Background: an optimization exercise with open tools, aiming at small area and a short achievable clock period. Do not read the settings as production practice.
Where RTL was checked, it was by simulation tests only, not by an equivalence proof against the original.
Some runs may be left out. An edit can pass the tests and still lose a function that they never use.
The RTL of runs 1 to 3 and 8 to 11 was laid out without a check of its function.

## flow/flow/run.sh

```bash
#!/bin/bash
set -e
bash standard.sh BUFFER_PORTS_ARGS="-buffer_cell sky130_fd_sc_hd__buf_4" \
    SETUP_SLACK_MARGIN=6.6 finish > flow.log 2>&1
```

## flow/standard.sh

```bash
#!/bin/bash
# synth_recipe.tcl (not shown) runs the flow's synth.tcl, then flattens the netlist and writes it again
# the make line also repeats each setting of config.mk as NAME=value (left out here)
make -C /OpenROAD-flow-scripts/flow DESIGN_CONFIG=/design/flow/config.mk WORK_HOME=/design/flow/orfs CLKGATE_MAP_FILE= SYNTH_SCRIPT=/design/flow/synth_recipe.tcl "${@:-finish}"
```

## flow/config.mk

```make
export PLATFORM = sky130hd
export DESIGN_NAME = dct_core
export DESIGN_NICKNAME = dct_core
export VERILOG_FILES = /design/flow/design.v
export SDC_FILE = /design/flow/constraint.sdc
export NUM_CORES = 8
export LEC_CHECK = 0
export ABC_AREA = 1
export CAP_MARGIN = 20
export CORE_MARGIN = 2
export CORE_UTILIZATION = 60
export CTS_CLUSTER_DIAMETER = 70
export CTS_CLUSTER_SIZE = 30
export PLACE_DENSITY = 0.72
export SLEW_MARGIN = 40
```

## flow/constraint.sdc

```tcl
create_clock -name core_clock -period 10.0 [get_ports {clk}]
set_input_delay 2.0000 -clock core_clock [delete_from_list [all_inputs] [get_ports {clk}]]
set_output_delay 2.0000 -clock core_clock [all_outputs]
set_load 0.01 [all_outputs]
```

## flow/design.v

```verilog
module f_padd #(parameter W = 26) (
    input  [W-1:0] a,
    input  [W-1:0] b,
    output [W-1:0] s
);
    function integer lg2(input integer n);
        integer t;
        begin
            lg2 = 0;
            for (t = 1; t < n; t = t * 2) lg2 = lg2 + 1;
        end
    endfunction
    localparam L = lg2(W);
    wire [W-1:0] g [0:L];
    wire [W-1:0] p [0:L];
    assign g[0] = a & b;
    assign p[0] = a ^ b;
    genvar l, i;
    generate
        for (l = 0; l < L; l = l + 1) begin : lv
            for (i = 0; i < W; i = i + 1) begin : bt
                if ((i >> l) & 1) begin : cmb
                    localparam J = ((i >> l) << l) - 1;
                    assign g[l+1][i] = g[l][i] | (p[l][i] & g[l][J]);
                    assign p[l+1][i] = p[l][i] & p[l][J];
                end else begin : pas
                    assign g[l+1][i] = g[l][i];
                    assign p[l+1][i] = p[l][i];
                end
            end
        end
    endgenerate
    assign s = p[0] ^ {g[L][W-2:0], 1'b0};
endmodule
module f_pge #(parameter W = 23) (
    input  [W-1:0] a,
    input  [W-1:0] b,
    output         ge
);
    wire [W+1:0] s;
    f_padd #(W + 2) u (.a({1'b0, a, 1'b1}), .b({1'b0, ~b, 1'b1}), .s(s));
    assign ge = s[W+1];
endmodule
module f_front (
    input  [30:0] a,
    input  [30:0] b,
    output        comp,
    output [63:0] q
);
    wire [8:0]  dab = {1'b0, a[30:23]} - {1'b0, b[30:23]};
    wire [7:0]  dba = b[30:23] - a[30:23];
    wire        eq  = a[30:23] == b[30:23];
    wire        mge;
    f_pge #(23) cm (.a(a[22:0]), .b(b[22:0]), .ge(mge));
    assign comp = ~dab[8] & (~eq | mge);
    wire [30:0] l   = comp ? a : b;
    wire [22:0] s   = comp ? b[22:0] : a[22:0];
    wire        hs  = comp ? |b[30:23] : |a[30:23];
    assign q = {l[30:23], |l[30:23], l[22:0], hs, s, dab[8] ? dba : dab[7:0]};
endmodule
module f_align (
    input  [63:0] q,
    input         x,
    output [55:0] r
);
    wire [7:0]  d  = q[7:0];
    wire [23:0] ms = q[31:8];
    wire [23:0] sh = (|d[7:5]) ? 24'b0 : (ms >> d[4:0]);
    assign r = {q[63:32], sh ^ {24{x}}};
endmodule
module f_lzc (
    input  [24:0] m,
    output [4:0]  k
);
    wire [31:0] x = {m, 7'b0};
    genvar i;
    wire [15:0] z1, p1;
    for (i = 0; i < 16; i = i + 1) begin : l1
        assign z1[i] = ~(x[2*i+1] | x[2*i]);
        assign p1[i] = ~x[2*i+1];
    end
    wire [7:0] z2; wire [15:0] p2;
    for (i = 0; i < 8; i = i + 1) begin : l2
        assign z2[i] = z1[2*i+1] & z1[2*i];
        assign p2[2*i+1:2*i] = z1[2*i+1] ? {1'b1, p1[2*i]} : {1'b0, p1[2*i+1]};
    end
    wire [3:0] z3; wire [11:0] p3;
    for (i = 0; i < 4; i = i + 1) begin : l3
        assign z3[i] = z2[2*i+1] & z2[2*i];
        assign p3[3*i+2:3*i] = z2[2*i+1] ? {1'b1, p2[4*i+1:4*i]} : {1'b0, p2[4*i+3:4*i+2]};
    end
    wire [1:0] z4; wire [7:0] p4;
    for (i = 0; i < 2; i = i + 1) begin : l4
        assign z4[i] = z3[2*i+1] & z3[2*i];
        assign p4[4*i+3:4*i] = z3[2*i+1] ? {1'b1, p3[6*i+2:6*i]} : {1'b0, p3[6*i+5:6*i+3]};
    end
    assign k = z4[1] ? {1'b1, p4[3:0]} : {1'b0, p4[7:4]};
endmodule
module f_esub (
    input  [7:0] e,
    input  [4:0] k,
    output [7:0] d
);
    wire [5:0] lo  = {1'b1, e[4:0]} - {1'b0, k};
    wire [2:0] hi1 = e[7:5] - 3'd1;
    assign d = {lo[5] ? e[7:5] : hi1, lo[4:0]};
endmodule
module f_norm (
    input         s,
    input  [7:0]  e,
    input  [24:0] m,
    output [31:0] y
);
    wire [4:0]  k;
    f_lzc z (.m(m), .k(k));
    wire [24:0] v4   = k[4] ? {m[8:0], 16'b0} : m;
    wire [24:0] v3   = k[3] ? {v4[16:0], 8'b0} : v4;
    wire [24:0] v2   = k[2] ? {v3[20:0], 4'b0} : v3;
    wire [24:0] v1   = k[1] ? {v2[22:0], 2'b0} : v2;
    wire [24:0] v    = k[0] ? {v1[23:0], 1'b0} : v1;
    wire [7:0]  e1   = e + 8'd1;
    wire [7:0]  e2   = e + 8'd2;
    wire [7:0]  en;
    f_esub xn (.e(e1), .k(k), .d(en));
    wire        zero = ~|m;
    wire        fl   = zero | (e2 == {3'b0, k}) | ((e == 8'hff) & (k == 5'd0));
    assign y = fl ? 32'b0 : {s, en, v[23:1]};
endmodule
module fadd1 #(parameter [3:0] C = 4'b1110) (
    input         clk,
    input  [31:0] a,
    input  [31:0] b,
    output [31:0] y
);
    wire        comp;
    wire [63:0] q0, q1;
    wire [55:0] r1, r2;
    f_front f (.a(a[30:0]), .b(b[30:0]), .comp(comp), .q(q0));
    wire        sg1, x1;
    dly #(66, C[0]) c0 (clk, {comp ? a[31] : b[31], a[31] ^ b[31], q0}, {sg1, x1, q1});
    f_align al (.q(q1), .x(x1), .r(r1));
    wire        sg2, x2;
    dly #(58, C[1]) c1 (clk, {sg1, x1, r1}, {sg2, x2, r2});
    wire [25:0] sm;
    f_padd #(26) ad (.a({1'b0, r2[47:24], 1'b1}), .b({x2, r2[23:0], x2}), .s(sm));
    wire [24:0] m3;
    wire [7:0]  e3;
    wire        sg3;
    dly #(34, C[2]) c2 (clk, {sg2, r2[55:48], sm[25:1]}, {sg3, e3, m3});
    wire [31:0] y0;
    f_norm n (.s(sg3), .e(e3), .m(m3), .y(y0));
    dly #(32, C[3]) c3 (clk, y0, y);
endmodule
module fadd2 #(parameter [3:0] C = 4'b1110, parameter D = 0) (
    input         clk,
    input  [31:0] a,
    input  [31:0] b,
    output [31:0] ya,
    output [31:0] ys
);
    wire        comp;
    wire [63:0] q0, q1;
    wire [55:0] r1, r2;
    f_front f (.a(a[30:0]), .b(b[30:0]), .comp(comp), .q(q0));
    wire        sa1, ss1, x1;
    dly #(67, C[0]) c0 (clk, {comp ? a[31] : b[31], comp ? a[31] : ~b[31], a[31] ^ b[31], q0},
                             {sa1, ss1, x1, q1});
    f_align al (.q(q1), .x(x1), .r(r1));
    wire        sa2, ss2, x2;
    dly #(59, C[1] + D) c1 (clk, {sa1, ss1, x1, r1}, {sa2, ss2, x2, r2});
    wire [23:0] ml = r2[47:24], mt = r2[23:0];
    wire [25:0] sa, sz;
    f_padd #(26) aa (.a({1'b0, ml, 1'b1}), .b({x2, mt, x2}), .s(sa));
    f_padd #(26) az (.a({1'b0, ml, 1'b1}), .b({~x2, ~mt, ~x2}), .s(sz));
    wire [24:0] ma3, ms3;
    wire [7:0]  e3;
    wire        sa3, ss3;
    dly #(60, C[2]) c2 (clk, {sa2, ss2, r2[55:48], sa[25:1], sz[25:1]}, {sa3, ss3, e3, ma3, ms3});
    wire [31:0] ya0, ys0;
    f_norm na (.s(sa3), .e(e3), .m(ma3), .y(ya0));
    f_norm ns (.s(ss3), .e(e3), .m(ms3), .y(ys0));
    dly #(64, C[3]) c3 (clk, {ya0, ys0}, {ya, ys});
endmodule
module dly #(parameter W = 32, parameter N = 1) (
    input              clk,
    input  [W-1:0]     d,
    output [W-1:0]     q
);
generate
    if (N == 0) begin : g_wire
        assign q = d;
    end else begin : g_regs
        genvar i;
        for (i = 0; i < N; i = i + 1) begin : s
            reg [W-1:0] r;
            if (i == 0) begin : g0
                always @(posedge clk) r <= d;
            end else begin : gn
                always @(posedge clk) r <= s[i-1].r;
            end
        end
        assign q = s[N-1].r;
    end
endgenerate
endmodule
module fmulc #(parameter [23:0] KM = 24'h800000, parameter [7:0] EA = 8'd127,
               parameter [23:0] THR = 24'h800000, parameter TZ = 0,
               parameter [2:0] C = 3'b101) (
    input         clk,
    input  [31:0] b,
    output [31:0] y
);
    wire [23:0] mb  = {1'b1, b[22:0]};
    wire [8:0]  es  = {1'b0, EA} + {1'b0, b[30:23]};    
    wire        p47 = mb >= THR;
    wire        den = es < 9'd127;                      
    wire        inj = p47 & ~den;
    wire        tie = (TZ == 0) ? ~|b[22:0] : (b[21] & ~|b[20:0]);
    wire [48:0] s, c;
    generate
        if (KM == 24'hb50481)      begin : g1 csa_m1 u (b[22:0], inj, s, c); end
        else if (KM == 24'hc3f141) begin : g2 csa_m2 u (b[22:0], inj, s, c); end
        else if (KM == 24'h8a8c15) begin : g3 csa_m3 u (b[22:0], inj, s, c); end
        else                       begin : g4 csa_m4 u (b[22:0], inj, s, c); end
    endgenerate
    wire [16:0] lo;
    f_padd #(17) cl (.a({1'b0, s[15:0]}), .b({1'b0, c[15:0]}), .s(lo));
    wire [31:0] s1, c1;
    wire        ci1;
    wire [8:0]  es1;
    wire        p1, d1, t1, sg1;
    dly #(78, C[0]) k1 (clk, {s[47:16], c[47:16], lo[16], es, p47, den, tie, b[31]},
                             {s1, c1, ci1, es1, p1, d1, t1, sg1});
    wire [32:0] rf;
    f_padd #(33) cp (.a({s1, 1'b1}), .b({c1, ci1}), .s(rf));
    wire [24:0] r1 = rf[32:8];
    wire [24:0] r;
    wire [8:0]  es2;
    wire        p2, d2, t2, sg2;
    dly #(38, C[1]) k2 (clk, {r1, es1, p1, d1, t1, sg1}, {r, es2, p2, d2, t2, sg2});
    wire [7:0]  ex_n = es2[7:0] - 8'd127;
    wire [8:0]  ex_p = es2 - 9'd126;
    wire        inf  = &ex_p[7:0];
    wire [23:0] top  = r[24:1];                          
    wire [23:0] dsh  = es2[0] ? top >> 2 : top >> 1;     
    wire [22:0] mant = d2 ? dsh[22:0] :
                       ~p2 ? r[22:0] :
                       inf ? 23'b0 : {r[23:2], r[1] & ~t2};
    wire [7:0]  ex   = d2 ? 8'h00 : ~p2 ? ex_n : inf ? 8'hFF : ex_p[7:0];
    dly #(32, C[2]) k3 (clk, {sg2, ex, mant}, y);
endmodule
module csa_m1 (
    input  [22:0] b,
    input         inj,
    output [48:0] s,
    output [48:0] c
);
    wire [23:0] mb = {1'b1, b};
    wire w1 = 1'b1 ^ mb[20];
    wire w2 = 1'b1 & mb[20];
    wire w3 = mb[21] ^ mb[14];
    wire w4 = mb[21] & mb[14];
    wire w5 = 1'b1 ^ mb[22] ^ mb[15];
    wire w6 = (1'b1 & mb[22]) | (1'b1 & mb[15]) | (mb[22] & mb[15]);
    wire w7 = mb[12] ^ mb[6];
    wire w8 = mb[12] & mb[6];
    wire w9 = 1'b1 ^ mb[16] ^ mb[13];
    wire w10 = (1'b1 & mb[16]) | (1'b1 & mb[13]) | (mb[16] & mb[13]);
    wire w11 = mb[7] ^ mb[5] ^ ~mb[3];
    wire w12 = (mb[7] & mb[5]) | (mb[7] & ~mb[3]) | (mb[5] & ~mb[3]);
    wire w13 = mb[17] ^ mb[14] ^ mb[8];
    wire w14 = (mb[17] & mb[14]) | (mb[17] & mb[8]) | (mb[14] & mb[8]);
    wire w15 = mb[6] ^ ~mb[4];
    wire w16 = mb[6] & ~mb[4];
    wire w17 = mb[18] ^ mb[15] ^ mb[9];
    wire w18 = (mb[18] & mb[15]) | (mb[18] & mb[9]) | (mb[15] & mb[9]);
    wire w19 = mb[7] ^ ~mb[5];
    wire w20 = mb[7] & ~mb[5];
    wire w21 = mb[19] ^ mb[16] ^ mb[10];
    wire w22 = (mb[19] & mb[16]) | (mb[19] & mb[10]) | (mb[16] & mb[10]);
    wire w23 = mb[8] ^ ~mb[6];
    wire w24 = mb[8] & ~mb[6];
    wire w25 = mb[20] ^ mb[17] ^ mb[11];
    wire w26 = (mb[20] & mb[17]) | (mb[20] & mb[11]) | (mb[17] & mb[11]);
    wire w27 = mb[9] ^ ~mb[7];
    wire w28 = mb[9] & ~mb[7];
    wire w29 = mb[21] ^ mb[18] ^ mb[12];
    wire w30 = (mb[21] & mb[18]) | (mb[21] & mb[12]) | (mb[18] & mb[12]);
    wire w31 = mb[10] ^ ~mb[8];
    wire w32 = mb[10] & ~mb[8];
    wire w33 = mb[22] ^ mb[19] ^ mb[13];
    wire w34 = (mb[22] & mb[19]) | (mb[22] & mb[13]) | (mb[19] & mb[13]);
    wire w35 = mb[11] ^ ~mb[9];
    wire w36 = mb[11] & ~mb[9];
    wire w37 = 1'b1 ^ mb[20] ^ mb[14];
    wire w38 = (1'b1 & mb[20]) | (1'b1 & mb[14]) | (mb[20] & mb[14]);
    wire w39 = mb[12] ^ ~mb[10];
    wire w40 = mb[12] & ~mb[10];
    wire w41 = mb[21] ^ mb[15] ^ mb[13];
    wire w42 = (mb[21] & mb[15]) | (mb[21] & mb[13]) | (mb[15] & mb[13]);
    wire w43 = mb[22] ^ mb[16];
    wire w44 = mb[22] & mb[16];
    wire w45 = 1'b1 ^ mb[17];
    wire w46 = 1'b1 & mb[17];
    wire w47 = mb[18] ^ mb[11];
    wire w48 = mb[18] & mb[11];
    wire w49 = mb[19] ^ mb[12] ^ mb[9];
    wire w50 = (mb[19] & mb[12]) | (mb[19] & mb[9]) | (mb[12] & mb[9]);
    wire w51 = mb[13] ^ mb[10] ^ mb[4];
    wire w52 = (mb[13] & mb[10]) | (mb[13] & mb[4]) | (mb[10] & mb[4]);
    wire w53 = mb[2] ^ ~mb[0];
    wire w54 = mb[2] & ~mb[0];
    wire w55 = mb[11] ^ mb[5] ^ mb[3];
    wire w56 = (mb[11] & mb[5]) | (mb[11] & mb[3]) | (mb[5] & mb[3]);
    wire w57 = ~mb[1] ^ w2 ^ w3;
    wire w58 = (~mb[1] & w2) | (~mb[1] & w3) | (w2 & w3);
    wire w59 = mb[4] ^ ~mb[2] ^ ~mb[0];
    wire w60 = (mb[4] & ~mb[2]) | (mb[4] & ~mb[0]) | (~mb[2] & ~mb[0]);
    wire w61 = w4 ^ w7 ^ w5;
    wire w62 = (w4 & w7) | (w4 & w5) | (w7 & w5);
    wire w63 = ~mb[1] ^ w8 ^ w6;
    wire w64 = (~mb[1] & w8) | (~mb[1] & w6) | (w8 & w6);
    wire w65 = w9 ^ w11 ^ inj;
    wire w66 = (w9 & w11) | (w9 & inj) | (w11 & inj);
    wire w67 = ~mb[2] ^ mb[0] ^ w15;
    wire w68 = (~mb[2] & mb[0]) | (~mb[2] & w15) | (mb[0] & w15);
    wire w69 = w10 ^ w12 ^ w13;
    wire w70 = (w10 & w12) | (w10 & w13) | (w12 & w13);
    wire w71 = ~mb[3] ^ mb[1] ^ w16;
    wire w72 = (~mb[3] & mb[1]) | (~mb[3] & w16) | (mb[1] & w16);
    wire w73 = w19 ^ w14 ^ w17;
    wire w74 = (w19 & w14) | (w19 & w17) | (w14 & w17);
    wire w75 = ~mb[4] ^ mb[2] ^ w20;
    wire w76 = (~mb[4] & mb[2]) | (~mb[4] & w20) | (mb[2] & w20);
    wire w77 = w23 ^ w18 ^ w21;
    wire w78 = (w23 & w18) | (w23 & w21) | (w18 & w21);
    wire w79 = ~mb[5] ^ mb[3] ^ w24;
    wire w80 = (~mb[5] & mb[3]) | (~mb[5] & w24) | (mb[3] & w24);
    wire w81 = w27 ^ w22 ^ w25;
    wire w82 = (w27 & w22) | (w27 & w25) | (w22 & w25);
    wire w83 = ~mb[6] ^ mb[4] ^ w28;
    wire w84 = (~mb[6] & mb[4]) | (~mb[6] & w28) | (mb[4] & w28);
    wire w85 = w31 ^ w26 ^ w29;
    wire w86 = (w31 & w26) | (w31 & w29) | (w26 & w29);
    wire w87 = ~mb[7] ^ mb[5] ^ w32;
    wire w88 = (~mb[7] & mb[5]) | (~mb[7] & w32) | (mb[5] & w32);
    wire w89 = w35 ^ w30 ^ w33;
    wire w90 = (w35 & w30) | (w35 & w33) | (w30 & w33);
    wire w91 = ~mb[8] ^ mb[6] ^ w36;
    wire w92 = (~mb[8] & mb[6]) | (~mb[8] & w36) | (mb[6] & w36);
    wire w93 = w39 ^ w34 ^ w37;
    wire w94 = (w39 & w34) | (w39 & w37) | (w34 & w37);
    wire w95 = ~mb[11] ^ ~mb[9] ^ mb[7];
    wire w96 = (~mb[11] & ~mb[9]) | (~mb[11] & mb[7]) | (~mb[9] & mb[7]);
    wire w97 = w40 ^ w38 ^ w41;
    wire w98 = (w40 & w38) | (w40 & w41) | (w38 & w41);
    wire w99 = mb[14] ^ ~mb[12] ^ ~mb[10];
    wire w100 = (mb[14] & ~mb[12]) | (mb[14] & ~mb[10]) | (~mb[12] & ~mb[10]);
    wire w101 = mb[8] ^ w43 ^ w42;
    wire w102 = (mb[8] & w43) | (mb[8] & w42) | (w43 & w42);
    wire w103 = mb[15] ^ ~mb[13] ^ ~mb[11];
    wire w104 = (mb[15] & ~mb[13]) | (mb[15] & ~mb[11]) | (~mb[13] & ~mb[11]);
    wire w105 = mb[9] ^ w44 ^ w45;
    wire w106 = (mb[9] & w44) | (mb[9] & w45) | (w44 & w45);
    wire w107 = mb[18] ^ mb[16] ^ ~mb[14];
    wire w108 = (mb[18] & mb[16]) | (mb[18] & ~mb[14]) | (mb[16] & ~mb[14]);
    wire w109 = ~mb[12] ^ mb[10] ^ w46;
    wire w110 = (~mb[12] & mb[10]) | (~mb[12] & w46) | (mb[10] & w46);
    wire w111 = mb[19] ^ mb[17] ^ ~mb[15];
    wire w112 = (mb[19] & mb[17]) | (mb[19] & ~mb[15]) | (mb[17] & ~mb[15]);
    wire w113 = ~mb[13] ^ mb[11];
    wire w114 = ~mb[13] & mb[11];
    wire w115 = mb[20] ^ mb[18] ^ ~mb[16];
    wire w116 = (mb[20] & mb[18]) | (mb[20] & ~mb[16]) | (mb[18] & ~mb[16]);
    wire w117 = ~mb[14] ^ mb[12];
    wire w118 = ~mb[14] & mb[12];
    wire w119 = mb[21] ^ mb[19] ^ ~mb[17];
    wire w120 = (mb[21] & mb[19]) | (mb[21] & ~mb[17]) | (mb[19] & ~mb[17]);
    wire w121 = ~mb[15] ^ mb[13];
    wire w122 = ~mb[15] & mb[13];
    wire w123 = mb[22] ^ mb[20] ^ ~mb[18];
    wire w124 = (mb[22] & mb[20]) | (mb[22] & ~mb[18]) | (mb[20] & ~mb[18]);
    wire w125 = ~mb[16] ^ mb[14];
    wire w126 = ~mb[16] & mb[14];
    wire w127 = 1'b1 ^ mb[21] ^ ~mb[19];
    wire w128 = (1'b1 & mb[21]) | (1'b1 & ~mb[19]) | (mb[21] & ~mb[19]);
    wire w129 = ~mb[17] ^ mb[15];
    wire w130 = ~mb[17] & mb[15];
    wire w131 = mb[22] ^ ~mb[20] ^ ~mb[18];
    wire w132 = (mb[22] & ~mb[20]) | (mb[22] & ~mb[18]) | (~mb[20] & ~mb[18]);
    wire w133 = 1'b1 ^ ~mb[21];
    wire w134 = 1'b1 & ~mb[21];
    wire w135 = mb[16] ^ mb[9];
    wire w136 = mb[16] & mb[9];
    wire w137 = mb[17] ^ mb[10] ^ mb[7];
    wire w138 = (mb[17] & mb[10]) | (mb[17] & mb[7]) | (mb[10] & mb[7]);
    wire w139 = mb[8] ^ mb[2] ^ mb[0];
    wire w140 = (mb[8] & mb[2]) | (mb[8] & mb[0]) | (mb[2] & mb[0]);
    wire w141 = mb[3] ^ mb[1] ^ w48;
    wire w142 = (mb[3] & mb[1]) | (mb[3] & w48) | (mb[1] & w48);
    wire w143 = w1 ^ w53 ^ w50;
    wire w144 = (w1 & w53) | (w1 & w50) | (w53 & w50);
    wire w145 = w54 ^ w52 ^ w55;
    wire w146 = (w54 & w52) | (w54 & w55) | (w52 & w55);
    wire w147 = w56 ^ w59 ^ w58;
    wire w148 = (w56 & w59) | (w56 & w58) | (w59 & w58);
    wire w149 = w60 ^ w62 ^ w63;
    wire w150 = (w60 & w62) | (w60 & w63) | (w62 & w63);
    wire w151 = w67 ^ w64 ^ w69;
    wire w152 = (w67 & w64) | (w67 & w69) | (w64 & w69);
    wire w153 = w71 ^ w68 ^ w70;
    wire w154 = (w71 & w68) | (w71 & w70) | (w68 & w70);
    wire w155 = w72 ^ w75 ^ w74;
    wire w156 = (w72 & w75) | (w72 & w74) | (w75 & w74);
    wire w157 = w76 ^ w79 ^ w78;
    wire w158 = (w76 & w79) | (w76 & w78) | (w79 & w78);
    wire w159 = w80 ^ w83 ^ w82;
    wire w160 = (w80 & w83) | (w80 & w82) | (w83 & w82);
    wire w161 = w84 ^ w87 ^ w86;
    wire w162 = (w84 & w87) | (w84 & w86) | (w87 & w86);
    wire w163 = w88 ^ w91 ^ w90;
    wire w164 = (w88 & w91) | (w88 & w90) | (w91 & w90);
    wire w165 = w95 ^ w92 ^ w94;
    wire w166 = (w95 & w92) | (w95 & w94) | (w92 & w94);
    wire w167 = w96 ^ w99 ^ w98;
    wire w168 = (w96 & w99) | (w96 & w98) | (w99 & w98);
    wire w169 = w100 ^ w103 ^ w105;
    wire w170 = (w100 & w103) | (w100 & w105) | (w103 & w105);
    wire w171 = w104 ^ w107 ^ w109;
    wire w172 = (w104 & w107) | (w104 & w109) | (w107 & w109);
    wire w173 = w113 ^ w108 ^ w111;
    wire w174 = (w113 & w108) | (w113 & w111) | (w108 & w111);
    wire w175 = w114 ^ w117 ^ w112;
    wire w176 = (w114 & w117) | (w114 & w112) | (w117 & w112);
    wire w177 = w118 ^ w121 ^ w116;
    wire w178 = (w118 & w121) | (w118 & w116) | (w121 & w116);
    wire w179 = w122 ^ w125 ^ w120;
    wire w180 = (w122 & w125) | (w122 & w120) | (w125 & w120);
    wire w181 = w126 ^ w129 ^ w124;
    wire w182 = (w126 & w129) | (w126 & w124) | (w129 & w124);
    wire w183 = mb[16] ^ w130 ^ w128;
    wire w184 = (mb[16] & w130) | (mb[16] & w128) | (w130 & w128);
    wire w185 = ~mb[19] ^ mb[17] ^ w133;
    wire w186 = (~mb[19] & mb[17]) | (~mb[19] & w133) | (mb[17] & w133);
    wire w187 = ~mb[22] ^ ~mb[20] ^ mb[18];
    wire w188 = (~mb[22] & ~mb[20]) | (~mb[22] & mb[18]) | (~mb[20] & mb[18]);
    wire w189 = mb[10] ^ mb[3];
    wire w190 = mb[10] & mb[3];
    wire w191 = mb[11] ^ mb[4] ^ mb[1];
    wire w192 = (mb[11] & mb[4]) | (mb[11] & mb[1]) | (mb[4] & mb[1]);
    wire w193 = mb[12] ^ mb[5] ^ mb[2];
    wire w194 = (mb[12] & mb[5]) | (mb[12] & mb[2]) | (mb[5] & mb[2]);
    wire w195 = mb[13] ^ mb[6] ^ mb[3];
    wire w196 = (mb[13] & mb[6]) | (mb[13] & mb[3]) | (mb[6] & mb[3]);
    wire w197 = mb[14] ^ mb[7] ^ mb[4];
    wire w198 = (mb[14] & mb[7]) | (mb[14] & mb[4]) | (mb[7] & mb[4]);
    wire w199 = mb[15] ^ mb[8] ^ mb[5];
    wire w200 = (mb[15] & mb[8]) | (mb[15] & mb[5]) | (mb[8] & mb[5]);
    wire w201 = mb[6] ^ mb[0] ^ w135;
    wire w202 = (mb[6] & mb[0]) | (mb[6] & w135) | (mb[0] & w135);
    wire w203 = mb[1] ^ w136 ^ w137;
    wire w204 = (mb[1] & w136) | (mb[1] & w137) | (w136 & w137);
    wire w205 = w47 ^ w138 ^ w139;
    wire w206 = (w47 & w138) | (w47 & w139) | (w138 & w139);
    wire w207 = w140 ^ w49 ^ w141;
    wire w208 = (w140 & w49) | (w140 & w141) | (w49 & w141);
    wire w209 = w51 ^ w142 ^ w143;
    wire w210 = (w51 & w142) | (w51 & w143) | (w142 & w143);
    wire w211 = w57 ^ w144 ^ w145;
    wire w212 = (w57 & w144) | (w57 & w145) | (w144 & w145);
    wire w213 = w146 ^ w61 ^ w147;
    wire w214 = (w146 & w61) | (w146 & w147) | (w61 & w147);
    wire w215 = w148 ^ w65 ^ w149;
    wire w216 = (w148 & w65) | (w148 & w149) | (w65 & w149);
    wire w217 = w66 ^ w150 ^ w151;
    wire w218 = (w66 & w150) | (w66 & w151) | (w150 & w151);
    wire w219 = w73 ^ w152 ^ w153;
    wire w220 = (w73 & w152) | (w73 & w153) | (w152 & w153);
    wire w221 = w77 ^ w154 ^ w155;
    wire w222 = (w77 & w154) | (w77 & w155) | (w154 & w155);
    wire w223 = w81 ^ w156 ^ w157;
    wire w224 = (w81 & w156) | (w81 & w157) | (w156 & w157);
    wire w225 = w85 ^ w158 ^ w159;
    wire w226 = (w85 & w158) | (w85 & w159) | (w158 & w159);
    wire w227 = w89 ^ w160 ^ w161;
    wire w228 = (w89 & w160) | (w89 & w161) | (w160 & w161);
    wire w229 = w93 ^ w162 ^ w163;
    wire w230 = (w93 & w162) | (w93 & w163) | (w162 & w163);
    wire w231 = w97 ^ w164 ^ w165;
    wire w232 = (w97 & w164) | (w97 & w165) | (w164 & w165);
    wire w233 = w101 ^ w166 ^ w167;
    wire w234 = (w101 & w166) | (w101 & w167) | (w166 & w167);
    wire w235 = w102 ^ w169 ^ w168;
    wire w236 = (w102 & w169) | (w102 & w168) | (w169 & w168);
    wire w237 = w106 ^ w171 ^ w170;
    wire w238 = (w106 & w171) | (w106 & w170) | (w171 & w170);
    wire w239 = w110 ^ w173 ^ w172;
    wire w240 = (w110 & w173) | (w110 & w172) | (w173 & w172);
    wire w241 = w115 ^ w174 ^ w175;
    wire w242 = (w115 & w174) | (w115 & w175) | (w174 & w175);
    wire w243 = w119 ^ w176 ^ w177;
    wire w244 = (w119 & w176) | (w119 & w177) | (w176 & w177);
    wire w245 = w123 ^ w178 ^ w179;
    wire w246 = (w123 & w178) | (w123 & w179) | (w178 & w179);
    wire w247 = w127 ^ w180 ^ w181;
    wire w248 = (w127 & w180) | (w127 & w181) | (w180 & w181);
    wire w249 = w131 ^ w182 ^ w183;
    wire w250 = (w131 & w182) | (w131 & w183) | (w182 & w183);
    wire w251 = w132 ^ w185 ^ w184;
    wire w252 = (w132 & w185) | (w132 & w184) | (w185 & w184);
    wire w253 = w134 ^ w187 ^ w186;
    wire w254 = (w134 & w187) | (w134 & w186) | (w187 & w186);
    wire w255 = ~mb[21] ^ mb[19] ^ w188;
    wire w256 = (~mb[21] & mb[19]) | (~mb[21] & w188) | (mb[19] & w188);
    wire w257 = 1'b1 ^ ~mb[22] ^ mb[20];
    wire w258 = (1'b1 & ~mb[22]) | (1'b1 & mb[20]) | (~mb[22] & mb[20]);
    wire w259 = 1'b1 ^ mb[21];
    wire w260 = 1'b1 & mb[21];
    assign s = {1'b0, 1'b0, mb[22], w259, w257, w255, w253, w250, w248, w246, w244, w242, w241, w239, w237, w235, w232, w230, w228, w226, w224, w222, w220, w218, w216, w214, w212, w210, w208, w206, w204, w202, w200, w198, w196, w194, w192, w190, mb[0], mb[9], mb[8], mb[7], mb[6], mb[5], mb[4], mb[3], mb[2], mb[1], mb[0]};
    assign c = {1'b0, 1'b0, w260, w258, w256, w254, w252, w251, w249, w247, w245, w243, w240, w238, w236, w234, w233, w231, w229, w227, w225, w223, w221, w219, w217, w215, w213, w211, w209, w207, w205, w203, w201, w199, w197, w195, w193, w191, w189, mb[2], mb[1], mb[0], 1'b0, 1'b0, 1'b0, 1'b0, 1'b0, 1'b0, 1'b0};
endmodule
module csa_m2 (
    input  [22:0] b,
    input         inj,
    output [48:0] s,
    output [48:0] c
);
    wire [23:0] mb = {1'b1, b};
    wire w1 = 1'b1 ^ mb[22];
    wire w2 = 1'b1 & mb[22];
    wire w3 = 1'b1 ^ mb[17] ^ mb[15];
    wire w4 = (1'b1 & mb[17]) | (1'b1 & mb[15]) | (mb[17] & mb[15]);
    wire w5 = mb[18] ^ mb[16];
    wire w6 = mb[18] & mb[16];
    wire w7 = mb[19] ^ mb[17];
    wire w8 = mb[19] & mb[17];
    wire w9 = mb[20] ^ mb[18];
    wire w10 = mb[20] & mb[18];
    wire w11 = mb[21] ^ mb[19];
    wire w12 = mb[21] & mb[19];
    wire w13 = mb[22] ^ mb[20];
    wire w14 = mb[22] & mb[20];
    wire w15 = 1'b1 ^ mb[21];
    wire w16 = 1'b1 & mb[21];
    wire w17 = 1'b1 ^ mb[12];
    wire w18 = 1'b1 & mb[12];
    wire w19 = mb[13] ^ mb[7];
    wire w20 = mb[13] & mb[7];
    wire w21 = mb[14] ^ mb[8];
    wire w22 = mb[14] & mb[8];
    wire w23 = mb[15] ^ mb[9];
    wire w24 = mb[15] & mb[9];
    wire w25 = mb[16] ^ mb[10];
    wire w26 = mb[16] & mb[10];
    wire w27 = mb[17] ^ mb[11];
    wire w28 = mb[17] & mb[11];
    wire w29 = mb[18] ^ mb[12] ^ mb[10];
    wire w30 = (mb[18] & mb[12]) | (mb[18] & mb[10]) | (mb[12] & mb[10]);
    wire w31 = mb[19] ^ mb[13] ^ mb[11];
    wire w32 = (mb[19] & mb[13]) | (mb[19] & mb[11]) | (mb[13] & mb[11]);
    wire w33 = mb[20] ^ mb[14] ^ mb[12];
    wire w34 = (mb[20] & mb[14]) | (mb[20] & mb[12]) | (mb[14] & mb[12]);
    wire w35 = mb[21] ^ mb[15] ^ mb[13];
    wire w36 = (mb[21] & mb[15]) | (mb[21] & mb[13]) | (mb[15] & mb[13]);
    wire w37 = mb[16] ^ mb[14] ^ ~mb[10];
    wire w38 = (mb[16] & mb[14]) | (mb[16] & ~mb[10]) | (mb[14] & ~mb[10]);
    wire w39 = mb[4] ^ ~mb[0];
    wire w40 = mb[4] & ~mb[0];
    wire w41 = ~mb[11] ^ mb[5] ^ ~mb[1];
    wire w42 = (~mb[11] & mb[5]) | (~mb[11] & ~mb[1]) | (mb[5] & ~mb[1]);
    wire w43 = w2 ^ w3 ^ inj;
    wire w44 = (w2 & w3) | (w2 & inj) | (w3 & inj);
    wire w45 = ~mb[12] ^ mb[6] ^ ~mb[2];
    wire w46 = (~mb[12] & mb[6]) | (~mb[12] & ~mb[2]) | (mb[6] & ~mb[2]);
    wire w47 = mb[0] ^ w5 ^ w4;
    wire w48 = (mb[0] & w5) | (mb[0] & w4) | (w5 & w4);
    wire w49 = ~mb[13] ^ mb[7] ^ ~mb[3];
    wire w50 = (~mb[13] & mb[7]) | (~mb[13] & ~mb[3]) | (mb[7] & ~mb[3]);
    wire w51 = mb[1] ^ w6 ^ w7;
    wire w52 = (mb[1] & w6) | (mb[1] & w7) | (w6 & w7);
    wire w53 = ~mb[14] ^ mb[8] ^ ~mb[4];
    wire w54 = (~mb[14] & mb[8]) | (~mb[14] & ~mb[4]) | (mb[8] & ~mb[4]);
    wire w55 = mb[2] ^ w8 ^ w9;
    wire w56 = (mb[2] & w8) | (mb[2] & w9) | (w8 & w9);
    wire w57 = ~mb[15] ^ mb[9] ^ ~mb[5];
    wire w58 = (~mb[15] & mb[9]) | (~mb[15] & ~mb[5]) | (mb[9] & ~mb[5]);
    wire w59 = mb[3] ^ w10 ^ w11;
    wire w60 = (mb[3] & w10) | (mb[3] & w11) | (w10 & w11);
    wire w61 = ~mb[16] ^ mb[10] ^ ~mb[6];
    wire w62 = (~mb[16] & mb[10]) | (~mb[16] & ~mb[6]) | (mb[10] & ~mb[6]);
    wire w63 = mb[4] ^ w12 ^ w13;
    wire w64 = (mb[4] & w12) | (mb[4] & w13) | (w12 & w13);
    wire w65 = ~mb[17] ^ mb[11] ^ ~mb[7];
    wire w66 = (~mb[17] & mb[11]) | (~mb[17] & ~mb[7]) | (mb[11] & ~mb[7]);
    wire w67 = mb[5] ^ w14 ^ w15;
    wire w68 = (mb[5] & w14) | (mb[5] & w15) | (w14 & w15);
    wire w69 = mb[22] ^ ~mb[18] ^ mb[12];
    wire w70 = (mb[22] & ~mb[18]) | (mb[22] & mb[12]) | (~mb[18] & mb[12]);
    wire w71 = ~mb[8] ^ mb[6] ^ w16;
    wire w72 = (~mb[8] & mb[6]) | (~mb[8] & w16) | (mb[6] & w16);
    wire w73 = 1'b1 ^ ~mb[19] ^ mb[13];
    wire w74 = (1'b1 & ~mb[19]) | (1'b1 & mb[13]) | (~mb[19] & mb[13]);
    wire w75 = ~mb[9] ^ mb[7];
    wire w76 = ~mb[9] & mb[7];
    wire w77 = ~mb[20] ^ mb[14] ^ ~mb[10];
    wire w78 = (~mb[20] & mb[14]) | (~mb[20] & ~mb[10]) | (mb[14] & ~mb[10]);
    wire w79 = ~mb[21] ^ mb[15];
    wire w80 = ~mb[21] & mb[15];
    wire w81 = ~mb[22] ^ mb[16];
    wire w82 = ~mb[22] & mb[16];
    wire w83 = mb[6] ^ mb[4];
    wire w84 = mb[6] & mb[4];
    wire w85 = mb[5] ^ ~mb[1] ^ w18;
    wire w86 = (mb[5] & ~mb[1]) | (mb[5] & w18) | (~mb[1] & w18);
    wire w87 = mb[6] ^ ~mb[2] ^ w20;
    wire w88 = (mb[6] & ~mb[2]) | (mb[6] & w20) | (~mb[2] & w20);
    wire w89 = mb[7] ^ ~mb[3] ^ w22;
    wire w90 = (mb[7] & ~mb[3]) | (mb[7] & w22) | (~mb[3] & w22);
    wire w91 = mb[8] ^ ~mb[4] ^ w24;
    wire w92 = (mb[8] & ~mb[4]) | (mb[8] & w24) | (~mb[4] & w24);
    wire w93 = mb[9] ^ ~mb[5] ^ w26;
    wire w94 = (mb[9] & ~mb[5]) | (mb[9] & w26) | (~mb[5] & w26);
    wire w95 = ~mb[6] ^ mb[0] ^ w28;
    wire w96 = (~mb[6] & mb[0]) | (~mb[6] & w28) | (mb[0] & w28);
    wire w97 = ~mb[7] ^ mb[1] ^ w30;
    wire w98 = (~mb[7] & mb[1]) | (~mb[7] & w30) | (mb[1] & w30);
    wire w99 = ~mb[8] ^ mb[2] ^ w32;
    wire w100 = (~mb[8] & mb[2]) | (~mb[8] & w32) | (mb[2] & w32);
    wire w101 = ~mb[9] ^ mb[3] ^ w34;
    wire w102 = (~mb[9] & mb[3]) | (~mb[9] & w34) | (mb[3] & w34);
    wire w103 = w1 ^ w39 ^ w36;
    wire w104 = (w1 & w39) | (w1 & w36) | (w39 & w36);
    wire w105 = w40 ^ w38 ^ w41;
    wire w106 = (w40 & w38) | (w40 & w41) | (w38 & w41);
    wire w107 = w42 ^ w45 ^ w47;
    wire w108 = (w42 & w45) | (w42 & w47) | (w45 & w47);
    wire w109 = w46 ^ w49 ^ w51;
    wire w110 = (w46 & w49) | (w46 & w51) | (w49 & w51);
    wire w111 = w50 ^ w53 ^ w52;
    wire w112 = (w50 & w53) | (w50 & w52) | (w53 & w52);
    wire w113 = w54 ^ w57 ^ w56;
    wire w114 = (w54 & w57) | (w54 & w56) | (w57 & w56);
    wire w115 = w58 ^ w61 ^ w60;
    wire w116 = (w58 & w61) | (w58 & w60) | (w61 & w60);
    wire w117 = w62 ^ w65 ^ w64;
    wire w118 = (w62 & w65) | (w62 & w64) | (w65 & w64);
    wire w119 = w66 ^ w69 ^ w71;
    wire w120 = (w66 & w69) | (w66 & w71) | (w69 & w71);
    wire w121 = w75 ^ w70 ^ w73;
    wire w122 = (w75 & w70) | (w75 & w73) | (w70 & w73);
    wire w123 = mb[8] ^ w76 ^ w74;
    wire w124 = (mb[8] & w76) | (mb[8] & w74) | (w76 & w74);
    wire w125 = ~mb[11] ^ mb[9] ^ w79;
    wire w126 = (~mb[11] & mb[9]) | (~mb[11] & w79) | (mb[9] & w79);
    wire w127 = ~mb[12] ^ mb[10] ^ w80;
    wire w128 = (~mb[12] & mb[10]) | (~mb[12] & w80) | (mb[10] & w80);
    wire w129 = mb[17] ^ ~mb[13] ^ mb[11];
    wire w130 = (mb[17] & ~mb[13]) | (mb[17] & mb[11]) | (~mb[13] & mb[11]);
    wire w131 = 1'b1 ^ mb[18] ^ ~mb[14];
    wire w132 = (1'b1 & mb[18]) | (1'b1 & ~mb[14]) | (mb[18] & ~mb[14]);
    wire w133 = 1'b1 ^ mb[19] ^ ~mb[15];
    wire w134 = (1'b1 & mb[19]) | (1'b1 & ~mb[15]) | (mb[19] & ~mb[15]);
    wire w135 = 1'b1 ^ mb[20] ^ ~mb[16];
    wire w136 = (1'b1 & mb[20]) | (1'b1 & ~mb[16]) | (mb[20] & ~mb[16]);
    wire w137 = 1'b1 ^ mb[21] ^ ~mb[17];
    wire w138 = (1'b1 & mb[21]) | (1'b1 & ~mb[17]) | (mb[21] & ~mb[17]);
    wire w139 = 1'b1 ^ mb[22] ^ ~mb[18];
    wire w140 = (1'b1 & mb[22]) | (1'b1 & ~mb[18]) | (mb[22] & ~mb[18]);
    wire w141 = mb[8] ^ mb[2];
    wire w142 = mb[8] & mb[2];
    wire w143 = mb[9] ^ mb[3] ^ mb[1];
    wire w144 = (mb[9] & mb[3]) | (mb[9] & mb[1]) | (mb[3] & mb[1]);
    wire w145 = mb[10] ^ mb[4] ^ mb[2];
    wire w146 = (mb[10] & mb[4]) | (mb[10] & mb[2]) | (mb[4] & mb[2]);
    wire w147 = mb[11] ^ mb[5] ^ mb[3];
    wire w148 = (mb[11] & mb[5]) | (mb[11] & mb[3]) | (mb[5] & mb[3]);
    wire w149 = ~mb[0] ^ w17 ^ w83;
    wire w150 = (~mb[0] & w17) | (~mb[0] & w83) | (w17 & w83);
    wire w151 = w84 ^ w19 ^ w85;
    wire w152 = (w84 & w19) | (w84 & w85) | (w19 & w85);
    wire w153 = w21 ^ w86 ^ w87;
    wire w154 = (w21 & w86) | (w21 & w87) | (w86 & w87);
    wire w155 = w23 ^ w88 ^ w89;
    wire w156 = (w23 & w88) | (w23 & w89) | (w88 & w89);
    wire w157 = w25 ^ w90 ^ w91;
    wire w158 = (w25 & w90) | (w25 & w91) | (w90 & w91);
    wire w159 = w27 ^ w92 ^ w93;
    wire w160 = (w27 & w92) | (w27 & w93) | (w92 & w93);
    wire w161 = w29 ^ w94 ^ w95;
    wire w162 = (w29 & w94) | (w29 & w95) | (w94 & w95);
    wire w163 = w31 ^ w96 ^ w97;
    wire w164 = (w31 & w96) | (w31 & w97) | (w96 & w97);
    wire w165 = w33 ^ w98 ^ w99;
    wire w166 = (w33 & w98) | (w33 & w99) | (w98 & w99);
    wire w167 = w35 ^ w100 ^ w101;
    wire w168 = (w35 & w100) | (w35 & w101) | (w100 & w101);
    wire w169 = w37 ^ w102 ^ w103;
    wire w170 = (w37 & w102) | (w37 & w103) | (w102 & w103);
    wire w171 = w104 ^ w105 ^ w43;
    wire w172 = (w104 & w105) | (w104 & w43) | (w105 & w43);
    wire w173 = w106 ^ w44 ^ w107;
    wire w174 = (w106 & w44) | (w106 & w107) | (w44 & w107);
    wire w175 = w48 ^ w109 ^ w108;
    wire w176 = (w48 & w109) | (w48 & w108) | (w109 & w108);
    wire w177 = w55 ^ w110 ^ w111;
    wire w178 = (w55 & w110) | (w55 & w111) | (w110 & w111);
    wire w179 = w59 ^ w112 ^ w113;
    wire w180 = (w59 & w112) | (w59 & w113) | (w112 & w113);
    wire w181 = w63 ^ w114 ^ w115;
    wire w182 = (w63 & w114) | (w63 & w115) | (w114 & w115);
    wire w183 = w67 ^ w116 ^ w117;
    wire w184 = (w67 & w116) | (w67 & w117) | (w116 & w117);
    wire w185 = w68 ^ w118 ^ w119;
    wire w186 = (w68 & w118) | (w68 & w119) | (w118 & w119);
    wire w187 = w72 ^ w121 ^ w120;
    wire w188 = (w72 & w121) | (w72 & w120) | (w121 & w120);
    wire w189 = w77 ^ w122 ^ w123;
    wire w190 = (w77 & w122) | (w77 & w123) | (w122 & w123);
    wire w191 = w78 ^ w125 ^ w124;
    wire w192 = (w78 & w125) | (w78 & w124) | (w125 & w124);
    wire w193 = w81 ^ w127 ^ w126;
    wire w194 = (w81 & w127) | (w81 & w126) | (w127 & w126);
    wire w195 = w82 ^ w129 ^ w128;
    wire w196 = (w82 & w129) | (w82 & w128) | (w129 & w128);
    wire w197 = mb[12] ^ w130 ^ w131;
    wire w198 = (mb[12] & w130) | (mb[12] & w131) | (w130 & w131);
    wire w199 = mb[13] ^ w132 ^ w133;
    wire w200 = (mb[13] & w132) | (mb[13] & w133) | (w132 & w133);
    wire w201 = mb[14] ^ w134 ^ w135;
    wire w202 = (mb[14] & w134) | (mb[14] & w135) | (w134 & w135);
    wire w203 = mb[15] ^ w136 ^ w137;
    wire w204 = (mb[15] & w136) | (mb[15] & w137) | (w136 & w137);
    wire w205 = mb[16] ^ w138 ^ w139;
    wire w206 = (mb[16] & w138) | (mb[16] & w139) | (w138 & w139);
    wire w207 = ~mb[19] ^ mb[17] ^ w140;
    wire w208 = (~mb[19] & mb[17]) | (~mb[19] & w140) | (mb[17] & w140);
    wire w209 = ~mb[20] ^ mb[18];
    wire w210 = ~mb[20] & mb[18];
    wire w211 = ~mb[21] ^ mb[19];
    wire w212 = ~mb[21] & mb[19];
    wire w213 = ~mb[22] ^ mb[20];
    wire w214 = ~mb[22] & mb[20];
    assign s = {1'b0, 1'b0, 1'b1, mb[21], w212, w210, w209, w206, w204, w202, w200, w198, w197, w195, w193, w190, w189, w186, w184, w182, w180, w178, w177, w175, w172, w170, w168, w166, w164, w162, w160, w158, w156, w154, w152, w150, w148, w146, w144, w142, mb[0], mb[7], mb[6], mb[5], mb[4], mb[3], mb[2], mb[1], mb[0]};
    assign c = {1'b0, 1'b0, mb[22], w214, w213, w211, w208, w207, w205, w203, w201, w199, w196, w194, w192, w191, w188, w187, w185, w183, w181, w179, w176, w174, w173, w171, w169, w167, w165, w163, w161, w159, w157, w155, w153, w151, w149, w147, w145, w143, w141, mb[1], mb[0], 1'b0, 1'b0, 1'b0, 1'b0, 1'b0, 1'b0};
endmodule
module csa_m3 (
    input  [22:0] b,
    input         inj,
    output [48:0] s,
    output [48:0] c
);
    wire [23:0] mb = {1'b1, b};
    wire w1 = 1'b1 ^ mb[21];
    wire w2 = 1'b1 & mb[21];
    wire w3 = mb[17] ^ mb[15];
    wire w4 = mb[17] & mb[15];
    wire w5 = mb[18] ^ mb[16] ^ mb[14];
    wire w6 = (mb[18] & mb[16]) | (mb[18] & mb[14]) | (mb[16] & mb[14]);
    wire w7 = mb[19] ^ mb[17] ^ mb[15];
    wire w8 = (mb[19] & mb[17]) | (mb[19] & mb[15]) | (mb[17] & mb[15]);
    wire w9 = ~mb[9] ^ mb[7];
    wire w10 = ~mb[9] & mb[7];
    wire w11 = mb[20] ^ mb[18] ^ mb[16];
    wire w12 = (mb[20] & mb[18]) | (mb[20] & mb[16]) | (mb[18] & mb[16]);
    wire w13 = ~mb[10] ^ mb[8] ^ mb[5];
    wire w14 = (~mb[10] & mb[8]) | (~mb[10] & mb[5]) | (mb[8] & mb[5]);
    wire w15 = mb[21] ^ mb[19] ^ mb[17];
    wire w16 = (mb[21] & mb[19]) | (mb[21] & mb[17]) | (mb[19] & mb[17]);
    wire w17 = ~mb[11] ^ mb[9] ^ mb[6];
    wire w18 = (~mb[11] & mb[9]) | (~mb[11] & mb[6]) | (mb[9] & mb[6]);
    wire w19 = mb[22] ^ mb[20] ^ mb[18];
    wire w20 = (mb[22] & mb[20]) | (mb[22] & mb[18]) | (mb[20] & mb[18]);
    wire w21 = ~mb[12] ^ mb[10] ^ mb[7];
    wire w22 = (~mb[12] & mb[10]) | (~mb[12] & mb[7]) | (mb[10] & mb[7]);
    wire w23 = mb[19] ^ ~mb[13] ^ mb[11];
    wire w24 = (mb[19] & ~mb[13]) | (mb[19] & mb[11]) | (~mb[13] & mb[11]);
    wire w25 = mb[8] ^ mb[6] ^ mb[4];
    wire w26 = (mb[8] & mb[6]) | (mb[8] & mb[4]) | (mb[6] & mb[4]);
    wire w27 = mb[0] ^ w1;
    wire w28 = mb[0] & w1;
    wire w29 = mb[22] ^ mb[20] ^ ~mb[14];
    wire w30 = (mb[22] & mb[20]) | (mb[22] & ~mb[14]) | (mb[20] & ~mb[14]);
    wire w31 = mb[12] ^ mb[9] ^ mb[7];
    wire w32 = (mb[12] & mb[9]) | (mb[12] & mb[7]) | (mb[9] & mb[7]);
    wire w33 = mb[5] ^ mb[1] ^ w2;
    wire w34 = (mb[5] & mb[1]) | (mb[5] & w2) | (mb[1] & w2);
    wire w35 = 1'b1 ^ mb[21] ^ ~mb[15];
    wire w36 = (1'b1 & mb[21]) | (1'b1 & ~mb[15]) | (mb[21] & ~mb[15]);
    wire w37 = mb[13] ^ mb[10] ^ mb[8];
    wire w38 = (mb[13] & mb[10]) | (mb[13] & mb[8]) | (mb[10] & mb[8]);
    wire w39 = mb[6] ^ mb[2];
    wire w40 = mb[6] & mb[2];
    wire w41 = mb[22] ^ ~mb[16] ^ mb[14];
    wire w42 = (mb[22] & ~mb[16]) | (mb[22] & mb[14]) | (~mb[16] & mb[14]);
    wire w43 = mb[11] ^ mb[9] ^ mb[7];
    wire w44 = (mb[11] & mb[9]) | (mb[11] & mb[7]) | (mb[9] & mb[7]);
    wire w45 = 1'b1 ^ ~mb[17] ^ mb[15];
    wire w46 = (1'b1 & ~mb[17]) | (1'b1 & mb[15]) | (~mb[17] & mb[15]);
    wire w47 = mb[12] ^ mb[10];
    wire w48 = mb[12] & mb[10];
    wire w49 = ~mb[18] ^ mb[16] ^ mb[13];
    wire w50 = (~mb[18] & mb[16]) | (~mb[18] & mb[13]) | (mb[16] & mb[13]);
    wire w51 = ~mb[19] ^ mb[17];
    wire w52 = ~mb[19] & mb[17];
    wire w53 = ~mb[20] ^ mb[18];
    wire w54 = ~mb[20] & mb[18];
    wire w55 = ~mb[21] ^ mb[19];
    wire w56 = ~mb[21] & mb[19];
    wire w57 = ~mb[22] ^ mb[20];
    wire w58 = ~mb[22] & mb[20];
    wire w59 = 1'b1 ^ mb[10];
    wire w60 = 1'b1 & mb[10];
    wire w61 = mb[11] ^ mb[9];
    wire w62 = mb[11] & mb[9];
    wire w63 = mb[12] ^ mb[10] ^ mb[8];
    wire w64 = (mb[12] & mb[10]) | (mb[12] & mb[8]) | (mb[10] & mb[8]);
    wire w65 = mb[13] ^ mb[11] ^ mb[9];
    wire w66 = (mb[13] & mb[11]) | (mb[13] & mb[9]) | (mb[11] & mb[9]);
    wire w67 = mb[14] ^ mb[12] ^ mb[10];
    wire w68 = (mb[14] & mb[12]) | (mb[14] & mb[10]) | (mb[12] & mb[10]);
    wire w69 = mb[15] ^ mb[13] ^ mb[11];
    wire w70 = (mb[15] & mb[13]) | (mb[15] & mb[11]) | (mb[13] & mb[11]);
    wire w71 = ~mb[5] ^ mb[3];
    wire w72 = ~mb[5] & mb[3];
    wire w73 = mb[16] ^ mb[14] ^ mb[12];
    wire w74 = (mb[16] & mb[14]) | (mb[16] & mb[12]) | (mb[14] & mb[12]);
    wire w75 = ~mb[6] ^ mb[4] ^ mb[1];
    wire w76 = (~mb[6] & mb[4]) | (~mb[6] & mb[1]) | (mb[4] & mb[1]);
    wire w77 = mb[13] ^ ~mb[7] ^ mb[5];
    wire w78 = (mb[13] & ~mb[7]) | (mb[13] & mb[5]) | (~mb[7] & mb[5]);
    wire w79 = mb[2] ^ mb[0] ^ w3;
    wire w80 = (mb[2] & mb[0]) | (mb[2] & w3) | (mb[0] & w3);
    wire w81 = ~mb[8] ^ mb[6] ^ mb[3];
    wire w82 = (~mb[8] & mb[6]) | (~mb[8] & mb[3]) | (mb[6] & mb[3]);
    wire w83 = mb[1] ^ w4 ^ w5;
    wire w84 = (mb[1] & w4) | (mb[1] & w5) | (w4 & w5);
    wire w85 = mb[4] ^ mb[2] ^ mb[0];
    wire w86 = (mb[4] & mb[2]) | (mb[4] & mb[0]) | (mb[2] & mb[0]);
    wire w87 = w9 ^ w6 ^ w7;
    wire w88 = (w9 & w6) | (w9 & w7) | (w6 & w7);
    wire w89 = mb[3] ^ mb[1] ^ w10;
    wire w90 = (mb[3] & mb[1]) | (mb[3] & w10) | (mb[1] & w10);
    wire w91 = w8 ^ w11 ^ w13;
    wire w92 = (w8 & w11) | (w8 & w13) | (w11 & w13);
    wire w93 = mb[4] ^ mb[2] ^ w12;
    wire w94 = (mb[4] & mb[2]) | (mb[4] & w12) | (mb[2] & w12);
    wire w95 = w14 ^ w15 ^ w17;
    wire w96 = (w14 & w15) | (w14 & w17) | (w15 & w17);
    wire w97 = mb[5] ^ mb[3] ^ w16;
    wire w98 = (mb[5] & mb[3]) | (mb[5] & w16) | (mb[3] & w16);
    wire w99 = w18 ^ w19 ^ w21;
    wire w100 = (w18 & w19) | (w18 & w21) | (w19 & w21);
    wire w101 = w20 ^ w22 ^ w23;
    wire w102 = (w20 & w22) | (w20 & w23) | (w22 & w23);
    wire w103 = w25 ^ w27 ^ inj;
    wire w104 = (w25 & w27) | (w25 & inj) | (w27 & inj);
    wire w105 = w24 ^ w26 ^ w29;
    wire w106 = (w24 & w26) | (w24 & w29) | (w26 & w29);
    wire w107 = w31 ^ w28 ^ w33;
    wire w108 = (w31 & w28) | (w31 & w33) | (w28 & w33);
    wire w109 = w39 ^ w30 ^ w32;
    wire w110 = (w39 & w30) | (w39 & w32) | (w30 & w32);
    wire w111 = w35 ^ w37 ^ w34;
    wire w112 = (w35 & w37) | (w35 & w34) | (w37 & w34);
    wire w113 = mb[3] ^ w40 ^ w36;
    wire w114 = (mb[3] & w40) | (mb[3] & w36) | (w40 & w36);
    wire w115 = w38 ^ w41 ^ w43;
    wire w116 = (w38 & w41) | (w38 & w43) | (w41 & w43);
    wire w117 = mb[8] ^ mb[4] ^ w47;
    wire w118 = (mb[8] & mb[4]) | (mb[8] & w47) | (mb[4] & w47);
    wire w119 = w42 ^ w44 ^ w45;
    wire w120 = (w42 & w44) | (w42 & w45) | (w44 & w45);
    wire w121 = mb[11] ^ mb[9] ^ mb[5];
    wire w122 = (mb[11] & mb[9]) | (mb[11] & mb[5]) | (mb[9] & mb[5]);
    wire w123 = w48 ^ w46 ^ w49;
    wire w124 = (w48 & w46) | (w48 & w49) | (w46 & w49);
    wire w125 = mb[14] ^ mb[12] ^ mb[10];
    wire w126 = (mb[14] & mb[12]) | (mb[14] & mb[10]) | (mb[12] & mb[10]);
    wire w127 = mb[6] ^ w51 ^ w50;
    wire w128 = (mb[6] & w51) | (mb[6] & w50) | (w51 & w50);
    wire w129 = mb[15] ^ mb[13] ^ mb[11];
    wire w130 = (mb[15] & mb[13]) | (mb[15] & mb[11]) | (mb[13] & mb[11]);
    wire w131 = mb[7] ^ w52 ^ w53;
    wire w132 = (mb[7] & w52) | (mb[7] & w53) | (w52 & w53);
    wire w133 = mb[16] ^ mb[14] ^ mb[12];
    wire w134 = (mb[16] & mb[14]) | (mb[16] & mb[12]) | (mb[14] & mb[12]);
    wire w135 = mb[8] ^ w54 ^ w55;
    wire w136 = (mb[8] & w54) | (mb[8] & w55) | (w54 & w55);
    wire w137 = mb[17] ^ mb[15] ^ mb[13];
    wire w138 = (mb[17] & mb[15]) | (mb[17] & mb[13]) | (mb[15] & mb[13]);
    wire w139 = mb[9] ^ w56 ^ w57;
    wire w140 = (mb[9] & w56) | (mb[9] & w57) | (w56 & w57);
    wire w141 = mb[21] ^ mb[18] ^ mb[16];
    wire w142 = (mb[21] & mb[18]) | (mb[21] & mb[16]) | (mb[18] & mb[16]);
    wire w143 = mb[14] ^ mb[10] ^ w58;
    wire w144 = (mb[14] & mb[10]) | (mb[14] & w58) | (mb[10] & w58);
    wire w145 = 1'b1 ^ mb[22] ^ mb[19];
    wire w146 = (1'b1 & mb[22]) | (1'b1 & mb[19]) | (mb[22] & mb[19]);
    wire w147 = mb[17] ^ mb[15] ^ mb[11];
    wire w148 = (mb[17] & mb[15]) | (mb[17] & mb[11]) | (mb[15] & mb[11]);
    wire w149 = mb[20] ^ mb[18] ^ mb[16];
    wire w150 = (mb[20] & mb[18]) | (mb[20] & mb[16]) | (mb[18] & mb[16]);
    wire w151 = mb[21] ^ mb[19];
    wire w152 = mb[21] & mb[19];
    wire w153 = mb[22] ^ mb[20];
    wire w154 = mb[22] & mb[20];
    wire w155 = 1'b1 ^ mb[21];
    wire w156 = 1'b1 & mb[21];
    wire w157 = mb[8] ^ mb[6];
    wire w158 = mb[8] & mb[6];
    wire w159 = mb[7] ^ ~mb[1] ^ w60;
    wire w160 = (mb[7] & ~mb[1]) | (mb[7] & w60) | (~mb[1] & w60);
    wire w161 = ~mb[2] ^ mb[0] ^ w62;
    wire w162 = (~mb[2] & mb[0]) | (~mb[2] & w62) | (mb[0] & w62);
    wire w163 = ~mb[3] ^ mb[1] ^ w64;
    wire w164 = (~mb[3] & mb[1]) | (~mb[3] & w64) | (mb[1] & w64);
    wire w165 = ~mb[4] ^ mb[2] ^ w66;
    wire w166 = (~mb[4] & mb[2]) | (~mb[4] & w66) | (mb[2] & w66);
    wire w167 = mb[0] ^ w71 ^ w68;
    wire w168 = (mb[0] & w71) | (mb[0] & w68) | (w71 & w68);
    wire w169 = w72 ^ w70 ^ w73;
    wire w170 = (w72 & w70) | (w72 & w73) | (w70 & w73);
    wire w171 = w74 ^ w76 ^ w77;
    wire w172 = (w74 & w76) | (w74 & w77) | (w76 & w77);
    wire w173 = w78 ^ w81 ^ w80;
    wire w174 = (w78 & w81) | (w78 & w80) | (w81 & w80);
    wire w175 = w82 ^ w85 ^ w84;
    wire w176 = (w82 & w85) | (w82 & w84) | (w85 & w84);
    wire w177 = w86 ^ w89 ^ w88;
    wire w178 = (w86 & w89) | (w86 & w88) | (w89 & w88);
    wire w179 = w90 ^ w92 ^ w93;
    wire w180 = (w90 & w92) | (w90 & w93) | (w92 & w93);
    wire w181 = w94 ^ w96 ^ w97;
    wire w182 = (w94 & w96) | (w94 & w97) | (w96 & w97);
    wire w183 = w98 ^ w100 ^ w101;
    wire w184 = (w98 & w100) | (w98 & w101) | (w100 & w101);
    wire w185 = w102 ^ w105 ^ w107;
    wire w186 = (w102 & w105) | (w102 & w107) | (w105 & w107);
    wire w187 = w106 ^ w109 ^ w108;
    wire w188 = (w106 & w109) | (w106 & w108) | (w109 & w108);
    wire w189 = w110 ^ w113 ^ w115;
    wire w190 = (w110 & w113) | (w110 & w115) | (w113 & w115);
    wire w191 = w117 ^ w114 ^ w116;
    wire w192 = (w117 & w114) | (w117 & w116) | (w114 & w116);
    wire w193 = w121 ^ w118 ^ w120;
    wire w194 = (w121 & w118) | (w121 & w120) | (w118 & w120);
    wire w195 = w122 ^ w125 ^ w124;
    wire w196 = (w122 & w125) | (w122 & w124) | (w125 & w124);
    wire w197 = w126 ^ w129 ^ w131;
    wire w198 = (w126 & w129) | (w126 & w131) | (w129 & w131);
    wire w199 = w130 ^ w133 ^ w132;
    wire w200 = (w130 & w133) | (w130 & w132) | (w133 & w132);
    wire w201 = w134 ^ w137 ^ w136;
    wire w202 = (w134 & w137) | (w134 & w136) | (w137 & w136);
    wire w203 = w138 ^ w141 ^ w143;
    wire w204 = (w138 & w141) | (w138 & w143) | (w141 & w143);
    wire w205 = w142 ^ w145 ^ w147;
    wire w206 = (w142 & w145) | (w142 & w147) | (w145 & w147);
    wire w207 = mb[12] ^ w146 ^ w148;
    wire w208 = (mb[12] & w146) | (mb[12] & w148) | (w146 & w148);
    wire w209 = mb[17] ^ mb[13] ^ w151;
    wire w210 = (mb[17] & mb[13]) | (mb[17] & w151) | (mb[13] & w151);
    wire w211 = mb[18] ^ mb[14] ^ w152;
    wire w212 = (mb[18] & mb[14]) | (mb[18] & w152) | (mb[14] & w152);
    wire w213 = mb[19] ^ mb[15] ^ w154;
    wire w214 = (mb[19] & mb[15]) | (mb[19] & w154) | (mb[15] & w154);
    wire w215 = mb[22] ^ mb[20] ^ mb[16];
    wire w216 = (mb[22] & mb[20]) | (mb[22] & mb[16]) | (mb[20] & mb[16]);
    wire w217 = 1'b1 ^ mb[21];
    wire w218 = 1'b1 & mb[21];
    wire w219 = mb[4] ^ mb[2];
    wire w220 = mb[4] & mb[2];
    wire w221 = mb[5] ^ mb[3] ^ mb[1];
    wire w222 = (mb[5] & mb[3]) | (mb[5] & mb[1]) | (mb[3] & mb[1]);
    wire w223 = mb[6] ^ mb[4] ^ mb[2];
    wire w224 = (mb[6] & mb[4]) | (mb[6] & mb[2]) | (mb[4] & mb[2]);
    wire w225 = mb[7] ^ mb[5] ^ mb[3];
    wire w226 = (mb[7] & mb[5]) | (mb[7] & mb[3]) | (mb[5] & mb[3]);
    wire w227 = mb[8] ^ mb[6] ^ mb[4];
    wire w228 = (mb[8] & mb[6]) | (mb[8] & mb[4]) | (mb[6] & mb[4]);
    wire w229 = mb[9] ^ mb[7] ^ mb[5];
    wire w230 = (mb[9] & mb[7]) | (mb[9] & mb[5]) | (mb[7] & mb[5]);
    wire w231 = ~mb[0] ^ w59 ^ w157;
    wire w232 = (~mb[0] & w59) | (~mb[0] & w157) | (w59 & w157);
    wire w233 = w158 ^ w61 ^ w159;
    wire w234 = (w158 & w61) | (w158 & w159) | (w61 & w159);
    wire w235 = w63 ^ w160 ^ w161;
    wire w236 = (w63 & w160) | (w63 & w161) | (w160 & w161);
    wire w237 = w65 ^ w162 ^ w163;
    wire w238 = (w65 & w162) | (w65 & w163) | (w162 & w163);
    wire w239 = w67 ^ w164 ^ w165;
    wire w240 = (w67 & w164) | (w67 & w165) | (w164 & w165);
    wire w241 = w69 ^ w166 ^ w167;
    wire w242 = (w69 & w166) | (w69 & w167) | (w166 & w167);
    wire w243 = w75 ^ w168 ^ w169;
    wire w244 = (w75 & w168) | (w75 & w169) | (w168 & w169);
    wire w245 = w79 ^ w170 ^ w171;
    wire w246 = (w79 & w170) | (w79 & w171) | (w170 & w171);
    wire w247 = w172 ^ w83 ^ w173;
    wire w248 = (w172 & w83) | (w172 & w173) | (w83 & w173);
    wire w249 = w87 ^ w174 ^ w175;
    wire w250 = (w87 & w174) | (w87 & w175) | (w174 & w175);
    wire w251 = w91 ^ w176 ^ w177;
    wire w252 = (w91 & w176) | (w91 & w177) | (w176 & w177);
    wire w253 = w95 ^ w178 ^ w179;
    wire w254 = (w95 & w178) | (w95 & w179) | (w178 & w179);
    wire w255 = w99 ^ w180 ^ w181;
    wire w256 = (w99 & w180) | (w99 & w181) | (w180 & w181);
    wire w257 = w103 ^ w182 ^ w183;
    wire w258 = (w103 & w182) | (w103 & w183) | (w182 & w183);
    wire w259 = w104 ^ w184 ^ w185;
    wire w260 = (w104 & w184) | (w104 & w185) | (w184 & w185);
    wire w261 = w111 ^ w186 ^ w187;
    wire w262 = (w111 & w186) | (w111 & w187) | (w186 & w187);
    wire w263 = w112 ^ w189 ^ w188;
    wire w264 = (w112 & w189) | (w112 & w188) | (w189 & w188);
    wire w265 = w119 ^ w190 ^ w191;
    wire w266 = (w119 & w190) | (w119 & w191) | (w190 & w191);
    wire w267 = w123 ^ w192 ^ w193;
    wire w268 = (w123 & w192) | (w123 & w193) | (w192 & w193);
    wire w269 = w127 ^ w194 ^ w195;
    wire w270 = (w127 & w194) | (w127 & w195) | (w194 & w195);
    wire w271 = w128 ^ w197 ^ w196;
    wire w272 = (w128 & w197) | (w128 & w196) | (w197 & w196);
    wire w273 = w135 ^ w198 ^ w199;
    wire w274 = (w135 & w198) | (w135 & w199) | (w198 & w199);
    wire w275 = w139 ^ w200 ^ w201;
    wire w276 = (w139 & w200) | (w139 & w201) | (w200 & w201);
    wire w277 = w140 ^ w202 ^ w203;
    wire w278 = (w140 & w202) | (w140 & w203) | (w202 & w203);
    wire w279 = w144 ^ w205 ^ w204;
    wire w280 = (w144 & w205) | (w144 & w204) | (w205 & w204);
    wire w281 = w149 ^ w206 ^ w207;
    wire w282 = (w149 & w206) | (w149 & w207) | (w206 & w207);
    wire w283 = w150 ^ w209 ^ w208;
    wire w284 = (w150 & w209) | (w150 & w208) | (w209 & w208);
    wire w285 = w153 ^ w211 ^ w210;
    wire w286 = (w153 & w211) | (w153 & w210) | (w211 & w210);
    wire w287 = w155 ^ w212 ^ w213;
    wire w288 = (w155 & w212) | (w155 & w213) | (w212 & w213);
    wire w289 = w156 ^ w215 ^ w214;
    wire w290 = (w156 & w215) | (w156 & w214) | (w215 & w214);
    wire w291 = mb[17] ^ w217 ^ w216;
    wire w292 = (mb[17] & w217) | (mb[17] & w216) | (w217 & w216);
    wire w293 = mb[22] ^ mb[18] ^ w218;
    wire w294 = (mb[22] & mb[18]) | (mb[22] & w218) | (mb[18] & w218);
    wire w295 = 1'b1 ^ mb[19];
    wire w296 = 1'b1 & mb[19];
    assign s = {1'b0, 1'b0, 1'b1, mb[22], mb[21], mb[20], w295, w293, w291, w288, w286, w285, w282, w281, w278, w276, w274, w273, w271, w268, w266, w265, w262, w261, w258, w256, w254, w252, w250, w248, w246, w244, w242, w240, w238, w236, w234, w232, w230, w228, w226, w224, w222, w220, mb[0], mb[3], mb[2], mb[1], mb[0]};
    assign c = {1'b0, 1'b0, 1'b0, 1'b0, 1'b0, w296, w294, w292, w290, w289, w287, w284, w283, w280, w279, w277, w275, w272, w270, w269, w267, w264, w263, w260, w259, w257, w255, w253, w251, w249, w247, w245, w243, w241, w239, w237, w235, w233, w231, w229, w227, w225, w223, w221, w219, mb[1], mb[0], 1'b0, 1'b0};
endmodule
module csa_m4 (
    input  [22:0] b,
    input         inj,
    output [48:0] s,
    output [48:0] c
);
    wire [23:0] mb = {1'b1, b};
    wire w1 = mb[21] ^ ~mb[18];
    wire w2 = mb[21] & ~mb[18];
    wire w3 = mb[22] ^ ~mb[19];
    wire w4 = mb[22] & ~mb[19];
    wire w5 = 1'b1 ^ ~mb[20];
    wire w6 = 1'b1 & ~mb[20];
    wire w7 = 1'b1 ^ mb[14];
    wire w8 = 1'b1 & mb[14];
    wire w9 = mb[15] ^ ~mb[12];
    wire w10 = mb[15] & ~mb[12];
    wire w11 = mb[16] ^ ~mb[13];
    wire w12 = mb[16] & ~mb[13];
    wire w13 = mb[17] ^ ~mb[14] ^ ~mb[12];
    wire w14 = (mb[17] & ~mb[14]) | (mb[17] & ~mb[12]) | (~mb[14] & ~mb[12]);
    wire w15 = mb[18] ^ ~mb[15] ^ ~mb[13];
    wire w16 = (mb[18] & ~mb[15]) | (mb[18] & ~mb[13]) | (~mb[15] & ~mb[13]);
    wire w17 = mb[19] ^ ~mb[16] ^ ~mb[14];
    wire w18 = (mb[19] & ~mb[16]) | (mb[19] & ~mb[14]) | (~mb[16] & ~mb[14]);
    wire w19 = ~mb[11] ^ mb[7];
    wire w20 = ~mb[11] & mb[7];
    wire w21 = mb[20] ^ ~mb[17] ^ ~mb[15];
    wire w22 = (mb[20] & ~mb[17]) | (mb[20] & ~mb[15]) | (~mb[17] & ~mb[15]);
    wire w23 = ~mb[12] ^ mb[8] ^ ~mb[6];
    wire w24 = (~mb[12] & mb[8]) | (~mb[12] & ~mb[6]) | (mb[8] & ~mb[6]);
    wire w25 = ~mb[16] ^ ~mb[13] ^ mb[9];
    wire w26 = (~mb[16] & ~mb[13]) | (~mb[16] & mb[9]) | (~mb[13] & mb[9]);
    wire w27 = ~mb[7] ^ mb[4] ^ mb[2];
    wire w28 = (~mb[7] & mb[4]) | (~mb[7] & mb[2]) | (mb[4] & mb[2]);
    wire w29 = mb[0] ^ w1;
    wire w30 = mb[0] & w1;
    wire w31 = ~mb[17] ^ ~mb[14] ^ mb[10];
    wire w32 = (~mb[17] & ~mb[14]) | (~mb[17] & mb[10]) | (~mb[14] & mb[10]);
    wire w33 = ~mb[8] ^ mb[5] ^ mb[3];
    wire w34 = (~mb[8] & mb[5]) | (~mb[8] & mb[3]) | (mb[5] & mb[3]);
    wire w35 = mb[1] ^ w2 ^ w3;
    wire w36 = (mb[1] & w2) | (mb[1] & w3) | (w2 & w3);
    wire w37 = ~mb[18] ^ ~mb[15] ^ mb[11];
    wire w38 = (~mb[18] & ~mb[15]) | (~mb[18] & mb[11]) | (~mb[15] & mb[11]);
    wire w39 = ~mb[9] ^ mb[6] ^ mb[4];
    wire w40 = (~mb[9] & mb[6]) | (~mb[9] & mb[4]) | (mb[6] & mb[4]);
    wire w41 = mb[2] ^ w4 ^ w5;
    wire w42 = (mb[2] & w4) | (mb[2] & w5) | (w4 & w5);
    wire w43 = ~mb[21] ^ ~mb[19] ^ ~mb[16];
    wire w44 = (~mb[21] & ~mb[19]) | (~mb[21] & ~mb[16]) | (~mb[19] & ~mb[16]);
    wire w45 = mb[12] ^ ~mb[10] ^ mb[7];
    wire w46 = (mb[12] & ~mb[10]) | (mb[12] & mb[7]) | (~mb[10] & mb[7]);
    wire w47 = mb[5] ^ mb[3] ^ w6;
    wire w48 = (mb[5] & mb[3]) | (mb[5] & w6) | (mb[3] & w6);
    wire w49 = ~mb[22] ^ ~mb[20] ^ ~mb[17];
    wire w50 = (~mb[22] & ~mb[20]) | (~mb[22] & ~mb[17]) | (~mb[20] & ~mb[17]);
    wire w51 = mb[13] ^ ~mb[11] ^ mb[8];
    wire w52 = (mb[13] & ~mb[11]) | (mb[13] & mb[8]) | (~mb[11] & mb[8]);
    wire w53 = mb[6] ^ mb[4];
    wire w54 = mb[6] & mb[4];
    wire w55 = ~mb[21] ^ ~mb[18] ^ mb[14];
    wire w56 = (~mb[21] & ~mb[18]) | (~mb[21] & mb[14]) | (~mb[18] & mb[14]);
    wire w57 = ~mb[12] ^ mb[9] ^ mb[7];
    wire w58 = (~mb[12] & mb[9]) | (~mb[12] & mb[7]) | (mb[9] & mb[7]);
    wire w59 = 1'b1 ^ ~mb[22] ^ ~mb[19];
    wire w60 = (1'b1 & ~mb[22]) | (1'b1 & ~mb[19]) | (~mb[22] & ~mb[19]);
    wire w61 = mb[15] ^ ~mb[13] ^ mb[10];
    wire w62 = (mb[15] & ~mb[13]) | (mb[15] & mb[10]) | (~mb[13] & mb[10]);
    wire w63 = 1'b1 ^ ~mb[20] ^ mb[16];
    wire w64 = (1'b1 & ~mb[20]) | (1'b1 & mb[16]) | (~mb[20] & mb[16]);
    wire w65 = ~mb[14] ^ mb[11];
    wire w66 = ~mb[14] & mb[11];
    wire w67 = ~mb[21] ^ mb[17] ^ ~mb[15];
    wire w68 = (~mb[21] & mb[17]) | (~mb[21] & ~mb[15]) | (mb[17] & ~mb[15]);
    wire w69 = 1'b1 ^ ~mb[22] ^ mb[18];
    wire w70 = (1'b1 & ~mb[22]) | (1'b1 & mb[18]) | (~mb[22] & mb[18]);
    wire w71 = 1'b1 ^ mb[19];
    wire w72 = 1'b1 & mb[19];
    wire w73 = 1'b1 ^ mb[8];
    wire w74 = 1'b1 & mb[8];
    wire w75 = mb[9] ^ ~mb[6];
    wire w76 = mb[9] & ~mb[6];
    wire w77 = mb[10] ^ ~mb[7];
    wire w78 = mb[10] & ~mb[7];
    wire w79 = mb[11] ^ ~mb[8];
    wire w80 = mb[11] & ~mb[8];
    wire w81 = mb[12] ^ ~mb[9] ^ ~mb[7];
    wire w82 = (mb[12] & ~mb[9]) | (mb[12] & ~mb[7]) | (~mb[9] & ~mb[7]);
    wire w83 = mb[13] ^ ~mb[10] ^ ~mb[8];
    wire w84 = (mb[13] & ~mb[10]) | (mb[13] & ~mb[8]) | (~mb[10] & ~mb[8]);
    wire w85 = ~mb[11] ^ ~mb[9] ^ ~mb[6];
    wire w86 = (~mb[11] & ~mb[9]) | (~mb[11] & ~mb[6]) | (~mb[9] & ~mb[6]);
    wire w87 = mb[2] ^ ~mb[0];
    wire w88 = mb[2] & ~mb[0];
    wire w89 = ~mb[10] ^ ~mb[7] ^ mb[3];
    wire w90 = (~mb[10] & ~mb[7]) | (~mb[10] & mb[3]) | (~mb[7] & mb[3]);
    wire w91 = ~mb[1] ^ w8 ^ w9;
    wire w92 = (~mb[1] & w8) | (~mb[1] & w9) | (w8 & w9);
    wire w93 = ~mb[11] ^ ~mb[8] ^ mb[4];
    wire w94 = (~mb[11] & ~mb[8]) | (~mb[11] & mb[4]) | (~mb[8] & mb[4]);
    wire w95 = ~mb[2] ^ w10 ^ w11;
    wire w96 = (~mb[2] & w10) | (~mb[2] & w11) | (w10 & w11);
    wire w97 = ~mb[9] ^ mb[5] ^ ~mb[3];
    wire w98 = (~mb[9] & mb[5]) | (~mb[9] & ~mb[3]) | (mb[5] & ~mb[3]);
    wire w99 = mb[0] ^ w12 ^ w13;
    wire w100 = (mb[0] & w12) | (mb[0] & w13) | (w12 & w13);
    wire w101 = ~mb[10] ^ mb[6] ^ ~mb[4];
    wire w102 = (~mb[10] & mb[6]) | (~mb[10] & ~mb[4]) | (mb[6] & ~mb[4]);
    wire w103 = mb[1] ^ w14 ^ w15;
    wire w104 = (mb[1] & w14) | (mb[1] & w15) | (w14 & w15);
    wire w105 = ~mb[5] ^ mb[2] ^ mb[0];
    wire w106 = (~mb[5] & mb[2]) | (~mb[5] & mb[0]) | (mb[2] & mb[0]);
    wire w107 = w19 ^ w16 ^ w17;
    wire w108 = (w19 & w16) | (w19 & w17) | (w16 & w17);
    wire w109 = mb[3] ^ mb[1] ^ w20;
    wire w110 = (mb[3] & mb[1]) | (mb[3] & w20) | (mb[1] & w20);
    wire w111 = w18 ^ w21 ^ w23;
    wire w112 = (w18 & w21) | (w18 & w23) | (w21 & w23);
    wire w113 = w22 ^ w24 ^ w25;
    wire w114 = (w22 & w24) | (w22 & w25) | (w24 & w25);
    wire w115 = w27 ^ w29 ^ inj;
    wire w116 = (w27 & w29) | (w27 & inj) | (w29 & inj);
    wire w117 = w26 ^ w28 ^ w31;
    wire w118 = (w26 & w28) | (w26 & w31) | (w28 & w31);
    wire w119 = w33 ^ w30 ^ w35;
    wire w120 = (w33 & w30) | (w33 & w35) | (w30 & w35);
    wire w121 = w32 ^ w34 ^ w37;
    wire w122 = (w32 & w34) | (w32 & w37) | (w34 & w37);
    wire w123 = w39 ^ w36 ^ w41;
    wire w124 = (w39 & w36) | (w39 & w41) | (w36 & w41);
    wire w125 = w38 ^ w40 ^ w43;
    wire w126 = (w38 & w40) | (w38 & w43) | (w40 & w43);
    wire w127 = w45 ^ w47 ^ w42;
    wire w128 = (w45 & w47) | (w45 & w42) | (w47 & w42);
    wire w129 = w53 ^ w44 ^ w46;
    wire w130 = (w53 & w44) | (w53 & w46) | (w44 & w46);
    wire w131 = w49 ^ w51 ^ w48;
    wire w132 = (w49 & w51) | (w49 & w48) | (w51 & w48);
    wire w133 = mb[5] ^ w54 ^ w50;
    wire w134 = (mb[5] & w54) | (mb[5] & w50) | (w54 & w50);
    wire w135 = w52 ^ w55 ^ w57;
    wire w136 = (w52 & w55) | (w52 & w57) | (w55 & w57);
    wire w137 = mb[8] ^ mb[6] ^ w56;
    wire w138 = (mb[8] & mb[6]) | (mb[8] & w56) | (mb[6] & w56);
    wire w139 = w58 ^ w59 ^ w61;
    wire w140 = (w58 & w59) | (w58 & w61) | (w59 & w61);
    wire w141 = mb[9] ^ mb[7] ^ w65;
    wire w142 = (mb[9] & mb[7]) | (mb[9] & w65) | (mb[7] & w65);
    wire w143 = w60 ^ w62 ^ w63;
    wire w144 = (w60 & w62) | (w60 & w63) | (w62 & w63);
    wire w145 = mb[12] ^ mb[10] ^ mb[8];
    wire w146 = (mb[12] & mb[10]) | (mb[12] & mb[8]) | (mb[10] & mb[8]);
    wire w147 = w66 ^ w64 ^ w67;
    wire w148 = (w66 & w64) | (w66 & w67) | (w64 & w67);
    wire w149 = ~mb[16] ^ mb[13] ^ mb[11];
    wire w150 = (~mb[16] & mb[13]) | (~mb[16] & mb[11]) | (mb[13] & mb[11]);
    wire w151 = mb[9] ^ w68 ^ w69;
    wire w152 = (mb[9] & w68) | (mb[9] & w69) | (w68 & w69);
    wire w153 = ~mb[17] ^ mb[14] ^ mb[12];
    wire w154 = (~mb[17] & mb[14]) | (~mb[17] & mb[12]) | (mb[14] & mb[12]);
    wire w155 = mb[10] ^ w71 ^ w70;
    wire w156 = (mb[10] & w71) | (mb[10] & w70) | (w71 & w70);
    wire w157 = mb[20] ^ ~mb[18] ^ mb[15];
    wire w158 = (mb[20] & ~mb[18]) | (mb[20] & mb[15]) | (~mb[18] & mb[15]);
    wire w159 = mb[13] ^ mb[11] ^ w72;
    wire w160 = (mb[13] & mb[11]) | (mb[13] & w72) | (mb[11] & w72);
    wire w161 = 1'b1 ^ mb[21] ^ ~mb[19];
    wire w162 = (1'b1 & mb[21]) | (1'b1 & ~mb[19]) | (mb[21] & ~mb[19]);
    wire w163 = mb[16] ^ mb[14] ^ mb[12];
    wire w164 = (mb[16] & mb[14]) | (mb[16] & mb[12]) | (mb[14] & mb[12]);
    wire w165 = 1'b1 ^ mb[22] ^ ~mb[20];
    wire w166 = (1'b1 & mb[22]) | (1'b1 & ~mb[20]) | (mb[22] & ~mb[20]);
    wire w167 = mb[17] ^ mb[15] ^ mb[13];
    wire w168 = (mb[17] & mb[15]) | (mb[17] & mb[13]) | (mb[15] & mb[13]);
    wire w169 = ~mb[21] ^ mb[18] ^ mb[16];
    wire w170 = (~mb[21] & mb[18]) | (~mb[21] & mb[16]) | (mb[18] & mb[16]);
    wire w171 = ~mb[22] ^ mb[19];
    wire w172 = ~mb[22] & mb[19];
    wire w173 = 1'b1 ^ mb[5];
    wire w174 = 1'b1 & mb[5];
    wire w175 = mb[6] ^ ~mb[3];
    wire w176 = mb[6] & ~mb[3];
    wire w177 = mb[7] ^ ~mb[4];
    wire w178 = mb[7] & ~mb[4];
    wire w179 = ~mb[5] ^ ~mb[3] ^ ~mb[0];
    wire w180 = (~mb[5] & ~mb[3]) | (~mb[5] & ~mb[0]) | (~mb[3] & ~mb[0]);
    wire w181 = ~mb[4] ^ ~mb[1] ^ w74;
    wire w182 = (~mb[4] & ~mb[1]) | (~mb[4] & w74) | (~mb[1] & w74);
    wire w183 = ~mb[5] ^ ~mb[2] ^ w76;
    wire w184 = (~mb[5] & ~mb[2]) | (~mb[5] & w76) | (~mb[2] & w76);
    wire w185 = ~mb[6] ^ ~mb[3] ^ w78;
    wire w186 = (~mb[6] & ~mb[3]) | (~mb[6] & w78) | (~mb[3] & w78);
    wire w187 = ~mb[4] ^ mb[0] ^ w80;
    wire w188 = (~mb[4] & mb[0]) | (~mb[4] & w80) | (mb[0] & w80);
    wire w189 = ~mb[5] ^ mb[1] ^ w82;
    wire w190 = (~mb[5] & mb[1]) | (~mb[5] & w82) | (mb[1] & w82);
    wire w191 = w7 ^ w87 ^ w84;
    wire w192 = (w7 & w87) | (w7 & w84) | (w87 & w84);
    wire w193 = w88 ^ w86 ^ w89;
    wire w194 = (w88 & w86) | (w88 & w89) | (w86 & w89);
    wire w195 = w90 ^ w93 ^ w92;
    wire w196 = (w90 & w93) | (w90 & w92) | (w93 & w92);
    wire w197 = w94 ^ w97 ^ w96;
    wire w198 = (w94 & w97) | (w94 & w96) | (w97 & w96);
    wire w199 = w98 ^ w101 ^ w100;
    wire w200 = (w98 & w101) | (w98 & w100) | (w101 & w100);
    wire w201 = w102 ^ w105 ^ w104;
    wire w202 = (w102 & w105) | (w102 & w104) | (w105 & w104);
    wire w203 = w106 ^ w109 ^ w108;
    wire w204 = (w106 & w109) | (w106 & w108) | (w109 & w108);
    wire w205 = w110 ^ w112 ^ w113;
    wire w206 = (w110 & w112) | (w110 & w113) | (w112 & w113);
    wire w207 = w114 ^ w117 ^ w119;
    wire w208 = (w114 & w117) | (w114 & w119) | (w117 & w119);
    wire w209 = w118 ^ w121 ^ w120;
    wire w210 = (w118 & w121) | (w118 & w120) | (w121 & w120);
    wire w211 = w122 ^ w125 ^ w124;
    wire w212 = (w122 & w125) | (w122 & w124) | (w125 & w124);
    wire w213 = w126 ^ w129 ^ w131;
    wire w214 = (w126 & w129) | (w126 & w131) | (w129 & w131);
    wire w215 = w130 ^ w133 ^ w135;
    wire w216 = (w130 & w133) | (w130 & w135) | (w133 & w135);
    wire w217 = w134 ^ w136 ^ w137;
    wire w218 = (w134 & w136) | (w134 & w137) | (w136 & w137);
    wire w219 = w141 ^ w138 ^ w140;
    wire w220 = (w141 & w138) | (w141 & w140) | (w138 & w140);
    wire w221 = w145 ^ w142 ^ w144;
    wire w222 = (w145 & w142) | (w145 & w144) | (w142 & w144);
    wire w223 = w146 ^ w149 ^ w148;
    wire w224 = (w146 & w149) | (w146 & w148) | (w149 & w148);
    wire w225 = w150 ^ w153 ^ w152;
    wire w226 = (w150 & w153) | (w150 & w152) | (w153 & w152);
    wire w227 = w154 ^ w157 ^ w159;
    wire w228 = (w154 & w157) | (w154 & w159) | (w157 & w159);
    wire w229 = w158 ^ w161 ^ w163;
    wire w230 = (w158 & w161) | (w158 & w163) | (w161 & w163);
    wire w231 = w162 ^ w164 ^ w165;
    wire w232 = (w162 & w164) | (w162 & w165) | (w164 & w165);
    wire w233 = mb[14] ^ w166 ^ w168;
    wire w234 = (mb[14] & w166) | (mb[14] & w168) | (w166 & w168);
    wire w235 = mb[17] ^ mb[15] ^ w171;
    wire w236 = (mb[17] & mb[15]) | (mb[17] & w171) | (mb[15] & w171);
    wire w237 = mb[20] ^ mb[18] ^ mb[16];
    wire w238 = (mb[20] & mb[18]) | (mb[20] & mb[16]) | (mb[18] & mb[16]);
    wire w239 = 1'b1 ^ mb[21] ^ mb[19];
    wire w240 = (1'b1 & mb[21]) | (1'b1 & mb[19]) | (mb[21] & mb[19]);
    wire w241 = 1'b1 ^ mb[22] ^ mb[20];
    wire w242 = (1'b1 & mb[22]) | (1'b1 & mb[20]) | (mb[22] & mb[20]);
    wire w243 = 1'b1 ^ mb[3];
    wire w244 = 1'b1 & mb[3];
    wire w245 = mb[4] ^ ~mb[1];
    wire w246 = mb[4] & ~mb[1];
    wire w247 = ~mb[2] ^ ~mb[0] ^ w173;
    wire w248 = (~mb[2] & ~mb[0]) | (~mb[2] & w173) | (~mb[0] & w173);
    wire w249 = ~mb[1] ^ w174 ^ w175;
    wire w250 = (~mb[1] & w174) | (~mb[1] & w175) | (w174 & w175);
    wire w251 = ~mb[2] ^ w176 ^ w177;
    wire w252 = (~mb[2] & w176) | (~mb[2] & w177) | (w176 & w177);
    wire w253 = w178 ^ w73 ^ w179;
    wire w254 = (w178 & w73) | (w178 & w179) | (w73 & w179);
    wire w255 = w75 ^ w180 ^ w181;
    wire w256 = (w75 & w180) | (w75 & w181) | (w180 & w181);
    wire w257 = w77 ^ w182 ^ w183;
    wire w258 = (w77 & w182) | (w77 & w183) | (w182 & w183);
    wire w259 = w79 ^ w184 ^ w185;
    wire w260 = (w79 & w184) | (w79 & w185) | (w184 & w185);
    wire w261 = w81 ^ w186 ^ w187;
    wire w262 = (w81 & w186) | (w81 & w187) | (w186 & w187);
    wire w263 = w83 ^ w188 ^ w189;
    wire w264 = (w83 & w188) | (w83 & w189) | (w188 & w189);
    wire w265 = w85 ^ w190 ^ w191;
    wire w266 = (w85 & w190) | (w85 & w191) | (w190 & w191);
    wire w267 = w91 ^ w192 ^ w193;
    wire w268 = (w91 & w192) | (w91 & w193) | (w192 & w193);
    wire w269 = w95 ^ w194 ^ w195;
    wire w270 = (w95 & w194) | (w95 & w195) | (w194 & w195);
    wire w271 = w99 ^ w196 ^ w197;
    wire w272 = (w99 & w196) | (w99 & w197) | (w196 & w197);
    wire w273 = w103 ^ w198 ^ w199;
    wire w274 = (w103 & w198) | (w103 & w199) | (w198 & w199);
    wire w275 = w107 ^ w200 ^ w201;
    wire w276 = (w107 & w200) | (w107 & w201) | (w200 & w201);
    wire w277 = w111 ^ w202 ^ w203;
    wire w278 = (w111 & w202) | (w111 & w203) | (w202 & w203);
    wire w279 = w115 ^ w204 ^ w205;
    wire w280 = (w115 & w204) | (w115 & w205) | (w204 & w205);
    wire w281 = w116 ^ w206 ^ w207;
    wire w282 = (w116 & w206) | (w116 & w207) | (w206 & w207);
    wire w283 = w123 ^ w209 ^ w208;
    wire w284 = (w123 & w209) | (w123 & w208) | (w209 & w208);
    wire w285 = w127 ^ w210 ^ w211;
    wire w286 = (w127 & w210) | (w127 & w211) | (w210 & w211);
    wire w287 = w128 ^ w213 ^ w212;
    wire w288 = (w128 & w213) | (w128 & w212) | (w213 & w212);
    wire w289 = w132 ^ w215 ^ w214;
    wire w290 = (w132 & w215) | (w132 & w214) | (w215 & w214);
    wire w291 = w139 ^ w216 ^ w217;
    wire w292 = (w139 & w216) | (w139 & w217) | (w216 & w217);
    wire w293 = w143 ^ w218 ^ w219;
    wire w294 = (w143 & w218) | (w143 & w219) | (w218 & w219);
    wire w295 = w147 ^ w220 ^ w221;
    wire w296 = (w147 & w220) | (w147 & w221) | (w220 & w221);
    wire w297 = w151 ^ w222 ^ w223;
    wire w298 = (w151 & w222) | (w151 & w223) | (w222 & w223);
    wire w299 = w155 ^ w224 ^ w225;
    wire w300 = (w155 & w224) | (w155 & w225) | (w224 & w225);
    wire w301 = w156 ^ w227 ^ w226;
    wire w302 = (w156 & w227) | (w156 & w226) | (w227 & w226);
    wire w303 = w160 ^ w229 ^ w228;
    wire w304 = (w160 & w229) | (w160 & w228) | (w229 & w228);
    wire w305 = w167 ^ w230 ^ w231;
    wire w306 = (w167 & w230) | (w167 & w231) | (w230 & w231);
    wire w307 = w169 ^ w232 ^ w233;
    wire w308 = (w169 & w232) | (w169 & w233) | (w232 & w233);
    wire w309 = w170 ^ w235 ^ w234;
    wire w310 = (w170 & w235) | (w170 & w234) | (w235 & w234);
    wire w311 = w172 ^ w237 ^ w236;
    wire w312 = (w172 & w237) | (w172 & w236) | (w237 & w236);
    wire w313 = mb[17] ^ w238 ^ w239;
    wire w314 = (mb[17] & w238) | (mb[17] & w239) | (w238 & w239);
    wire w315 = mb[18] ^ w240 ^ w241;
    wire w316 = (mb[18] & w240) | (mb[18] & w241) | (w240 & w241);
    wire w317 = mb[21] ^ mb[19] ^ w242;
    wire w318 = (mb[21] & mb[19]) | (mb[21] & w242) | (mb[19] & w242);
    wire w319 = mb[22] ^ mb[20];
    wire w320 = mb[22] & mb[20];
    wire w321 = 1'b1 ^ mb[21];
    wire w322 = 1'b1 & mb[21];
    assign s = {1'b0, 1'b0, 1'b1, mb[22], w320, w319, w316, w314, w313, w311, w308, w306, w305, w303, w301, w298, w296, w294, w292, w291, w289, w287, w284, w282, w280, w278, w276, w274, w272, w270, w268, w266, w264, w262, w260, w258, w256, w254, w252, w250, w248, w246, w244, ~mb[0], mb[2], mb[1], mb[0], 1'b0, 1'b0};
    assign c = {1'b0, 1'b0, 1'b0, w322, w321, w318, w317, w315, w312, w310, w309, w307, w304, w302, w300, w299, w297, w295, w293, w290, w288, w286, w285, w283, w281, w279, w277, w275, w273, w271, w269, w267, w265, w263, w261, w259, w257, w255, w253, w251, w249, w247, w245, w243, 1'b0, 1'b0, 1'b0, 1'b0, 1'b0};
endmodule
module dct_core (
    input                clk,
    input                rst_n,
    input                start,
    input signed [255:0] a1,
    output               done,
    output       [255:0] final_output
);
localparam [3:0] CF = 4'b1111;
localparam [3:0] CA = 4'b1110;
localparam [2:0] CM = 3'b101;
function integer ones(input [3:0] c);
    ones = c[0] + c[1] + c[2] + c[3];
endfunction
localparam LF = ones(CF);
localparam LA = ones(CA);
localparam LM = ones({1'b0, CM});
localparam T1 = LF;           
localparam T2 = T1 + LA;      
localparam T3 = T2 + LA;      
localparam T4 = T3 + LM;      
localparam T5 = T4 + LA;      
localparam T6 = T5 + LA;      
localparam NEG = 32'h80000000;
wire [31:0] x0 = a1[255:224], x1 = a1[223:192], x2 = a1[191:160], x3 = a1[159:128];
wire [31:0] x4 = a1[127:96],  x5 = a1[95:64],   x6 = a1[63:32],   x7 = a1[31:0];
wire [31:0] b0, b1, b2, b3, b4, b5, b6, b7;
fadd2 #(CF) u_b07 (clk, x0, x7, b0, b7);
fadd2 #(CF) u_b13 (clk, x1, x6, b1, b3);
fadd2 #(CF) u_b46 (clk, x2, x5, b4, b6);
fadd2 #(CF) u_b52 (clk, x3, x4, b5, b2);
wire [31:0] c0, c1, c2, c3, c4, c5, c6;
fadd2 #(CA) u_c04 (clk, b0, b5, c0, c4);
fadd2 #(CA) u_c31 (clk, b1, b4, c3, c1);
fadd1 #(CA) u_c2  (clk, b2, b6, c2);
fadd1 #(CA) u_c5  (clk, b3, b7, c5);
fadd1 #(CA) u_c6  (clk, b3, b6, c6);
wire [31:0] d0, d1, d3, d4;
fadd2 #(CA, T6 - T3) u_d01 (clk, c0, c3, d0, d1);     
fadd1 #(CA) u_d3  (clk, c1, c4, d3);
fadd1 #(CA) u_d4  (clk, c2, c5 ^ NEG, d4);
wire [31:0] e2, e3, e4, e6, e7, e2i, e3i, e4i;
fmulc #(24'h8a8c15, 8'd126, 24'hec82f0, 0, CM) u_e2 (clk, c2, e2i);
fmulc #(24'hb50481, 8'd126, 24'hb50566, 0, CM) u_e3 (clk, c6, e3i);
fmulc #(24'ha73b64, 8'd127, 24'hc3f181, 2, CM) u_e4 (clk, c5, e4i);
fmulc #(24'hb50481, 8'd126, 24'hb50566, 0, CM) u_e6 (clk, d3, e6);
fmulc #(24'hc3f141, 8'd125, 24'ha73b9b, 0, CM) u_e7 (clk, d4, e7);
dly #(96, T4 - T2 - LM) dl_e (clk, {e2i, e3i, e4i}, {e2, e3, e4});
wire [31:0] b7d, c4d;
dly #(32, T4 - T1) dl_b7 (clk, b7, b7d);
dly #(32, T4 - T2) dl_c4 (clk, c4, c4d);
wire [31:0] f2, f3, f4, f5, f6, f7;
fadd2 #(CA, T6 - T5) u_f23 (clk, c4d, e6, f2, f3);     
fadd2 #(CA) u_f45 (clk, b7d, e3, f4, f5);
fadd1 #(CA) u_f6  (clk, e2, e7, f6);
fadd1 #(CA) u_f7  (clk, e4, e7, f7);
wire [31:0] y0, y1, y2, y3, y4, y5, y6, y7;
fadd2 #(CA) u_y17 (clk, f4, f7, y1, y7);
fadd2 #(CA) u_y53 (clk, f5, f6, y5, y3);
assign y0 = d0, y4 = d1;
assign y2 = f2, y6 = f3;
assign final_output = {y0, y1, y2, y3, y4, y5, y6, y7};
reg [T6-1:0] vld;
always @(posedge clk) begin
    if (rst_n) vld <= {T6{1'b0}};
    else       vld <= {vld[T6-2:0], start};
end
assign done = vld[T6-1];
endmodule
```

### Top view of the die, run 1

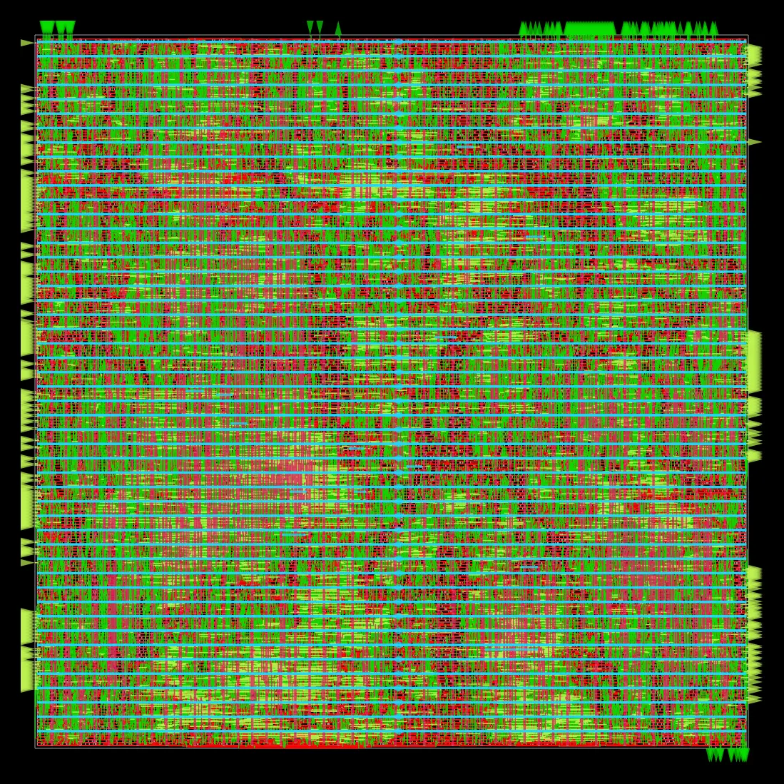
Final Cell Area: 0.303 mm²
final non-filler cell total: 41900
die area: 0.456 mm²
final WL: 818000 µm
post-layout util: 67.5%

### Track usage over the die, run 1

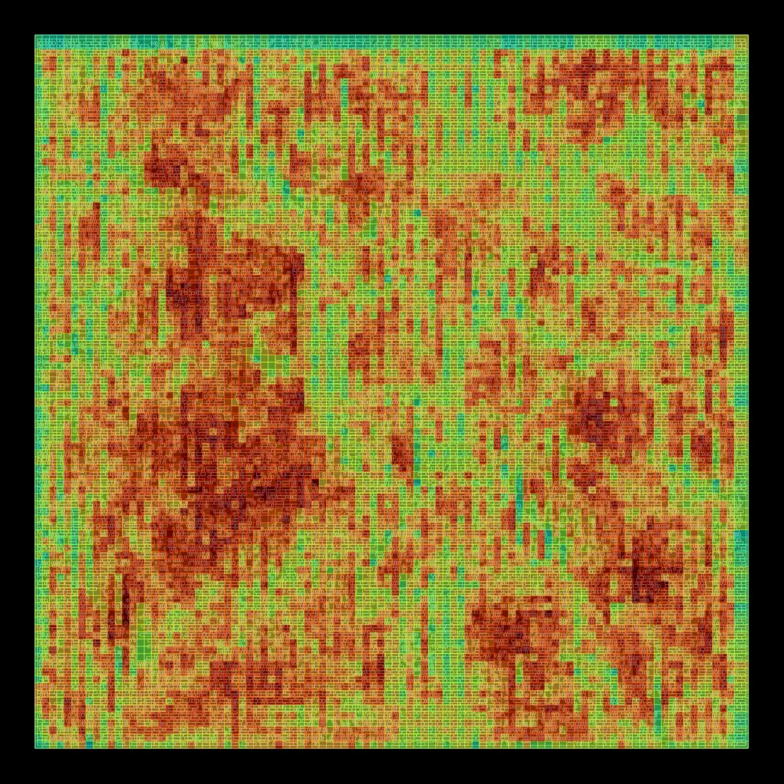
GR Util All Layers: 34.0%
GRT busiest layer: met2
GR Util met2: 56.4%
met1 usage: 42.9%

### I/O nets highlighted, run 1

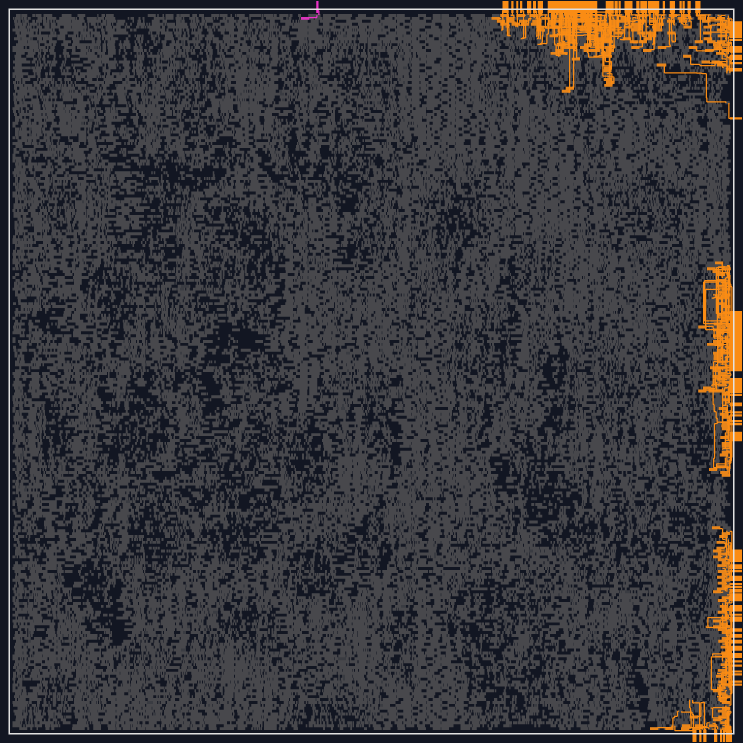
Magenta shows `done`, bits 1, direction output, edge north, end cells 1, buffers 1, wire 15.6 µm. Orange shows `final_output`, bits 256, direction output, edge 137 east, 105 north, 14 south, end cells 256, buffers 256, wire 8690 µm.
I/O pin cnt: 516
Port-buffer cells: 515

==> results by group, run 1 <==
Critical path
  • CP Capture Point: final_output[106]
  • Crit path capture type: output pin
  • Worst path cell trace: buf_6
  • Critical-path maximum fanout: 1
  • Worst reg2reg path startpoint: u_b52.c3.g_regs.s[0].r[25]
  • WP depth: 1

STA
  • RSZ-0062 raised after global routing: yes
  • Total negative slack: 0 ns
  • Clock Skews: around 0.08 ns
  • Fin. Hold Viols: 0
  • Setup violations, final: 0
  • Rel. slew slack: 35.4%
  • Worst slew pin tran: roughly 0.96 ns

Synth
  • Synth area leader: dfxtp_1
  • Adder-Cell Fraction of Synth Area: roughly 14%
  • Post-Syn Instances: between 30000 and 40000
  • Top-count cell post-synth: nand2_1
  • Flops & latches, synth: roughly 5000
  • Post-synth cell types: 92
  • Synth Area in Simple Gates: ~23%

Clock tree
  • Clk slew on worst S/H paths: around 0.1 ns
  • CTS tree: built
  • Clk Latency, worst-skew pair: 1.06 ns
  • CTS Sinks: roughly 5000
  • Count of hold buffers inserted by post-cts repair: 0

Global routing
  • Initial antenna violation count: 36
  • Number of global-route vias before repair: between 200k and 250k
  • Met3 GRT Util: around 5.3%
  • Gr ovfl total: 0

Cells and area
  • Clock-cell share: 3.80%
  • Inverters: about 4600
  • Non-CTS buffers: ~1200
  • Commonest non-fill, non-tap cell in the layout: nand2_1
  • Sequential share of cell area: between 30% and 40%
  • Num sequential: between 5000 and 6000
  • Max FFs per register: ~530
  • Clock buf count: approximately 330
  • Non-clock buffer share: between 3 and 4%
  • Register Area: around 0.10 mm²
  • Largest cell class: multi-input gates

Floorplan
  • Chip height: just under 700 µm
  • # rows: 246
  • Num tapcells: between 5000 and 6000
  • Die Width: just under 700 µm

Worst hold path
  • Hold path startpoint: dl_b7.g_regs.s[4].r[13]
  • Worst hold path endpoint: dl_b7.g_regs.s[5].r[13]

Status
  • Status: complete, no violations

Drt
  • M1 WL: between 300000 and 400000 µm
  • WL met2: between 300000 and 400000 µm
  • WL met3: roughly 63000 µm
  • Drt pass-1 iters: 10
==> run 2, diff against run 1 <==
--- a/flow/config.mk
+++ b/flow/config.mk
@@ -13,3 +13,3 @@
 export CTS_CLUSTER_SIZE = 30
 export PLACE_DENSITY = 0.72
-export SLEW_MARGIN = 40
+export SLEW_MARGIN = 30
==> results by group, run 2 <==
Synth
  • Flops & latches, synth: 5048
  • Top cells by count, synth: 7913 x nand2_1, 5048 x dfxtp_1, 4370 x inv_1
  • Adder-Cell Fraction of Synth Area: between 10 and 15%
  • Synth area leader: dfxtp_1
  • Synth Area in Simple Gates: about 23%
  • Post-synth cell types: 92
  • Area contributors post-synth: dfxtp_1 37%, nand2_1 11%, ha_1 8.9%, nand3_1 6.4%, inv_1 6.1%
  • Top-count cell post-synth: nand2_1
  • Post-Syn Instances: about 35000

Clock tree
  • Clk slew on worst S/H paths: roughly 0.10 ns
  • CTS Sinks: ~5000
  • Count of hold buffers inserted by post-cts repair: 0
  • CTS tree: built
  • Clk Latency, worst-skew pair: roughly 1.1 ns

STA
  • Clock Skews: around 0.083 ns
  • RSZ-0062 raised after global routing: yes
  • Total negative slack: 0 ns
  • Worst slew pin tran: about 1.2 ns
  • Setup violations, final: 0

Cells and area
  • Clock-cell share: between 3 and 4%
  • Non-CTS buffers: approximately 1200
  • Largest cell class: multi-input gates
  • Inverters: approximately 4600
  • Register Area: between 0.1 and 0.15 mm²
  • Non-clock buffer share: 3.64%
  • Sequential share of cell area: between 30% and 40%
  • Commonest non-fill, non-tap cell in the layout: nand2_1
  • Clock buf count: around 330
  • Max FFs per register: 531

Critical path
  • CP Capture Point: final_output[106]
  • Worst path cell trace: buf_6
  • WP depth: 1
  • Worst reg2reg path startpoint: u_b46.c3.g_regs.s[0].r[18]
  • Critical-path maximum fanout: 1
  • Crit path capture type: output pin

Placed design
  • Port-buffer cells: roughly 500

Global routing
  • Initial antenna violation count: 50
  • GR Util All Layers: between 30% and 40%
  • GR Util met2: 56.2%
  • Gr ovfl total: 0
  • Number of global-route vias before repair: around 220k
  • Met1 usage: 42.9%
  • GRT busiest layer: met2

Drt
  • M1 WL: around 330000 µm
  • Drt pass-1 iters: 9
  • WL met2: 374000 µm

Worst hold path
  • Hold path startpoint: u_d01.c1.g_regs.s[1].r[3]
  • Worst hold path endpoint: u_d01.c1.g_regs.s[2].r[3]

Status
  • Status: complete, no violations

Floorplan
  • I/O pin cnt: between 500 and 600
  • Die area: around 0.46 mm²
  • Num tapcells: between 5000 and 6000
### The metal 3 layer, run 2

Bar = 200 µm.
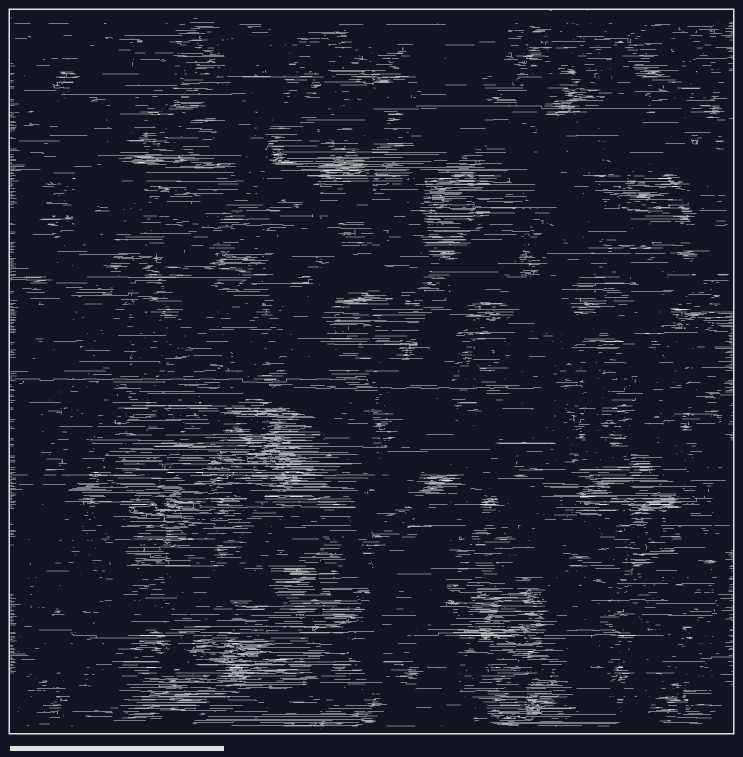
3864 nets have wire on it. The longest straight run is 159 µm. The layer carries 62.3 mm of wire. The layer holds 7.6% of the routed length. The wires run mostly horizontal.
total number of vias: 237000
met3 GRT Util: 5.10%
final WL: 818000 µm

### I/O nets highlighted, run 2

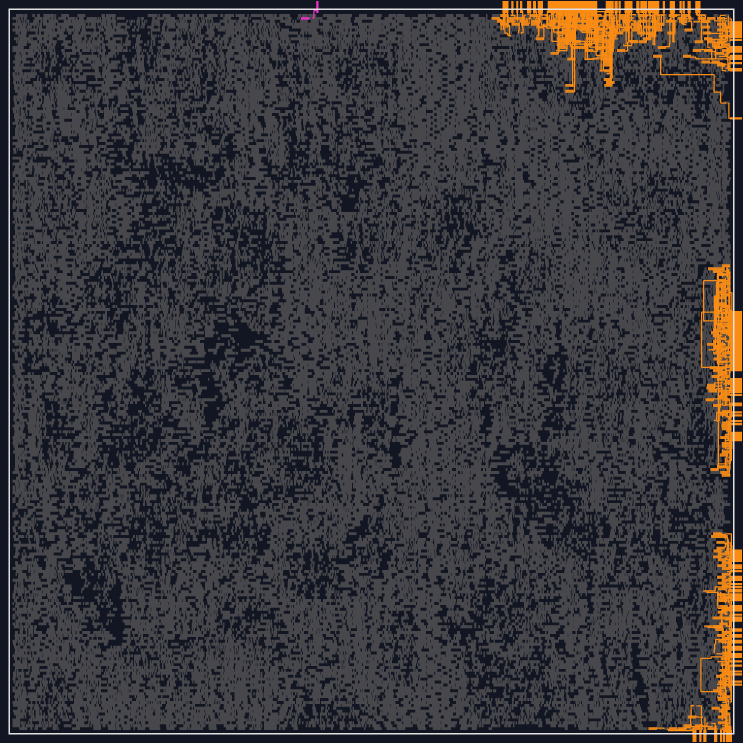
Magenta shows `done`, bits 1, direction output, edge north, end cells 1, buffers 1, wire 13.7 µm. Orange shows `final_output`, bits 256, direction output, edge 137 east, 105 north, 14 south, end cells 256, buffers 256, wire 8600 µm.

### Top view of the die, run 2

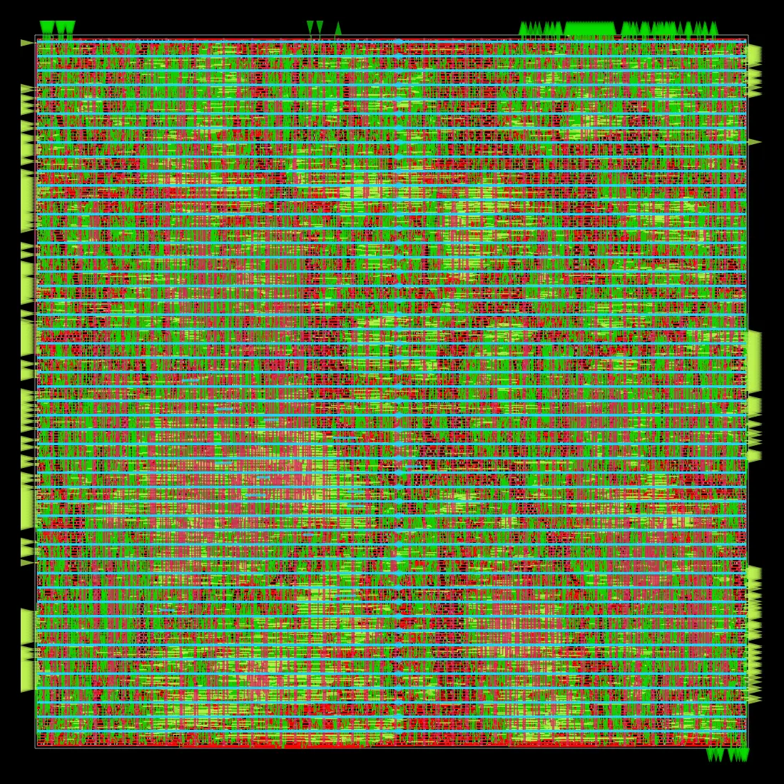
final non-filler cell total: 41900
Final Cell Area: 0.303 mm²
Die Width: 676 µm
# rows: 246
post-layout util: 67.6%

==> run 3, diff against run 2 <==
==> flow/flow/run.sh (replaced) <==
#!/bin/bash
set -e
bash standard.sh BUFFER_PORTS_ARGS="-buffer_cell sky130_fd_sc_hd__buf_4" \
    SETUP_SLACK_MARGIN=0 synth floorplan > flow_floorplan.log 2>&1
bash standard.sh BUFFER_PORTS_ARGS="-buffer_cell sky130_fd_sc_hd__buf_4" \
    SETUP_SLACK_MARGIN=6.6 finish > flow.log 2>&1
--- a/flow/config.mk
+++ b/flow/config.mk
@@ -13,3 +13,3 @@
 export CTS_CLUSTER_SIZE = 30
 export PLACE_DENSITY = 0.72
-export SLEW_MARGIN = 30
+export SLEW_MARGIN = 40
==> results by group, run 3 <==
Clock tree
  • Clk slew on worst S/H paths: roughly 0.11 ns
  • CTS Buf Count: 306
  • Clk Latency, worst-skew pair: ~1.1 ns
  • Count of hold buffers inserted by post-cts repair: 0
  • Setup bufs post-CTS: ~190
  • Clk root buf: clkbuf_16
  • PostCTS Resize Cnt: approximately 1200
  • CTS Sinks: 5048
  • H-tree Lvls: 5
  • CTS tree: built

Cells and area
  • Non-clock buffer share: between 3 and 4%
  • Largest cell class: multi-input gates
  • Clock buf count: ~320
  • Clock-cell share: 3.89%
  • Register Area: just over 0.1 mm²
  • P&R area growth vs syn: 12.1%
  • Num sequential: ~5000
  • Sequential share of cell area: between 30% and 40%
  • Inverters: approximately 4600
  • Commonest non-fill, non-tap cell in the layout: nand2_1
  • Max FFs per register: between 500 and 600
  • Most frequent cells in the layout: 7790 x nand2_1, 4595 x dfxtp_1, 4252 x inv_1
  • Largest regs: u_d01.c1.g_regs.s.r: 531 flops, dl_e.g_regs.s.r: 288 flops, dl_b7.g_regs.s.r: 256 flops
  • Non-CTS buffers: 1216

Drt
  • WL met3: around 64000 µm
  • Number of remaining DRC errors: 0
  • Total number of vias: 238000
  • WL met2: approximately 370000 µm
  • M1 WL: between 300000 and 400000 µm
  • Wirelength per Cell: between 15 and 20 µm
  • Detail Route Antenna Nets: 0
  • Drt pass-1 iters: 12

Synth
  • Post-synth ARST share: 0%
  • Post-synth cell types: slightly above 90
  • Synth area leader: dfxtp_1
  • Top-count cell post-synth: nand2_1
  • Area contributors post-synth: dfxtp_1 37%, nand2_1 11%, ha_1 8.9%, nand3_1 6.4%, inv_1 6.1%
  • Synth Area in Compound Gates: 11.1%
  • Post-Syn Instances: between 30000 and 40000
  • Flops & latches, synth: 5048
  • Top cells by count, synth: 7913 x nand2_1, 5048 x dfxtp_1, 4370 x inv_1
  • Adder-Cell Fraction of Synth Area: between 10% and 20%
  • Synth Area in Simple Gates: a little under a quarter
  • Xor/xnor cell area share of the yosys netlist: 4.34%
  • Yosys warns: 18
  • Syn_area_per_cell: ~7.7 µm²
  • Net count after synthesis: 38100

STA
  • Setup violations, final: 0
  • Crit path time final: around 3.5 ns
  • Total negative slack: 0 ns
  • Final setup margin: around 6.5 ns
  • Worst slew pin tran: about 0.94 ns
  • RSZ-0062 raised after global routing: yes
  • Fin. Hold Viols: 0
  • Clock Skews: around 0.07 ns
  • Rel. slew slack: 36.5%

Global routing
  • First-pass GRT wire length: ~1200000 µm
  • Met1 usage: between 40 and 50%
  • Met3 GRT Util: ~5.3%
  • GR Util All Layers: 33.8%
  • Number of global-route vias before repair: around 220k
  • Gr ovfl total: 0
  • GRT busiest layer: met2
  • GR Util met2: a little under three fifths
  • Initial antenna violation count: 39

Placed design
  • Port-buffer cells: 515
  • Area after DPL: roughly 0.28 mm²
  • Post-detail-place hpwl: approximately 600000 µm
  • Setup WS pre-CTS: a little under 5 ns
  • Dpl cells: ~41000

Floorplan
  • Die Width: slightly below 700 µm
  • # rows: approximately 250
  • Num tapcells: around 6000
  • I/O pin cnt: between 500 and 600
  • Initial Util: between 60% and 70%
  • Die area: 0.456 mm²

Critical path
  • Worst Setup Start Kind: register
  • Biggest cell delay along the critical path: 0.38 ns
  • Worst path cell trace: buf_6
  • Critical-path maximum fanout: 1
  • Reg2Reg Setup Slack: 6.63 ns
  • Worst reg2reg path startpoint: u_e7.k3.g_regs.s[0].r[25]
  • WP depth: 1
  • CP Capture Point: final_output[105]
  • Crit path capture type: output pin

Status
  • Status: complete, no violations

Worst hold path
  • Hold path startpoint: dl_e.g_regs.s[1].r[37]
  • Worst hold path endpoint: dl_e.g_regs.s[2].r[37]
### Pin map, run 3

Pins as bars across the die edge, other pins in gray.
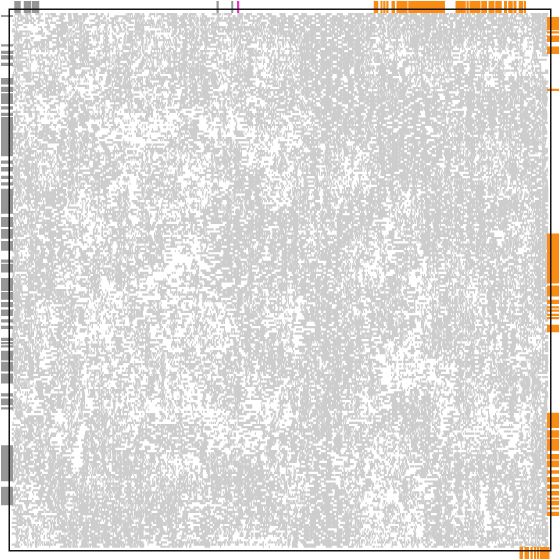
Magenta shows `done`, pins 1, direction output, edge north. Orange shows `final_output`, pins 256, direction output, edge 136 east, 106 north, 14 south.
chip height: 676 µm

### Top view of the die, run 3

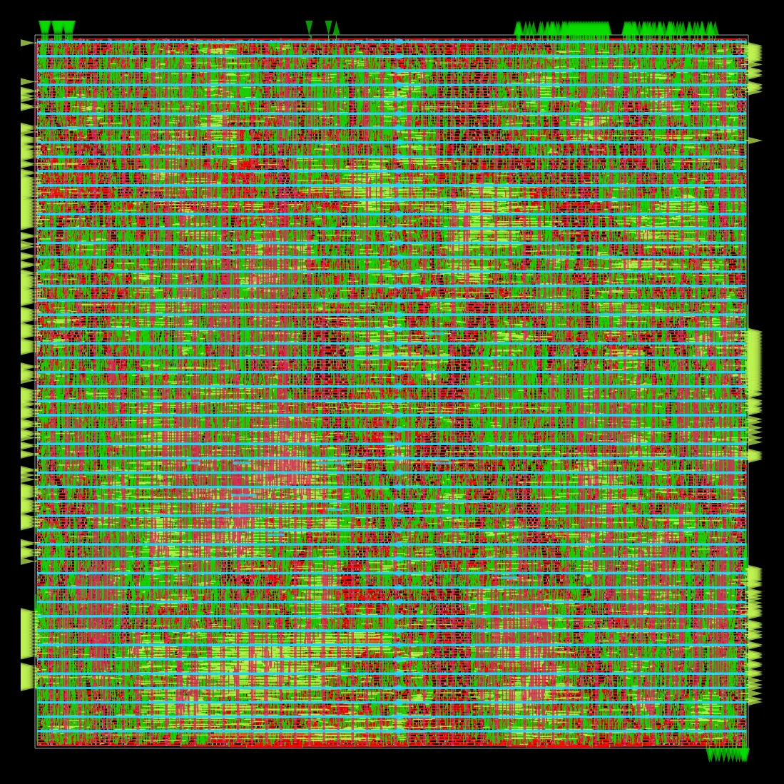
final WL: 822000 µm
post-layout util: 67.5%
final non-filler cell total: 41900
Final Cell Area: 0.303 mm²

### I/O nets highlighted, run 3

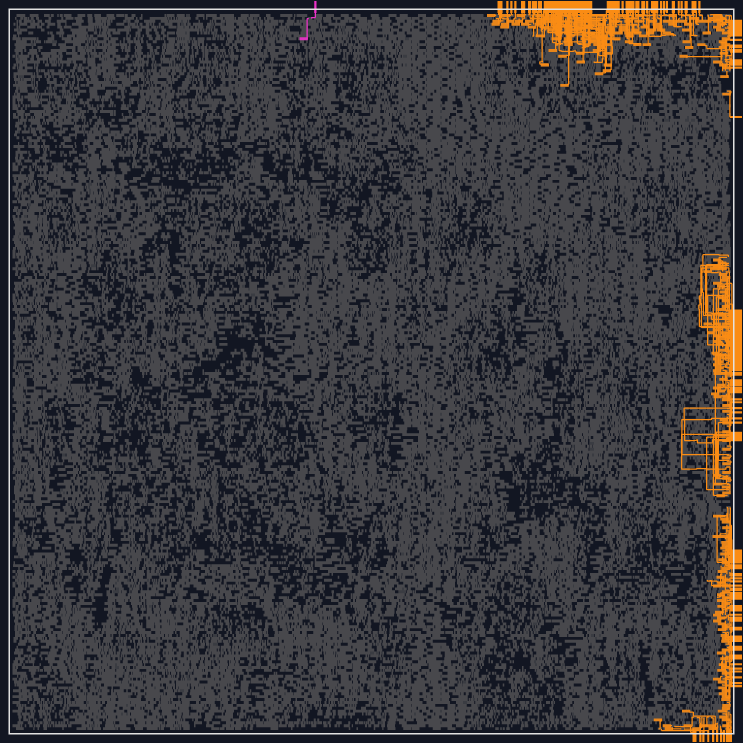
Magenta shows `done`, bits 1, direction output, edge north, end cells 1, buffers 1, wire 31.9 µm. Orange shows `final_output`, bits 256, direction output, edge 136 east, 106 north, 14 south, end cells 256, buffers 256, wire 9160 µm.

==> run 4, diff against run 3 <==
--- a/flow/design.v
+++ b/flow/design.v
@@ -62,10 +62,10 @@
     input  [63:0] q,
     input         x,
-    output [55:0] r
+    output [54:0] r
 );
     wire [7:0]  d  = q[7:0];
     wire [23:0] ms = q[31:8];
     wire [23:0] sh = (|d[7:5]) ? 24'b0 : (ms >> d[4:0]);
-    assign r = {q[63:32], sh ^ {24{x}}};
+    assign r = {q[63:56], q[54:32], sh ^ {24{x}}};
 endmodule
 module f_lzc (
@@ -135,5 +135,5 @@
     wire        comp;
     wire [63:0] q0, q1;
-    wire [55:0] r1, r2;
+    wire [54:0] r1, r2;
     f_front f (.a(a[30:0]), .b(b[30:0]), .comp(comp), .q(q0));
     wire        sg1, x1;
@@ -141,11 +141,13 @@
     f_align al (.q(q1), .x(x1), .r(r1));
     wire        sg2, x2;
-    dly #(58, C[1]) c1 (clk, {sg1, x1, r1}, {sg2, x2, r2});
+    dly #(57, C[1]) c1 (clk, {sg1, x1, r1}, {sg2, x2, r2});
+    wire [7:0]  el = r2[54:47];
+    wire [23:0] ml = {|el, r2[46:24]};
     wire [25:0] sm;
-    f_padd #(26) ad (.a({1'b0, r2[47:24], 1'b1}), .b({x2, r2[23:0], x2}), .s(sm));
+    f_padd #(26) ad (.a({1'b0, ml, 1'b1}), .b({x2, r2[23:0], x2}), .s(sm));
     wire [24:0] m3;
     wire [7:0]  e3;
     wire        sg3;
-    dly #(34, C[2]) c2 (clk, {sg2, r2[55:48], sm[25:1]}, {sg3, e3, m3});
+    dly #(34, C[2]) c2 (clk, {sg2, el, sm[25:1]}, {sg3, e3, m3});
     wire [31:0] y0;
     f_norm n (.s(sg3), .e(e3), .m(m3), .y(y0));
@@ -161,5 +163,5 @@
     wire        comp;
     wire [63:0] q0, q1;
-    wire [55:0] r1, r2;
+    wire [54:0] r1, r2;
     f_front f (.a(a[30:0]), .b(b[30:0]), .comp(comp), .q(q0));
     wire        sa1, ss1, x1;
@@ -168,6 +170,7 @@
     f_align al (.q(q1), .x(x1), .r(r1));
     wire        sa2, ss2, x2;
-    dly #(59, C[1] + D) c1 (clk, {sa1, ss1, x1, r1}, {sa2, ss2, x2, r2});
-    wire [23:0] ml = r2[47:24], mt = r2[23:0];
+    dly #(58, C[1] + D) c1 (clk, {sa1, ss1, x1, r1}, {sa2, ss2, x2, r2});
+    wire [7:0]  el = r2[54:47];
+    wire [23:0] ml = {|el, r2[46:24]}, mt = r2[23:0];
     wire [25:0] sa, sz;
     f_padd #(26) aa (.a({1'b0, ml, 1'b1}), .b({x2, mt, x2}), .s(sa));
@@ -176,5 +179,5 @@
     wire [7:0]  e3;
     wire        sa3, ss3;
-    dly #(60, C[2]) c2 (clk, {sa2, ss2, r2[55:48], sa[25:1], sz[25:1]}, {sa3, ss3, e3, ma3, ms3});
+    dly #(60, C[2]) c2 (clk, {sa2, ss2, el, sa[25:1], sz[25:1]}, {sa3, ss3, e3, ma3, ms3});
     wire [31:0] ya0, ys0;
     f_norm na (.s(sa3), .e(e3), .m(ma3), .y(ya0));
@@ -1423,5 +1426,5 @@
 fadd1 #(CA) u_d3  (clk, c1, c4, d3);
 fadd1 #(CA) u_d4  (clk, c2, c5 ^ NEG, d4);
-wire [31:0] e2, e3, e4, e6, e7, e2i, e3i, e4i;
+wire [31:0] e2, e4, e6, e7, e2i, e3i, e4i;
 fmulc #(24'h8a8c15, 8'd126, 24'hec82f0, 0, CM) u_e2 (clk, c2, e2i);
 fmulc #(24'hb50481, 8'd126, 24'hb50566, 0, CM) u_e3 (clk, c6, e3i);
@@ -1429,11 +1432,11 @@
 fmulc #(24'hb50481, 8'd126, 24'hb50566, 0, CM) u_e6 (clk, d3, e6);
 fmulc #(24'hc3f141, 8'd125, 24'ha73b9b, 0, CM) u_e7 (clk, d4, e7);
-dly #(96, T4 - T2 - LM) dl_e (clk, {e2i, e3i, e4i}, {e2, e3, e4});
-wire [31:0] b7d, c4d;
-dly #(32, T4 - T1) dl_b7 (clk, b7, b7d);
+dly #(64, T4 - T2 - LM) dl_e (clk, {e2i, e4i}, {e2, e4});
+wire [31:0] b7e, c4d;
+dly #(32, T2 + LM - T1) dl_b7 (clk, b7, b7e);
 dly #(32, T4 - T2) dl_c4 (clk, c4, c4d);
 wire [31:0] f2, f3, f4, f5, f6, f7;
 fadd2 #(CA, T6 - T5) u_f23 (clk, c4d, e6, f2, f3);     
-fadd2 #(CA) u_f45 (clk, b7d, e3, f4, f5);
+fadd2 #(CA, T4 - T2 - LM) u_f45 (clk, b7e, e3i, f4, f5);     
 fadd1 #(CA) u_f6  (clk, e2, e7, f6);
 fadd1 #(CA) u_f7  (clk, e4, e7, f7);
--- a/flow/config.mk
+++ b/flow/config.mk
@@ -9,7 +9,7 @@
 export CAP_MARGIN = 20
 export CORE_MARGIN = 2
-export CORE_UTILIZATION = 60
+export CORE_UTILIZATION = 55
 export CTS_CLUSTER_DIAMETER = 70
 export CTS_CLUSTER_SIZE = 30
-export PLACE_DENSITY = 0.72
+export PLACE_DENSITY = 0.68
 export SLEW_MARGIN = 40
==> results by group, run 4 <==
Status
  • Status: complete, no violations

Critical path
  • Crit Reg-Reg Endpoint: u_b13.c3.g_regs.s[0].r[38]
  • CP Capture Point: final_output[251]
  • Setup Crit Path Kind: register to output pin
  • Worst path cell trace: buf_6
  • WP depth: 1
  • Worst Setup Start Kind: register
  • Reg2Reg Setup Slack: 6.59 ns
  • Critical-path maximum fanout: 1
  • Biggest cell delay along the critical path: 0.37 ns
  • Crit path capture type: output pin
  • Worst reg2reg path startpoint: u_b13.c2.g_regs.s[0].r[49]

Drt
  • WL met2: around 370000 µm
  • Total number of vias: ~230k
  • Wirelength per Cell: 19.3 µm
  • Detail Route Antenna Nets: 0
  • WL met3: around 56000 µm
  • Number of remaining DRC errors: 0
  • Drt pass-1 iters: 9
  • M1 WL: 342000 µm

Global routing
  • Met3 GRT Util: between 4 and 5%
  • Met1 usage: between 40 and 50%
  • Initial antenna violation count: 28
  • First-pass GRT wire length: 1240000 µm
  • GR Util All Layers: roughly a third
  • GR Util met2: between 50 and 60%
  • Gr ovfl total: 0
  • Number of global-route vias before repair: approximately 220k
  • GRT busiest layer: met2

Clock tree
  • H-tree Lvls: 5
  • CTS Buf Count: between 300 and 400
  • Count of hold buffers inserted by post-cts repair: 0
  • CTS Sinks: 4997
  • Clk Latency, worst-skew pair: between 1 and 1.5 ns
  • CTS tree: built
  • Clk slew on worst S/H paths: ~0.10 ns
  • Setup bufs post-CTS: 185
  • PostCTS Resize Cnt: 1166
  • Clk root buf: clkbuf_16

Synth
  • Adder-Cell Fraction of Synth Area: roughly 14%
  • Top-count cell post-synth: nand2_1
  • Top cells by count, synth: 7858 x nand2_1, 4997 x dfxtp_1, 4382 x inv_1
  • Post-synth cell types: 95
  • Post-synth ARST share: 0%
  • Yosys warns: 17
  • Net count after synthesis: between 30000 and 40000
  • Synth Area in Simple Gates: about 23%
  • Post-Syn Instances: 35200
  • Synth area leader: dfxtp_1
  • Synth Area in Compound Gates: between 10% and 20%
  • Area contributors post-synth: dfxtp_1 37%, nand2_1 11%, ha_1 8.9%, nand3_1 6.5%, inv_1 6.1%
  • Xor/xnor cell area share of the yosys netlist: under 10%
  • Flops & latches, synth: 4997

Cells and area
  • Clock-cell share: under 10%
  • Most frequent cells in the layout: 7754 x nand2_1, 4591 x dfxtp_1, 4268 x inv_1
  • Max FFs per register: 522
  • Largest regs: u_d01.c1.g_regs.s.r: 522 flops, u_f23.c1.g_regs.s.r: 232 flops, u_f45.c1.g_regs.s.r: 232 flops
  • Clock buf count: ~350
  • P&R area growth vs syn: 12.4%
  • Commonest non-fill, non-tap cell in the layout: nand2_1
  • Num sequential: 4997
  • Largest cell class: multi-input gates
  • Sequential share of cell area: roughly a third
  • Register Area: 0.101 mm²
  • Non-CTS buffers: 1168
  • Inverters: roughly 4600
  • Multi-input logic portion of the cell area: ~50%
  • Final Cell Area: around 0.30 mm²
  • Non-clock buffer share: between 3 and 4%

Placed design
  • Area after DPL: between 0.2 and 0.3 mm²
  • Setup WS pre-CTS: between 4 and 5 ns
  • Dpl cells: between 40000 and 50000
  • Port-buffer cells: 515
  • Post-detail-place hpwl: ~620000 µm

STA
  • Total negative slack: 0 ns
  • Rel. slew slack: between 30% and 40%
  • Worst slew pin tran: 0.996 ns
  • Max Clk Rate: roughly 0.29 GHz
  • Setup violations, final: 0
  • Clock Skews: between 0.06 and 0.07 ns
  • RSZ-0062 raised after global routing: yes
  • Final setup margin: between 6 and 7 ns
  • Crit path time final: around 3.5 ns
  • Fin. Hold Viols: 0

Worst hold path
  • Hold path startpoint: u_d01.c1.g_regs.s[0].r[15]
  • Worst hold path endpoint: u_d01.c1.g_regs.s[1].r[15]

Floorplan
  • Chip height: just over 700 µm
  • Die Width: roughly 700 µm
  • Num tapcells: roughly 6500
  • I/O pin cnt: just over 500

Job
  • Max_cap viols: 0
### Placement by cell class, run 4

Bar = 200 µm.
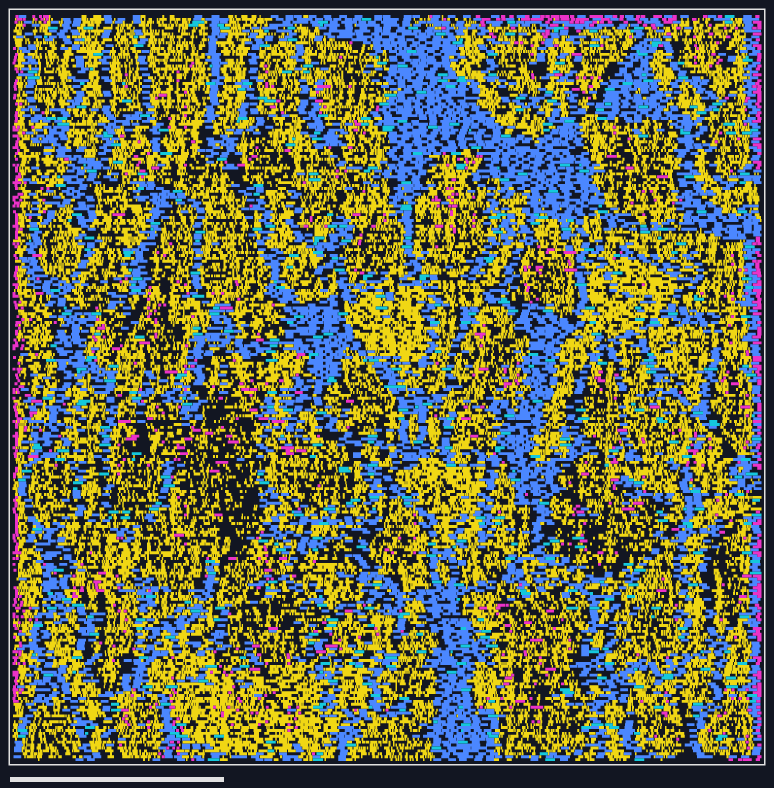
Yellow shows combinational and other logic, cells 29166. Cyan shows clock drivers and dummy loads, cells 590. Blue shows sequential cells, cells 4997. Magenta shows remaining buffers and delay cells, cells 1168.

### Top view of the die, run 4

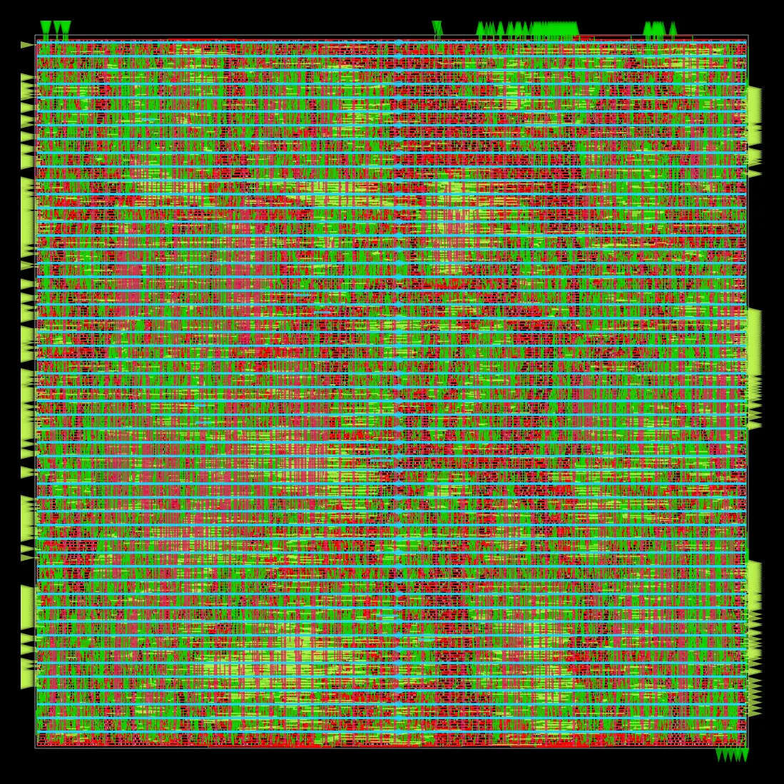
die area: 0.495 mm²
post-layout util: 62.2%
# rows: 256
final non-filler cell total: 42400
final WL: 816000 µm

### Pin map, run 4

Pins as bars across the die edge, other pins in gray.
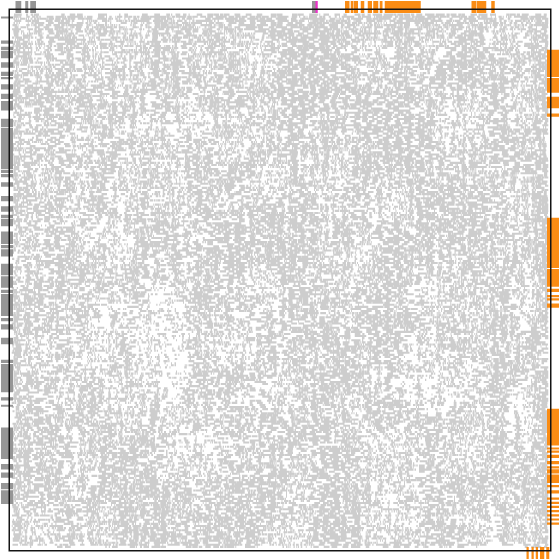
Orange shows `final_output`, pins 256, direction output, edge 168 east, 81 north, 7 south. Magenta shows `done`, pins 1, direction output, edge north.
All pins by edge: 243 west, 168 east, 98 north, 7 south.

==> run 5, diff against run 4 <==
--- a/flow/config.mk
+++ b/flow/config.mk
@@ -9,7 +9,7 @@
 export CAP_MARGIN = 20
 export CORE_MARGIN = 2
-export CORE_UTILIZATION = 55
+export CORE_UTILIZATION = 60
 export CTS_CLUSTER_DIAMETER = 70
 export CTS_CLUSTER_SIZE = 30
-export PLACE_DENSITY = 0.68
+export PLACE_DENSITY = 0.72
 export SLEW_MARGIN = 40
==> results by group, run 5 <==
Synth
  • Post-Syn Instances: around 35000
  • Post-synth cell types: between 90 and 100
  • Synth Area in Simple Gates: 23.1%
  • Adder-Cell Fraction of Synth Area: between 10% and 20%
  • Net count after synthesis: around 38000
  • Area contributors post-synth: dfxtp_1 37%, nand2_1 11%, ha_1 8.9%, nand3_1 6.5%, inv_1 6.1%
  • Post-synth ARST share: 0%
  • Top-count cell post-synth: nand2_1
  • Flops & latches, synth: about 5000
  • Synth Area in Compound Gates: 11.3%
  • Syn_area_per_cell: between 7 and 8 µm²
  • Xor/xnor cell area share of the yosys netlist: around 4.4%
  • Post-synth top area share: 37.1%
  • Synth area leader: dfxtp_1
  • Top cells by count, synth: 7858 x nand2_1, 4997 x dfxtp_1, 4382 x inv_1

Clock tree
  • CTS Sinks: about 5000
  • Count of hold buffers inserted by post-cts repair: 0
  • Setup bufs post-CTS: approximately 190
  • Clock Path Buffers: 4
  • Clk root buf: clkbuf_16
  • CTS tree: built
  • H-tree Lvls: 5
  • CTS Buf Count: 300
  • Clk slew on worst S/H paths: around 0.1 ns
  • Clk Latency, worst-skew pair: between 1 and 1.5 ns
  • PostCTS Resize Cnt: around 1100

Cells and area
  • Largest regs: u_d01.c1.g_regs.s.r: 522 flops, u_f23.c1.g_regs.s.r: 232 flops, u_f45.c1.g_regs.s.r: 232 flops
  • Non-CTS buffers: 1199
  • Inverters: around 4600
  • Final Cell Area: about 0.30 mm²
  • Multi-input logic portion of the cell area: between 50% and 60%
  • Most frequent cells in the layout: 7745 x nand2_1, 4603 x dfxtp_1, 4272 x inv_1
  • Max FFs per register: about 520
  • P&R area growth vs syn: 12.0%
  • Register Area: 0.101 mm²
  • Sequential share of cell area: between 30% and 40%
  • Commonest non-fill, non-tap cell in the layout: nand2_1
  • Num sequential: 4997
  • Largest cell class: multi-input gates
  • Clock buf count: between 300 and 400
  • Non-clock buffer share: just under 4%
  • Post-layout util: around 67%

Critical path
  • Worst Setup Start Kind: register
  • WP depth: 1
  • Worst path cell trace: buf_6
  • Reg2Reg Setup Slack: roughly 6.6 ns
  • CP startpoint: u_f23.c3.g_regs.s[0].r[48]
  • CP Capture Point: final_output[176]
  • Crit path capture type: output pin
  • Crit-path slowest cell: dfxtp_4
  • Worst Reg-to-Reg Cells: 19
  • Critical-path maximum fanout: 1
  • Crit Reg-Reg Endpoint: u_y53.c3.g_regs.s[0].r[3]
  • Worst reg2reg path startpoint: u_y53.c2.g_regs.s[0].r[15]

STA
  • Total negative slack: 0 ns
  • RSZ-0062 raised after global routing: yes
  • Rel. slew slack: 38.1%
  • Fin. Hold Viols: 0
  • Crit path time final: around 3.5 ns
  • Worst slew pin tran: 0.918 ns
  • Max Clk Rate: ~0.28 GHz
  • Final setup margin: ~6.5 ns
  • Setup violations, final: 0
  • Clock Skews: between 0.07 and 0.08 ns

Job
  • Max_cap viols: 0

Drt
  • Total number of vias: around 240k
  • WL met3: a little over 60000 µm
  • Wirelength per Cell: approximately 19 µm
  • Detail Route Antenna Nets: 0
  • Drt pass-1 iters: 10
  • Number of remaining DRC errors: 0
  • M1 WL: ~330000 µm

Worst hold path
  • Hold path startpoint: u_d01.c1.g_regs.s[1].r[30]
  • Worst hold path endpoint: u_d01.c1.g_regs.s[2].r[30]

Placed design
  • Setup WS pre-CTS: about 4.9 ns
  • Post-detail-place hpwl: 609000 µm
  • Dpl cells: about 40000
  • Area after DPL: roughly 0.28 mm²

Global routing
  • Number of global-route vias before repair: 222000
  • Initial antenna violation count: 30
  • Met1 usage: between 40% and 50%
  • First-pass GRT wire length: roughly 1200000 µm
  • GRT busiest layer: met2
  • GR Util met2: 55.9%

Floorplan
  • I/O pin cnt: 516
  • Num tapcells: 5952

Status
  • Status: complete, no violations
### Top view of the die, run 5

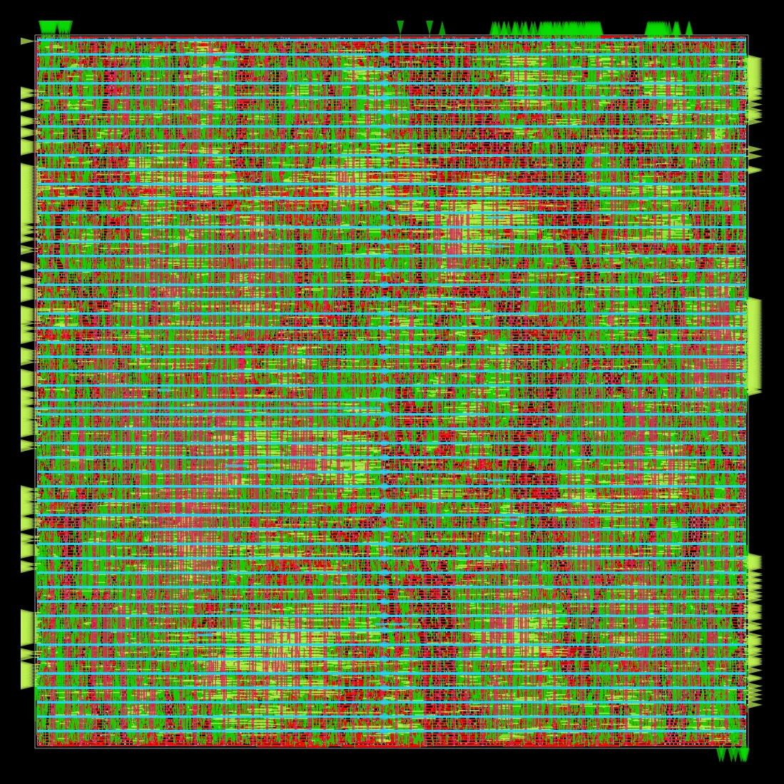
# rows: 246
final non-filler cell total: 41900
die area: 0.454 mm²
final WL: 806000 µm

### The metal 3 layer, run 5

Bar = 200 µm.
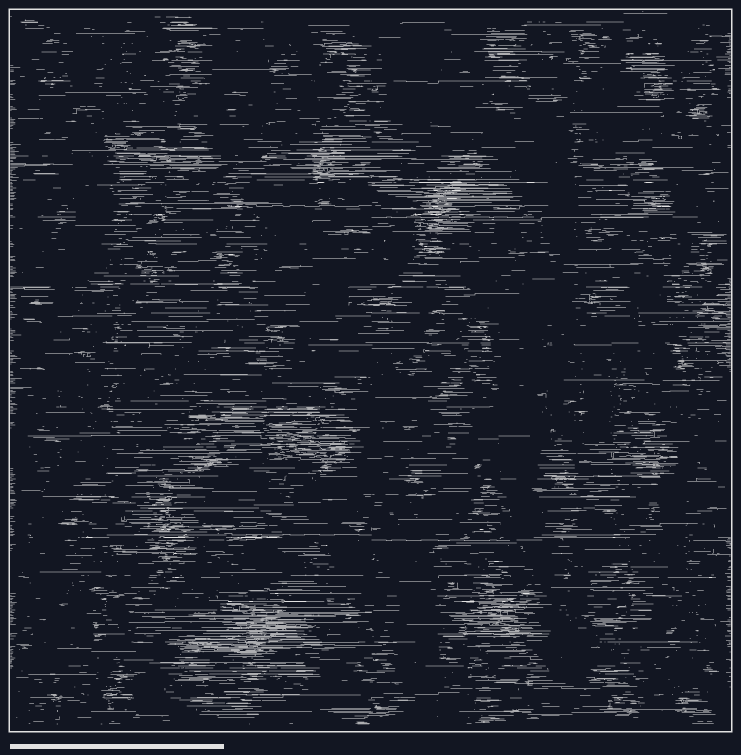
The wires run mostly horizontal. The layer carries 60.8 mm of wire. The longest straight run is 181 µm.

### Pin map, run 5

Pins as bars across the die edge, other pins in gray.
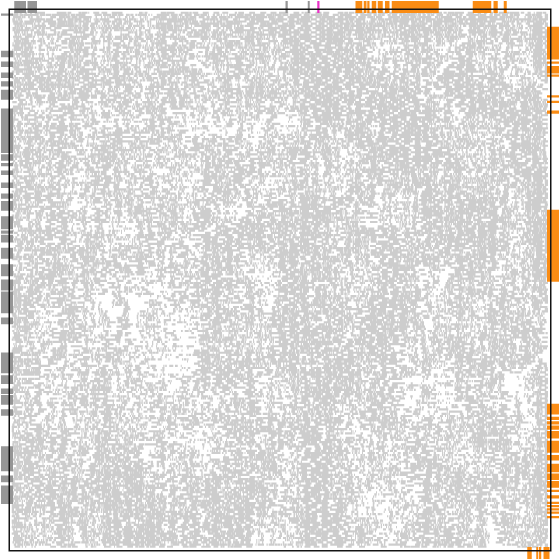
Orange shows `final_output`, pins 256, direction output, edge 157 east, 90 north, 9 south. Magenta shows `done`, pins 1, direction output, edge north.
All pins by edge: 235 west, 157 east, 115 north, 9 south.
chip height: 674 µm
Die Width: 674 µm

==> run 6, diff against run 5 <==
--- a/flow/config.mk
+++ b/flow/config.mk
@@ -6,5 +6,5 @@
 export NUM_CORES = 8
 export LEC_CHECK = 0
-export ABC_AREA = 1
+export ABC_AREA = 0
 export CAP_MARGIN = 20
 export CORE_MARGIN = 2
==> results by group, run 6 <==
Status
  • Status: complete, no violations

Cells and area
  • Largest cell class: multi-input gates
  • Non-clock buffer share: 9.32%
  • Inverters: ~2500
  • Largest regs: u_d01.c1.g_regs.s.r: 522 flops, u_f23.c1.g_regs.s.r: 232 flops, u_f45.c1.g_regs.s.r: 232 flops
  • Non-CTS buffers: approximately 3200
  • P&R area growth vs syn: 26.4%
  • Clock buf count: 330
  • Max FFs per register: around 520
  • Commonest non-fill, non-tap cell in the layout: dfxtp_1
  • Clock-cell share: under 10%
  • Final Cell Area: roughly 0.34 mm²
  • Most frequent cells in the layout: 4187 x dfxtp_1, 2467 x nor2_1, 2197 x inv_1
  • Sequential share of cell area: ~30%

Global routing
  • GR Util All Layers: a little over a third
  • First-pass GRT wire length: roughly 1300000 µm
  • GR Util met2: between 50% and 60%
  • Number of global-route vias before repair: between 200k and 250k
  • Initial antenna violation count: 62
  • GRT busiest layer: met2

Clock tree
  • Setup bufs post-CTS: around 1300
  • H-tree Lvls: 5
  • Clk root buf: clkbuf_16
  • CTS Buf Count: around 300
  • Clock Path Buffers: 4
  • CTS Sinks: 4997
  • Clk Latency, worst-skew pair: 1.04 ns
  • Clk slew on worst S/H paths: around 0.10 ns
  • CTS tree: built

Placed design
  • Post-detail-place hpwl: 611000 µm
  • Setup WS pre-CTS: about 4.4 ns
  • Dpl cells: 35400
  • Area after DPL: about 0.28 mm²
  • Port-buffer cells: between 500 and 600

Job
  • Max_cap viols: 0

Synth
  • Synth area leader: dfxtp_1
  • Post-synth top area share: 36.7%
  • Post-synth ARST share: 0%
  • Top-count cell post-synth: dfxtp_1
  • Synth Area in Simple Gates: a little over an eighth
  • Synth Area in Compound Gates: between 15 and 20%
  • Syn_area_per_cell: a little over 9 µm²
  • Post-synth cell types: between 100 and 150
  • Flops & latches, synth: ~5000
  • Yosys warns: 17
  • Post-Syn Instances: ~30000

Drt
  • M1 WL: about 350000 µm
  • WL met3: approximately 77000 µm
  • WL met2: approximately 410000 µm
  • Total number of vias: 241000
  • Detail Route Antenna Nets: 0
  • Number of remaining DRC errors: 0
  • Drt pass-1 iters: 13

STA
  • RSZ-0062 raised after global routing: yes
  • Fin. Hold Viols: 0
  • Worst slew pin tran: between 1 and 1.5 ns
  • Max Clk Rate: 0.251 GHz
  • Rel. slew slack: 26.4%
  • Final setup margin: ~6 ns
  • Clock Skews: 0.0660 ns

Floorplan
  • I/O pin cnt: 516
  • Die Width: around 680 µm
  • Num tapcells: 5976

Critical path
  • CP startpoint: u_f7.c3.g_regs.s[0].r[18]
  • Crit Reg-Reg Endpoint: u_y17.c1.g_regs.s[0].r[4]
  • CP Capture Point: u_y17.c1.g_regs.s[0].r[4]
  • Biggest cell delay along the critical path: ~0.63 ns
  • Worst Reg-to-Reg Cells: 14
  • Crit-path slowest cell: dfxtp_1
  • Worst reg2reg path startpoint: u_f7.c3.g_regs.s[0].r[18]
  • Reg2Reg Setup Slack: ~6 ns
  • Setup Crit Path Kind: register to register
  • Worst path cell trace: inv_1, ha_1, o21ai_0, o21a_1, o21ai_4, buf_4, a311oi_1, a311o_1, a22o_1, a222oi_1, buf_4, nor3_1, a211oi_2, xnor2_1

Worst hold path
  • Worst hold path endpoint: dl_b7.g_regs.s[1].r[29]
  • Hold path startpoint: dl_b7.g_regs.s[0].r[29]
### Placement by cell class, run 6

Bar = 200 µm.
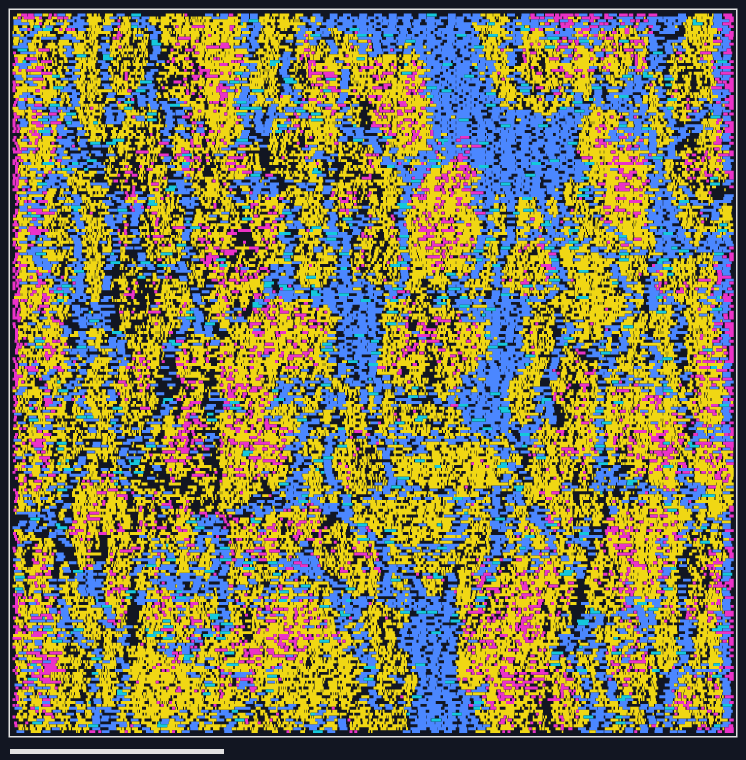
Magenta shows remaining buffers and delay cells, cells 3150. Blue shows sequential cells, cells 4997. Cyan shows clock drivers and dummy loads, cells 536. Yellow shows combinational and other logic, cells 23716.

### Track usage over the die, run 6

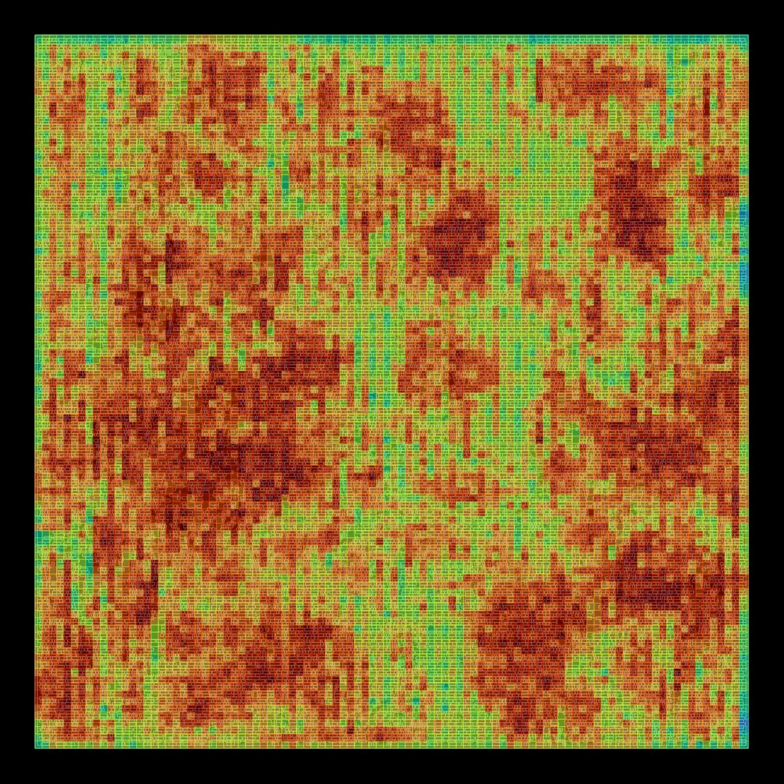
met1 usage: 45.4%
Wirelength per Cell: 23.8 µm
met3 GRT Util: 6.09%
post-layout util: 76.1%

### Top view of the die, run 6

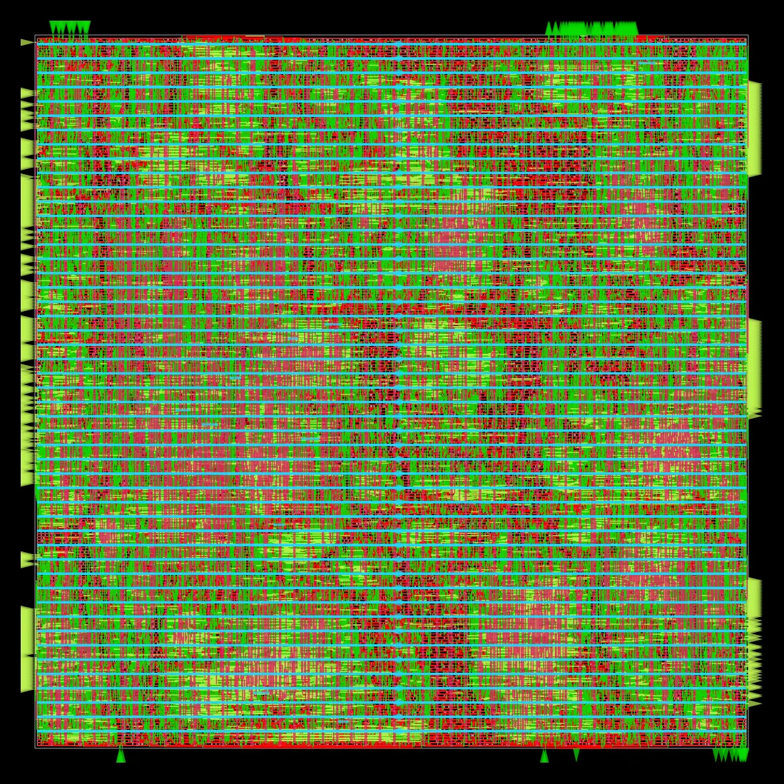
die area: 0.460 mm²
final non-filler cell total: 38400
chip height: 678 µm
# rows: 247
final WL: 915000 µm

==> run 7, diff against run 6 <==
==> flow/flow/run.sh (replaced) <==
#!/bin/bash
set -e
bash standard.sh BUFFER_PORTS_ARGS="-buffer_cell sky130_fd_sc_hd__buf_4" \
    SETUP_SLACK_MARGIN=0 synth floorplan > flow_floorplan.log 2>&1
bash standard.sh BUFFER_PORTS_ARGS="-buffer_cell sky130_fd_sc_hd__buf_4" \
    SETUP_SLACK_MARGIN=6.7 finish > flow.log 2>&1
--- a/flow/config.mk
+++ b/flow/config.mk
@@ -6,5 +6,5 @@
 export NUM_CORES = 8
 export LEC_CHECK = 0
-export ABC_AREA = 0
+export ABC_AREA = 1
 export CAP_MARGIN = 20
 export CORE_MARGIN = 2
==> results by group, run 7 <==
Synth
  • Yosys warns: 17
  • Top-count cell post-synth: nand2_1
  • Syn_area_per_cell: 7.65 µm²
  • Area contributors post-synth: dfxtp_1 37%, nand2_1 11%, ha_1 8.9%, nand3_1 6.5%, inv_1 6.1%
  • Post-Syn Instances: around 35000
  • Adder-Cell Fraction of Synth Area: 14.5%
  • Post-synth cell types: 95
  • Top cells by count, synth: 7858 x nand2_1, 4997 x dfxtp_1, 4382 x inv_1
  • Synth Area in Simple Gates: 23.1%
  • Synthesized cell area: 0.269 mm²
  • Flops & latches, synth: 4997
  • Xor/xnor cell area share of the yosys netlist: 4.36%
  • Synth area leader: dfxtp_1
  • Net count after synthesis: approximately 38000
  • Sequential area share after synthesis: 37.1%
  • Synth Area in Compound Gates: a little under an eighth
  • Post-synth top area share: 37.1%

Global routing
  • Number of global-route vias before repair: between 200k and 250k
  • GR Util All Layers: ~34%
  • GRT busiest layer: met2
  • Initial antenna violation count: 30
  • Met1 usage: 42.4%
  • Gr ovfl total: 0
  • First-pass GRT wire length: approximately 1200000 µm
  • GR Util met2: a little under three fifths

Cells and area
  • Non-CTS buffers: ~1400
  • Final Cell Area: 0.306 mm²
  • Commonest non-fill, non-tap cell in the layout: nand2_1
  • P&R area growth vs syn: 13.6%
  • Register Area: 0.101 mm²
  • Non-clock buffer share: between 4 and 5%
  • Clock-cell share: between 3 and 4%
  • Multi-input logic portion of the cell area: 50.4%
  • Ratio of cells with drive above 1 in the final layout: 11.6%
  • Largest cell class: multi-input gates
  • Most frequent cells in the layout: 7665 x nand2_1, 4556 x dfxtp_1, 4246 x inv_1
  • Num sequential: 4997
  • Final non-filler cell total: roughly 42000
  • Inverters: ~4600
  • Largest regs: u_d01.c1.g_regs.s.r: 522 flops, u_f23.c1.g_regs.s.r: 232 flops, u_f45.c1.g_regs.s.r: 232 flops
  • Max FFs per register: 522
  • Multi-input logic area: 0.154 mm²
  • Clock buf count: around 310

Drt
  • WL met3: about 62000 µm
  • Number of remaining DRC errors: 0
  • Drt pass-1 iters: 9
  • Wirelength per Cell: between 15 and 20 µm
  • M1 WL: 329000 µm
  • WL met2: 375000 µm

Critical path
  • Crit-path slowest cell: dfxtp_4
  • Reg2Reg Setup Slack: 6.69 ns
  • Setup Crit Path Kind: register to output pin
  • Critical Path RT: around 8 ns
  • CP Capture Point: final_output[176]
  • Worst path cell trace: buf_6
  • WP depth: 1
  • Biggest cell delay along the critical path: roughly 0.4 ns
  • Worst Setup Start Kind: register
  • Worst reg2reg path startpoint: u_y53.c2.g_regs.s[0].r[49]
  • CP startpoint: u_f23.c3.g_regs.s[0].r[48]
  • Crit path capture type: output pin
  • Crit Reg-Reg Endpoint: u_y53.c3.g_regs.s[0].r[61]
  • Critical-path maximum fanout: 1
  • Worst Reg-to-Reg Cells: 20
  • CP top delay family: flip-flops

Floorplan
  • Die area: 0.454 mm²
  • Initial Util: about 60%
  • Die Width: 674 µm
  • I/O pin cnt: just over 500
  • Num tapcells: 5952
  • Chip height: 674 µm

STA
  • Rel. slew slack: 38.9%
  • Clock Skews: between 0.07 and 0.08 ns
  • Max Clk Rate: around 0.28 GHz
  • Crit path time final: between 3 and 4 ns
  • Fin. Hold Viols: 0
  • RSZ-0062 raised after global routing: yes
  • Worst slew pin tran: approximately 0.91 ns
  • Setup violations, final: 0
  • Total negative slack: 0 ns

Worst hold path
  • Hold path startpoint: u_d01.c1.g_regs.s[1].r[30]
  • Worst hold path endpoint: u_d01.c1.g_regs.s[2].r[30]

Clock tree
  • Clock Path Buffers: 4
  • PostCTS Resize Cnt: 1350
  • Clk slew on worst S/H paths: 0.10 ns
  • Clk root buf: clkbuf_16
  • Count of hold buffers inserted by post-cts repair: 0
  • CTS Buf Count: 300
  • CTS Sinks: 4997
  • H-tree Lvls: 5
  • Setup bufs post-CTS: 258

Status
  • Status: complete, no violations

Job
  • Max_cap viols: 0

Placed design
  • Post-detail-place hpwl: around 600000 µm
  • Area after DPL: about 0.28 mm²
  • Setup WS pre-CTS: 4.91 ns
### Placement by cell class, run 7

Bar = 200 µm.
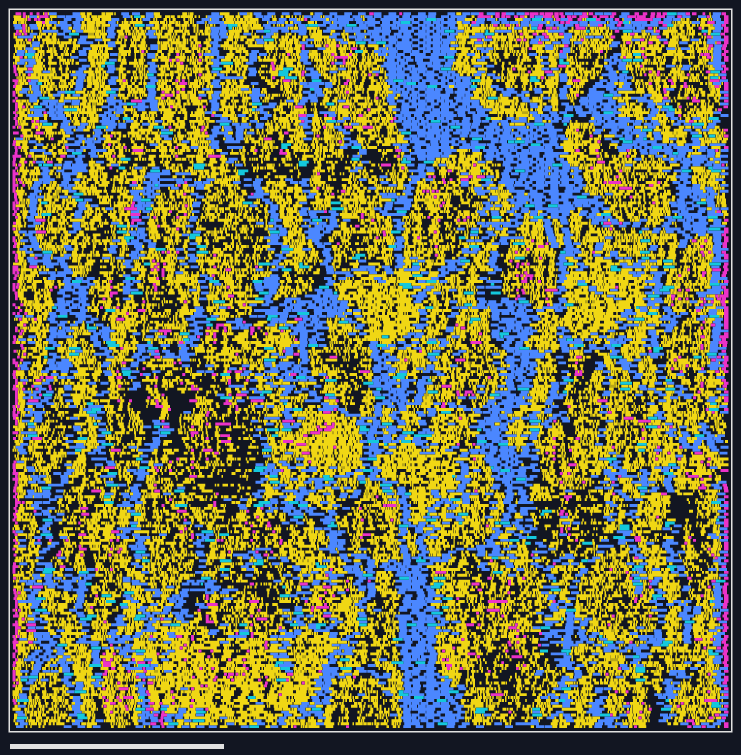
Blue shows sequential cells, cells 4997. Yellow shows combinational and other logic, cells 29187. Cyan shows clock drivers and dummy loads, cells 527. Magenta shows remaining buffers and delay cells, cells 1379.
# rows: 246
sequential share of cell area: 32.9%
post-layout util: 68.3%
Placeable Area: 0.448 mm²

### I/O nets highlighted, run 7

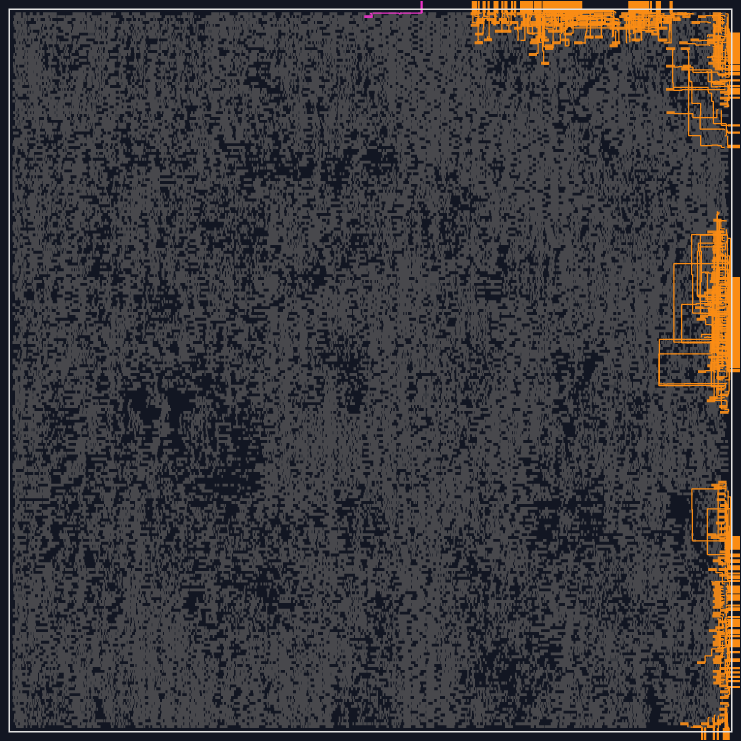
Orange shows `final_output`, bits 256, direction output, edge 157 east, 90 north, 9 south, end cells 256, buffers 256, wire 10100 µm. Magenta shows `done`, bits 1, direction output, edge north, end cells 1, buffers 1, wire 53.7 µm.

### The metal 3 layer, run 7

Bar = 200 µm.
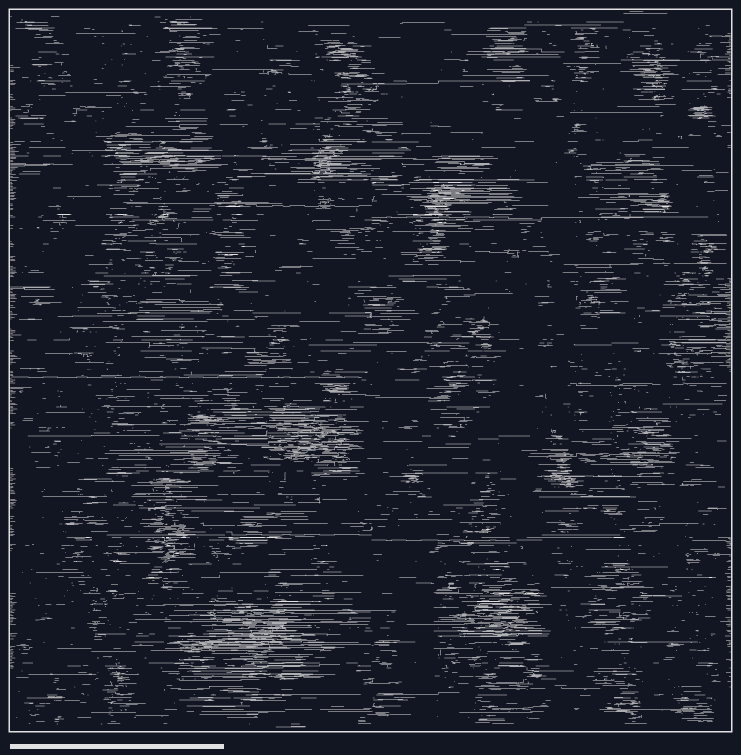
3977 nets have wire on it. The layer carries 62.4 mm of wire. The wires run mostly horizontal. The layer holds 7.6% of the routed length. The longest straight run is 208 µm.
met3 GRT Util: 5.55%
final WL: 818000 µm
total number of vias: 238000

==> run 8, diff against run 7 <==
--- a/flow/design.v
+++ b/flow/design.v
@@ -1,45 +1,2 @@
-module f_padd #(parameter W = 26) (
-    input  [W-1:0] a,
-    input  [W-1:0] b,
-    output [W-1:0] s
-);
-    function integer lg2(input integer n);
-        integer t;
-        begin
-            lg2 = 0;
-            for (t = 1; t < n; t = t * 2) lg2 = lg2 + 1;
-        end
-    endfunction
-    localparam L = lg2(W);
-    wire [W-1:0] g [0:L];
-    wire [W-1:0] p [0:L];
-    assign g[0] = a & b;
-    assign p[0] = a ^ b;
-    genvar l, i;
-    generate
-        for (l = 0; l < L; l = l + 1) begin : lv
-            for (i = 0; i < W; i = i + 1) begin : bt
-                if ((i >> l) & 1) begin : cmb
-                    localparam J = ((i >> l) << l) - 1;
-                    assign g[l+1][i] = g[l][i] | (p[l][i] & g[l][J]);
-                    assign p[l+1][i] = p[l][i] & p[l][J];
-                end else begin : pas
-                    assign g[l+1][i] = g[l][i];
-                    assign p[l+1][i] = p[l][i];
-                end
-            end
-        end
-    endgenerate
-    assign s = p[0] ^ {g[L][W-2:0], 1'b0};
-endmodule
-module f_pge #(parameter W = 23) (
-    input  [W-1:0] a,
-    input  [W-1:0] b,
-    output         ge
-);
-    wire [W+1:0] s;
-    f_padd #(W + 2) u (.a({1'b0, a, 1'b1}), .b({1'b0, ~b, 1'b1}), .s(s));
-    assign ge = s[W+1];
-endmodule
 module f_front (
     input  [30:0] a,
@@ -48,30 +5,55 @@
     output [63:0] q
 );
-    wire [8:0]  dab = {1'b0, a[30:23]} - {1'b0, b[30:23]};
+    assign comp = a >= b;
+    wire [7:0]  dab = a[30:23] - b[30:23];
     wire [7:0]  dba = b[30:23] - a[30:23];
-    wire        eq  = a[30:23] == b[30:23];
-    wire        mge;
-    f_pge #(23) cm (.a(a[22:0]), .b(b[22:0]), .ge(mge));
-    assign comp = ~dab[8] & (~eq | mge);
     wire [30:0] l   = comp ? a : b;
     wire [22:0] s   = comp ? b[22:0] : a[22:0];
     wire        hs  = comp ? |b[30:23] : |a[30:23];
-    assign q = {l[30:23], |l[30:23], l[22:0], hs, s, dab[8] ? dba : dab[7:0]};
+    assign q = {l[30:23], |l[30:23], l[22:0], hs, s, comp ? dab : dba};
 endmodule
-module f_align (
+module f_align1 (
     input  [63:0] q,
     input         x,
-    output [54:0] r
+    output [56:0] r
 );
     wire [7:0]  d  = q[7:0];
     wire [23:0] ms = q[31:8];
-    wire [23:0] sh = (|d[7:5]) ? 24'b0 : (ms >> d[4:0]);
-    assign r = {q[63:56], q[54:32], sh ^ {24{x}}};
+    wire [23:0] s1 = (|d[7:5] | (&d[4:3])) ? 24'b0 : (ms >> {d[4:1], 1'b0});
+    assign r = {q[63:32], s1 ^ {24{x}}, d[0]};
+endmodule
+module f_front_al (
+    input  [30:0] a,
+    input  [30:0] b,
+    input         x,
+    output        comp,
+    output [56:0] r
+);
+    assign comp = a >= b;
+    wire        ge  = a[30:23] >= b[30:23];
+    wire        eq  = a[30:23] == b[30:23];
+    wire [7:0]  dab = a[30:23] - b[30:23];
+    wire [7:0]  dba = b[30:23] - a[30:23];
+    wire [7:0]  d   = ge ? dab : dba;
+    wire [23:0] ma  = {|a[30:23], a[22:0]};
+    wire [23:0] mb  = {|b[30:23], b[22:0]};
+    wire [23:0] se  = ge ? mb : ma;
+    wire [23:0] s1  = (|d[7:5] | (&d[4:3])) ? 24'b0 : (se >> {d[4:1], 1'b0});
+    wire [23:0] s2  = eq ? (comp ? mb : ma) : s1;
+    assign r = {ge ? a[30:23] : b[30:23], comp ? ma : mb, s2 ^ {24{x}}, d[0]};
+endmodule
+module f_align2 (
+    input  [56:0] q,
+    input         x,
+    output [55:0] r
+);
+    wire [23:0] s1 = q[24:1];
+    assign r = {q[56:25], q[0] ? {x, s1[23:1]} : s1};
 endmodule
 module f_lzc (
-    input  [24:0] m,
+    input  [23:0] m,
     output [4:0]  k
 );
-    wire [31:0] x = {m, 7'b0};
+    wire [31:0] x = {m, 8'b0};
     genvar i;
     wire [15:0] z1, p1;
@@ -113,17 +95,12 @@
 );
     wire [4:0]  k;
-    f_lzc z (.m(m), .k(k));
-    wire [24:0] v4   = k[4] ? {m[8:0], 16'b0} : m;
-    wire [24:0] v3   = k[3] ? {v4[16:0], 8'b0} : v4;
-    wire [24:0] v2   = k[2] ? {v3[20:0], 4'b0} : v3;
-    wire [24:0] v1   = k[1] ? {v2[22:0], 2'b0} : v2;
-    wire [24:0] v    = k[0] ? {v1[23:0], 1'b0} : v1;
-    wire [7:0]  e1   = e + 8'd1;
-    wire [7:0]  e2   = e + 8'd2;
+    f_lzc z (.m(m[23:0]), .k(k));
+    wire [23:0] ms   = m[23:0] << k;
     wire [7:0]  en;
-    f_esub xn (.e(e1), .k(k), .d(en));
-    wire        zero = ~|m;
-    wire        fl   = zero | (e2 == {3'b0, k}) | ((e == 8'hff) & (k == 5'd0));
-    assign y = fl ? 32'b0 : {s, en, v[23:1]};
+    f_esub xn (.e(e), .k(k), .d(en));
+    wire [7:0]  e1   = e + 8'd1;
+    wire        zero = ~|m[23:0];
+    wire        fl   = m[24] ? (e[7:1] == 7'h7f) : (zero | (e1 == {3'b0, k}));
+    assign y = fl ? 32'b0 : m[24] ? {s, e1, m[23:1]} : {s, en, ms[22:0]};
 endmodule
 module fadd1 #(parameter [3:0] C = 4'b1110) (
@@ -134,25 +111,32 @@
 );
     wire        comp;
-    wire [63:0] q0, q1;
-    wire [54:0] r1, r2;
-    f_front f (.a(a[30:0]), .b(b[30:0]), .comp(comp), .q(q0));
+    wire [56:0] r1, r2;
     wire        sg1, x1;
-    dly #(66, C[0]) c0 (clk, {comp ? a[31] : b[31], a[31] ^ b[31], q0}, {sg1, x1, q1});
-    f_align al (.q(q1), .x(x1), .r(r1));
+    generate
+        if (C[0]) begin : g_cut
+            wire [63:0] q0, q1;
+            f_front f (.a(a[30:0]), .b(b[30:0]), .comp(comp), .q(q0));
+            dly #(66, 1) c0 (clk, {comp ? a[31] : b[31], a[31] ^ b[31], q0}, {sg1, x1, q1});
+            f_align1 a1 (.q(q1), .x(x1), .r(r1));
+        end else begin : g_comb
+            assign x1 = a[31] ^ b[31];
+            f_front_al f (.a(a[30:0]), .b(b[30:0]), .x(x1), .comp(comp), .r(r1));
+            assign sg1 = comp ? a[31] : b[31];
+        end
+    endgenerate
     wire        sg2, x2;
-    dly #(57, C[1]) c1 (clk, {sg1, x1, r1}, {sg2, x2, r2});
-    wire [7:0]  el = r2[54:47];
-    wire [23:0] ml = {|el, r2[46:24]};
-    wire [25:0] sm;
-    f_padd #(26) ad (.a({1'b0, ml, 1'b1}), .b({x2, r2[23:0], x2}), .s(sm));
+    dly #(59, C[1]) c1 (clk, {sg1, x1, r1}, {sg2, x2, r2});
+    wire [55:0] t2;
+    f_align2 a2 (.q(r2), .x(x2), .r(t2));
+    wire [24:0] m = {1'b0, t2[47:24]} + {x2, t2[23:0]} + {24'b0, x2};
     wire [24:0] m3;
     wire [7:0]  e3;
     wire        sg3;
-    dly #(34, C[2]) c2 (clk, {sg2, el, sm[25:1]}, {sg3, e3, m3});
+    dly #(34, C[2]) c2 (clk, {sg2, t2[55:48], m}, {sg3, e3, m3});
     wire [31:0] y0;
     f_norm n (.s(sg3), .e(e3), .m(m3), .y(y0));
     dly #(32, C[3]) c3 (clk, y0, y);
 endmodule
-module fadd2 #(parameter [3:0] C = 4'b1110, parameter D = 0) (
+module fadd2 #(parameter [3:0] C = 4'b1110) (
     input         clk,
     input  [31:0] a,
@@ -162,22 +146,32 @@
 );
     wire        comp;
-    wire [63:0] q0, q1;
-    wire [54:0] r1, r2;
-    f_front f (.a(a[30:0]), .b(b[30:0]), .comp(comp), .q(q0));
+    wire [56:0] r1, r2;
     wire        sa1, ss1, x1;
-    dly #(67, C[0]) c0 (clk, {comp ? a[31] : b[31], comp ? a[31] : ~b[31], a[31] ^ b[31], q0},
-                             {sa1, ss1, x1, q1});
-    f_align al (.q(q1), .x(x1), .r(r1));
+    generate
+        if (C[0]) begin : g_cut
+            wire [63:0] q0, q1;
+            f_front f (.a(a[30:0]), .b(b[30:0]), .comp(comp), .q(q0));
+            dly #(67, 1) c0 (clk, {comp ? a[31] : b[31], comp ? a[31] : ~b[31], a[31] ^ b[31], q0},
+                                  {sa1, ss1, x1, q1});
+            f_align1 a1 (.q(q1), .x(1'b0), .r(r1));
+        end else begin : g_comb
+            f_front_al f (.a(a[30:0]), .b(b[30:0]), .x(1'b0), .comp(comp), .r(r1));
+            assign sa1 = comp ? a[31] : b[31];
+            assign ss1 = comp ? a[31] : ~b[31];
+            assign x1  = a[31] ^ b[31];
+        end
+    endgenerate
     wire        sa2, ss2, x2;
-    dly #(58, C[1] + D) c1 (clk, {sa1, ss1, x1, r1}, {sa2, ss2, x2, r2});
-    wire [7:0]  el = r2[54:47];
-    wire [23:0] ml = {|el, r2[46:24]}, mt = r2[23:0];
-    wire [25:0] sa, sz;
-    f_padd #(26) aa (.a({1'b0, ml, 1'b1}), .b({x2, mt, x2}), .s(sa));
-    f_padd #(26) az (.a({1'b0, ml, 1'b1}), .b({~x2, ~mt, ~x2}), .s(sz));
+    dly #(60, C[1]) c1 (clk, {sa1, ss1, x1, r1}, {sa2, ss2, x2, r2});
+    wire [55:0] t2;
+    f_align2 a2 (.q(r2), .x(1'b0), .r(t2));
+    wire [23:0] ml = t2[47:24], ms = t2[23:0];
+    wire [24:0] mp = {1'b0, ml} + {1'b0, ms};
+    wire [24:0] mm = {1'b0, ml} - {1'b0, ms};
     wire [24:0] ma3, ms3;
     wire [7:0]  e3;
     wire        sa3, ss3;
-    dly #(60, C[2]) c2 (clk, {sa2, ss2, el, sa[25:1], sz[25:1]}, {sa3, ss3, e3, ma3, ms3});
+    dly #(60, C[2]) c2 (clk, {sa2, ss2, t2[55:48], x2 ? mm : mp, x2 ? mp : mm},
+                             {sa3, ss3, e3, ma3, ms3});
     wire [31:0] ya0, ys0;
     f_norm na (.s(sa3), .e(e3), .m(ma3), .y(ya0));
@@ -227,15 +221,11 @@
         else                       begin : g4 csa_m4 u (b[22:0], inj, s, c); end
     endgenerate
-    wire [16:0] lo;
-    f_padd #(17) cl (.a({1'b0, s[15:0]}), .b({1'b0, c[15:0]}), .s(lo));
-    wire [31:0] s1, c1;
-    wire        ci1;
+    wire [47:0] s1, c1;
     wire [8:0]  es1;
     wire        p1, d1, t1, sg1;
-    dly #(78, C[0]) k1 (clk, {s[47:16], c[47:16], lo[16], es, p47, den, tie, b[31]},
-                             {s1, c1, ci1, es1, p1, d1, t1, sg1});
-    wire [32:0] rf;
-    f_padd #(33) cp (.a({s1, 1'b1}), .b({c1, ci1}), .s(rf));
-    wire [24:0] r1 = rf[32:8];
+    dly #(109, C[0]) k1 (clk, {s[47:0], c[47:0], es, p47, den, tie, b[31]},
+                              {s1, c1, es1, p1, d1, t1, sg1});
+    wire [47:0] rf = s1 + c1;
+    wire [24:0] r1 = rf[47:23];
     wire [24:0] r;
     wire [8:0]  es2;
@@ -1423,8 +1413,8 @@
 fadd1 #(CA) u_c6  (clk, b3, b6, c6);
 wire [31:0] d0, d1, d3, d4;
-fadd2 #(CA, T6 - T3) u_d01 (clk, c0, c3, d0, d1);     
+fadd2 #(CA) u_d01 (clk, c0, c3, d0, d1);
 fadd1 #(CA) u_d3  (clk, c1, c4, d3);
 fadd1 #(CA) u_d4  (clk, c2, c5 ^ NEG, d4);
-wire [31:0] e2, e4, e6, e7, e2i, e3i, e4i;
+wire [31:0] e2, e3, e4, e6, e7, e2i, e3i, e4i;
 fmulc #(24'h8a8c15, 8'd126, 24'hec82f0, 0, CM) u_e2 (clk, c2, e2i);
 fmulc #(24'hb50481, 8'd126, 24'hb50566, 0, CM) u_e3 (clk, c6, e3i);
@@ -1432,11 +1422,11 @@
 fmulc #(24'hb50481, 8'd126, 24'hb50566, 0, CM) u_e6 (clk, d3, e6);
 fmulc #(24'hc3f141, 8'd125, 24'ha73b9b, 0, CM) u_e7 (clk, d4, e7);
-dly #(64, T4 - T2 - LM) dl_e (clk, {e2i, e4i}, {e2, e4});
-wire [31:0] b7e, c4d;
-dly #(32, T2 + LM - T1) dl_b7 (clk, b7, b7e);
+dly #(96, T4 - T2 - LM) dl_e (clk, {e2i, e3i, e4i}, {e2, e3, e4});
+wire [31:0] b7d, c4d;
+dly #(32, T4 - T1) dl_b7 (clk, b7, b7d);
 dly #(32, T4 - T2) dl_c4 (clk, c4, c4d);
 wire [31:0] f2, f3, f4, f5, f6, f7;
-fadd2 #(CA, T6 - T5) u_f23 (clk, c4d, e6, f2, f3);     
-fadd2 #(CA, T4 - T2 - LM) u_f45 (clk, b7e, e3i, f4, f5);     
+fadd2 #(CA) u_f23 (clk, c4d, e6, f2, f3);
+fadd2 #(CA) u_f45 (clk, b7d, e3, f4, f5);
 fadd1 #(CA) u_f6  (clk, e2, e7, f6);
 fadd1 #(CA) u_f7  (clk, e4, e7, f7);
@@ -1444,6 +1434,6 @@
 fadd2 #(CA) u_y17 (clk, f4, f7, y1, y7);
 fadd2 #(CA) u_y53 (clk, f5, f6, y5, y3);
-assign y0 = d0, y4 = d1;
-assign y2 = f2, y6 = f3;
+dly #(64, T6 - T3) dl_d (clk, {d0, d1}, {y0, y4});
+dly #(64, T6 - T5) dl_f (clk, {f2, f3}, {y2, y6});
 assign final_output = {y0, y1, y2, y3, y4, y5, y6, y7};
 reg [T6-1:0] vld;
==> flow/flow/run.sh (replaced) <==
#!/bin/bash
set -e
bash standard.sh BUFFER_PORTS_ARGS="-buffer_cell sky130_fd_sc_hd__buf_4" \
    SETUP_SLACK_MARGIN=6.4 finish > flow.log 2>&1
==> results by group, run 8 <==
Cells and area
  • Final Cell Area: about 0.34 mm²
  • Most frequent cells in the layout: 11400 x nand2_1, 5101 x dfxtp_1, 4822 x nand3_1
  • Largest cell class: multi-input gates
  • Max FFs per register: around 510
  • P&R area growth vs syn: 9.07%
  • Non-CTS buffers: around 1000
  • Commonest non-fill, non-tap cell in the layout: nand2_1
  • Non-clock buffer share: about 2.6%
  • Num sequential: 5207
  • Sequential share of cell area: a little under a third

Clock tree
  • CTS Sinks: ~5200
  • Clock Path Buffers: 4
  • Clk root buf: clkbuf_16
  • H-tree Lvls: 5
  • Count of hold buffers inserted by post-cts repair: 0
  • CTS Buf Count: between 300 and 400
  • Setup bufs post-CTS: between 90 and 100
  • PostCTS Resize Cnt: 503

Synth
  • Flops & latches, synth: around 5200
  • Synth Area in Simple Gates: about 29%
  • Yosys warns: 13
  • Post-synth top area share: 33.8%
  • Synthesized cell area: 0.308 mm²
  • Synth Area in Compound Gates: roughly an eighth
  • Net count after synthesis: ~47000
  • Syn_area_per_cell: 7.01 µm²
  • Area contributors post-synth: dfxtp_1 34%, nand2_1 14%, ha_1 8.0%, nand3_1 7.8%, inv_1 5.8%
  • Adder-Cell Fraction of Synth Area: about 12%
  • Post-synth cell types: between 80 and 90
  • Synth area leader: dfxtp_1
  • Xor/xnor cell area share of the yosys netlist: approximately 2.8%
  • Post-Syn Instances: ~44000
  • Sequential area share after synthesis: around 34%
  • Post-synth ARST share: 0%

STA
  • RSZ-0062 raised after global routing: yes
  • Clock Skews: about 0.087 ns
  • Max Clk Rate: around 0.28 GHz
  • Total negative slack: 0 ns
  • Final setup margin: roughly 6.4 ns
  • Crit path time final: about 3.6 ns
  • Fin. Hold Viols: 0
  • Setup violations, final: 0
  • Rel. slew slack: between 20 and 30%

Status
  • Status: complete, no violations

Critical path
  • CP Capture Point: u_b13.c2.g_regs.s[0].r[17]
  • Worst reg2reg path startpoint: u_b13.c1.g_regs.s[0].r[0]
  • Reg2Reg Setup Slack: 6.40 ns
  • Worst Reg-to-Reg Cells: 16
  • Biggest cell delay along the critical path: 0.42 ns
  • Critical Path RT: ~11 ns
  • WP depth: 16
  • Worst Setup Start Kind: register
  • CP top delay family: compound AO/OA/AOI/OAI gates
  • Setup Crit Path Kind: register to register
  • Crit path capture type: register

Global routing
  • Met1 usage: between 50% and 60%
  • GR Util met2: roughly 60%
  • First-pass GRT wire length: ~1600000 µm
  • Number of global-route vias before repair: around 280k
  • Initial antenna violation count: between 70 and 80
  • Gr ovfl total: 0

Drt
  • WL met3: 103000 µm
  • Final WL: around 1100000 µm
  • Total number of vias: between 300k and 400k
  • Drt pass-1 iters: 22
  • M1 WL: between 400000 and 500000 µm
  • WL met2: roughly 460000 µm
  • Number of remaining DRC errors: 0
  • Detail Route Antenna Nets: 0

Placed design
  • Post-detail-place hpwl: a little over 800000 µm
  • Setup WS pre-CTS: 4.88 ns
  • Area after DPL: ~0.32 mm²
  • Dpl cells: roughly 50000
  • Port-buffer cells: approximately 500

Floorplan
  • Initial Util: 60.2%
  • # rows: around 260
  • I/O pin cnt: 516
  • Num tapcells: 6757
  • Chip height: between 700 and 800 µm
  • Die Width: a little over 700 µm

Worst hold path
  • Worst hold path endpoint: dl_e.g_regs.s[0].r[19]
  • Hold path startpoint: u_e4.k3.g_regs.s[0].r[19]

Job
  • Max_cap viols: 0
### Track usage over the die, run 8

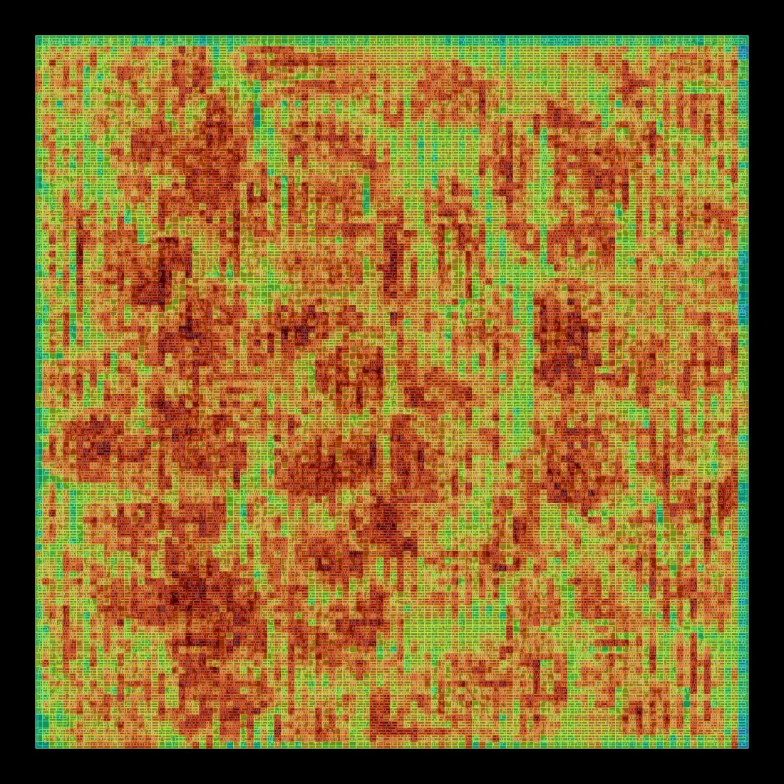
post-layout util: 65.6%
met3 GRT Util: 6.85%

### I/O nets highlighted, run 8

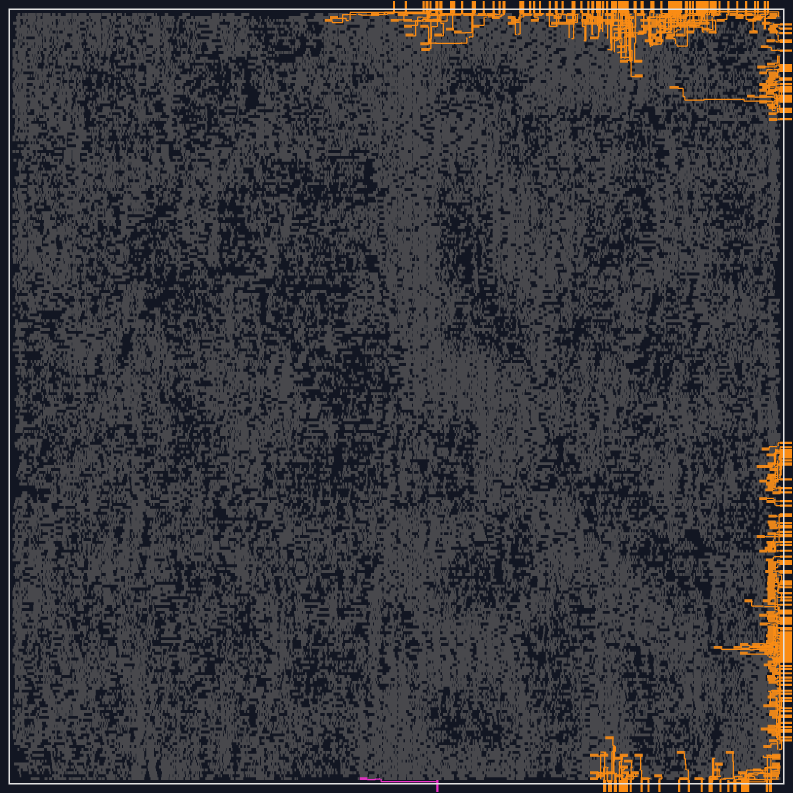
Magenta shows `done`, bits 1, direction output, edge south, end cells 1, buffers 1, wire 67.8 µm. Orange shows `final_output`, bits 256, direction output, edge 119 east, 101 north, 36 south, end cells 256, buffers 256, wire 6540 µm.

### The metal 3 layer, run 8

Bar = 200 µm.
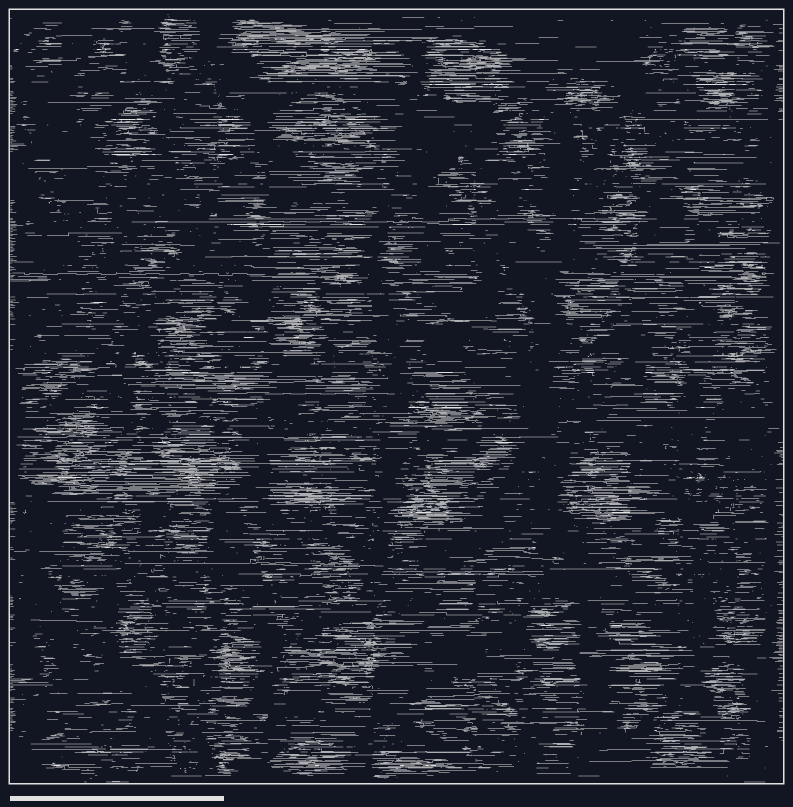
5821 nets have wire on it. The layer holds 9.7% of the routed length. The longest straight run is 189 µm. The wires run mostly horizontal.

## Run 9: files that changed since run 8, shown whole
removed: flow/flow/run.sh
removed: flow/standard.sh
==> flow/design.v <==
module fnorm (
    input         s,
    input  [7:0]  e,
    input  [24:0] m,
    output [31:0] y
);
    wire        z16 = ~|m[23:8];
    wire [23:0] m1  = z16 ? {m[7:0], 16'b0} : m[23:0];
    wire        z8  = ~|m1[23:16];
    wire [23:0] m2  = z8 ? {m1[15:0], 8'b0} : m1;
    wire        z4  = ~|m2[23:20];
    wire [23:0] m3  = z4 ? {m2[19:0], 4'b0} : m2;
    wire        z2  = ~|m3[23:22];
    wire [23:0] m4  = z2 ? {m3[21:0], 2'b0} : m3;
    wire        z1  = ~m4[23];
    wire [22:0] m5  = z1 ? {m4[21:0], 1'b0} : m4[22:0];
    wire [7:0]  en  = e - {3'b0, z16, z8, z4, z2, z1};
    wire        zero = ~|m[23:0];
    wire [7:0]  ec  = e + 8'd1;
    wire        fl  = m[24] ? (e[7:1] == 7'h7f) : (zero | (&en));
    assign y = fl ? 32'b0 : m[24] ? {s, ec, m[23:1]} : {s, en, m5};
endmodule
module ffront (
    input  [30:0] a,
    input  [30:0] b,
    output        comp,
    output [62:0] q
);
    assign comp = a >= b;
    wire [30:0] l = comp ? a : b;
    wire [30:0] s = comp ? b : a;
    wire [7:0]  d = l[30:23] - s[30:23];
    assign q = {l, |s[30:23], s[22:0], d};
endmodule
module falign (
    input  [62:0] q,
    output [55:0] r
);
    wire [30:0] l  = q[62:32];
    wire [23:0] ms = q[31:8];
    wire [7:0]  d  = q[7:0];
    wire [23:0] sh = (|d[7:5]) ? 24'b0 : (ms >> d[4:0]);
    assign r = {l[30:23], |l[30:23], l[22:0], sh};
endmodule
module fadd1 #(parameter K1 = 0, K2 = 1, K3 = 0, K4 = 1) (
    input         clk,
    input  [31:0] a,
    input  [31:0] b,
    output [31:0] y
);
    wire        comp;
    wire [62:0] q0, q1;
    ffront f (.a(a[30:0]), .b(b[30:0]), .comp(comp), .q(q0));
    wire        sg0 = comp ? a[31] : b[31];
    wire        x0  = a[31] ^ b[31];
    wire        sg1, x1;
    dly #(65, K1) c1 (clk, {sg0, x0, q0}, {sg1, x1, q1});
    wire [55:0] r1, r2;
    falign al (.q(q1), .r(r1));
    wire        sg2, x2;
    dly #(58, K2) c2 (clk, {sg1, x1, r1}, {sg2, x2, r2});
    wire [24:0] m = x2 ? ({1'b0, r2[47:24]} - {1'b0, r2[23:0]})
                       : ({1'b0, r2[47:24]} + {1'b0, r2[23:0]});
    wire [24:0] m3;
    wire [7:0]  e3;
    wire        sg3;
    dly #(34, K3) c3 (clk, {sg2, r2[55:48], m}, {sg3, e3, m3});
    wire [31:0] y0;
    fnorm n (.s(sg3), .e(e3), .m(m3), .y(y0));
    dly #(32, K4) c4 (clk, y0, y);
endmodule
module fadd2 #(parameter K1 = 0, K2 = 1, K3 = 0, K4 = 1) (
    input         clk,
    input  [31:0] a,
    input  [31:0] b,
    output [31:0] ya,
    output [31:0] ys
);
    wire        comp;
    wire [62:0] q0, q1;
    ffront f (.a(a[30:0]), .b(b[30:0]), .comp(comp), .q(q0));
    wire        sa0 = comp ? a[31] : b[31];
    wire        ss0 = comp ? a[31] : ~b[31];
    wire        x0  = a[31] ^ b[31];       
    wire        sa1, ss1, x1;
    dly #(66, K1) c1 (clk, {sa0, ss0, x0, q0}, {sa1, ss1, x1, q1});
    wire [55:0] r1, r2;
    falign al (.q(q1), .r(r1));
    wire        sa2, ss2, x2;
    dly #(59, K2) c2 (clk, {sa1, ss1, x1, r1}, {sa2, ss2, x2, r2});
    wire [24:0] mp = {1'b0, r2[47:24]} + {1'b0, r2[23:0]};
    wire [24:0] mm = {1'b0, r2[47:24]} - {1'b0, r2[23:0]};
    wire [24:0] ma = x2 ? mm : mp;
    wire [24:0] ms = x2 ? mp : mm;
    wire [24:0] ma3, ms3;
    wire [7:0]  e3;
    wire        sa3, ss3;
    dly #(60, K3) c3 (clk, {sa2, ss2, r2[55:48], ma, ms}, {sa3, ss3, e3, ma3, ms3});
    wire [31:0] ya0, ys0;
    fnorm na (.s(sa3), .e(e3), .m(ma3), .y(ya0));
    fnorm ns (.s(ss3), .e(e3), .m(ms3), .y(ys0));
    dly #(64, K4) c4 (clk, {ya0, ys0}, {ya, ys});
endmodule
module dly #(parameter W = 32, parameter N = 1) (
    input              clk,
    input  [W-1:0]     d,
    output [W-1:0]     q
);
generate
    if (N == 0) begin : g_wire
        assign q = d;
    end else begin : g_regs
        genvar i;
        for (i = 0; i < N; i = i + 1) begin : s
            reg [W-1:0] r;
            if (i == 0) begin : g0
                always @(posedge clk) r <= d;
            end else begin : gn
                always @(posedge clk) r <= s[i-1].r;
            end
        end
        assign q = s[N-1].r;
    end
endgenerate
endmodule
module fmulc #(parameter [23:0] KM = 24'h800000, parameter [7:0] EA = 8'd127,
               parameter [23:0] THR = 24'h800000, parameter TZ = 0,
               parameter K1 = 1, K2 = 1) (
    input         clk,
    input  [31:0] b,
    output [31:0] y
);
    wire [23:0] mb  = {1'b1, b[22:0]};
    wire [8:0]  es  = {1'b0, EA} + {1'b0, b[30:23]};    
    wire        p47 = mb >= THR;
    wire        den = es < 9'd127;                      
    wire        inj = p47 & ~den;
    wire [48:0] r   = mb * KM + {inj, 23'b0};
    wire        tie = (TZ == 0) ? ~|b[22:0] : (b[21] & ~|b[20:0]);
    wire [25:0] r1;
    wire [8:0]  es1;
    wire        p1, d1, t1, s1;
    dly #(39, K1) c1 (clk, {r[48:23], es, p47, den, tie, b[31]}, {r1, es1, p1, d1, t1, s1});
    wire        ovf  = r1[25];
    wire [7:0]  ex_n = es1[7:0] - 8'd127;
    wire [8:0]  ex_p = es1 - 9'd126 + {8'b0, ovf};
    wire        inf  = ex_p[8] | (&ex_p[7:0]);
    wire [23:0] top  = r1[24:1];                         
    wire [23:0] dsh  = es1[0] ? top >> 2 : top >> 1;    
    wire [22:0] mant = d1 ? dsh[22:0] :
                       ~p1 ? r1[22:0] :
                       inf ? 23'b0 : {r1[23:2], r1[1] & ~t1};
    wire [7:0]  ex   = d1 ? 8'h00 : ~p1 ? ex_n : inf ? 8'hFF : ex_p[7:0];
    dly #(32, K2) c2 (clk, {s1, ex, mant}, y);
endmodule
module dct_core (
    input                clk,
    input                rst_n,
    input                start,
    input signed [255:0] a1,
    output               done,
    output       [255:0] final_output
);
localparam F1 = 0, F2 = 1, F3 = 0, F4 = 1;
localparam A1 = 0, A2 = 1, A3 = 0, A4 = 1;
localparam M1 = 1, M2 = 1;
localparam LF = F1 + F2 + F3 + F4;
localparam LA = A1 + A2 + A3 + A4;
localparam LM = M1 + M2;
localparam T1 = LF;           
localparam T2 = T1 + LA;      
localparam T3 = T2 + LA;      
localparam T4 = T3 + LM;      
localparam T5 = T4 + LA;      
localparam T6 = T5 + LA;      
localparam NEG = 32'h80000000;
wire [31:0] x0 = a1[255:224], x1 = a1[223:192], x2 = a1[191:160], x3 = a1[159:128];
wire [31:0] x4 = a1[127:96],  x5 = a1[95:64],   x6 = a1[63:32],   x7 = a1[31:0];
wire [31:0] b0, b1, b2, b3, b4, b5, b6, b7;
fadd2 #(F1, F2, F3, F4) u_b07 (clk, x0, x7, b0, b7);
fadd2 #(F1, F2, F3, F4) u_b13 (clk, x1, x6, b1, b3);
fadd2 #(F1, F2, F3, F4) u_b46 (clk, x2, x5, b4, b6);
fadd2 #(F1, F2, F3, F4) u_b52 (clk, x3, x4, b5, b2);
wire [31:0] c0, c1, c2, c3, c4, c5, c6;
fadd2 #(A1, A2, A3, A4) u_c04 (clk, b0, b5, c0, c4);
fadd2 #(A1, A2, A3, A4) u_c31 (clk, b1, b4, c3, c1);
fadd1 #(A1, A2, A3, A4) u_c2  (clk, b2, b6, c2);
fadd1 #(A1, A2, A3, A4) u_c5  (clk, b3, b7, c5);
fadd1 #(A1, A2, A3, A4) u_c6  (clk, b3, b6, c6);
wire [31:0] d0, d1, d3, d4;
fadd2 #(A1, A2, A3, A4) u_d01 (clk, c0, c3, d0, d1);
fadd1 #(A1, A2, A3, A4) u_d3  (clk, c1, c4, d3);
fadd1 #(A1, A2, A3, A4) u_d4  (clk, c2, c5 ^ NEG, d4);
wire [31:0] e2, e3, e4, e6, e7, e2i, e3i, e4i;
fmulc #(24'h8a8c15, 8'd126, 24'hec82f0, 0, M1, M2) u_e2 (clk, c2, e2i);
fmulc #(24'hb50481, 8'd126, 24'hb50566, 0, M1, M2) u_e3 (clk, c6, e3i);
fmulc #(24'ha73b64, 8'd127, 24'hc3f181, 2, M1, M2) u_e4 (clk, c5, e4i);
fmulc #(24'hb50481, 8'd126, 24'hb50566, 0, M1, M2) u_e6 (clk, d3, e6);
fmulc #(24'hc3f141, 8'd125, 24'ha73b9b, 0, M1, M2) u_e7 (clk, d4, e7);
dly #(96, T4 - T2 - LM) dl_e (clk, {e2i, e3i, e4i}, {e2, e3, e4});
wire [31:0] b7d, c4d;
dly #(32, T4 - T1) dl_b7 (clk, b7, b7d);
dly #(32, T4 - T2) dl_c4 (clk, c4, c4d);
wire [31:0] f2, f3, f4, f5, f6, f7;
fadd2 #(A1, A2, A3, A4) u_f23 (clk, c4d, e6, f2, f3);
fadd2 #(A1, A2, A3, A4) u_f45 (clk, b7d, e3, f4, f5);
fadd1 #(A1, A2, A3, A4) u_f6  (clk, e2, e7, f6);
fadd1 #(A1, A2, A3, A4) u_f7  (clk, e4, e7, f7);
wire [31:0] y0, y1, y2, y3, y4, y5, y6, y7;
fadd2 #(A1, A2, A3, A4) u_y17 (clk, f4, f7, y1, y7);
fadd2 #(A1, A2, A3, A4) u_y53 (clk, f5, f6, y5, y3);
dly #(64, T6 - T3) dl_d (clk, {d0, d1}, {y0, y4});
dly #(64, T6 - T5) dl_f (clk, {f2, f3}, {y2, y6});
assign final_output = {y0, y1, y2, y3, y4, y5, y6, y7};
reg [T6-1:0] vld;
always @(posedge clk) begin
    if (rst_n) vld <= {T6{1'b0}};
    else       vld <= {vld[T6-2:0], start};
end
assign done = vld[T6-1];
endmodule
==> flow/run.sh <==
#!/bin/bash
# synth_recipe.tcl (not shown) runs the flow's synth.tcl, then flattens the netlist and writes it again
# the make line also repeats each setting of config.mk as NAME=value (left out here)
make -C /OpenROAD-flow-scripts/flow DESIGN_CONFIG=/design/flow/config.mk WORK_HOME=/design/flow/orfs CLKGATE_MAP_FILE= SYNTH_SCRIPT=/design/flow/synth_recipe.tcl finish
==> flow/config.mk <==
export PLATFORM = sky130hd
export DESIGN_NAME = dct_core
export DESIGN_NICKNAME = dct_core
export VERILOG_FILES = /design/flow/design.v
export SDC_FILE = /design/flow/constraint.sdc
export NUM_CORES = 8
export LEC_CHECK = 0
export CAP_MARGIN = 20
export CORE_MARGIN = 2
export CORE_UTILIZATION = 40
export SLEW_MARGIN = 40
==> results by group, run 9 <==
Status
  • Status: complete, no violations

Clock tree
  • Clk Latency, worst-skew pair: around 1.1 ns
  • PostCTS Resize Cnt: 0
  • CTS Buf Count: 366
  • Count of hold buffers inserted by post-cts repair: 0
  • CTS Sinks: ~3400
  • CTS tree: built
  • Clock Path Buffers: 4
  • Setup bufs post-CTS: 0
  • Clk root buf: clkbuf_16

Critical path
  • Critical Path RT: between 10 and 15 ns
  • WP depth: 28
  • Crit Reg-Reg Endpoint: u_c04.c4.g_regs.s[0].r[30]
  • Worst reg2reg path startpoint: u_c04.c2.g_regs.s[0].r[7]
  • Crit path capture type: register
  • Biggest cell delay along the critical path: ~0.80 ns
  • CP top delay family: compound AO/OA/AOI/OAI gates
  • Setup Crit Path Kind: register to register
  • CP Capture Point: u_c04.c4.g_regs.s[0].r[30]
  • Crit-path slowest cell: a211oi_1
  • Reg2Reg Setup Slack: about 0.58 ns
  • Worst Reg-to-Reg Cells: 28
  • Worst Setup Start Kind: register
  • CP startpoint: u_c04.c2.g_regs.s[0].r[7]
  • Critical-path maximum fanout: 36

Cells and area
  • Non-clock buffer share: under 10%
  • Multi-input logic area: approximately 0.19 mm²
  • Final Cell Area: slightly above 0.3 mm²
  • Final non-filler cell total: roughly 42000
  • P&R area growth vs syn: 10.3%
  • Num sequential: approximately 3400
  • Clock buf count: ~460
  • Sequential share of cell area: 22.2%
  • Post-layout util: between 40 and 50%
  • # diodes: 13
  • Largest regs: dl_d.g_regs.s.r: 384 flops, dl_b7.g_regs.s.r: 192 flops, dl_e.g_regs.s.r: 192 flops
  • Multi-input logic portion of the cell area: between 60% and 70%
  • Non-CTS buffers: 1000
  • Ratio of cells with drive above 1 in the final layout: 7.31%
  • Register Area: 0.0676 mm²
  • Clock-cell share: ~4.3%
  • Commonest non-fill, non-tap cell in the layout: dfxtp_1
  • Largest cell class: multi-input gates

Placed design
  • Setup WS pre-CTS: 0.845 ns
  • Dpl cells: between 40000 and 50000
  • Post-detail-place hpwl: about 730000 µm
  • Area after DPL: around 0.29 mm²

Synth
  • Top cells by count, synth: 3374 x dfxtp_1, 2690 x ha_1, 2668 x inv_1
  • Post-Syn Instances: roughly 33000
  • Yosys warns: 11
  • Area contributors post-synth: dfxtp_1 25%, ha_1 12%, mux2i_1 6.9%, fa_1 5.6%, a21oi_1 4.1%
  • Sequential area share after synthesis: about a quarter
  • Adder-Cell Fraction of Synth Area: between 10% and 20%
  • Post-synth top area share: 24.5%
  • Synth area leader: dfxtp_1
  • Synth Area in Simple Gates: between 10% and 20%
  • Xor/xnor cell area share of the yosys netlist: 4.70%
  • Flops & latches, synth: 3374
  • Top-count cell post-synth: dfxtp_1
  • Post-synth ARST share: 0%
  • Net count after synthesis: between 30000 and 40000
  • Synthesized cell area: roughly 0.28 mm²
  • Post-synth cell types: 153

Global routing
  • GRT busiest layer: met2
  • First-pass GRT wire length: roughly 1400000 µm
  • Met3 GRT Util: roughly 3.1%
  • Gr ovfl total: 0
  • GR Util met2: between 40% and 50%
  • Number of global-route vias before repair: between 200k and 250k

Drt
  • Total number of vias: around 250k
  • Number of remaining DRC errors: 0
  • WL met2: between 400000 and 500000 µm
  • Final WL: 898000 µm
  • Wirelength per Cell: roughly 21 µm
  • M1 WL: roughly 400000 µm
  • Drt pass-1 iters: 7

STA
  • Clock Skews: about 0.072 ns
  • Total negative slack: 0 ns
  • RSZ-0062 raised after global routing: no
  • Fin. Hold Viols: 0
  • Crit path time final: around 9.4 ns
  • Final setup margin: about 0.58 ns
  • Worst slew pin tran: between 1 and 1.5 ns
  • Setup violations, final: 0

Worst hold path
  • Worst hold path endpoint: dl_d.g_regs.s[2].r[63]

Floorplan
  • Initial Util: 40.2%
  • Die area: approximately 0.70 mm²
  • Chip height: about 830 µm
  • Num tapcells: slightly above 9000

Job
  • Max_cap viols: 0
### Placement by cell class, run 9

Bar = 200 µm.
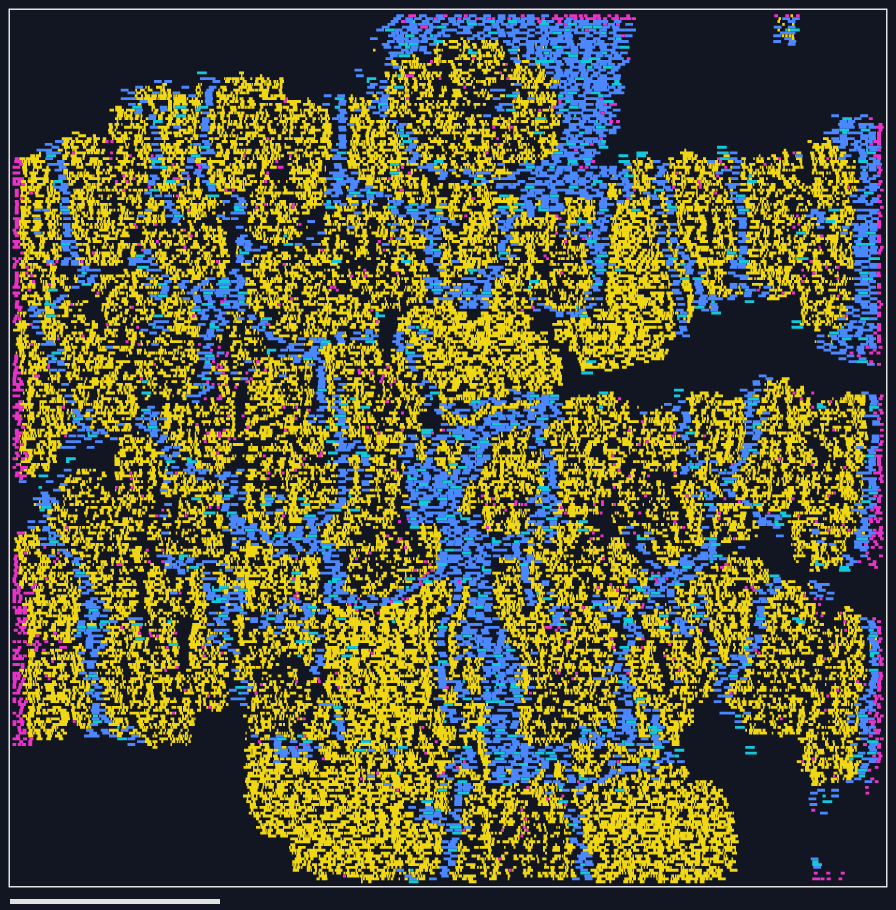
Yellow shows combinational and other logic, cells 27939. Magenta shows remaining buffers and delay cells, cells 1000. Blue shows sequential cells, cells 3374. Cyan shows clock drivers and dummy loads, cells 675.

### Pin map, run 9

Pins as bars across the die edge, other pins in gray.
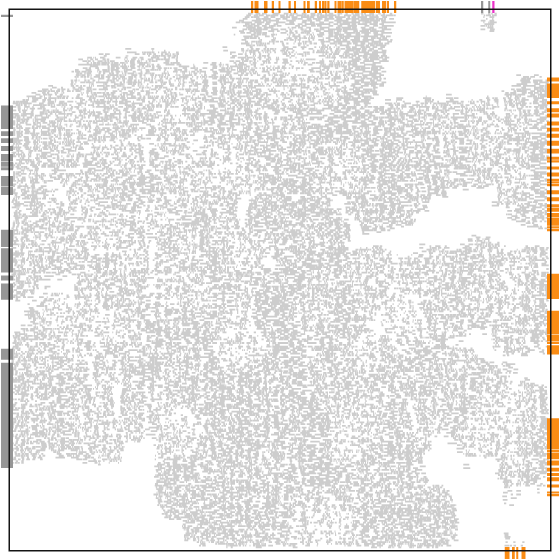
Orange shows `final_output`, pins 256, direction output, edge 183 east, 64 north, 9 south. Magenta shows `done`, pins 1, direction output, edge north.

### I/O nets highlighted, run 9

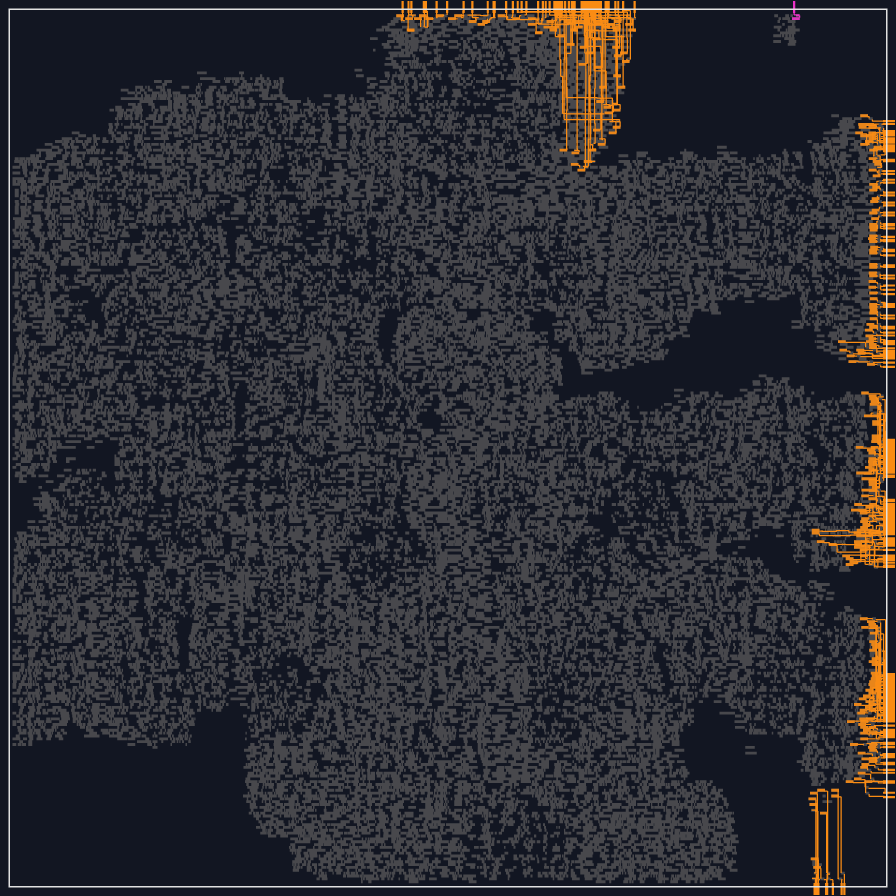
Magenta shows `done`, bits 1, direction output, edge north, end cells 1, buffers 1, wire 14.6 µm. Orange shows `final_output`, bits 256, direction output, edge 183 east, 64 north, 9 south, end cells 256, buffers 256, wire 8630 µm.

==> run 10: a larger rewrite; changed files in full <==
==> flow/design.v <==
module add_sub (
    input  wire [31:0] A, B,
    input  wire        clk,
    input  wire        reset,
    input  wire        stt,         
    input  wire        op_add,      
    output reg  [31:0] result,
    output reg        result_valid
);
reg comp_fr, comp_se, comp_th, comp_fo, comp_fi;  
wire [23:0] mantissax;  
wire [7:0] expx;  
reg [31:0] A0, B0;
reg        op_add0;
wire       comp;
reg [23:0] A1_mantissa, B1_mantissa;
reg [7:0]  A1_exp, B1_exp;
reg        A1_sign, B1_sign;
reg        op_add1;
reg [23:0] B2_aligned, A2_mantissa;
reg [7:0]  exp2;
reg        op_add2;
reg        A2_sign, B2_sign;
reg [23:0] mantissa2;
reg        carry2;
reg [23:0] mantissa3;
reg [7:0]  exp3;
reg        op_add3;
reg        sign3;
reg        sign5;
reg        carry3;
reg [22:0] mantissa4;
reg [7:0]  exp4;
reg        sign4;
wire [31:0] result5;
reg [4:0] valid_pipe; 
FloatingCompare comp_abs (
  .A(A[31:0]),
  .B(B[31:0]),
  .result(comp)
);
mantissa_normalizer norm (
    .mantissa_in(mantissa2),
    .exponent_in(exp2),
    .mantissa_out(mantissax),
    .exponent_out(expx)
);
always @(posedge clk) begin
    if (reset) begin
        A0 <= 0; B0 <= 0; op_add0 <= 0; comp_fr <= 0;
        valid_pipe[0] <= 0;
    end else if (stt) begin
        A0 <= comp ? A : B;
        B0 <= comp ? B : A;
        op_add0 <= op_add;
        comp_fr <= comp; 
        valid_pipe[0] <= stt; 
    end else valid_pipe[0] <= 0;
end
always @(posedge clk) begin
    valid_pipe[1] <= valid_pipe[0];
    if (valid_pipe[0] && (!reset) ) begin 
        A1_sign <= A0[31];
        B1_sign <= B0[31];
        A1_exp  <= A0[30:23];
        B1_exp  <= B0[30:23];
        A1_mantissa <= (A0[30:23] == 8'h00) ? {1'b0, A0[22:0]} : {1'b1, A0[22:0]};
        B1_mantissa <= (B0[30:23] == 8'h00) ? {1'b0, B0[22:0]} : {1'b1, B0[22:0]};
        op_add1 <= op_add0;
        comp_se <= comp_fr; 
    end else begin
        A1_sign <= 0;
        B1_sign <= 0;
        A1_exp <= 0;
        B1_exp <= 0;
        A1_mantissa <= 0;
        B1_mantissa <= 0;
        op_add1 <= 0;
        comp_se <= 0; 
    end
end
always @(posedge clk) begin
    valid_pipe[2] <= valid_pipe[1];
    if (valid_pipe[1] && (!reset)) begin
        exp2 <= A1_exp;
        op_add2 <= op_add1;
        comp_th <= comp_se;
        A2_sign <= A1_sign;
        B2_sign <= B1_sign;
        if (op_add1) begin
            {carry2, mantissa2} <= (A1_sign ~^ B1_sign) ?
                (A1_mantissa + (B1_mantissa >> (A1_exp - B1_exp))) :
                (A1_mantissa - (B1_mantissa >> (A1_exp - B1_exp)));
        end else begin
            {carry2, mantissa2} <= (A1_sign ~^ B1_sign) ?
                (A1_mantissa - (B1_mantissa >> (A1_exp - B1_exp))) :
                (A1_mantissa + (B1_mantissa >> (A1_exp - B1_exp)));
        end
    end else begin
        exp2 <= 0;
        op_add2 <= 0;
        A2_sign <= 0;
        B2_sign <= 0;
        mantissa2 <= 0;
        carry2 <= 0;
        comp_th <= 0; 
    end
end
always @(posedge clk) begin
    valid_pipe[3] <= valid_pipe[2];
    if (valid_pipe[2] && (!reset)) begin
        sign3 <= A2_sign;
        op_add3 <= op_add2;
        sign5 <= B2_sign;  
        comp_fo <= comp_th; 
        carry3 <= carry2;
        if (carry2) begin
            mantissa3 <= mantissa2 >> 1;
            exp3 <= (exp2 < 8'hFF) ? exp2 + 1 : 8'hFF;
        end else begin
            mantissa3 <= mantissax;
            exp3 <= expx;
        end
    end else begin
        sign3 <= 0;
        op_add3 <= 0;
        mantissa3 <= 0;
        exp3 <= 0;
        comp_fo <= 0; 
        carry3 <= 0;
    end
end
always @(posedge clk) begin
    valid_pipe[4] <= valid_pipe[3];
    if (valid_pipe[3] && (!reset)) begin
        comp_fi <= comp_fo;
        if (mantissa3 == 0 && carry3 == 0)begin
            exp4 <= 8'h00;  
            mantissa4 <= 23'b0;  
            sign4 <= 1'b0;  
        end else if (exp3 == 8'hff) begin 
            exp4 <= 8'h00;  
            mantissa4 <= 23'b0; 
            sign4 <= 1'b0; 
        end else begin
            exp4 <= exp3;
            mantissa4 <= mantissa3[22:0];
            if (!op_add3) begin
                if ((!sign3) && (sign5)) begin
                   if (comp_fo) sign4 <= 1'b0;
                   else sign4 <= 1'b1;
                end else if ((sign3) && (!sign5)) begin
                    if (comp_fo) sign4 <= 1'b1;
                   else sign4 <= 1'b0;
                end else if ((!sign3) &&(!sign5)) begin
                    if(!comp_fo) sign4 <= 1'b1;
                    else sign4 <= 1'b0;
                end else if ((sign3) && (sign5)) begin
                    if(!comp_fo)sign4 <= 1'b0;
                    else sign4 <= 1'b1;
                end 
            end else begin
                sign4 <= sign3;
            end
        end
    end else begin
        exp4 <= 0;
        mantissa4 <= 0;
        sign4 <= 0;
        comp_fi <= 0;  
    end
end 
always @(posedge clk) begin
    if (valid_pipe[4] && (!reset)) begin
        result <= {sign4, exp4, mantissa4};  
        result_valid <= 1'b1;  
    end else begin
        result_valid <= 1'b0;
        result <= 32'b0; 
    end
end
endmodule
module FloatingCompare (
input  [31:0] A,
input  [31:0] B,
output reg    result
);
always @(*) begin
    if (A[30:23] != B[30:23]) begin 
        result = (A[30:23] > B[30:23]) ? 1'b1 : 1'b0;  
    end
    else begin
        if(A[22:0] != B[22:0])begin
            result = (A[22:0] > B[22:0]) ? 1'b1 : 1'b0;  
        end else begin 
            result = 1'b1;
        end
    end 
end
endmodule
module mantissa_normalizer (
    input  wire [23:0] mantissa_in,      
    input  wire [7:0]  exponent_in,      
    output wire [23:0] mantissa_out,     
    output wire [7:0]  exponent_out      
);
    function [4:0] count_leading_zeros;
        input [23:0] in;
        begin
            casex (in)
                24'b1xxxxxxxxxxxxxxxxxxxxxxx: count_leading_zeros = 5'd0;
                24'b01xxxxxxxxxxxxxxxxxxxxxx: count_leading_zeros = 5'd1;
                24'b001xxxxxxxxxxxxxxxxxxxxx: count_leading_zeros = 5'd2;
                24'b0001xxxxxxxxxxxxxxxxxxxx: count_leading_zeros = 5'd3;
                24'b00001xxxxxxxxxxxxxxxxxxx: count_leading_zeros = 5'd4;
                24'b000001xxxxxxxxxxxxxxxxxx: count_leading_zeros = 5'd5;
                24'b0000001xxxxxxxxxxxxxxxxx: count_leading_zeros = 5'd6;
                24'b00000001xxxxxxxxxxxxxxxx: count_leading_zeros = 5'd7;
                24'b000000001xxxxxxxxxxxxxxx: count_leading_zeros = 5'd8;
                24'b0000000001xxxxxxxxxxxxxx: count_leading_zeros = 5'd9;
                24'b00000000001xxxxxxxxxxxxx: count_leading_zeros = 5'd10;
                24'b000000000001xxxxxxxxxxxx: count_leading_zeros = 5'd11;
                24'b0000000000001xxxxxxxxxxx: count_leading_zeros = 5'd12;
                24'b00000000000001xxxxxxxxxx: count_leading_zeros = 5'd13;
                24'b000000000000001xxxxxxxxx: count_leading_zeros = 5'd14;
                24'b0000000000000001xxxxxxxx: count_leading_zeros = 5'd15;
                24'b00000000000000001xxxxxxx: count_leading_zeros = 5'd16;
                24'b000000000000000001xxxxxx: count_leading_zeros = 5'd17;
                24'b0000000000000000001xxxxx: count_leading_zeros = 5'd18;
                24'b00000000000000000001xxxx: count_leading_zeros = 5'd19;
                24'b000000000000000000001xxx: count_leading_zeros = 5'd20;
                24'b0000000000000000000001xx: count_leading_zeros = 5'd21;
                24'b00000000000000000000001x: count_leading_zeros = 5'd22;
                24'b000000000000000000000001: count_leading_zeros = 5'd23;
                default: count_leading_zeros = 5'd24;  
            endcase
        end
    endfunction
    wire [4:0] shift_amount = count_leading_zeros(mantissa_in);
    assign mantissa_out  = mantissa_in << shift_amount;
    assign exponent_out  = exponent_in - shift_amount;
endmodule
module buff_as (
input clk,
input rst,
input enable, 
input [31:0] in_data,
output reg [31:0] out_data
);
reg [31:0] bsa;
reg [31:0] bsn;
reg [31:0]  bus;
reg [31:0] bsz;
reg [31:0]  buz;
always @(posedge clk) begin
    if (enable) bsa <= in_data;
    else bsa <= 0;
end
always @(posedge clk) begin    
    bsn <= bsa;
    bus <= bsn;
    bsz <= bus;
    buz <= bsz;
    out_data <= buz;
end 
  endmodule   
module buff_mul (
input clk,
input rst,
input enable, 
input [31:0] in_data,
output reg [31:0] out_data
);
reg [31:0] bsa;
reg [31:0] bsn;
reg [31:0]  bus;
reg [31:0] bsz;
reg [31:0]  buz;
reg [31:0] bsb;
always @(posedge clk) begin
    if (enable) bsa <= in_data;
    else bsa <= 0;
end 
always @(posedge clk) begin
    bsn <= bsa;
    bus <= bsn;
    bsz <= bus;
    buz <= bsz;
    bsb <= buz;
    out_data <= bsb;
   end 
  endmodule   
module mul (
    input  wire        clk,
    input  wire        rst,
    input  wire        stt,  
    input  wire [31:0] a,
    input  wire [31:0] b,
    output reg  [31:0] z,
    output reg        com
);
reg [6:0] valid_pipe;
reg [23:0] a_m1, b_m1;
reg [9:0]  a_e1, b_e1;
reg        a_s1, b_s1;
always @(posedge clk) begin
    if (rst) begin
        a_m1 <= 0;
        b_m1 <= 0;
        a_e1 <= 0;
        b_e1 <= 0;
        a_s1 <= 0;
        b_s1 <= 0;
        valid_pipe[0] <= 0;
    end else begin
        if (stt) begin  
            a_m1 <= a[22:0];
            b_m1 <= b[22:0];
            a_e1 <= a[30:23] - 127;  
            b_e1 <= b[30:23] - 127;  
            a_s1 <= a[31];           
            b_s1 <= b[31];           
            valid_pipe[0] <= 1; 
        end else begin 
            a_m1 <= 0;
            b_m1 <= 0;
            a_e1 <= 0;
            b_e1 <= 0;
            a_s1 <= 0;
            b_s1 <= 0;
            valid_pipe[0] <= 0;
        end
    end
end
reg [23:0] a_m2, b_m2;
reg [9:0]  a_e2, b_e2;
reg        a_s2, b_s2;
reg [31:0] z2;
reg        early_exit;
always @(posedge clk) begin
    if (valid_pipe[0]) begin
        a_m2 <= a_m1;
        b_m2 <= b_m1;
        a_e2 <= a_e1;
        b_e2 <= b_e1;
        a_s2 <= a_s1;
        b_s2 <= b_s1;
        early_exit <= 0;
        z2 <= 0;
        valid_pipe[1] <= 1;
        if ((a_e1 == 128 && a_m1 != 0) || (b_e1 == 128 && b_m1 != 0)) begin
            z2 <= {1'b1, 8'hFF, 1'b1, 22'b0};   
            early_exit <= 1;
        end else if (a_e1 == 128) begin
            z2 <= {a_s1 ^ b_s1, 8'hFF, 23'b0};
            if (b_e1 == -127 && b_m1 == 0) begin
                z2 <= {1'b1, 8'hFF, 1'b1, 22'b0};   
            end
            early_exit <= 1;
        end else if (b_e1 == 128) begin
            z2 <= {a_s1 ^ b_s1, 8'hFF, 23'b0};
            if (a_e1 == -127 && a_m1 == 0) begin
                z2 <= {1'b1, 8'hFF, 1'b1, 22'b0};   
            end
            early_exit <= 1;
        end else if ((a_e1 == -127 && a_m1 == 0) || (b_e1 == -127 && b_m1 == 0)) begin
            z2 <= {a_s1 ^ b_s1, 31'b0};   
            early_exit <= 1;
        end else begin
            if (a_e1 == -127) a_e2 <= -126; else a_m2[23] <= 1;
            if (b_e1 == -127) b_e2 <= -126; else b_m2[23] <= 1;
        end
    end else begin
        valid_pipe[1] <= 0;
    end 
end
reg [23:0] a_m3, b_m3;
reg [9:0]  a_e3, b_e3;
reg        a_s3, b_s3;
always @(posedge clk) begin
    if (valid_pipe[1]) begin
        a_m3 <= a_m2;
        b_m3 <= b_m2;
        a_s3 <= a_s2;
        b_s3 <= b_s2;
        a_e3 <= (~a_m2[23]) ? a_e2 - 1 : a_e2;
        valid_pipe[2] <= 1;
        b_e3 <= (~b_m2[23]) ? b_e2 - 1 : b_e2;
        if (~a_m2[23]) a_m3 <= a_m2 << 1;
        if (~b_m2[23]) b_m3 <= b_m2 << 1; 
    end else valid_pipe[2] <= 0; 
end
    reg [49:0] product4;
    reg [9:0]  z_e4;
    reg        z_s4;
    always @(posedge clk) begin
        if (valid_pipe[2]) begin
            product4 <= a_m3 * b_m3 * 4;
            z_e4 <= a_e3 + b_e3 + 1;
            z_s4 <= a_s3 ^ b_s3;
            valid_pipe[3] <= 1;
        end else valid_pipe[3] <=0;
    end
    reg [23:0] z_m5;
    reg        guard5, round5, sticky5;
    reg [9:0]  z_e5;
    reg        z_s5;
    always @(posedge clk) begin
        if (valid_pipe[3]) begin
            z_m5 <= product4[49:26];
            guard5  <= product4[25];
            round5  <= product4[24];
            sticky5 <= |product4[23:0];
            z_e5 <= z_e4;
            z_s5 <= z_s4;
            valid_pipe[4] <= 1;
       end else valid_pipe[4] <= 0;
    end
    reg [23:0] z_m6;
    reg [9:0]  z_e6;
    reg        z_s6;
    always @(posedge clk) begin
        if (valid_pipe[4]) begin 
            z_m6 <= z_m5;
            z_e6 <= z_e5;
            z_s6 <= z_s5;
            valid_pipe[5] <= 1;
            if ($signed(z_e5) < -126) begin
                z_e6 <= z_e5 + (-126 - $signed(z_e5));
                z_m6 <= z_m5 >> (-126 - $signed(z_e5));
            end else if (~z_m5[23]) begin
                z_e6 <= z_e5 - 1;
                z_m6 <= (z_m5 << 1) | guard5;
            end else if (guard5 && (round5 | sticky5 | z_m5[0])) begin
                z_m6 <= z_m5 + 1;
                if (z_m5 == 24'hffffff)  z_e6 <= z_e5 + 1;
            end
        end else valid_pipe[5] <= 0;
    end
    always @(posedge clk) begin
        if (valid_pipe[5]) begin 
            valid_pipe[6] <= 1;
            if (early_exit) z <= z2;
            else begin
                z[31] <= z_s6;
                z[30:23] <= ($signed(z_e6) > 127) ? 8'hFF :
                            ($signed(z_e6) == -126 && ~z_m6[23]) ? 8'h00 :
                            z_e6[7:0] + 127;
                z[22:0] <= ($signed(z_e6) > 127) ? 0 : z_m6[22:0];
                com <= 1'b1;
            end
        end else com <= 0;
    end
endmodule
module dct_core (
    input                clk,
    input                rst_n,
    input                start,
    input signed [255:0] a1,
    output reg           done,
    output reg [255:0]   final_output
);
reg signed [31:0] a [0:7];
reg signed [31:0] g0, g1, g2, g3, g4, g5, g6, g7;
reg reset1;
reg stage; 
reg stage1;  
reg stage2;  
reg stage3;  
reg stage4;  
reg stage5;  
reg stage6;  
wire [7:0] re_val_fi;
wire [6:0] re_val_se;
wire [3:0] re_val_th;
wire [5:0] re_val_fiv;
wire [3:0] re_val_si;
wire [4:0] valid ;
parameter  m1 = 32'h3f350481;
parameter  m2 = 32'h3ec3f141;
parameter  m3 = 32'h3f0a8c15;
parameter  m4 = 32'h3fa73b64;
reg signed [31:0] b0, b1, b2, b3, b4, b5, b6, b7;
reg signed [31:0] c0, c1, c2, c3, c4, c5, c6, c7;
reg signed [31:0] d0, d1, d2, d3, d4, d5, d6, d7,d8;
reg signed [31:0] e0, e1, e2, e3, e4, e5, e6, e7,e8;
reg signed [31:0] f0, f1, f2, f3, f4, f5, f6, f7;
wire signed [31:0] resu_a0, resu_a1, resu_a2, resu_a3, resu_a4, resu_a5, resu_a6, resu_a7;
wire signed [31:0] resu_b0, resu_b1, resu_b2, resu_b3, resu_b4, resu_b5, resu_b6, res_b;
wire signed [31:0] resu_c0, resu_c1, resu_c2, resu_c3, resu_c4, resu_c5, resu_c6, res_c2, res_c4, res_c5, res_c6, res_c7;
wire signed [31:0] resu_d2, resu_d3, resu_d4, resu_d6, resu_d7, res_d0, res_d1, res_d5, res_d8;
wire signed [31:0] resu_e2, resu_e3, resu_e4, resu_e5, resu_e6, resu_e7, res_e0, res_e1;
wire signed [31:0] resu_f1, resu_f3, resu_f5, resu_f7, res_f0, res_f1, res_f2, res_f3;
wire signed [31:0] resu_g1, resu_g3, resu_g5, resu_g7;
wire signed [31:0] resu_g0, resu_g2, resu_g4, resu_g6;
always @(posedge clk ) begin
    if (rst_n) begin
        reset1 <= 1;  
        stage <= 0;
    end else begin
        case (start) 
            1:begin
                a[0] <= a1[255:224];
                a[1] <= a1[223:192];
                a[2] <= a1[191:160];
                a[3] <= a1[159:128];
                a[4] <= a1[127:96];
                a[5] <= a1[95:64];
                a[6] <= a1[63:32];
                a[7] <= a1[31:0];
                stage <= 1;
                reset1 <= 0;  
            end 
            0:begin
                stage <= 0;
            end
        endcase
    end
end
add_sub as1_1(a[0], a[7], clk, reset1, stage, 1'b1, resu_a0, re_val_fi[0]);
add_sub as1_2(a[1], a[6], clk, reset1, stage, 1'b1, resu_a1, re_val_fi[1]);
add_sub as1_3(a[2], a[5], clk, reset1, stage, 1'b1, resu_a4, re_val_fi[2]);
add_sub as1_4(a[3], a[4], clk, reset1, stage, 1'b1, resu_a5, re_val_fi[3]);
add_sub as1_5(a[3], a[4], clk, reset1, stage, 1'b0, resu_a2, re_val_fi[4]);
add_sub as1_6(a[1], a[6], clk, reset1, stage, 1'b0, resu_a3, re_val_fi[5]);
add_sub as1_7(a[2], a[5], clk, reset1, stage, 1'b0, resu_a6, re_val_fi[6]);
add_sub as1_8(a[0], a[7], clk, reset1, stage, 1'b0, resu_a7, re_val_fi[7]);
always @(posedge clk) begin
    if (rst_n) begin
        stage1 <= 0;
    end else if (re_val_fi == 8'hff) begin
        b0 <= resu_a0;
        b1 <= resu_a1;
        b2 <= resu_a2;
        b3 <= resu_a3;
        b4 <= resu_a4;
        b5 <= resu_a5;
        b6 <= resu_a6;
        b7 <= resu_a7;
        stage1 <= 1;
    end else begin
        stage1 <= 0;
    end
end
add_sub as2_1(b0, b5, clk, reset1, stage1, 1'b1, resu_b0, re_val_se[0]);
add_sub as2_2(b1, b4, clk, reset1, stage1, 1'b0, resu_b1, re_val_se[1]);
add_sub as2_3(b2, b6, clk, reset1, stage1, 1'b1, resu_b2, re_val_se[2]);
add_sub as2_4(b1, b4, clk, reset1, stage1, 1'b1, resu_b3, re_val_se[3]);
add_sub as2_5(b3, b7, clk, reset1, stage1, 1'b1, resu_b5, re_val_se[4]);
add_sub as2_6(b0, b5, clk, reset1, stage1, 1'b0, resu_b4, re_val_se[5]);
add_sub as2_7(b3, b6, clk, reset1, stage1, 1'b1, resu_b6, re_val_se[6]);
always @(posedge clk) begin
    if (rst_n) begin
        stage2 <= 0;
    end else if (re_val_se == 7'b1111111) begin
        c0 <= resu_b0;
        c1 <= resu_b1;
        c2 <= resu_b2;                          
        c3 <= resu_b3;
        c4 <= resu_b4;
        c5 <= resu_b5;
        c7 <= res_b;    
        c6 <= resu_b6;  
        stage2 <= 1;
    end else begin
        stage2 <= 0;
    end
end
buff_as buff1 (clk, reset1, stage1, b7, res_b);
add_sub as3_1(c0, c3, clk, reset1, stage2, 1'b1, resu_c0, re_val_th[0]);
add_sub as3_2(c0, c3, clk, reset1, stage2, 1'b0, resu_c1, re_val_th[1]);
add_sub as3_4(c1, c4, clk, reset1, stage2, 1'b1, resu_c3, re_val_th[2]);
add_sub as3_5(c2, c5, clk, reset1, stage2, 1'b0, resu_c4, re_val_th[3]);
always @(posedge clk) begin
    if (rst_n) begin
        stage3 <= 0;
    end else if (re_val_th == 4'hf) begin
        d0 <= resu_c0;
        d1 <= resu_c1;
        d2 <= res_c2;
        d3 <= resu_c3;
        d4 <= resu_c4;
        d5 <= res_c4;  
        d6 <= res_c5;  
        d7 <= res_c6;  
        d8 <= res_c7;  
        stage3 <= 1;
    end else stage3 <= 0;
end
buff_as buff12 (clk, reset1, stage2, c2, res_c2);
buff_as buff13 (clk, reset1, stage2, c4, res_c4);
buff_as buff14 (clk, reset1, stage2, c5, res_c5);
buff_as buff15 (clk, reset1, stage2, c6, res_c6);
buff_as buff16 (clk, reset1, stage2, c7, res_c7);
mul m4_1(clk, reset1, stage3, m3, d2, resu_d2, valid[0]);
mul m4_2(clk, reset1, stage3, m1, d7, resu_d3, valid[1]);
mul m4_3(clk, reset1, stage3, m4, d6, resu_d4, valid[2]);
mul m4_4(clk, reset1, stage3, m1, d3, resu_d6, valid[3]);
mul m4_5(clk, reset1, stage3, m2, d4, resu_d7, valid[4]);
always @(posedge clk) begin
    if (rst_n) begin
        stage4 <= 0;
    end else if (valid == 5'b11111) begin
        e0 <= res_d0;
        e1 <= res_d1;
        e2 <= resu_d2;
        e3 <= resu_d3;
        e4 <= resu_d4;
        e5 <= res_d5;  
        e6 <= resu_d6;  
        e7 <= resu_d7;  
        e8 <= res_d8;  
        stage4 <= 1;
    end else begin
        stage4 <= 0;
    end
end
buff_mul buff2 (clk, reset1, stage3, d0, res_d0);
buff_mul buff3 (clk, reset1, stage3, d1, res_d1);
buff_mul buff4 (clk, reset1, stage3, d5, res_d5);
buff_mul buff5 (clk, reset1, stage3, d8, res_d8);
add_sub as5_1(e5, e6, clk, reset1, stage4, 1'b1, resu_e2, re_val_fiv[0]);
add_sub as5_2(e5, e6, clk, reset1, stage4, 1'b0, resu_e3, re_val_fiv[1]);
add_sub as5_3(e3, e8, clk, reset1, stage4, 1'b1, resu_e4, re_val_fiv[2]);
add_sub as5_4(e8, e3, clk, reset1, stage4, 1'b0, resu_e5, re_val_fiv[3]);
add_sub as5_5(e2, e7, clk, reset1, stage4, 1'b1, resu_e6, re_val_fiv[4]);
add_sub as5_6(e4, e7, clk, reset1, stage4, 1'b1, resu_e7, re_val_fiv[5]);
always @(posedge clk) begin
    if (rst_n) begin
        stage5 <= 0;
    end else if (re_val_fiv == 6'b111111) begin
        f0 <= res_e0;
        f1 <= res_e1;
        f2 <= resu_e2;
        f3 <= resu_e3;
        f4 <= resu_e4;
        f5 <= resu_e5;  
        f6 <= resu_e6;  
        f7 <= resu_e7;  
        stage5 <= 1;
    end else begin
        stage5 <= 0;
    end
end
buff_as buff6 (clk, reset1, stage4, e0, res_e0);
buff_as buff7 (clk, reset1, stage4, e1, res_e1);
add_sub as6_1(f4, f7, clk, reset1, stage5, 1'b1, resu_f1, re_val_si[0]);                                    
add_sub as6_3(f6, f5, clk, reset1, stage5, 1'b1, resu_f5, re_val_si[1]);
add_sub as6_5(f5,f6,  clk, reset1, stage5, 1'b0, resu_f3, re_val_si[2]);
add_sub as6_6(f4, f7, clk, reset1, stage5, 1'b0, resu_f7, re_val_si[3]);
 always @(posedge clk) begin
    if (rst_n) begin
            stage6 <= 0;
    end else if (re_val_si[3:0] == 4'hf) begin
            g0 <= res_f0;
            g2 <= res_f2;
            g4 <= res_f1;
            g6 <= res_f3; 
            g1 <= resu_f1;
            g3 <= resu_f3;
            g5 <= resu_f5; 
            g7 <= resu_f7; 
            stage6 <= 1;
    end else stage6 <= 0;
end
buff_as buff8 (clk, reset1, stage5, f0, res_f0);
buff_as buff9 (clk, reset1, stage5, f1, res_f1);
buff_as buff10 (clk, reset1, stage5, f3, res_f3);
buff_as buff11 (clk, reset1, stage5, f2, res_f2);
always @(posedge clk) begin
    if (rst_n) begin
        done <= 0;
        final_output <= 256'h0;
    end else if (stage6 == 1) begin
        final_output <= {g0, g1, g2, g3, g4, g5, g6, g7};
        done <= 1;
    end else begin 
        done <= 0;
        final_output <= 256'h0;  
    end
end
endmodule
==> results by group, run 10 <==
Cells and area
  • Num sequential: ~13000
  • # diodes: around 140
  • Non-CTS buffers: 1098
  • Non-clock buffer share: under 10%
  • Multi-input logic area: around 0.26 mm²
  • Final non-filler cell total: approximately 76000
  • Multi-input logic portion of the cell area: about two fifths
  • Sequential share of cell area: about 45%
  • P&R area growth vs syn: 12.8%
  • Clock-cell share: under 10%
  • Most frequent cells in the layout: 10100 x dfxtp_1, 4883 x and2_1, 4513 x nor2_1

Critical path
  • CP top delay family: adder cells
  • Crit Reg-Reg Endpoint: m4_4.product4[49]
  • CP startpoint: m4_4.a_m3[17]
  • Worst Reg-to-Reg Cells: 26
  • Worst reg2reg path startpoint: m4_4.a_m3[17]
  • Crit-path slowest cell: edfxtp_1
  • Biggest cell delay along the critical path: 0.56 ns
  • Reg2Reg Setup Slack: around 1.3 ns
  • Setup Crit Path Kind: register to register
  • Crit path capture type: register
  • CP Capture Point: m4_4.product4[49]
  • Critical-path maximum fanout: 15
  • Worst Setup Start Kind: register

Synth
  • Adder-Cell Fraction of Synth Area: approximately 11%
  • Post-synth cell types: roughly 120
  • Top-count cell post-synth: dfxtp_1
  • Sequential area share after synthesis: between 50% and 60%
  • Post-synth ARST share: 0%
  • Net count after synthesis: around 60000
  • Post-Syn Instances: between 50000 and 60000
  • Synthesized cell area: just under 0.6 mm²
  • Xor/xnor cell area share of the yosys netlist: about 2.3%
  • Post-synth top area share: roughly a third
  • Syn_area_per_cell: between 10 and 15 µm²
  • Area contributors post-synth: dfxtp_1 35%, edfxtp_1 16%, ha_1 6.8%, and2_1 5.3%, mux2i_1 5.2%
  • Top cells by count, synth: 10100 x dfxtp_1, 4883 x and2_1, 4533 x nor2_1
  • Yosys warns: 9
  • Synth Area in Simple Gates: between 10% and 20%
  • Flops & latches, synth: about 13000

Clock tree
  • Clk Latency, worst-skew pair: about 1.3 ns
  • Clk slew on worst S/H paths: roughly 0.070 ns
  • PostCTS Resize Cnt: 0
  • CTS tree: built
  • H-tree Lvls: 7
  • Setup bufs post-CTS: 0
  • CTS Sinks: between 10000 and 15000
  • Count of hold buffers inserted by post-cts repair: 0

Placed design
  • Area after DPL: 0.608 mm²

Drt
  • Detail Route Antenna Nets: 0
  • WL met3: between 50000 and 60000 µm
  • Drt pass-1 iters: 8
  • Wirelength per Cell: ~19 µm
  • Total number of vias: roughly 380k

Global routing
  • GRT busiest layer: met2
  • First-pass GRT wire length: about 2200000 µm
  • Initial antenna violation count: 90
  • Number of global-route vias before repair: about 370k
  • Met3 GRT Util: ~2.1%
  • Met1 usage: 25.0%
  • GR Util All Layers: a little under a fifth

Floorplan
  • Die area: between 1 and 1.5 mm²
  • I/O pin cnt: a little over 500
  • Die Width: around 1200 µm
  • Num tapcells: between 15000 and 20000

STA
  • Worst slew pin tran: between 0.8 and 0.9 ns
  • Fin. Hold Viols: 0
  • Setup violations, final: 0
  • Total negative slack: 0 ns
  • Final setup margin: ~1.3 ns
  • RSZ-0062 raised after global routing: no
  • Rel. slew slack: between 40% and 50%

Worst hold path
  • Hold path startpoint: buff6.bsz[31]

Status
  • Status: complete, no violations

Job
  • Max_cap viols: 0
### I/O nets highlighted, run 10

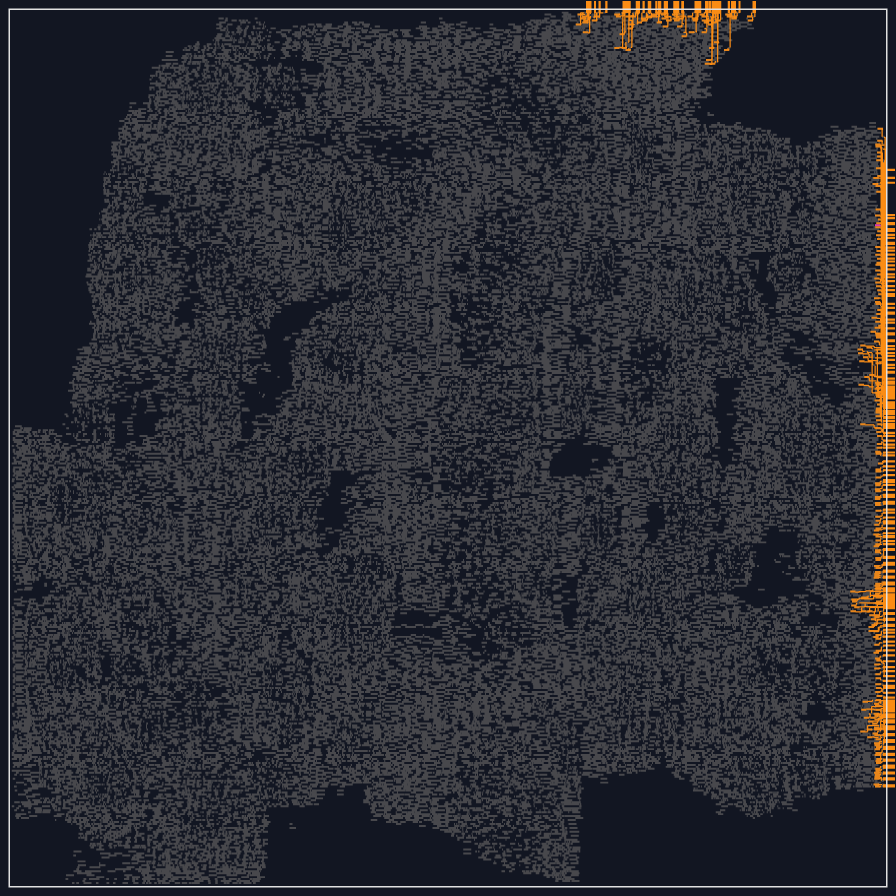
Orange shows `final_output`, bits 256, direction output, edge 195 east, 61 north, end cells 256, buffers 256, wire 6720 µm. Magenta shows `done`, bits 1, direction output, edge east, end cells 1, buffers 1, wire 9.00 µm.

### Placement by cell class, run 10

Bar = 200 µm.
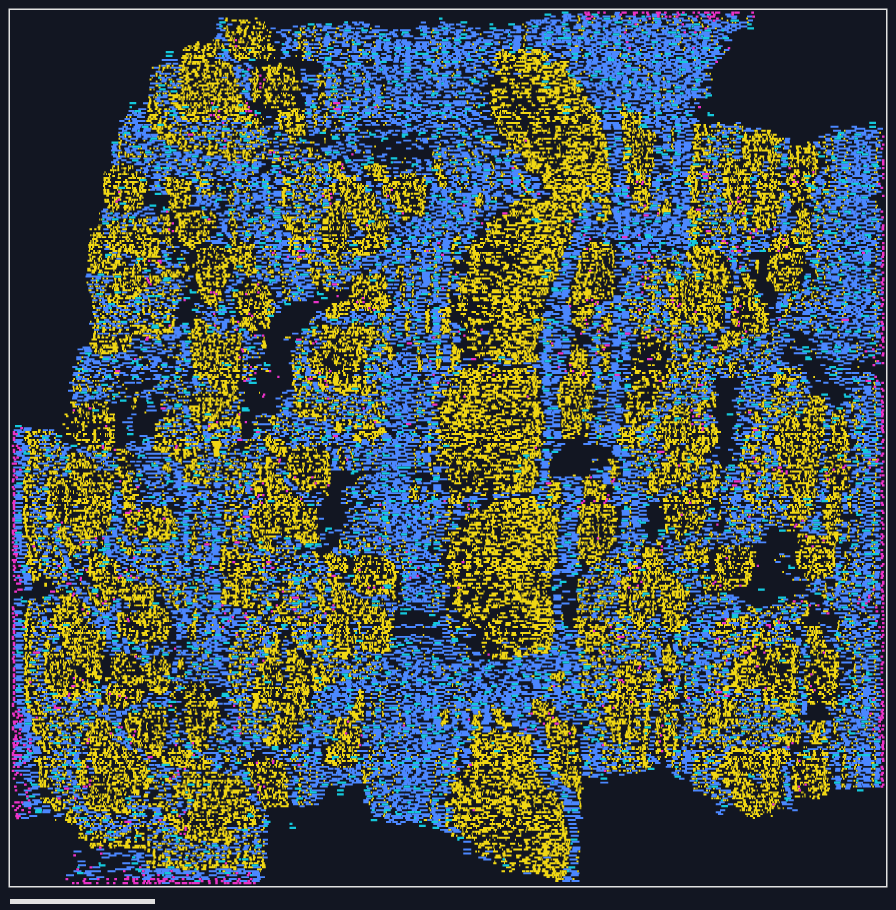
Magenta shows remaining buffers and delay cells, cells 1098. Cyan shows clock drivers and dummy loads, cells 2557. Yellow shows combinational and other logic, cells 39503. Blue shows sequential cells, cells 13199.
Final Cell Area: 0.656 mm²
post-layout util: 45.2%

### Top view of the die, run 10

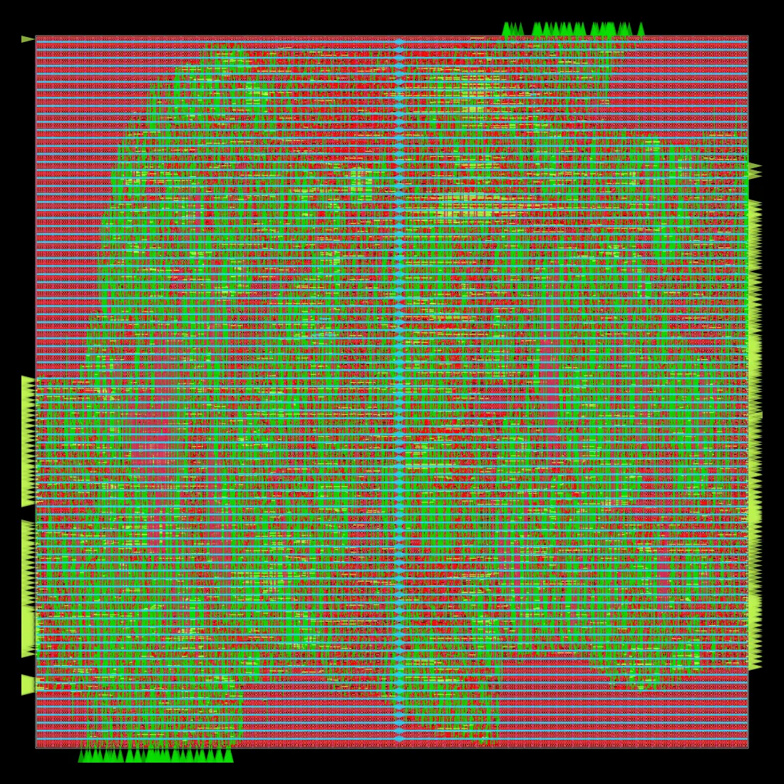
# rows: 443
final WL: 1430000 µm

--- run 11: outline of the changes from run 10 ---
flow/design.v: 682 -> 1355 lines; modules unchanged: 0
  f_front: new, 14 lines
  f_align: new, 9 lines
  f_lzc: new, 12 lines
  f_count: new, 16 lines
  f_norm: new, 16 lines
  fadd1: new, 29 lines
  fadd2: new, 35 lines
  dly: new, 22 lines
  fmulc: new, 39 lines
  csa_m1: new, 264 lines
  csa_m2: new, 210 lines
  csa_m3: new, 300 lines
  csa_m4: new, 320 lines
  dct_core: edited, 228 -> 69 lines
  removed: add_sub, FloatingCompare, mantissa_normalizer, buff_as, buff_mul, mul
==> module dct_core as of run 11 <==
module dct_core (
    input                clk,
    input                rst_n,
    input                start,
    input signed [255:0] a1,
    output               done,
    output       [255:0] final_output
);
localparam [3:0] CF = 4'b1111;
localparam [3:0] CA = 4'b1111;
localparam [1:0] CM = 2'b11;
function integer ones(input [3:0] c);
    ones = c[0] + c[1] + c[2] + c[3];
endfunction
localparam LF = ones(CF);
localparam LA = ones(CA);
localparam LM = ones({2'b0, CM});
localparam T1 = LF;           
localparam T2 = T1 + LA;      
localparam T3 = T2 + LA;      
localparam T4 = T3 + LM;      
localparam T5 = T4 + LA;      
localparam T6 = T5 + LA;      
localparam NEG = 32'h80000000;
wire [31:0] x0 = a1[255:224], x1 = a1[223:192], x2 = a1[191:160], x3 = a1[159:128];
wire [31:0] x4 = a1[127:96],  x5 = a1[95:64],   x6 = a1[63:32],   x7 = a1[31:0];
wire [31:0] b0, b1, b2, b3, b4, b5, b6, b7;
fadd2 #(CF) u_b07 (clk, x0, x7, b0, b7);
fadd2 #(CF) u_b13 (clk, x1, x6, b1, b3);
fadd2 #(CF) u_b46 (clk, x2, x5, b4, b6);
fadd2 #(CF) u_b52 (clk, x3, x4, b5, b2);
wire [31:0] c0, c1, c2, c3, c4, c5, c6;
fadd2 #(CA) u_c04 (clk, b0, b5, c0, c4);
fadd2 #(CA) u_c31 (clk, b1, b4, c3, c1);
fadd1 #(CA) u_c2  (clk, b2, b6, c2);
fadd1 #(CA) u_c5  (clk, b3, b7, c5);
fadd1 #(CA) u_c6  (clk, b3, b6, c6);
wire [31:0] d0, d1, d3, d4;
fadd2 #(CA) u_d01 (clk, c0, c3, d0, d1);
fadd1 #(CA) u_d3  (clk, c1, c4, d3);
fadd1 #(CA) u_d4  (clk, c2, c5 ^ NEG, d4);
wire [31:0] e2, e3, e4, e6, e7, e2i, e3i, e4i;
fmulc #(24'h8a8c15, 8'd126, 24'hec82f0, 0, CM) u_e2 (clk, c2, e2i);
fmulc #(24'hb50481, 8'd126, 24'hb50566, 0, CM) u_e3 (clk, c6, e3i);
fmulc #(24'ha73b64, 8'd127, 24'hc3f181, 2, CM) u_e4 (clk, c5, e4i);
fmulc #(24'hb50481, 8'd126, 24'hb50566, 0, CM) u_e6 (clk, d3, e6);
fmulc #(24'hc3f141, 8'd125, 24'ha73b9b, 0, CM) u_e7 (clk, d4, e7);
dly #(96, T4 - T2 - LM) dl_e (clk, {e2i, e3i, e4i}, {e2, e3, e4});
wire [31:0] b7d, c4d;
dly #(32, T4 - T1) dl_b7 (clk, b7, b7d);
dly #(32, T4 - T2) dl_c4 (clk, c4, c4d);
wire [31:0] f2, f3, f4, f5, f6, f7;
fadd2 #(CA) u_f23 (clk, c4d, e6, f2, f3);
fadd2 #(CA) u_f45 (clk, b7d, e3, f4, f5);
fadd1 #(CA) u_f6  (clk, e2, e7, f6);
fadd1 #(CA) u_f7  (clk, e4, e7, f7);
wire [31:0] y0, y1, y2, y3, y4, y5, y6, y7;
fadd2 #(CA) u_y17 (clk, f4, f7, y1, y7);
fadd2 #(CA) u_y53 (clk, f5, f6, y5, y3);
dly #(64, T6 - T3) dl_d (clk, {d0, d1}, {y0, y4});
dly #(64, T6 - T5) dl_f (clk, {f2, f3}, {y2, y6});
assign final_output = {y0, y1, y2, y3, y4, y5, y6, y7};
reg [T6-1:0] vld;
always @(posedge clk) begin
    if (rst_n) vld <= {T6{1'b0}};
    else       vld <= {vld[T6-2:0], start};
end
assign done = vld[T6-1];
endmodule
==> module f_lzc as of run 11 <==
module f_lzc (
    input  [23:0] m,
    output [4:0]  k
);
    reg [4:0] c;
    integer j;
    always @* begin
        c = 5'd24;
        for (j = 0; j < 24; j = j + 1) if (m[j]) c = 23 - j;
    end
    assign k = c;
endmodule
==> module f_count as of run 11 <==
module f_count (
    input  [23:0] ml,
    input  [23:0] ms,
    output [4:0]  ks,
    output [4:0]  kd,
    output        zs,
    output        zd
);
    wire [23:0] t = ml ^ ms;
    wire [23:0] n = ~ml & ms;
    wire [23:0] f = t & ~{n[22:0], 1'b0};
    f_lzc cs (.m(ml), .k(ks));
    f_lzc cd (.m(f),  .k(kd));
    assign zs = ~|ml;
    assign zd = ~|t;
endmodule
==> module dly as of run 11 <==
module dly #(parameter W = 32, parameter N = 1) (
    input              clk,
    input  [W-1:0]     d,
    output [W-1:0]     q
);
generate
    if (N == 0) begin : g_wire
        assign q = d;
    end else begin : g_regs
        genvar i;
        for (i = 0; i < N; i = i + 1) begin : s
            reg [W-1:0] r;
            if (i == 0) begin : g0
                always @(posedge clk) r <= d;
            end else begin : gn
                always @(posedge clk) r <= s[i-1].r;
            end
        end
        assign q = s[N-1].r;
    end
endgenerate
endmodule
==> module f_align as of run 11 <==
module f_align (
    input  [63:0] q,
    output [55:0] r
);
    wire [7:0]  d  = q[7:0];
    wire [23:0] ms = q[31:8];
    wire [23:0] sh = (|d[7:5]) ? 24'b0 : (ms >> d[4:0]);
    assign r = {q[63:32], sh};
endmodule
==> module fadd1 as of run 11 <==
module fadd1 #(parameter [3:0] C = 4'b1111) (
    input         clk,
    input  [31:0] a,
    input  [31:0] b,
    output [31:0] y
);
    wire        comp;
    wire [63:0] q0, q1;
    f_front f (.a(a[30:0]), .b(b[30:0]), .comp(comp), .q(q0));
    wire        sg1, x1;
    dly #(66, C[0]) c1 (clk, {comp ? a[31] : b[31], a[31] ^ b[31], q0}, {sg1, x1, q1});
    wire [55:0] r1, r2;
    f_align al (.q(q1), .r(r1));
    wire        sg2, x2;
    dly #(58, C[1]) c2 (clk, {sg1, x1, r1}, {sg2, x2, r2});
    wire [23:0] ml = r2[47:24], ms = r2[23:0];
    wire [4:0]  ks, kd;
    wire        zs, zd;
    f_count ct (.ml(ml), .ms(ms), .ks(ks), .kd(kd), .zs(zs), .zd(zd));
    wire [24:0] m = {1'b0, ml} + {x2, x2 ? ~ms : ms} + {24'b0, x2};
    wire [24:0] m3;
    wire [7:0]  e3;
    wire [4:0]  k3;
    wire        sg3, z3;
    dly #(40, C[2]) c3 (clk, {sg2, r2[55:48], m, x2 ? kd : ks, x2 ? zd : zs}, {sg3, e3, m3, k3, z3});
    wire [31:0] y0;
    f_norm n (.s(sg3), .e(e3), .m(m3), .k(k3), .z(z3), .y(y0));
    dly #(32, C[3]) c4 (clk, y0, y);
endmodule
==> module f_front as of run 11 <==
module f_front (
    input  [30:0] a,
    input  [30:0] b,
    output        comp,
    output [63:0] q
);
    assign comp = a >= b;
    wire [7:0]  dab = a[30:23] - b[30:23];
    wire [7:0]  dba = b[30:23] - a[30:23];
    wire [30:0] l   = comp ? a : b;
    wire [22:0] s   = comp ? b[22:0] : a[22:0];
    wire        hs  = comp ? |b[30:23] : |a[30:23];
    assign q = {l[30:23], |l[30:23], l[22:0], hs, s, comp ? dab : dba};
endmodule
==> results by group, run 11 <==
Status
  • Status: complete, no violations

Clock tree
  • CTS Buf Count: 673
  • Setup bufs post-CTS: 0
  • Clk Latency, worst-skew pair: about 1.2 ns

Synth
  • Synthesized cell area: approximately 0.33 mm²
  • Post-synth ARST share: 0%
  • Post-synth cell types: around 110
  • Post-synth top area share: between 30 and 40%
  • Top-count cell post-synth: dfxtp_1
  • Top cells by count, synth: 6449 x dfxtp_1, 3374 x nor2_1, 2771 x inv_1
  • Net count after synthesis: just under 40000
  • Synth Area in Compound Gates: 14.9%

Critical path
  • Crit-path slowest cell: dfxtp_1
  • Setup Crit Path Kind: register to register
  • CP startpoint: u_d3.c4.g_regs.s[0].r[1]
  • Reg2Reg Setup Slack: 3.22 ns
  • CP Capture Point: u_e6.k1.g_regs.s[0].r[46]
  • Crit path capture type: register
  • Biggest cell delay along the critical path: between 0.7 and 0.8 ns

STA
  • Crit path time final: slightly below 7 ns
  • Clock Skews: roughly 0.068 ns
  • Final setup margin: 3.22 ns
  • Fin. Hold Viols: 0
  • Max Clk Rate: between 0.1 and 0.15 GHz

Drt
  • WL met3: 39600 µm
  • Detail Route Antenna Nets: 0
  • Total number of vias: between 200k and 250k
  • Drt pass-1 iters: 8

Cells and area
  • Largest cell class: multi-input gates
  • Inverters: ~2900
  • P&R area growth vs syn: 11.7%
  • Non-clock buffer share: 1.94%
  • Multi-input logic area: roughly 0.18 mm²
  • Most frequent cells in the layout: 6382 x dfxtp_1, 3374 x nor2_1, 2771 x inv_1

Placed design
  • Port-buffer cells: roughly 520
  • Post-detail-place hpwl: between 700000 and 800000 µm

Global routing
  • Number of global-route vias before repair: about 240k
  • GR Util met2: between 30% and 40%
  • Met1 usage: 28.0%

Floorplan
  • Die area: 0.835 mm²
  • # rows: between 300 and 400
### Top view of the die, run 11

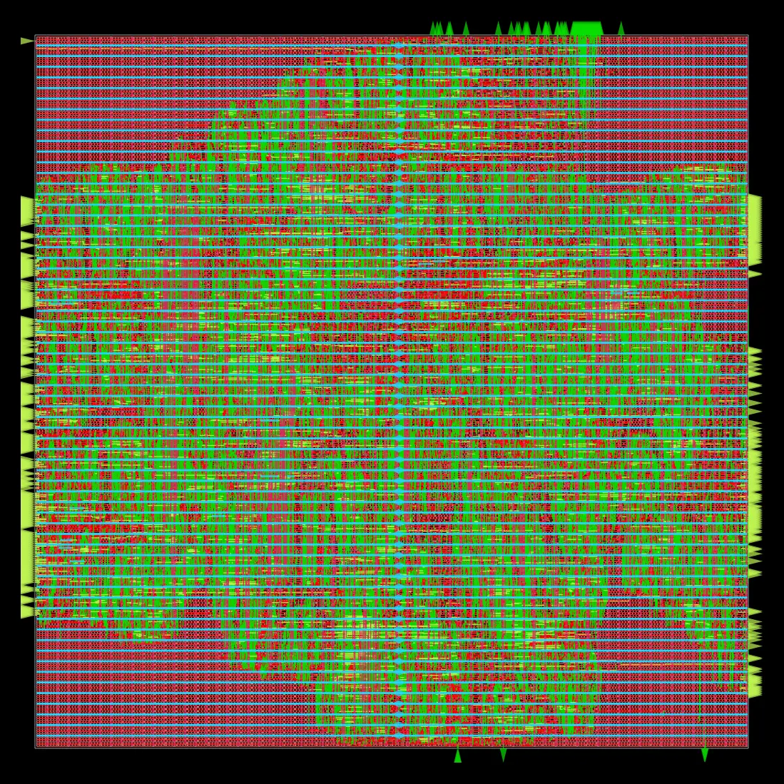
Die Width: 914 µm
final WL: 915000 µm
final non-filler cell total: 46800
post-layout util: 44.8%
chip height: 914 µm

### The metal 3 layer, run 11

Bar = 200 µm.
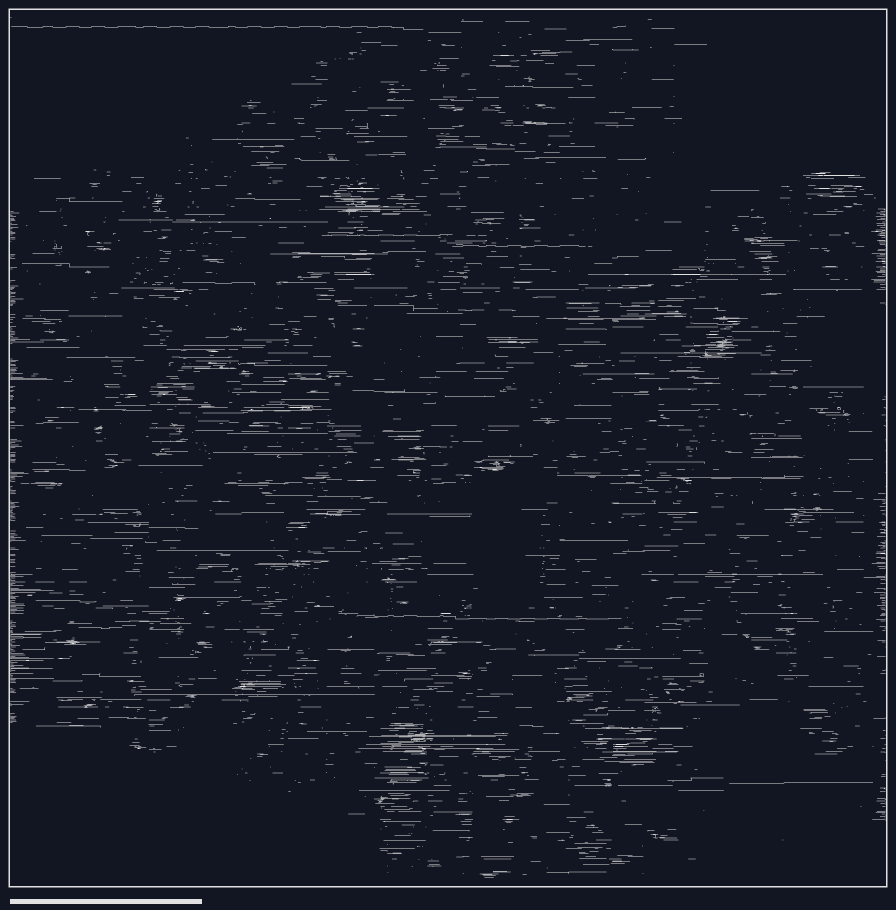
The layer carries 39.6 mm of wire. 2598 nets have wire on it. The wires run mostly horizontal.

### Register map, names as in the netlist, run 11

Other sequential cells in the stronger gray, the rest of the logic in the fainter gray.
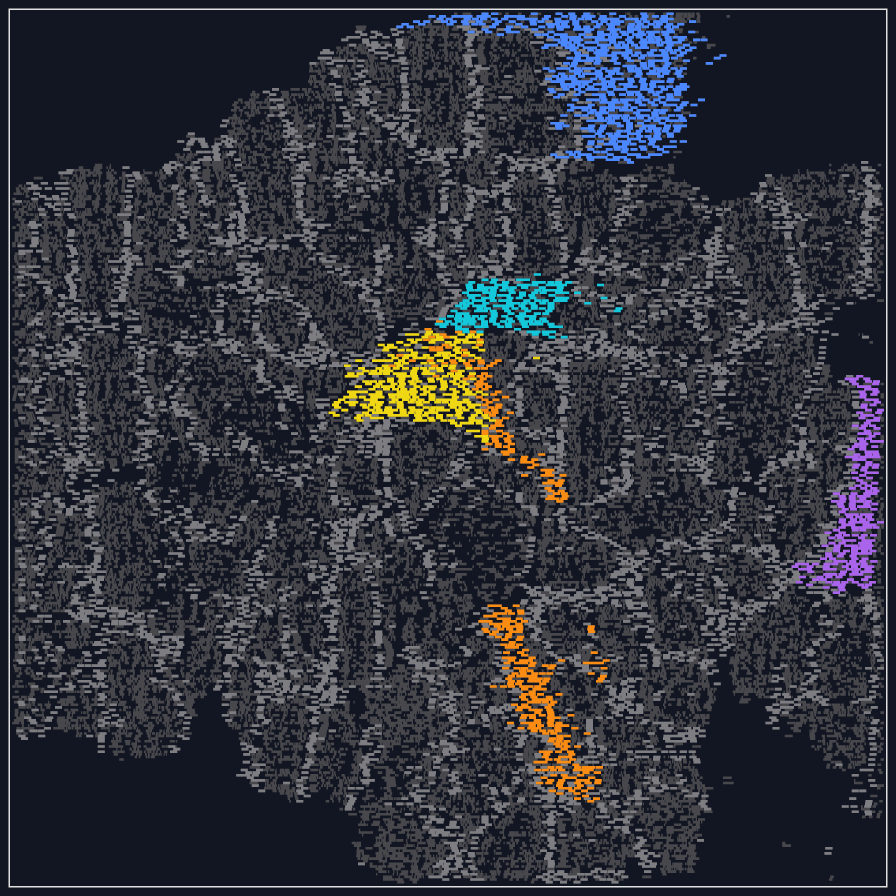
Yellow shows `dl_b7.g_regs.s.r`, placed flops 320, where center. Cyan shows `dl_c4.g_regs.s.r`, placed flops 192. Blue shows `dl_d.g_regs.s.r`, placed flops 640. Purple shows `dl_f.g_regs.s.r`, placed flops 256, where east. Orange shows `dl_e.g_regs.s.r`, placed flops 384.

what the ideal ports hide:
Ports are ideal in the flow. The routed layouts listed here were re-timed in OpenROAD.
Step 1, drivers: a clkbuf_16 drives clk and a buf_2 each remaining input, both assumed.
Step 2 times the ports against the registers' clock, not the clock port: input delays grow and output delays shrink by t, the midpoint of the rising clock arrivals with the driver on.
a / b / c = ideal / step 1 / step 2; a / b = the first two.
| run | shift t [ns] | setup slack, ns | latest minus earliest clock arrival (ns) | worst register clock-pin slew, ns | worst slew at a driven data input, ns |
|---|---|---|---|---|---|
| run 1 | 1.155 | 6.447 / 6.315 / 5.662 | 0.091 / 0.091 | 0.11 / 0.11 | 0.05 |
| run 2 | 1.155 | 6.459 / 6.327 / 5.727 | 0.088 / 0.087 | 0.11 / 0.11 | 0.05 |
| run 3 | 1.161 | 6.456 / 6.325 / 5.655 | 0.081 / 0.081 | 0.11 / 0.11 | 0.07 |
| run 4 | 1.127 | 6.510 / 6.377 / 5.606 | 0.074 / 0.073 | 0.11 / 0.11 | 0.05 |
| run 5 | 1.120 | 6.467 / 6.339 / 5.626 | 0.079 / 0.079 | 0.11 / 0.11 | 0.08 |
| run 6 | 1.143 | 6.015 / 6.015 / 5.226 | 0.083 / 0.083 | 0.11 / 0.11 | 0.11 |
| run 7 | 1.133 | 6.457 / 6.324 / 5.692 | 0.080 / 0.080 | 0.11 / 0.11 | 0.08 |
| run 8 | 1.173 | 6.402 / 6.294 / 5.427 | 0.119 / 0.120 | 0.11 / 0.11 | 0.08 |
| run 9 | 1.155 | 0.581 / 0.581 / 0.581 | 0.081 / 0.081 | 0.09 / 0.09 | 0.11 |
| run 10 | 1.429 | 1.324 / 1.324 / 1.324 | 0.193 / 0.193 | 0.08 / 0.08 | 0.08 |
| run 11 | 1.262 | 3.223 / 3.223 / 3.223 | 0.083 / 0.084 | 0.07 / 0.07 | 0.09 |
After both steps setup and hold are still met in every run listed. For run 8, which loses most, drivers alone change the setup slack by -0.108 ns; drivers and shift together by -0.975 ns.
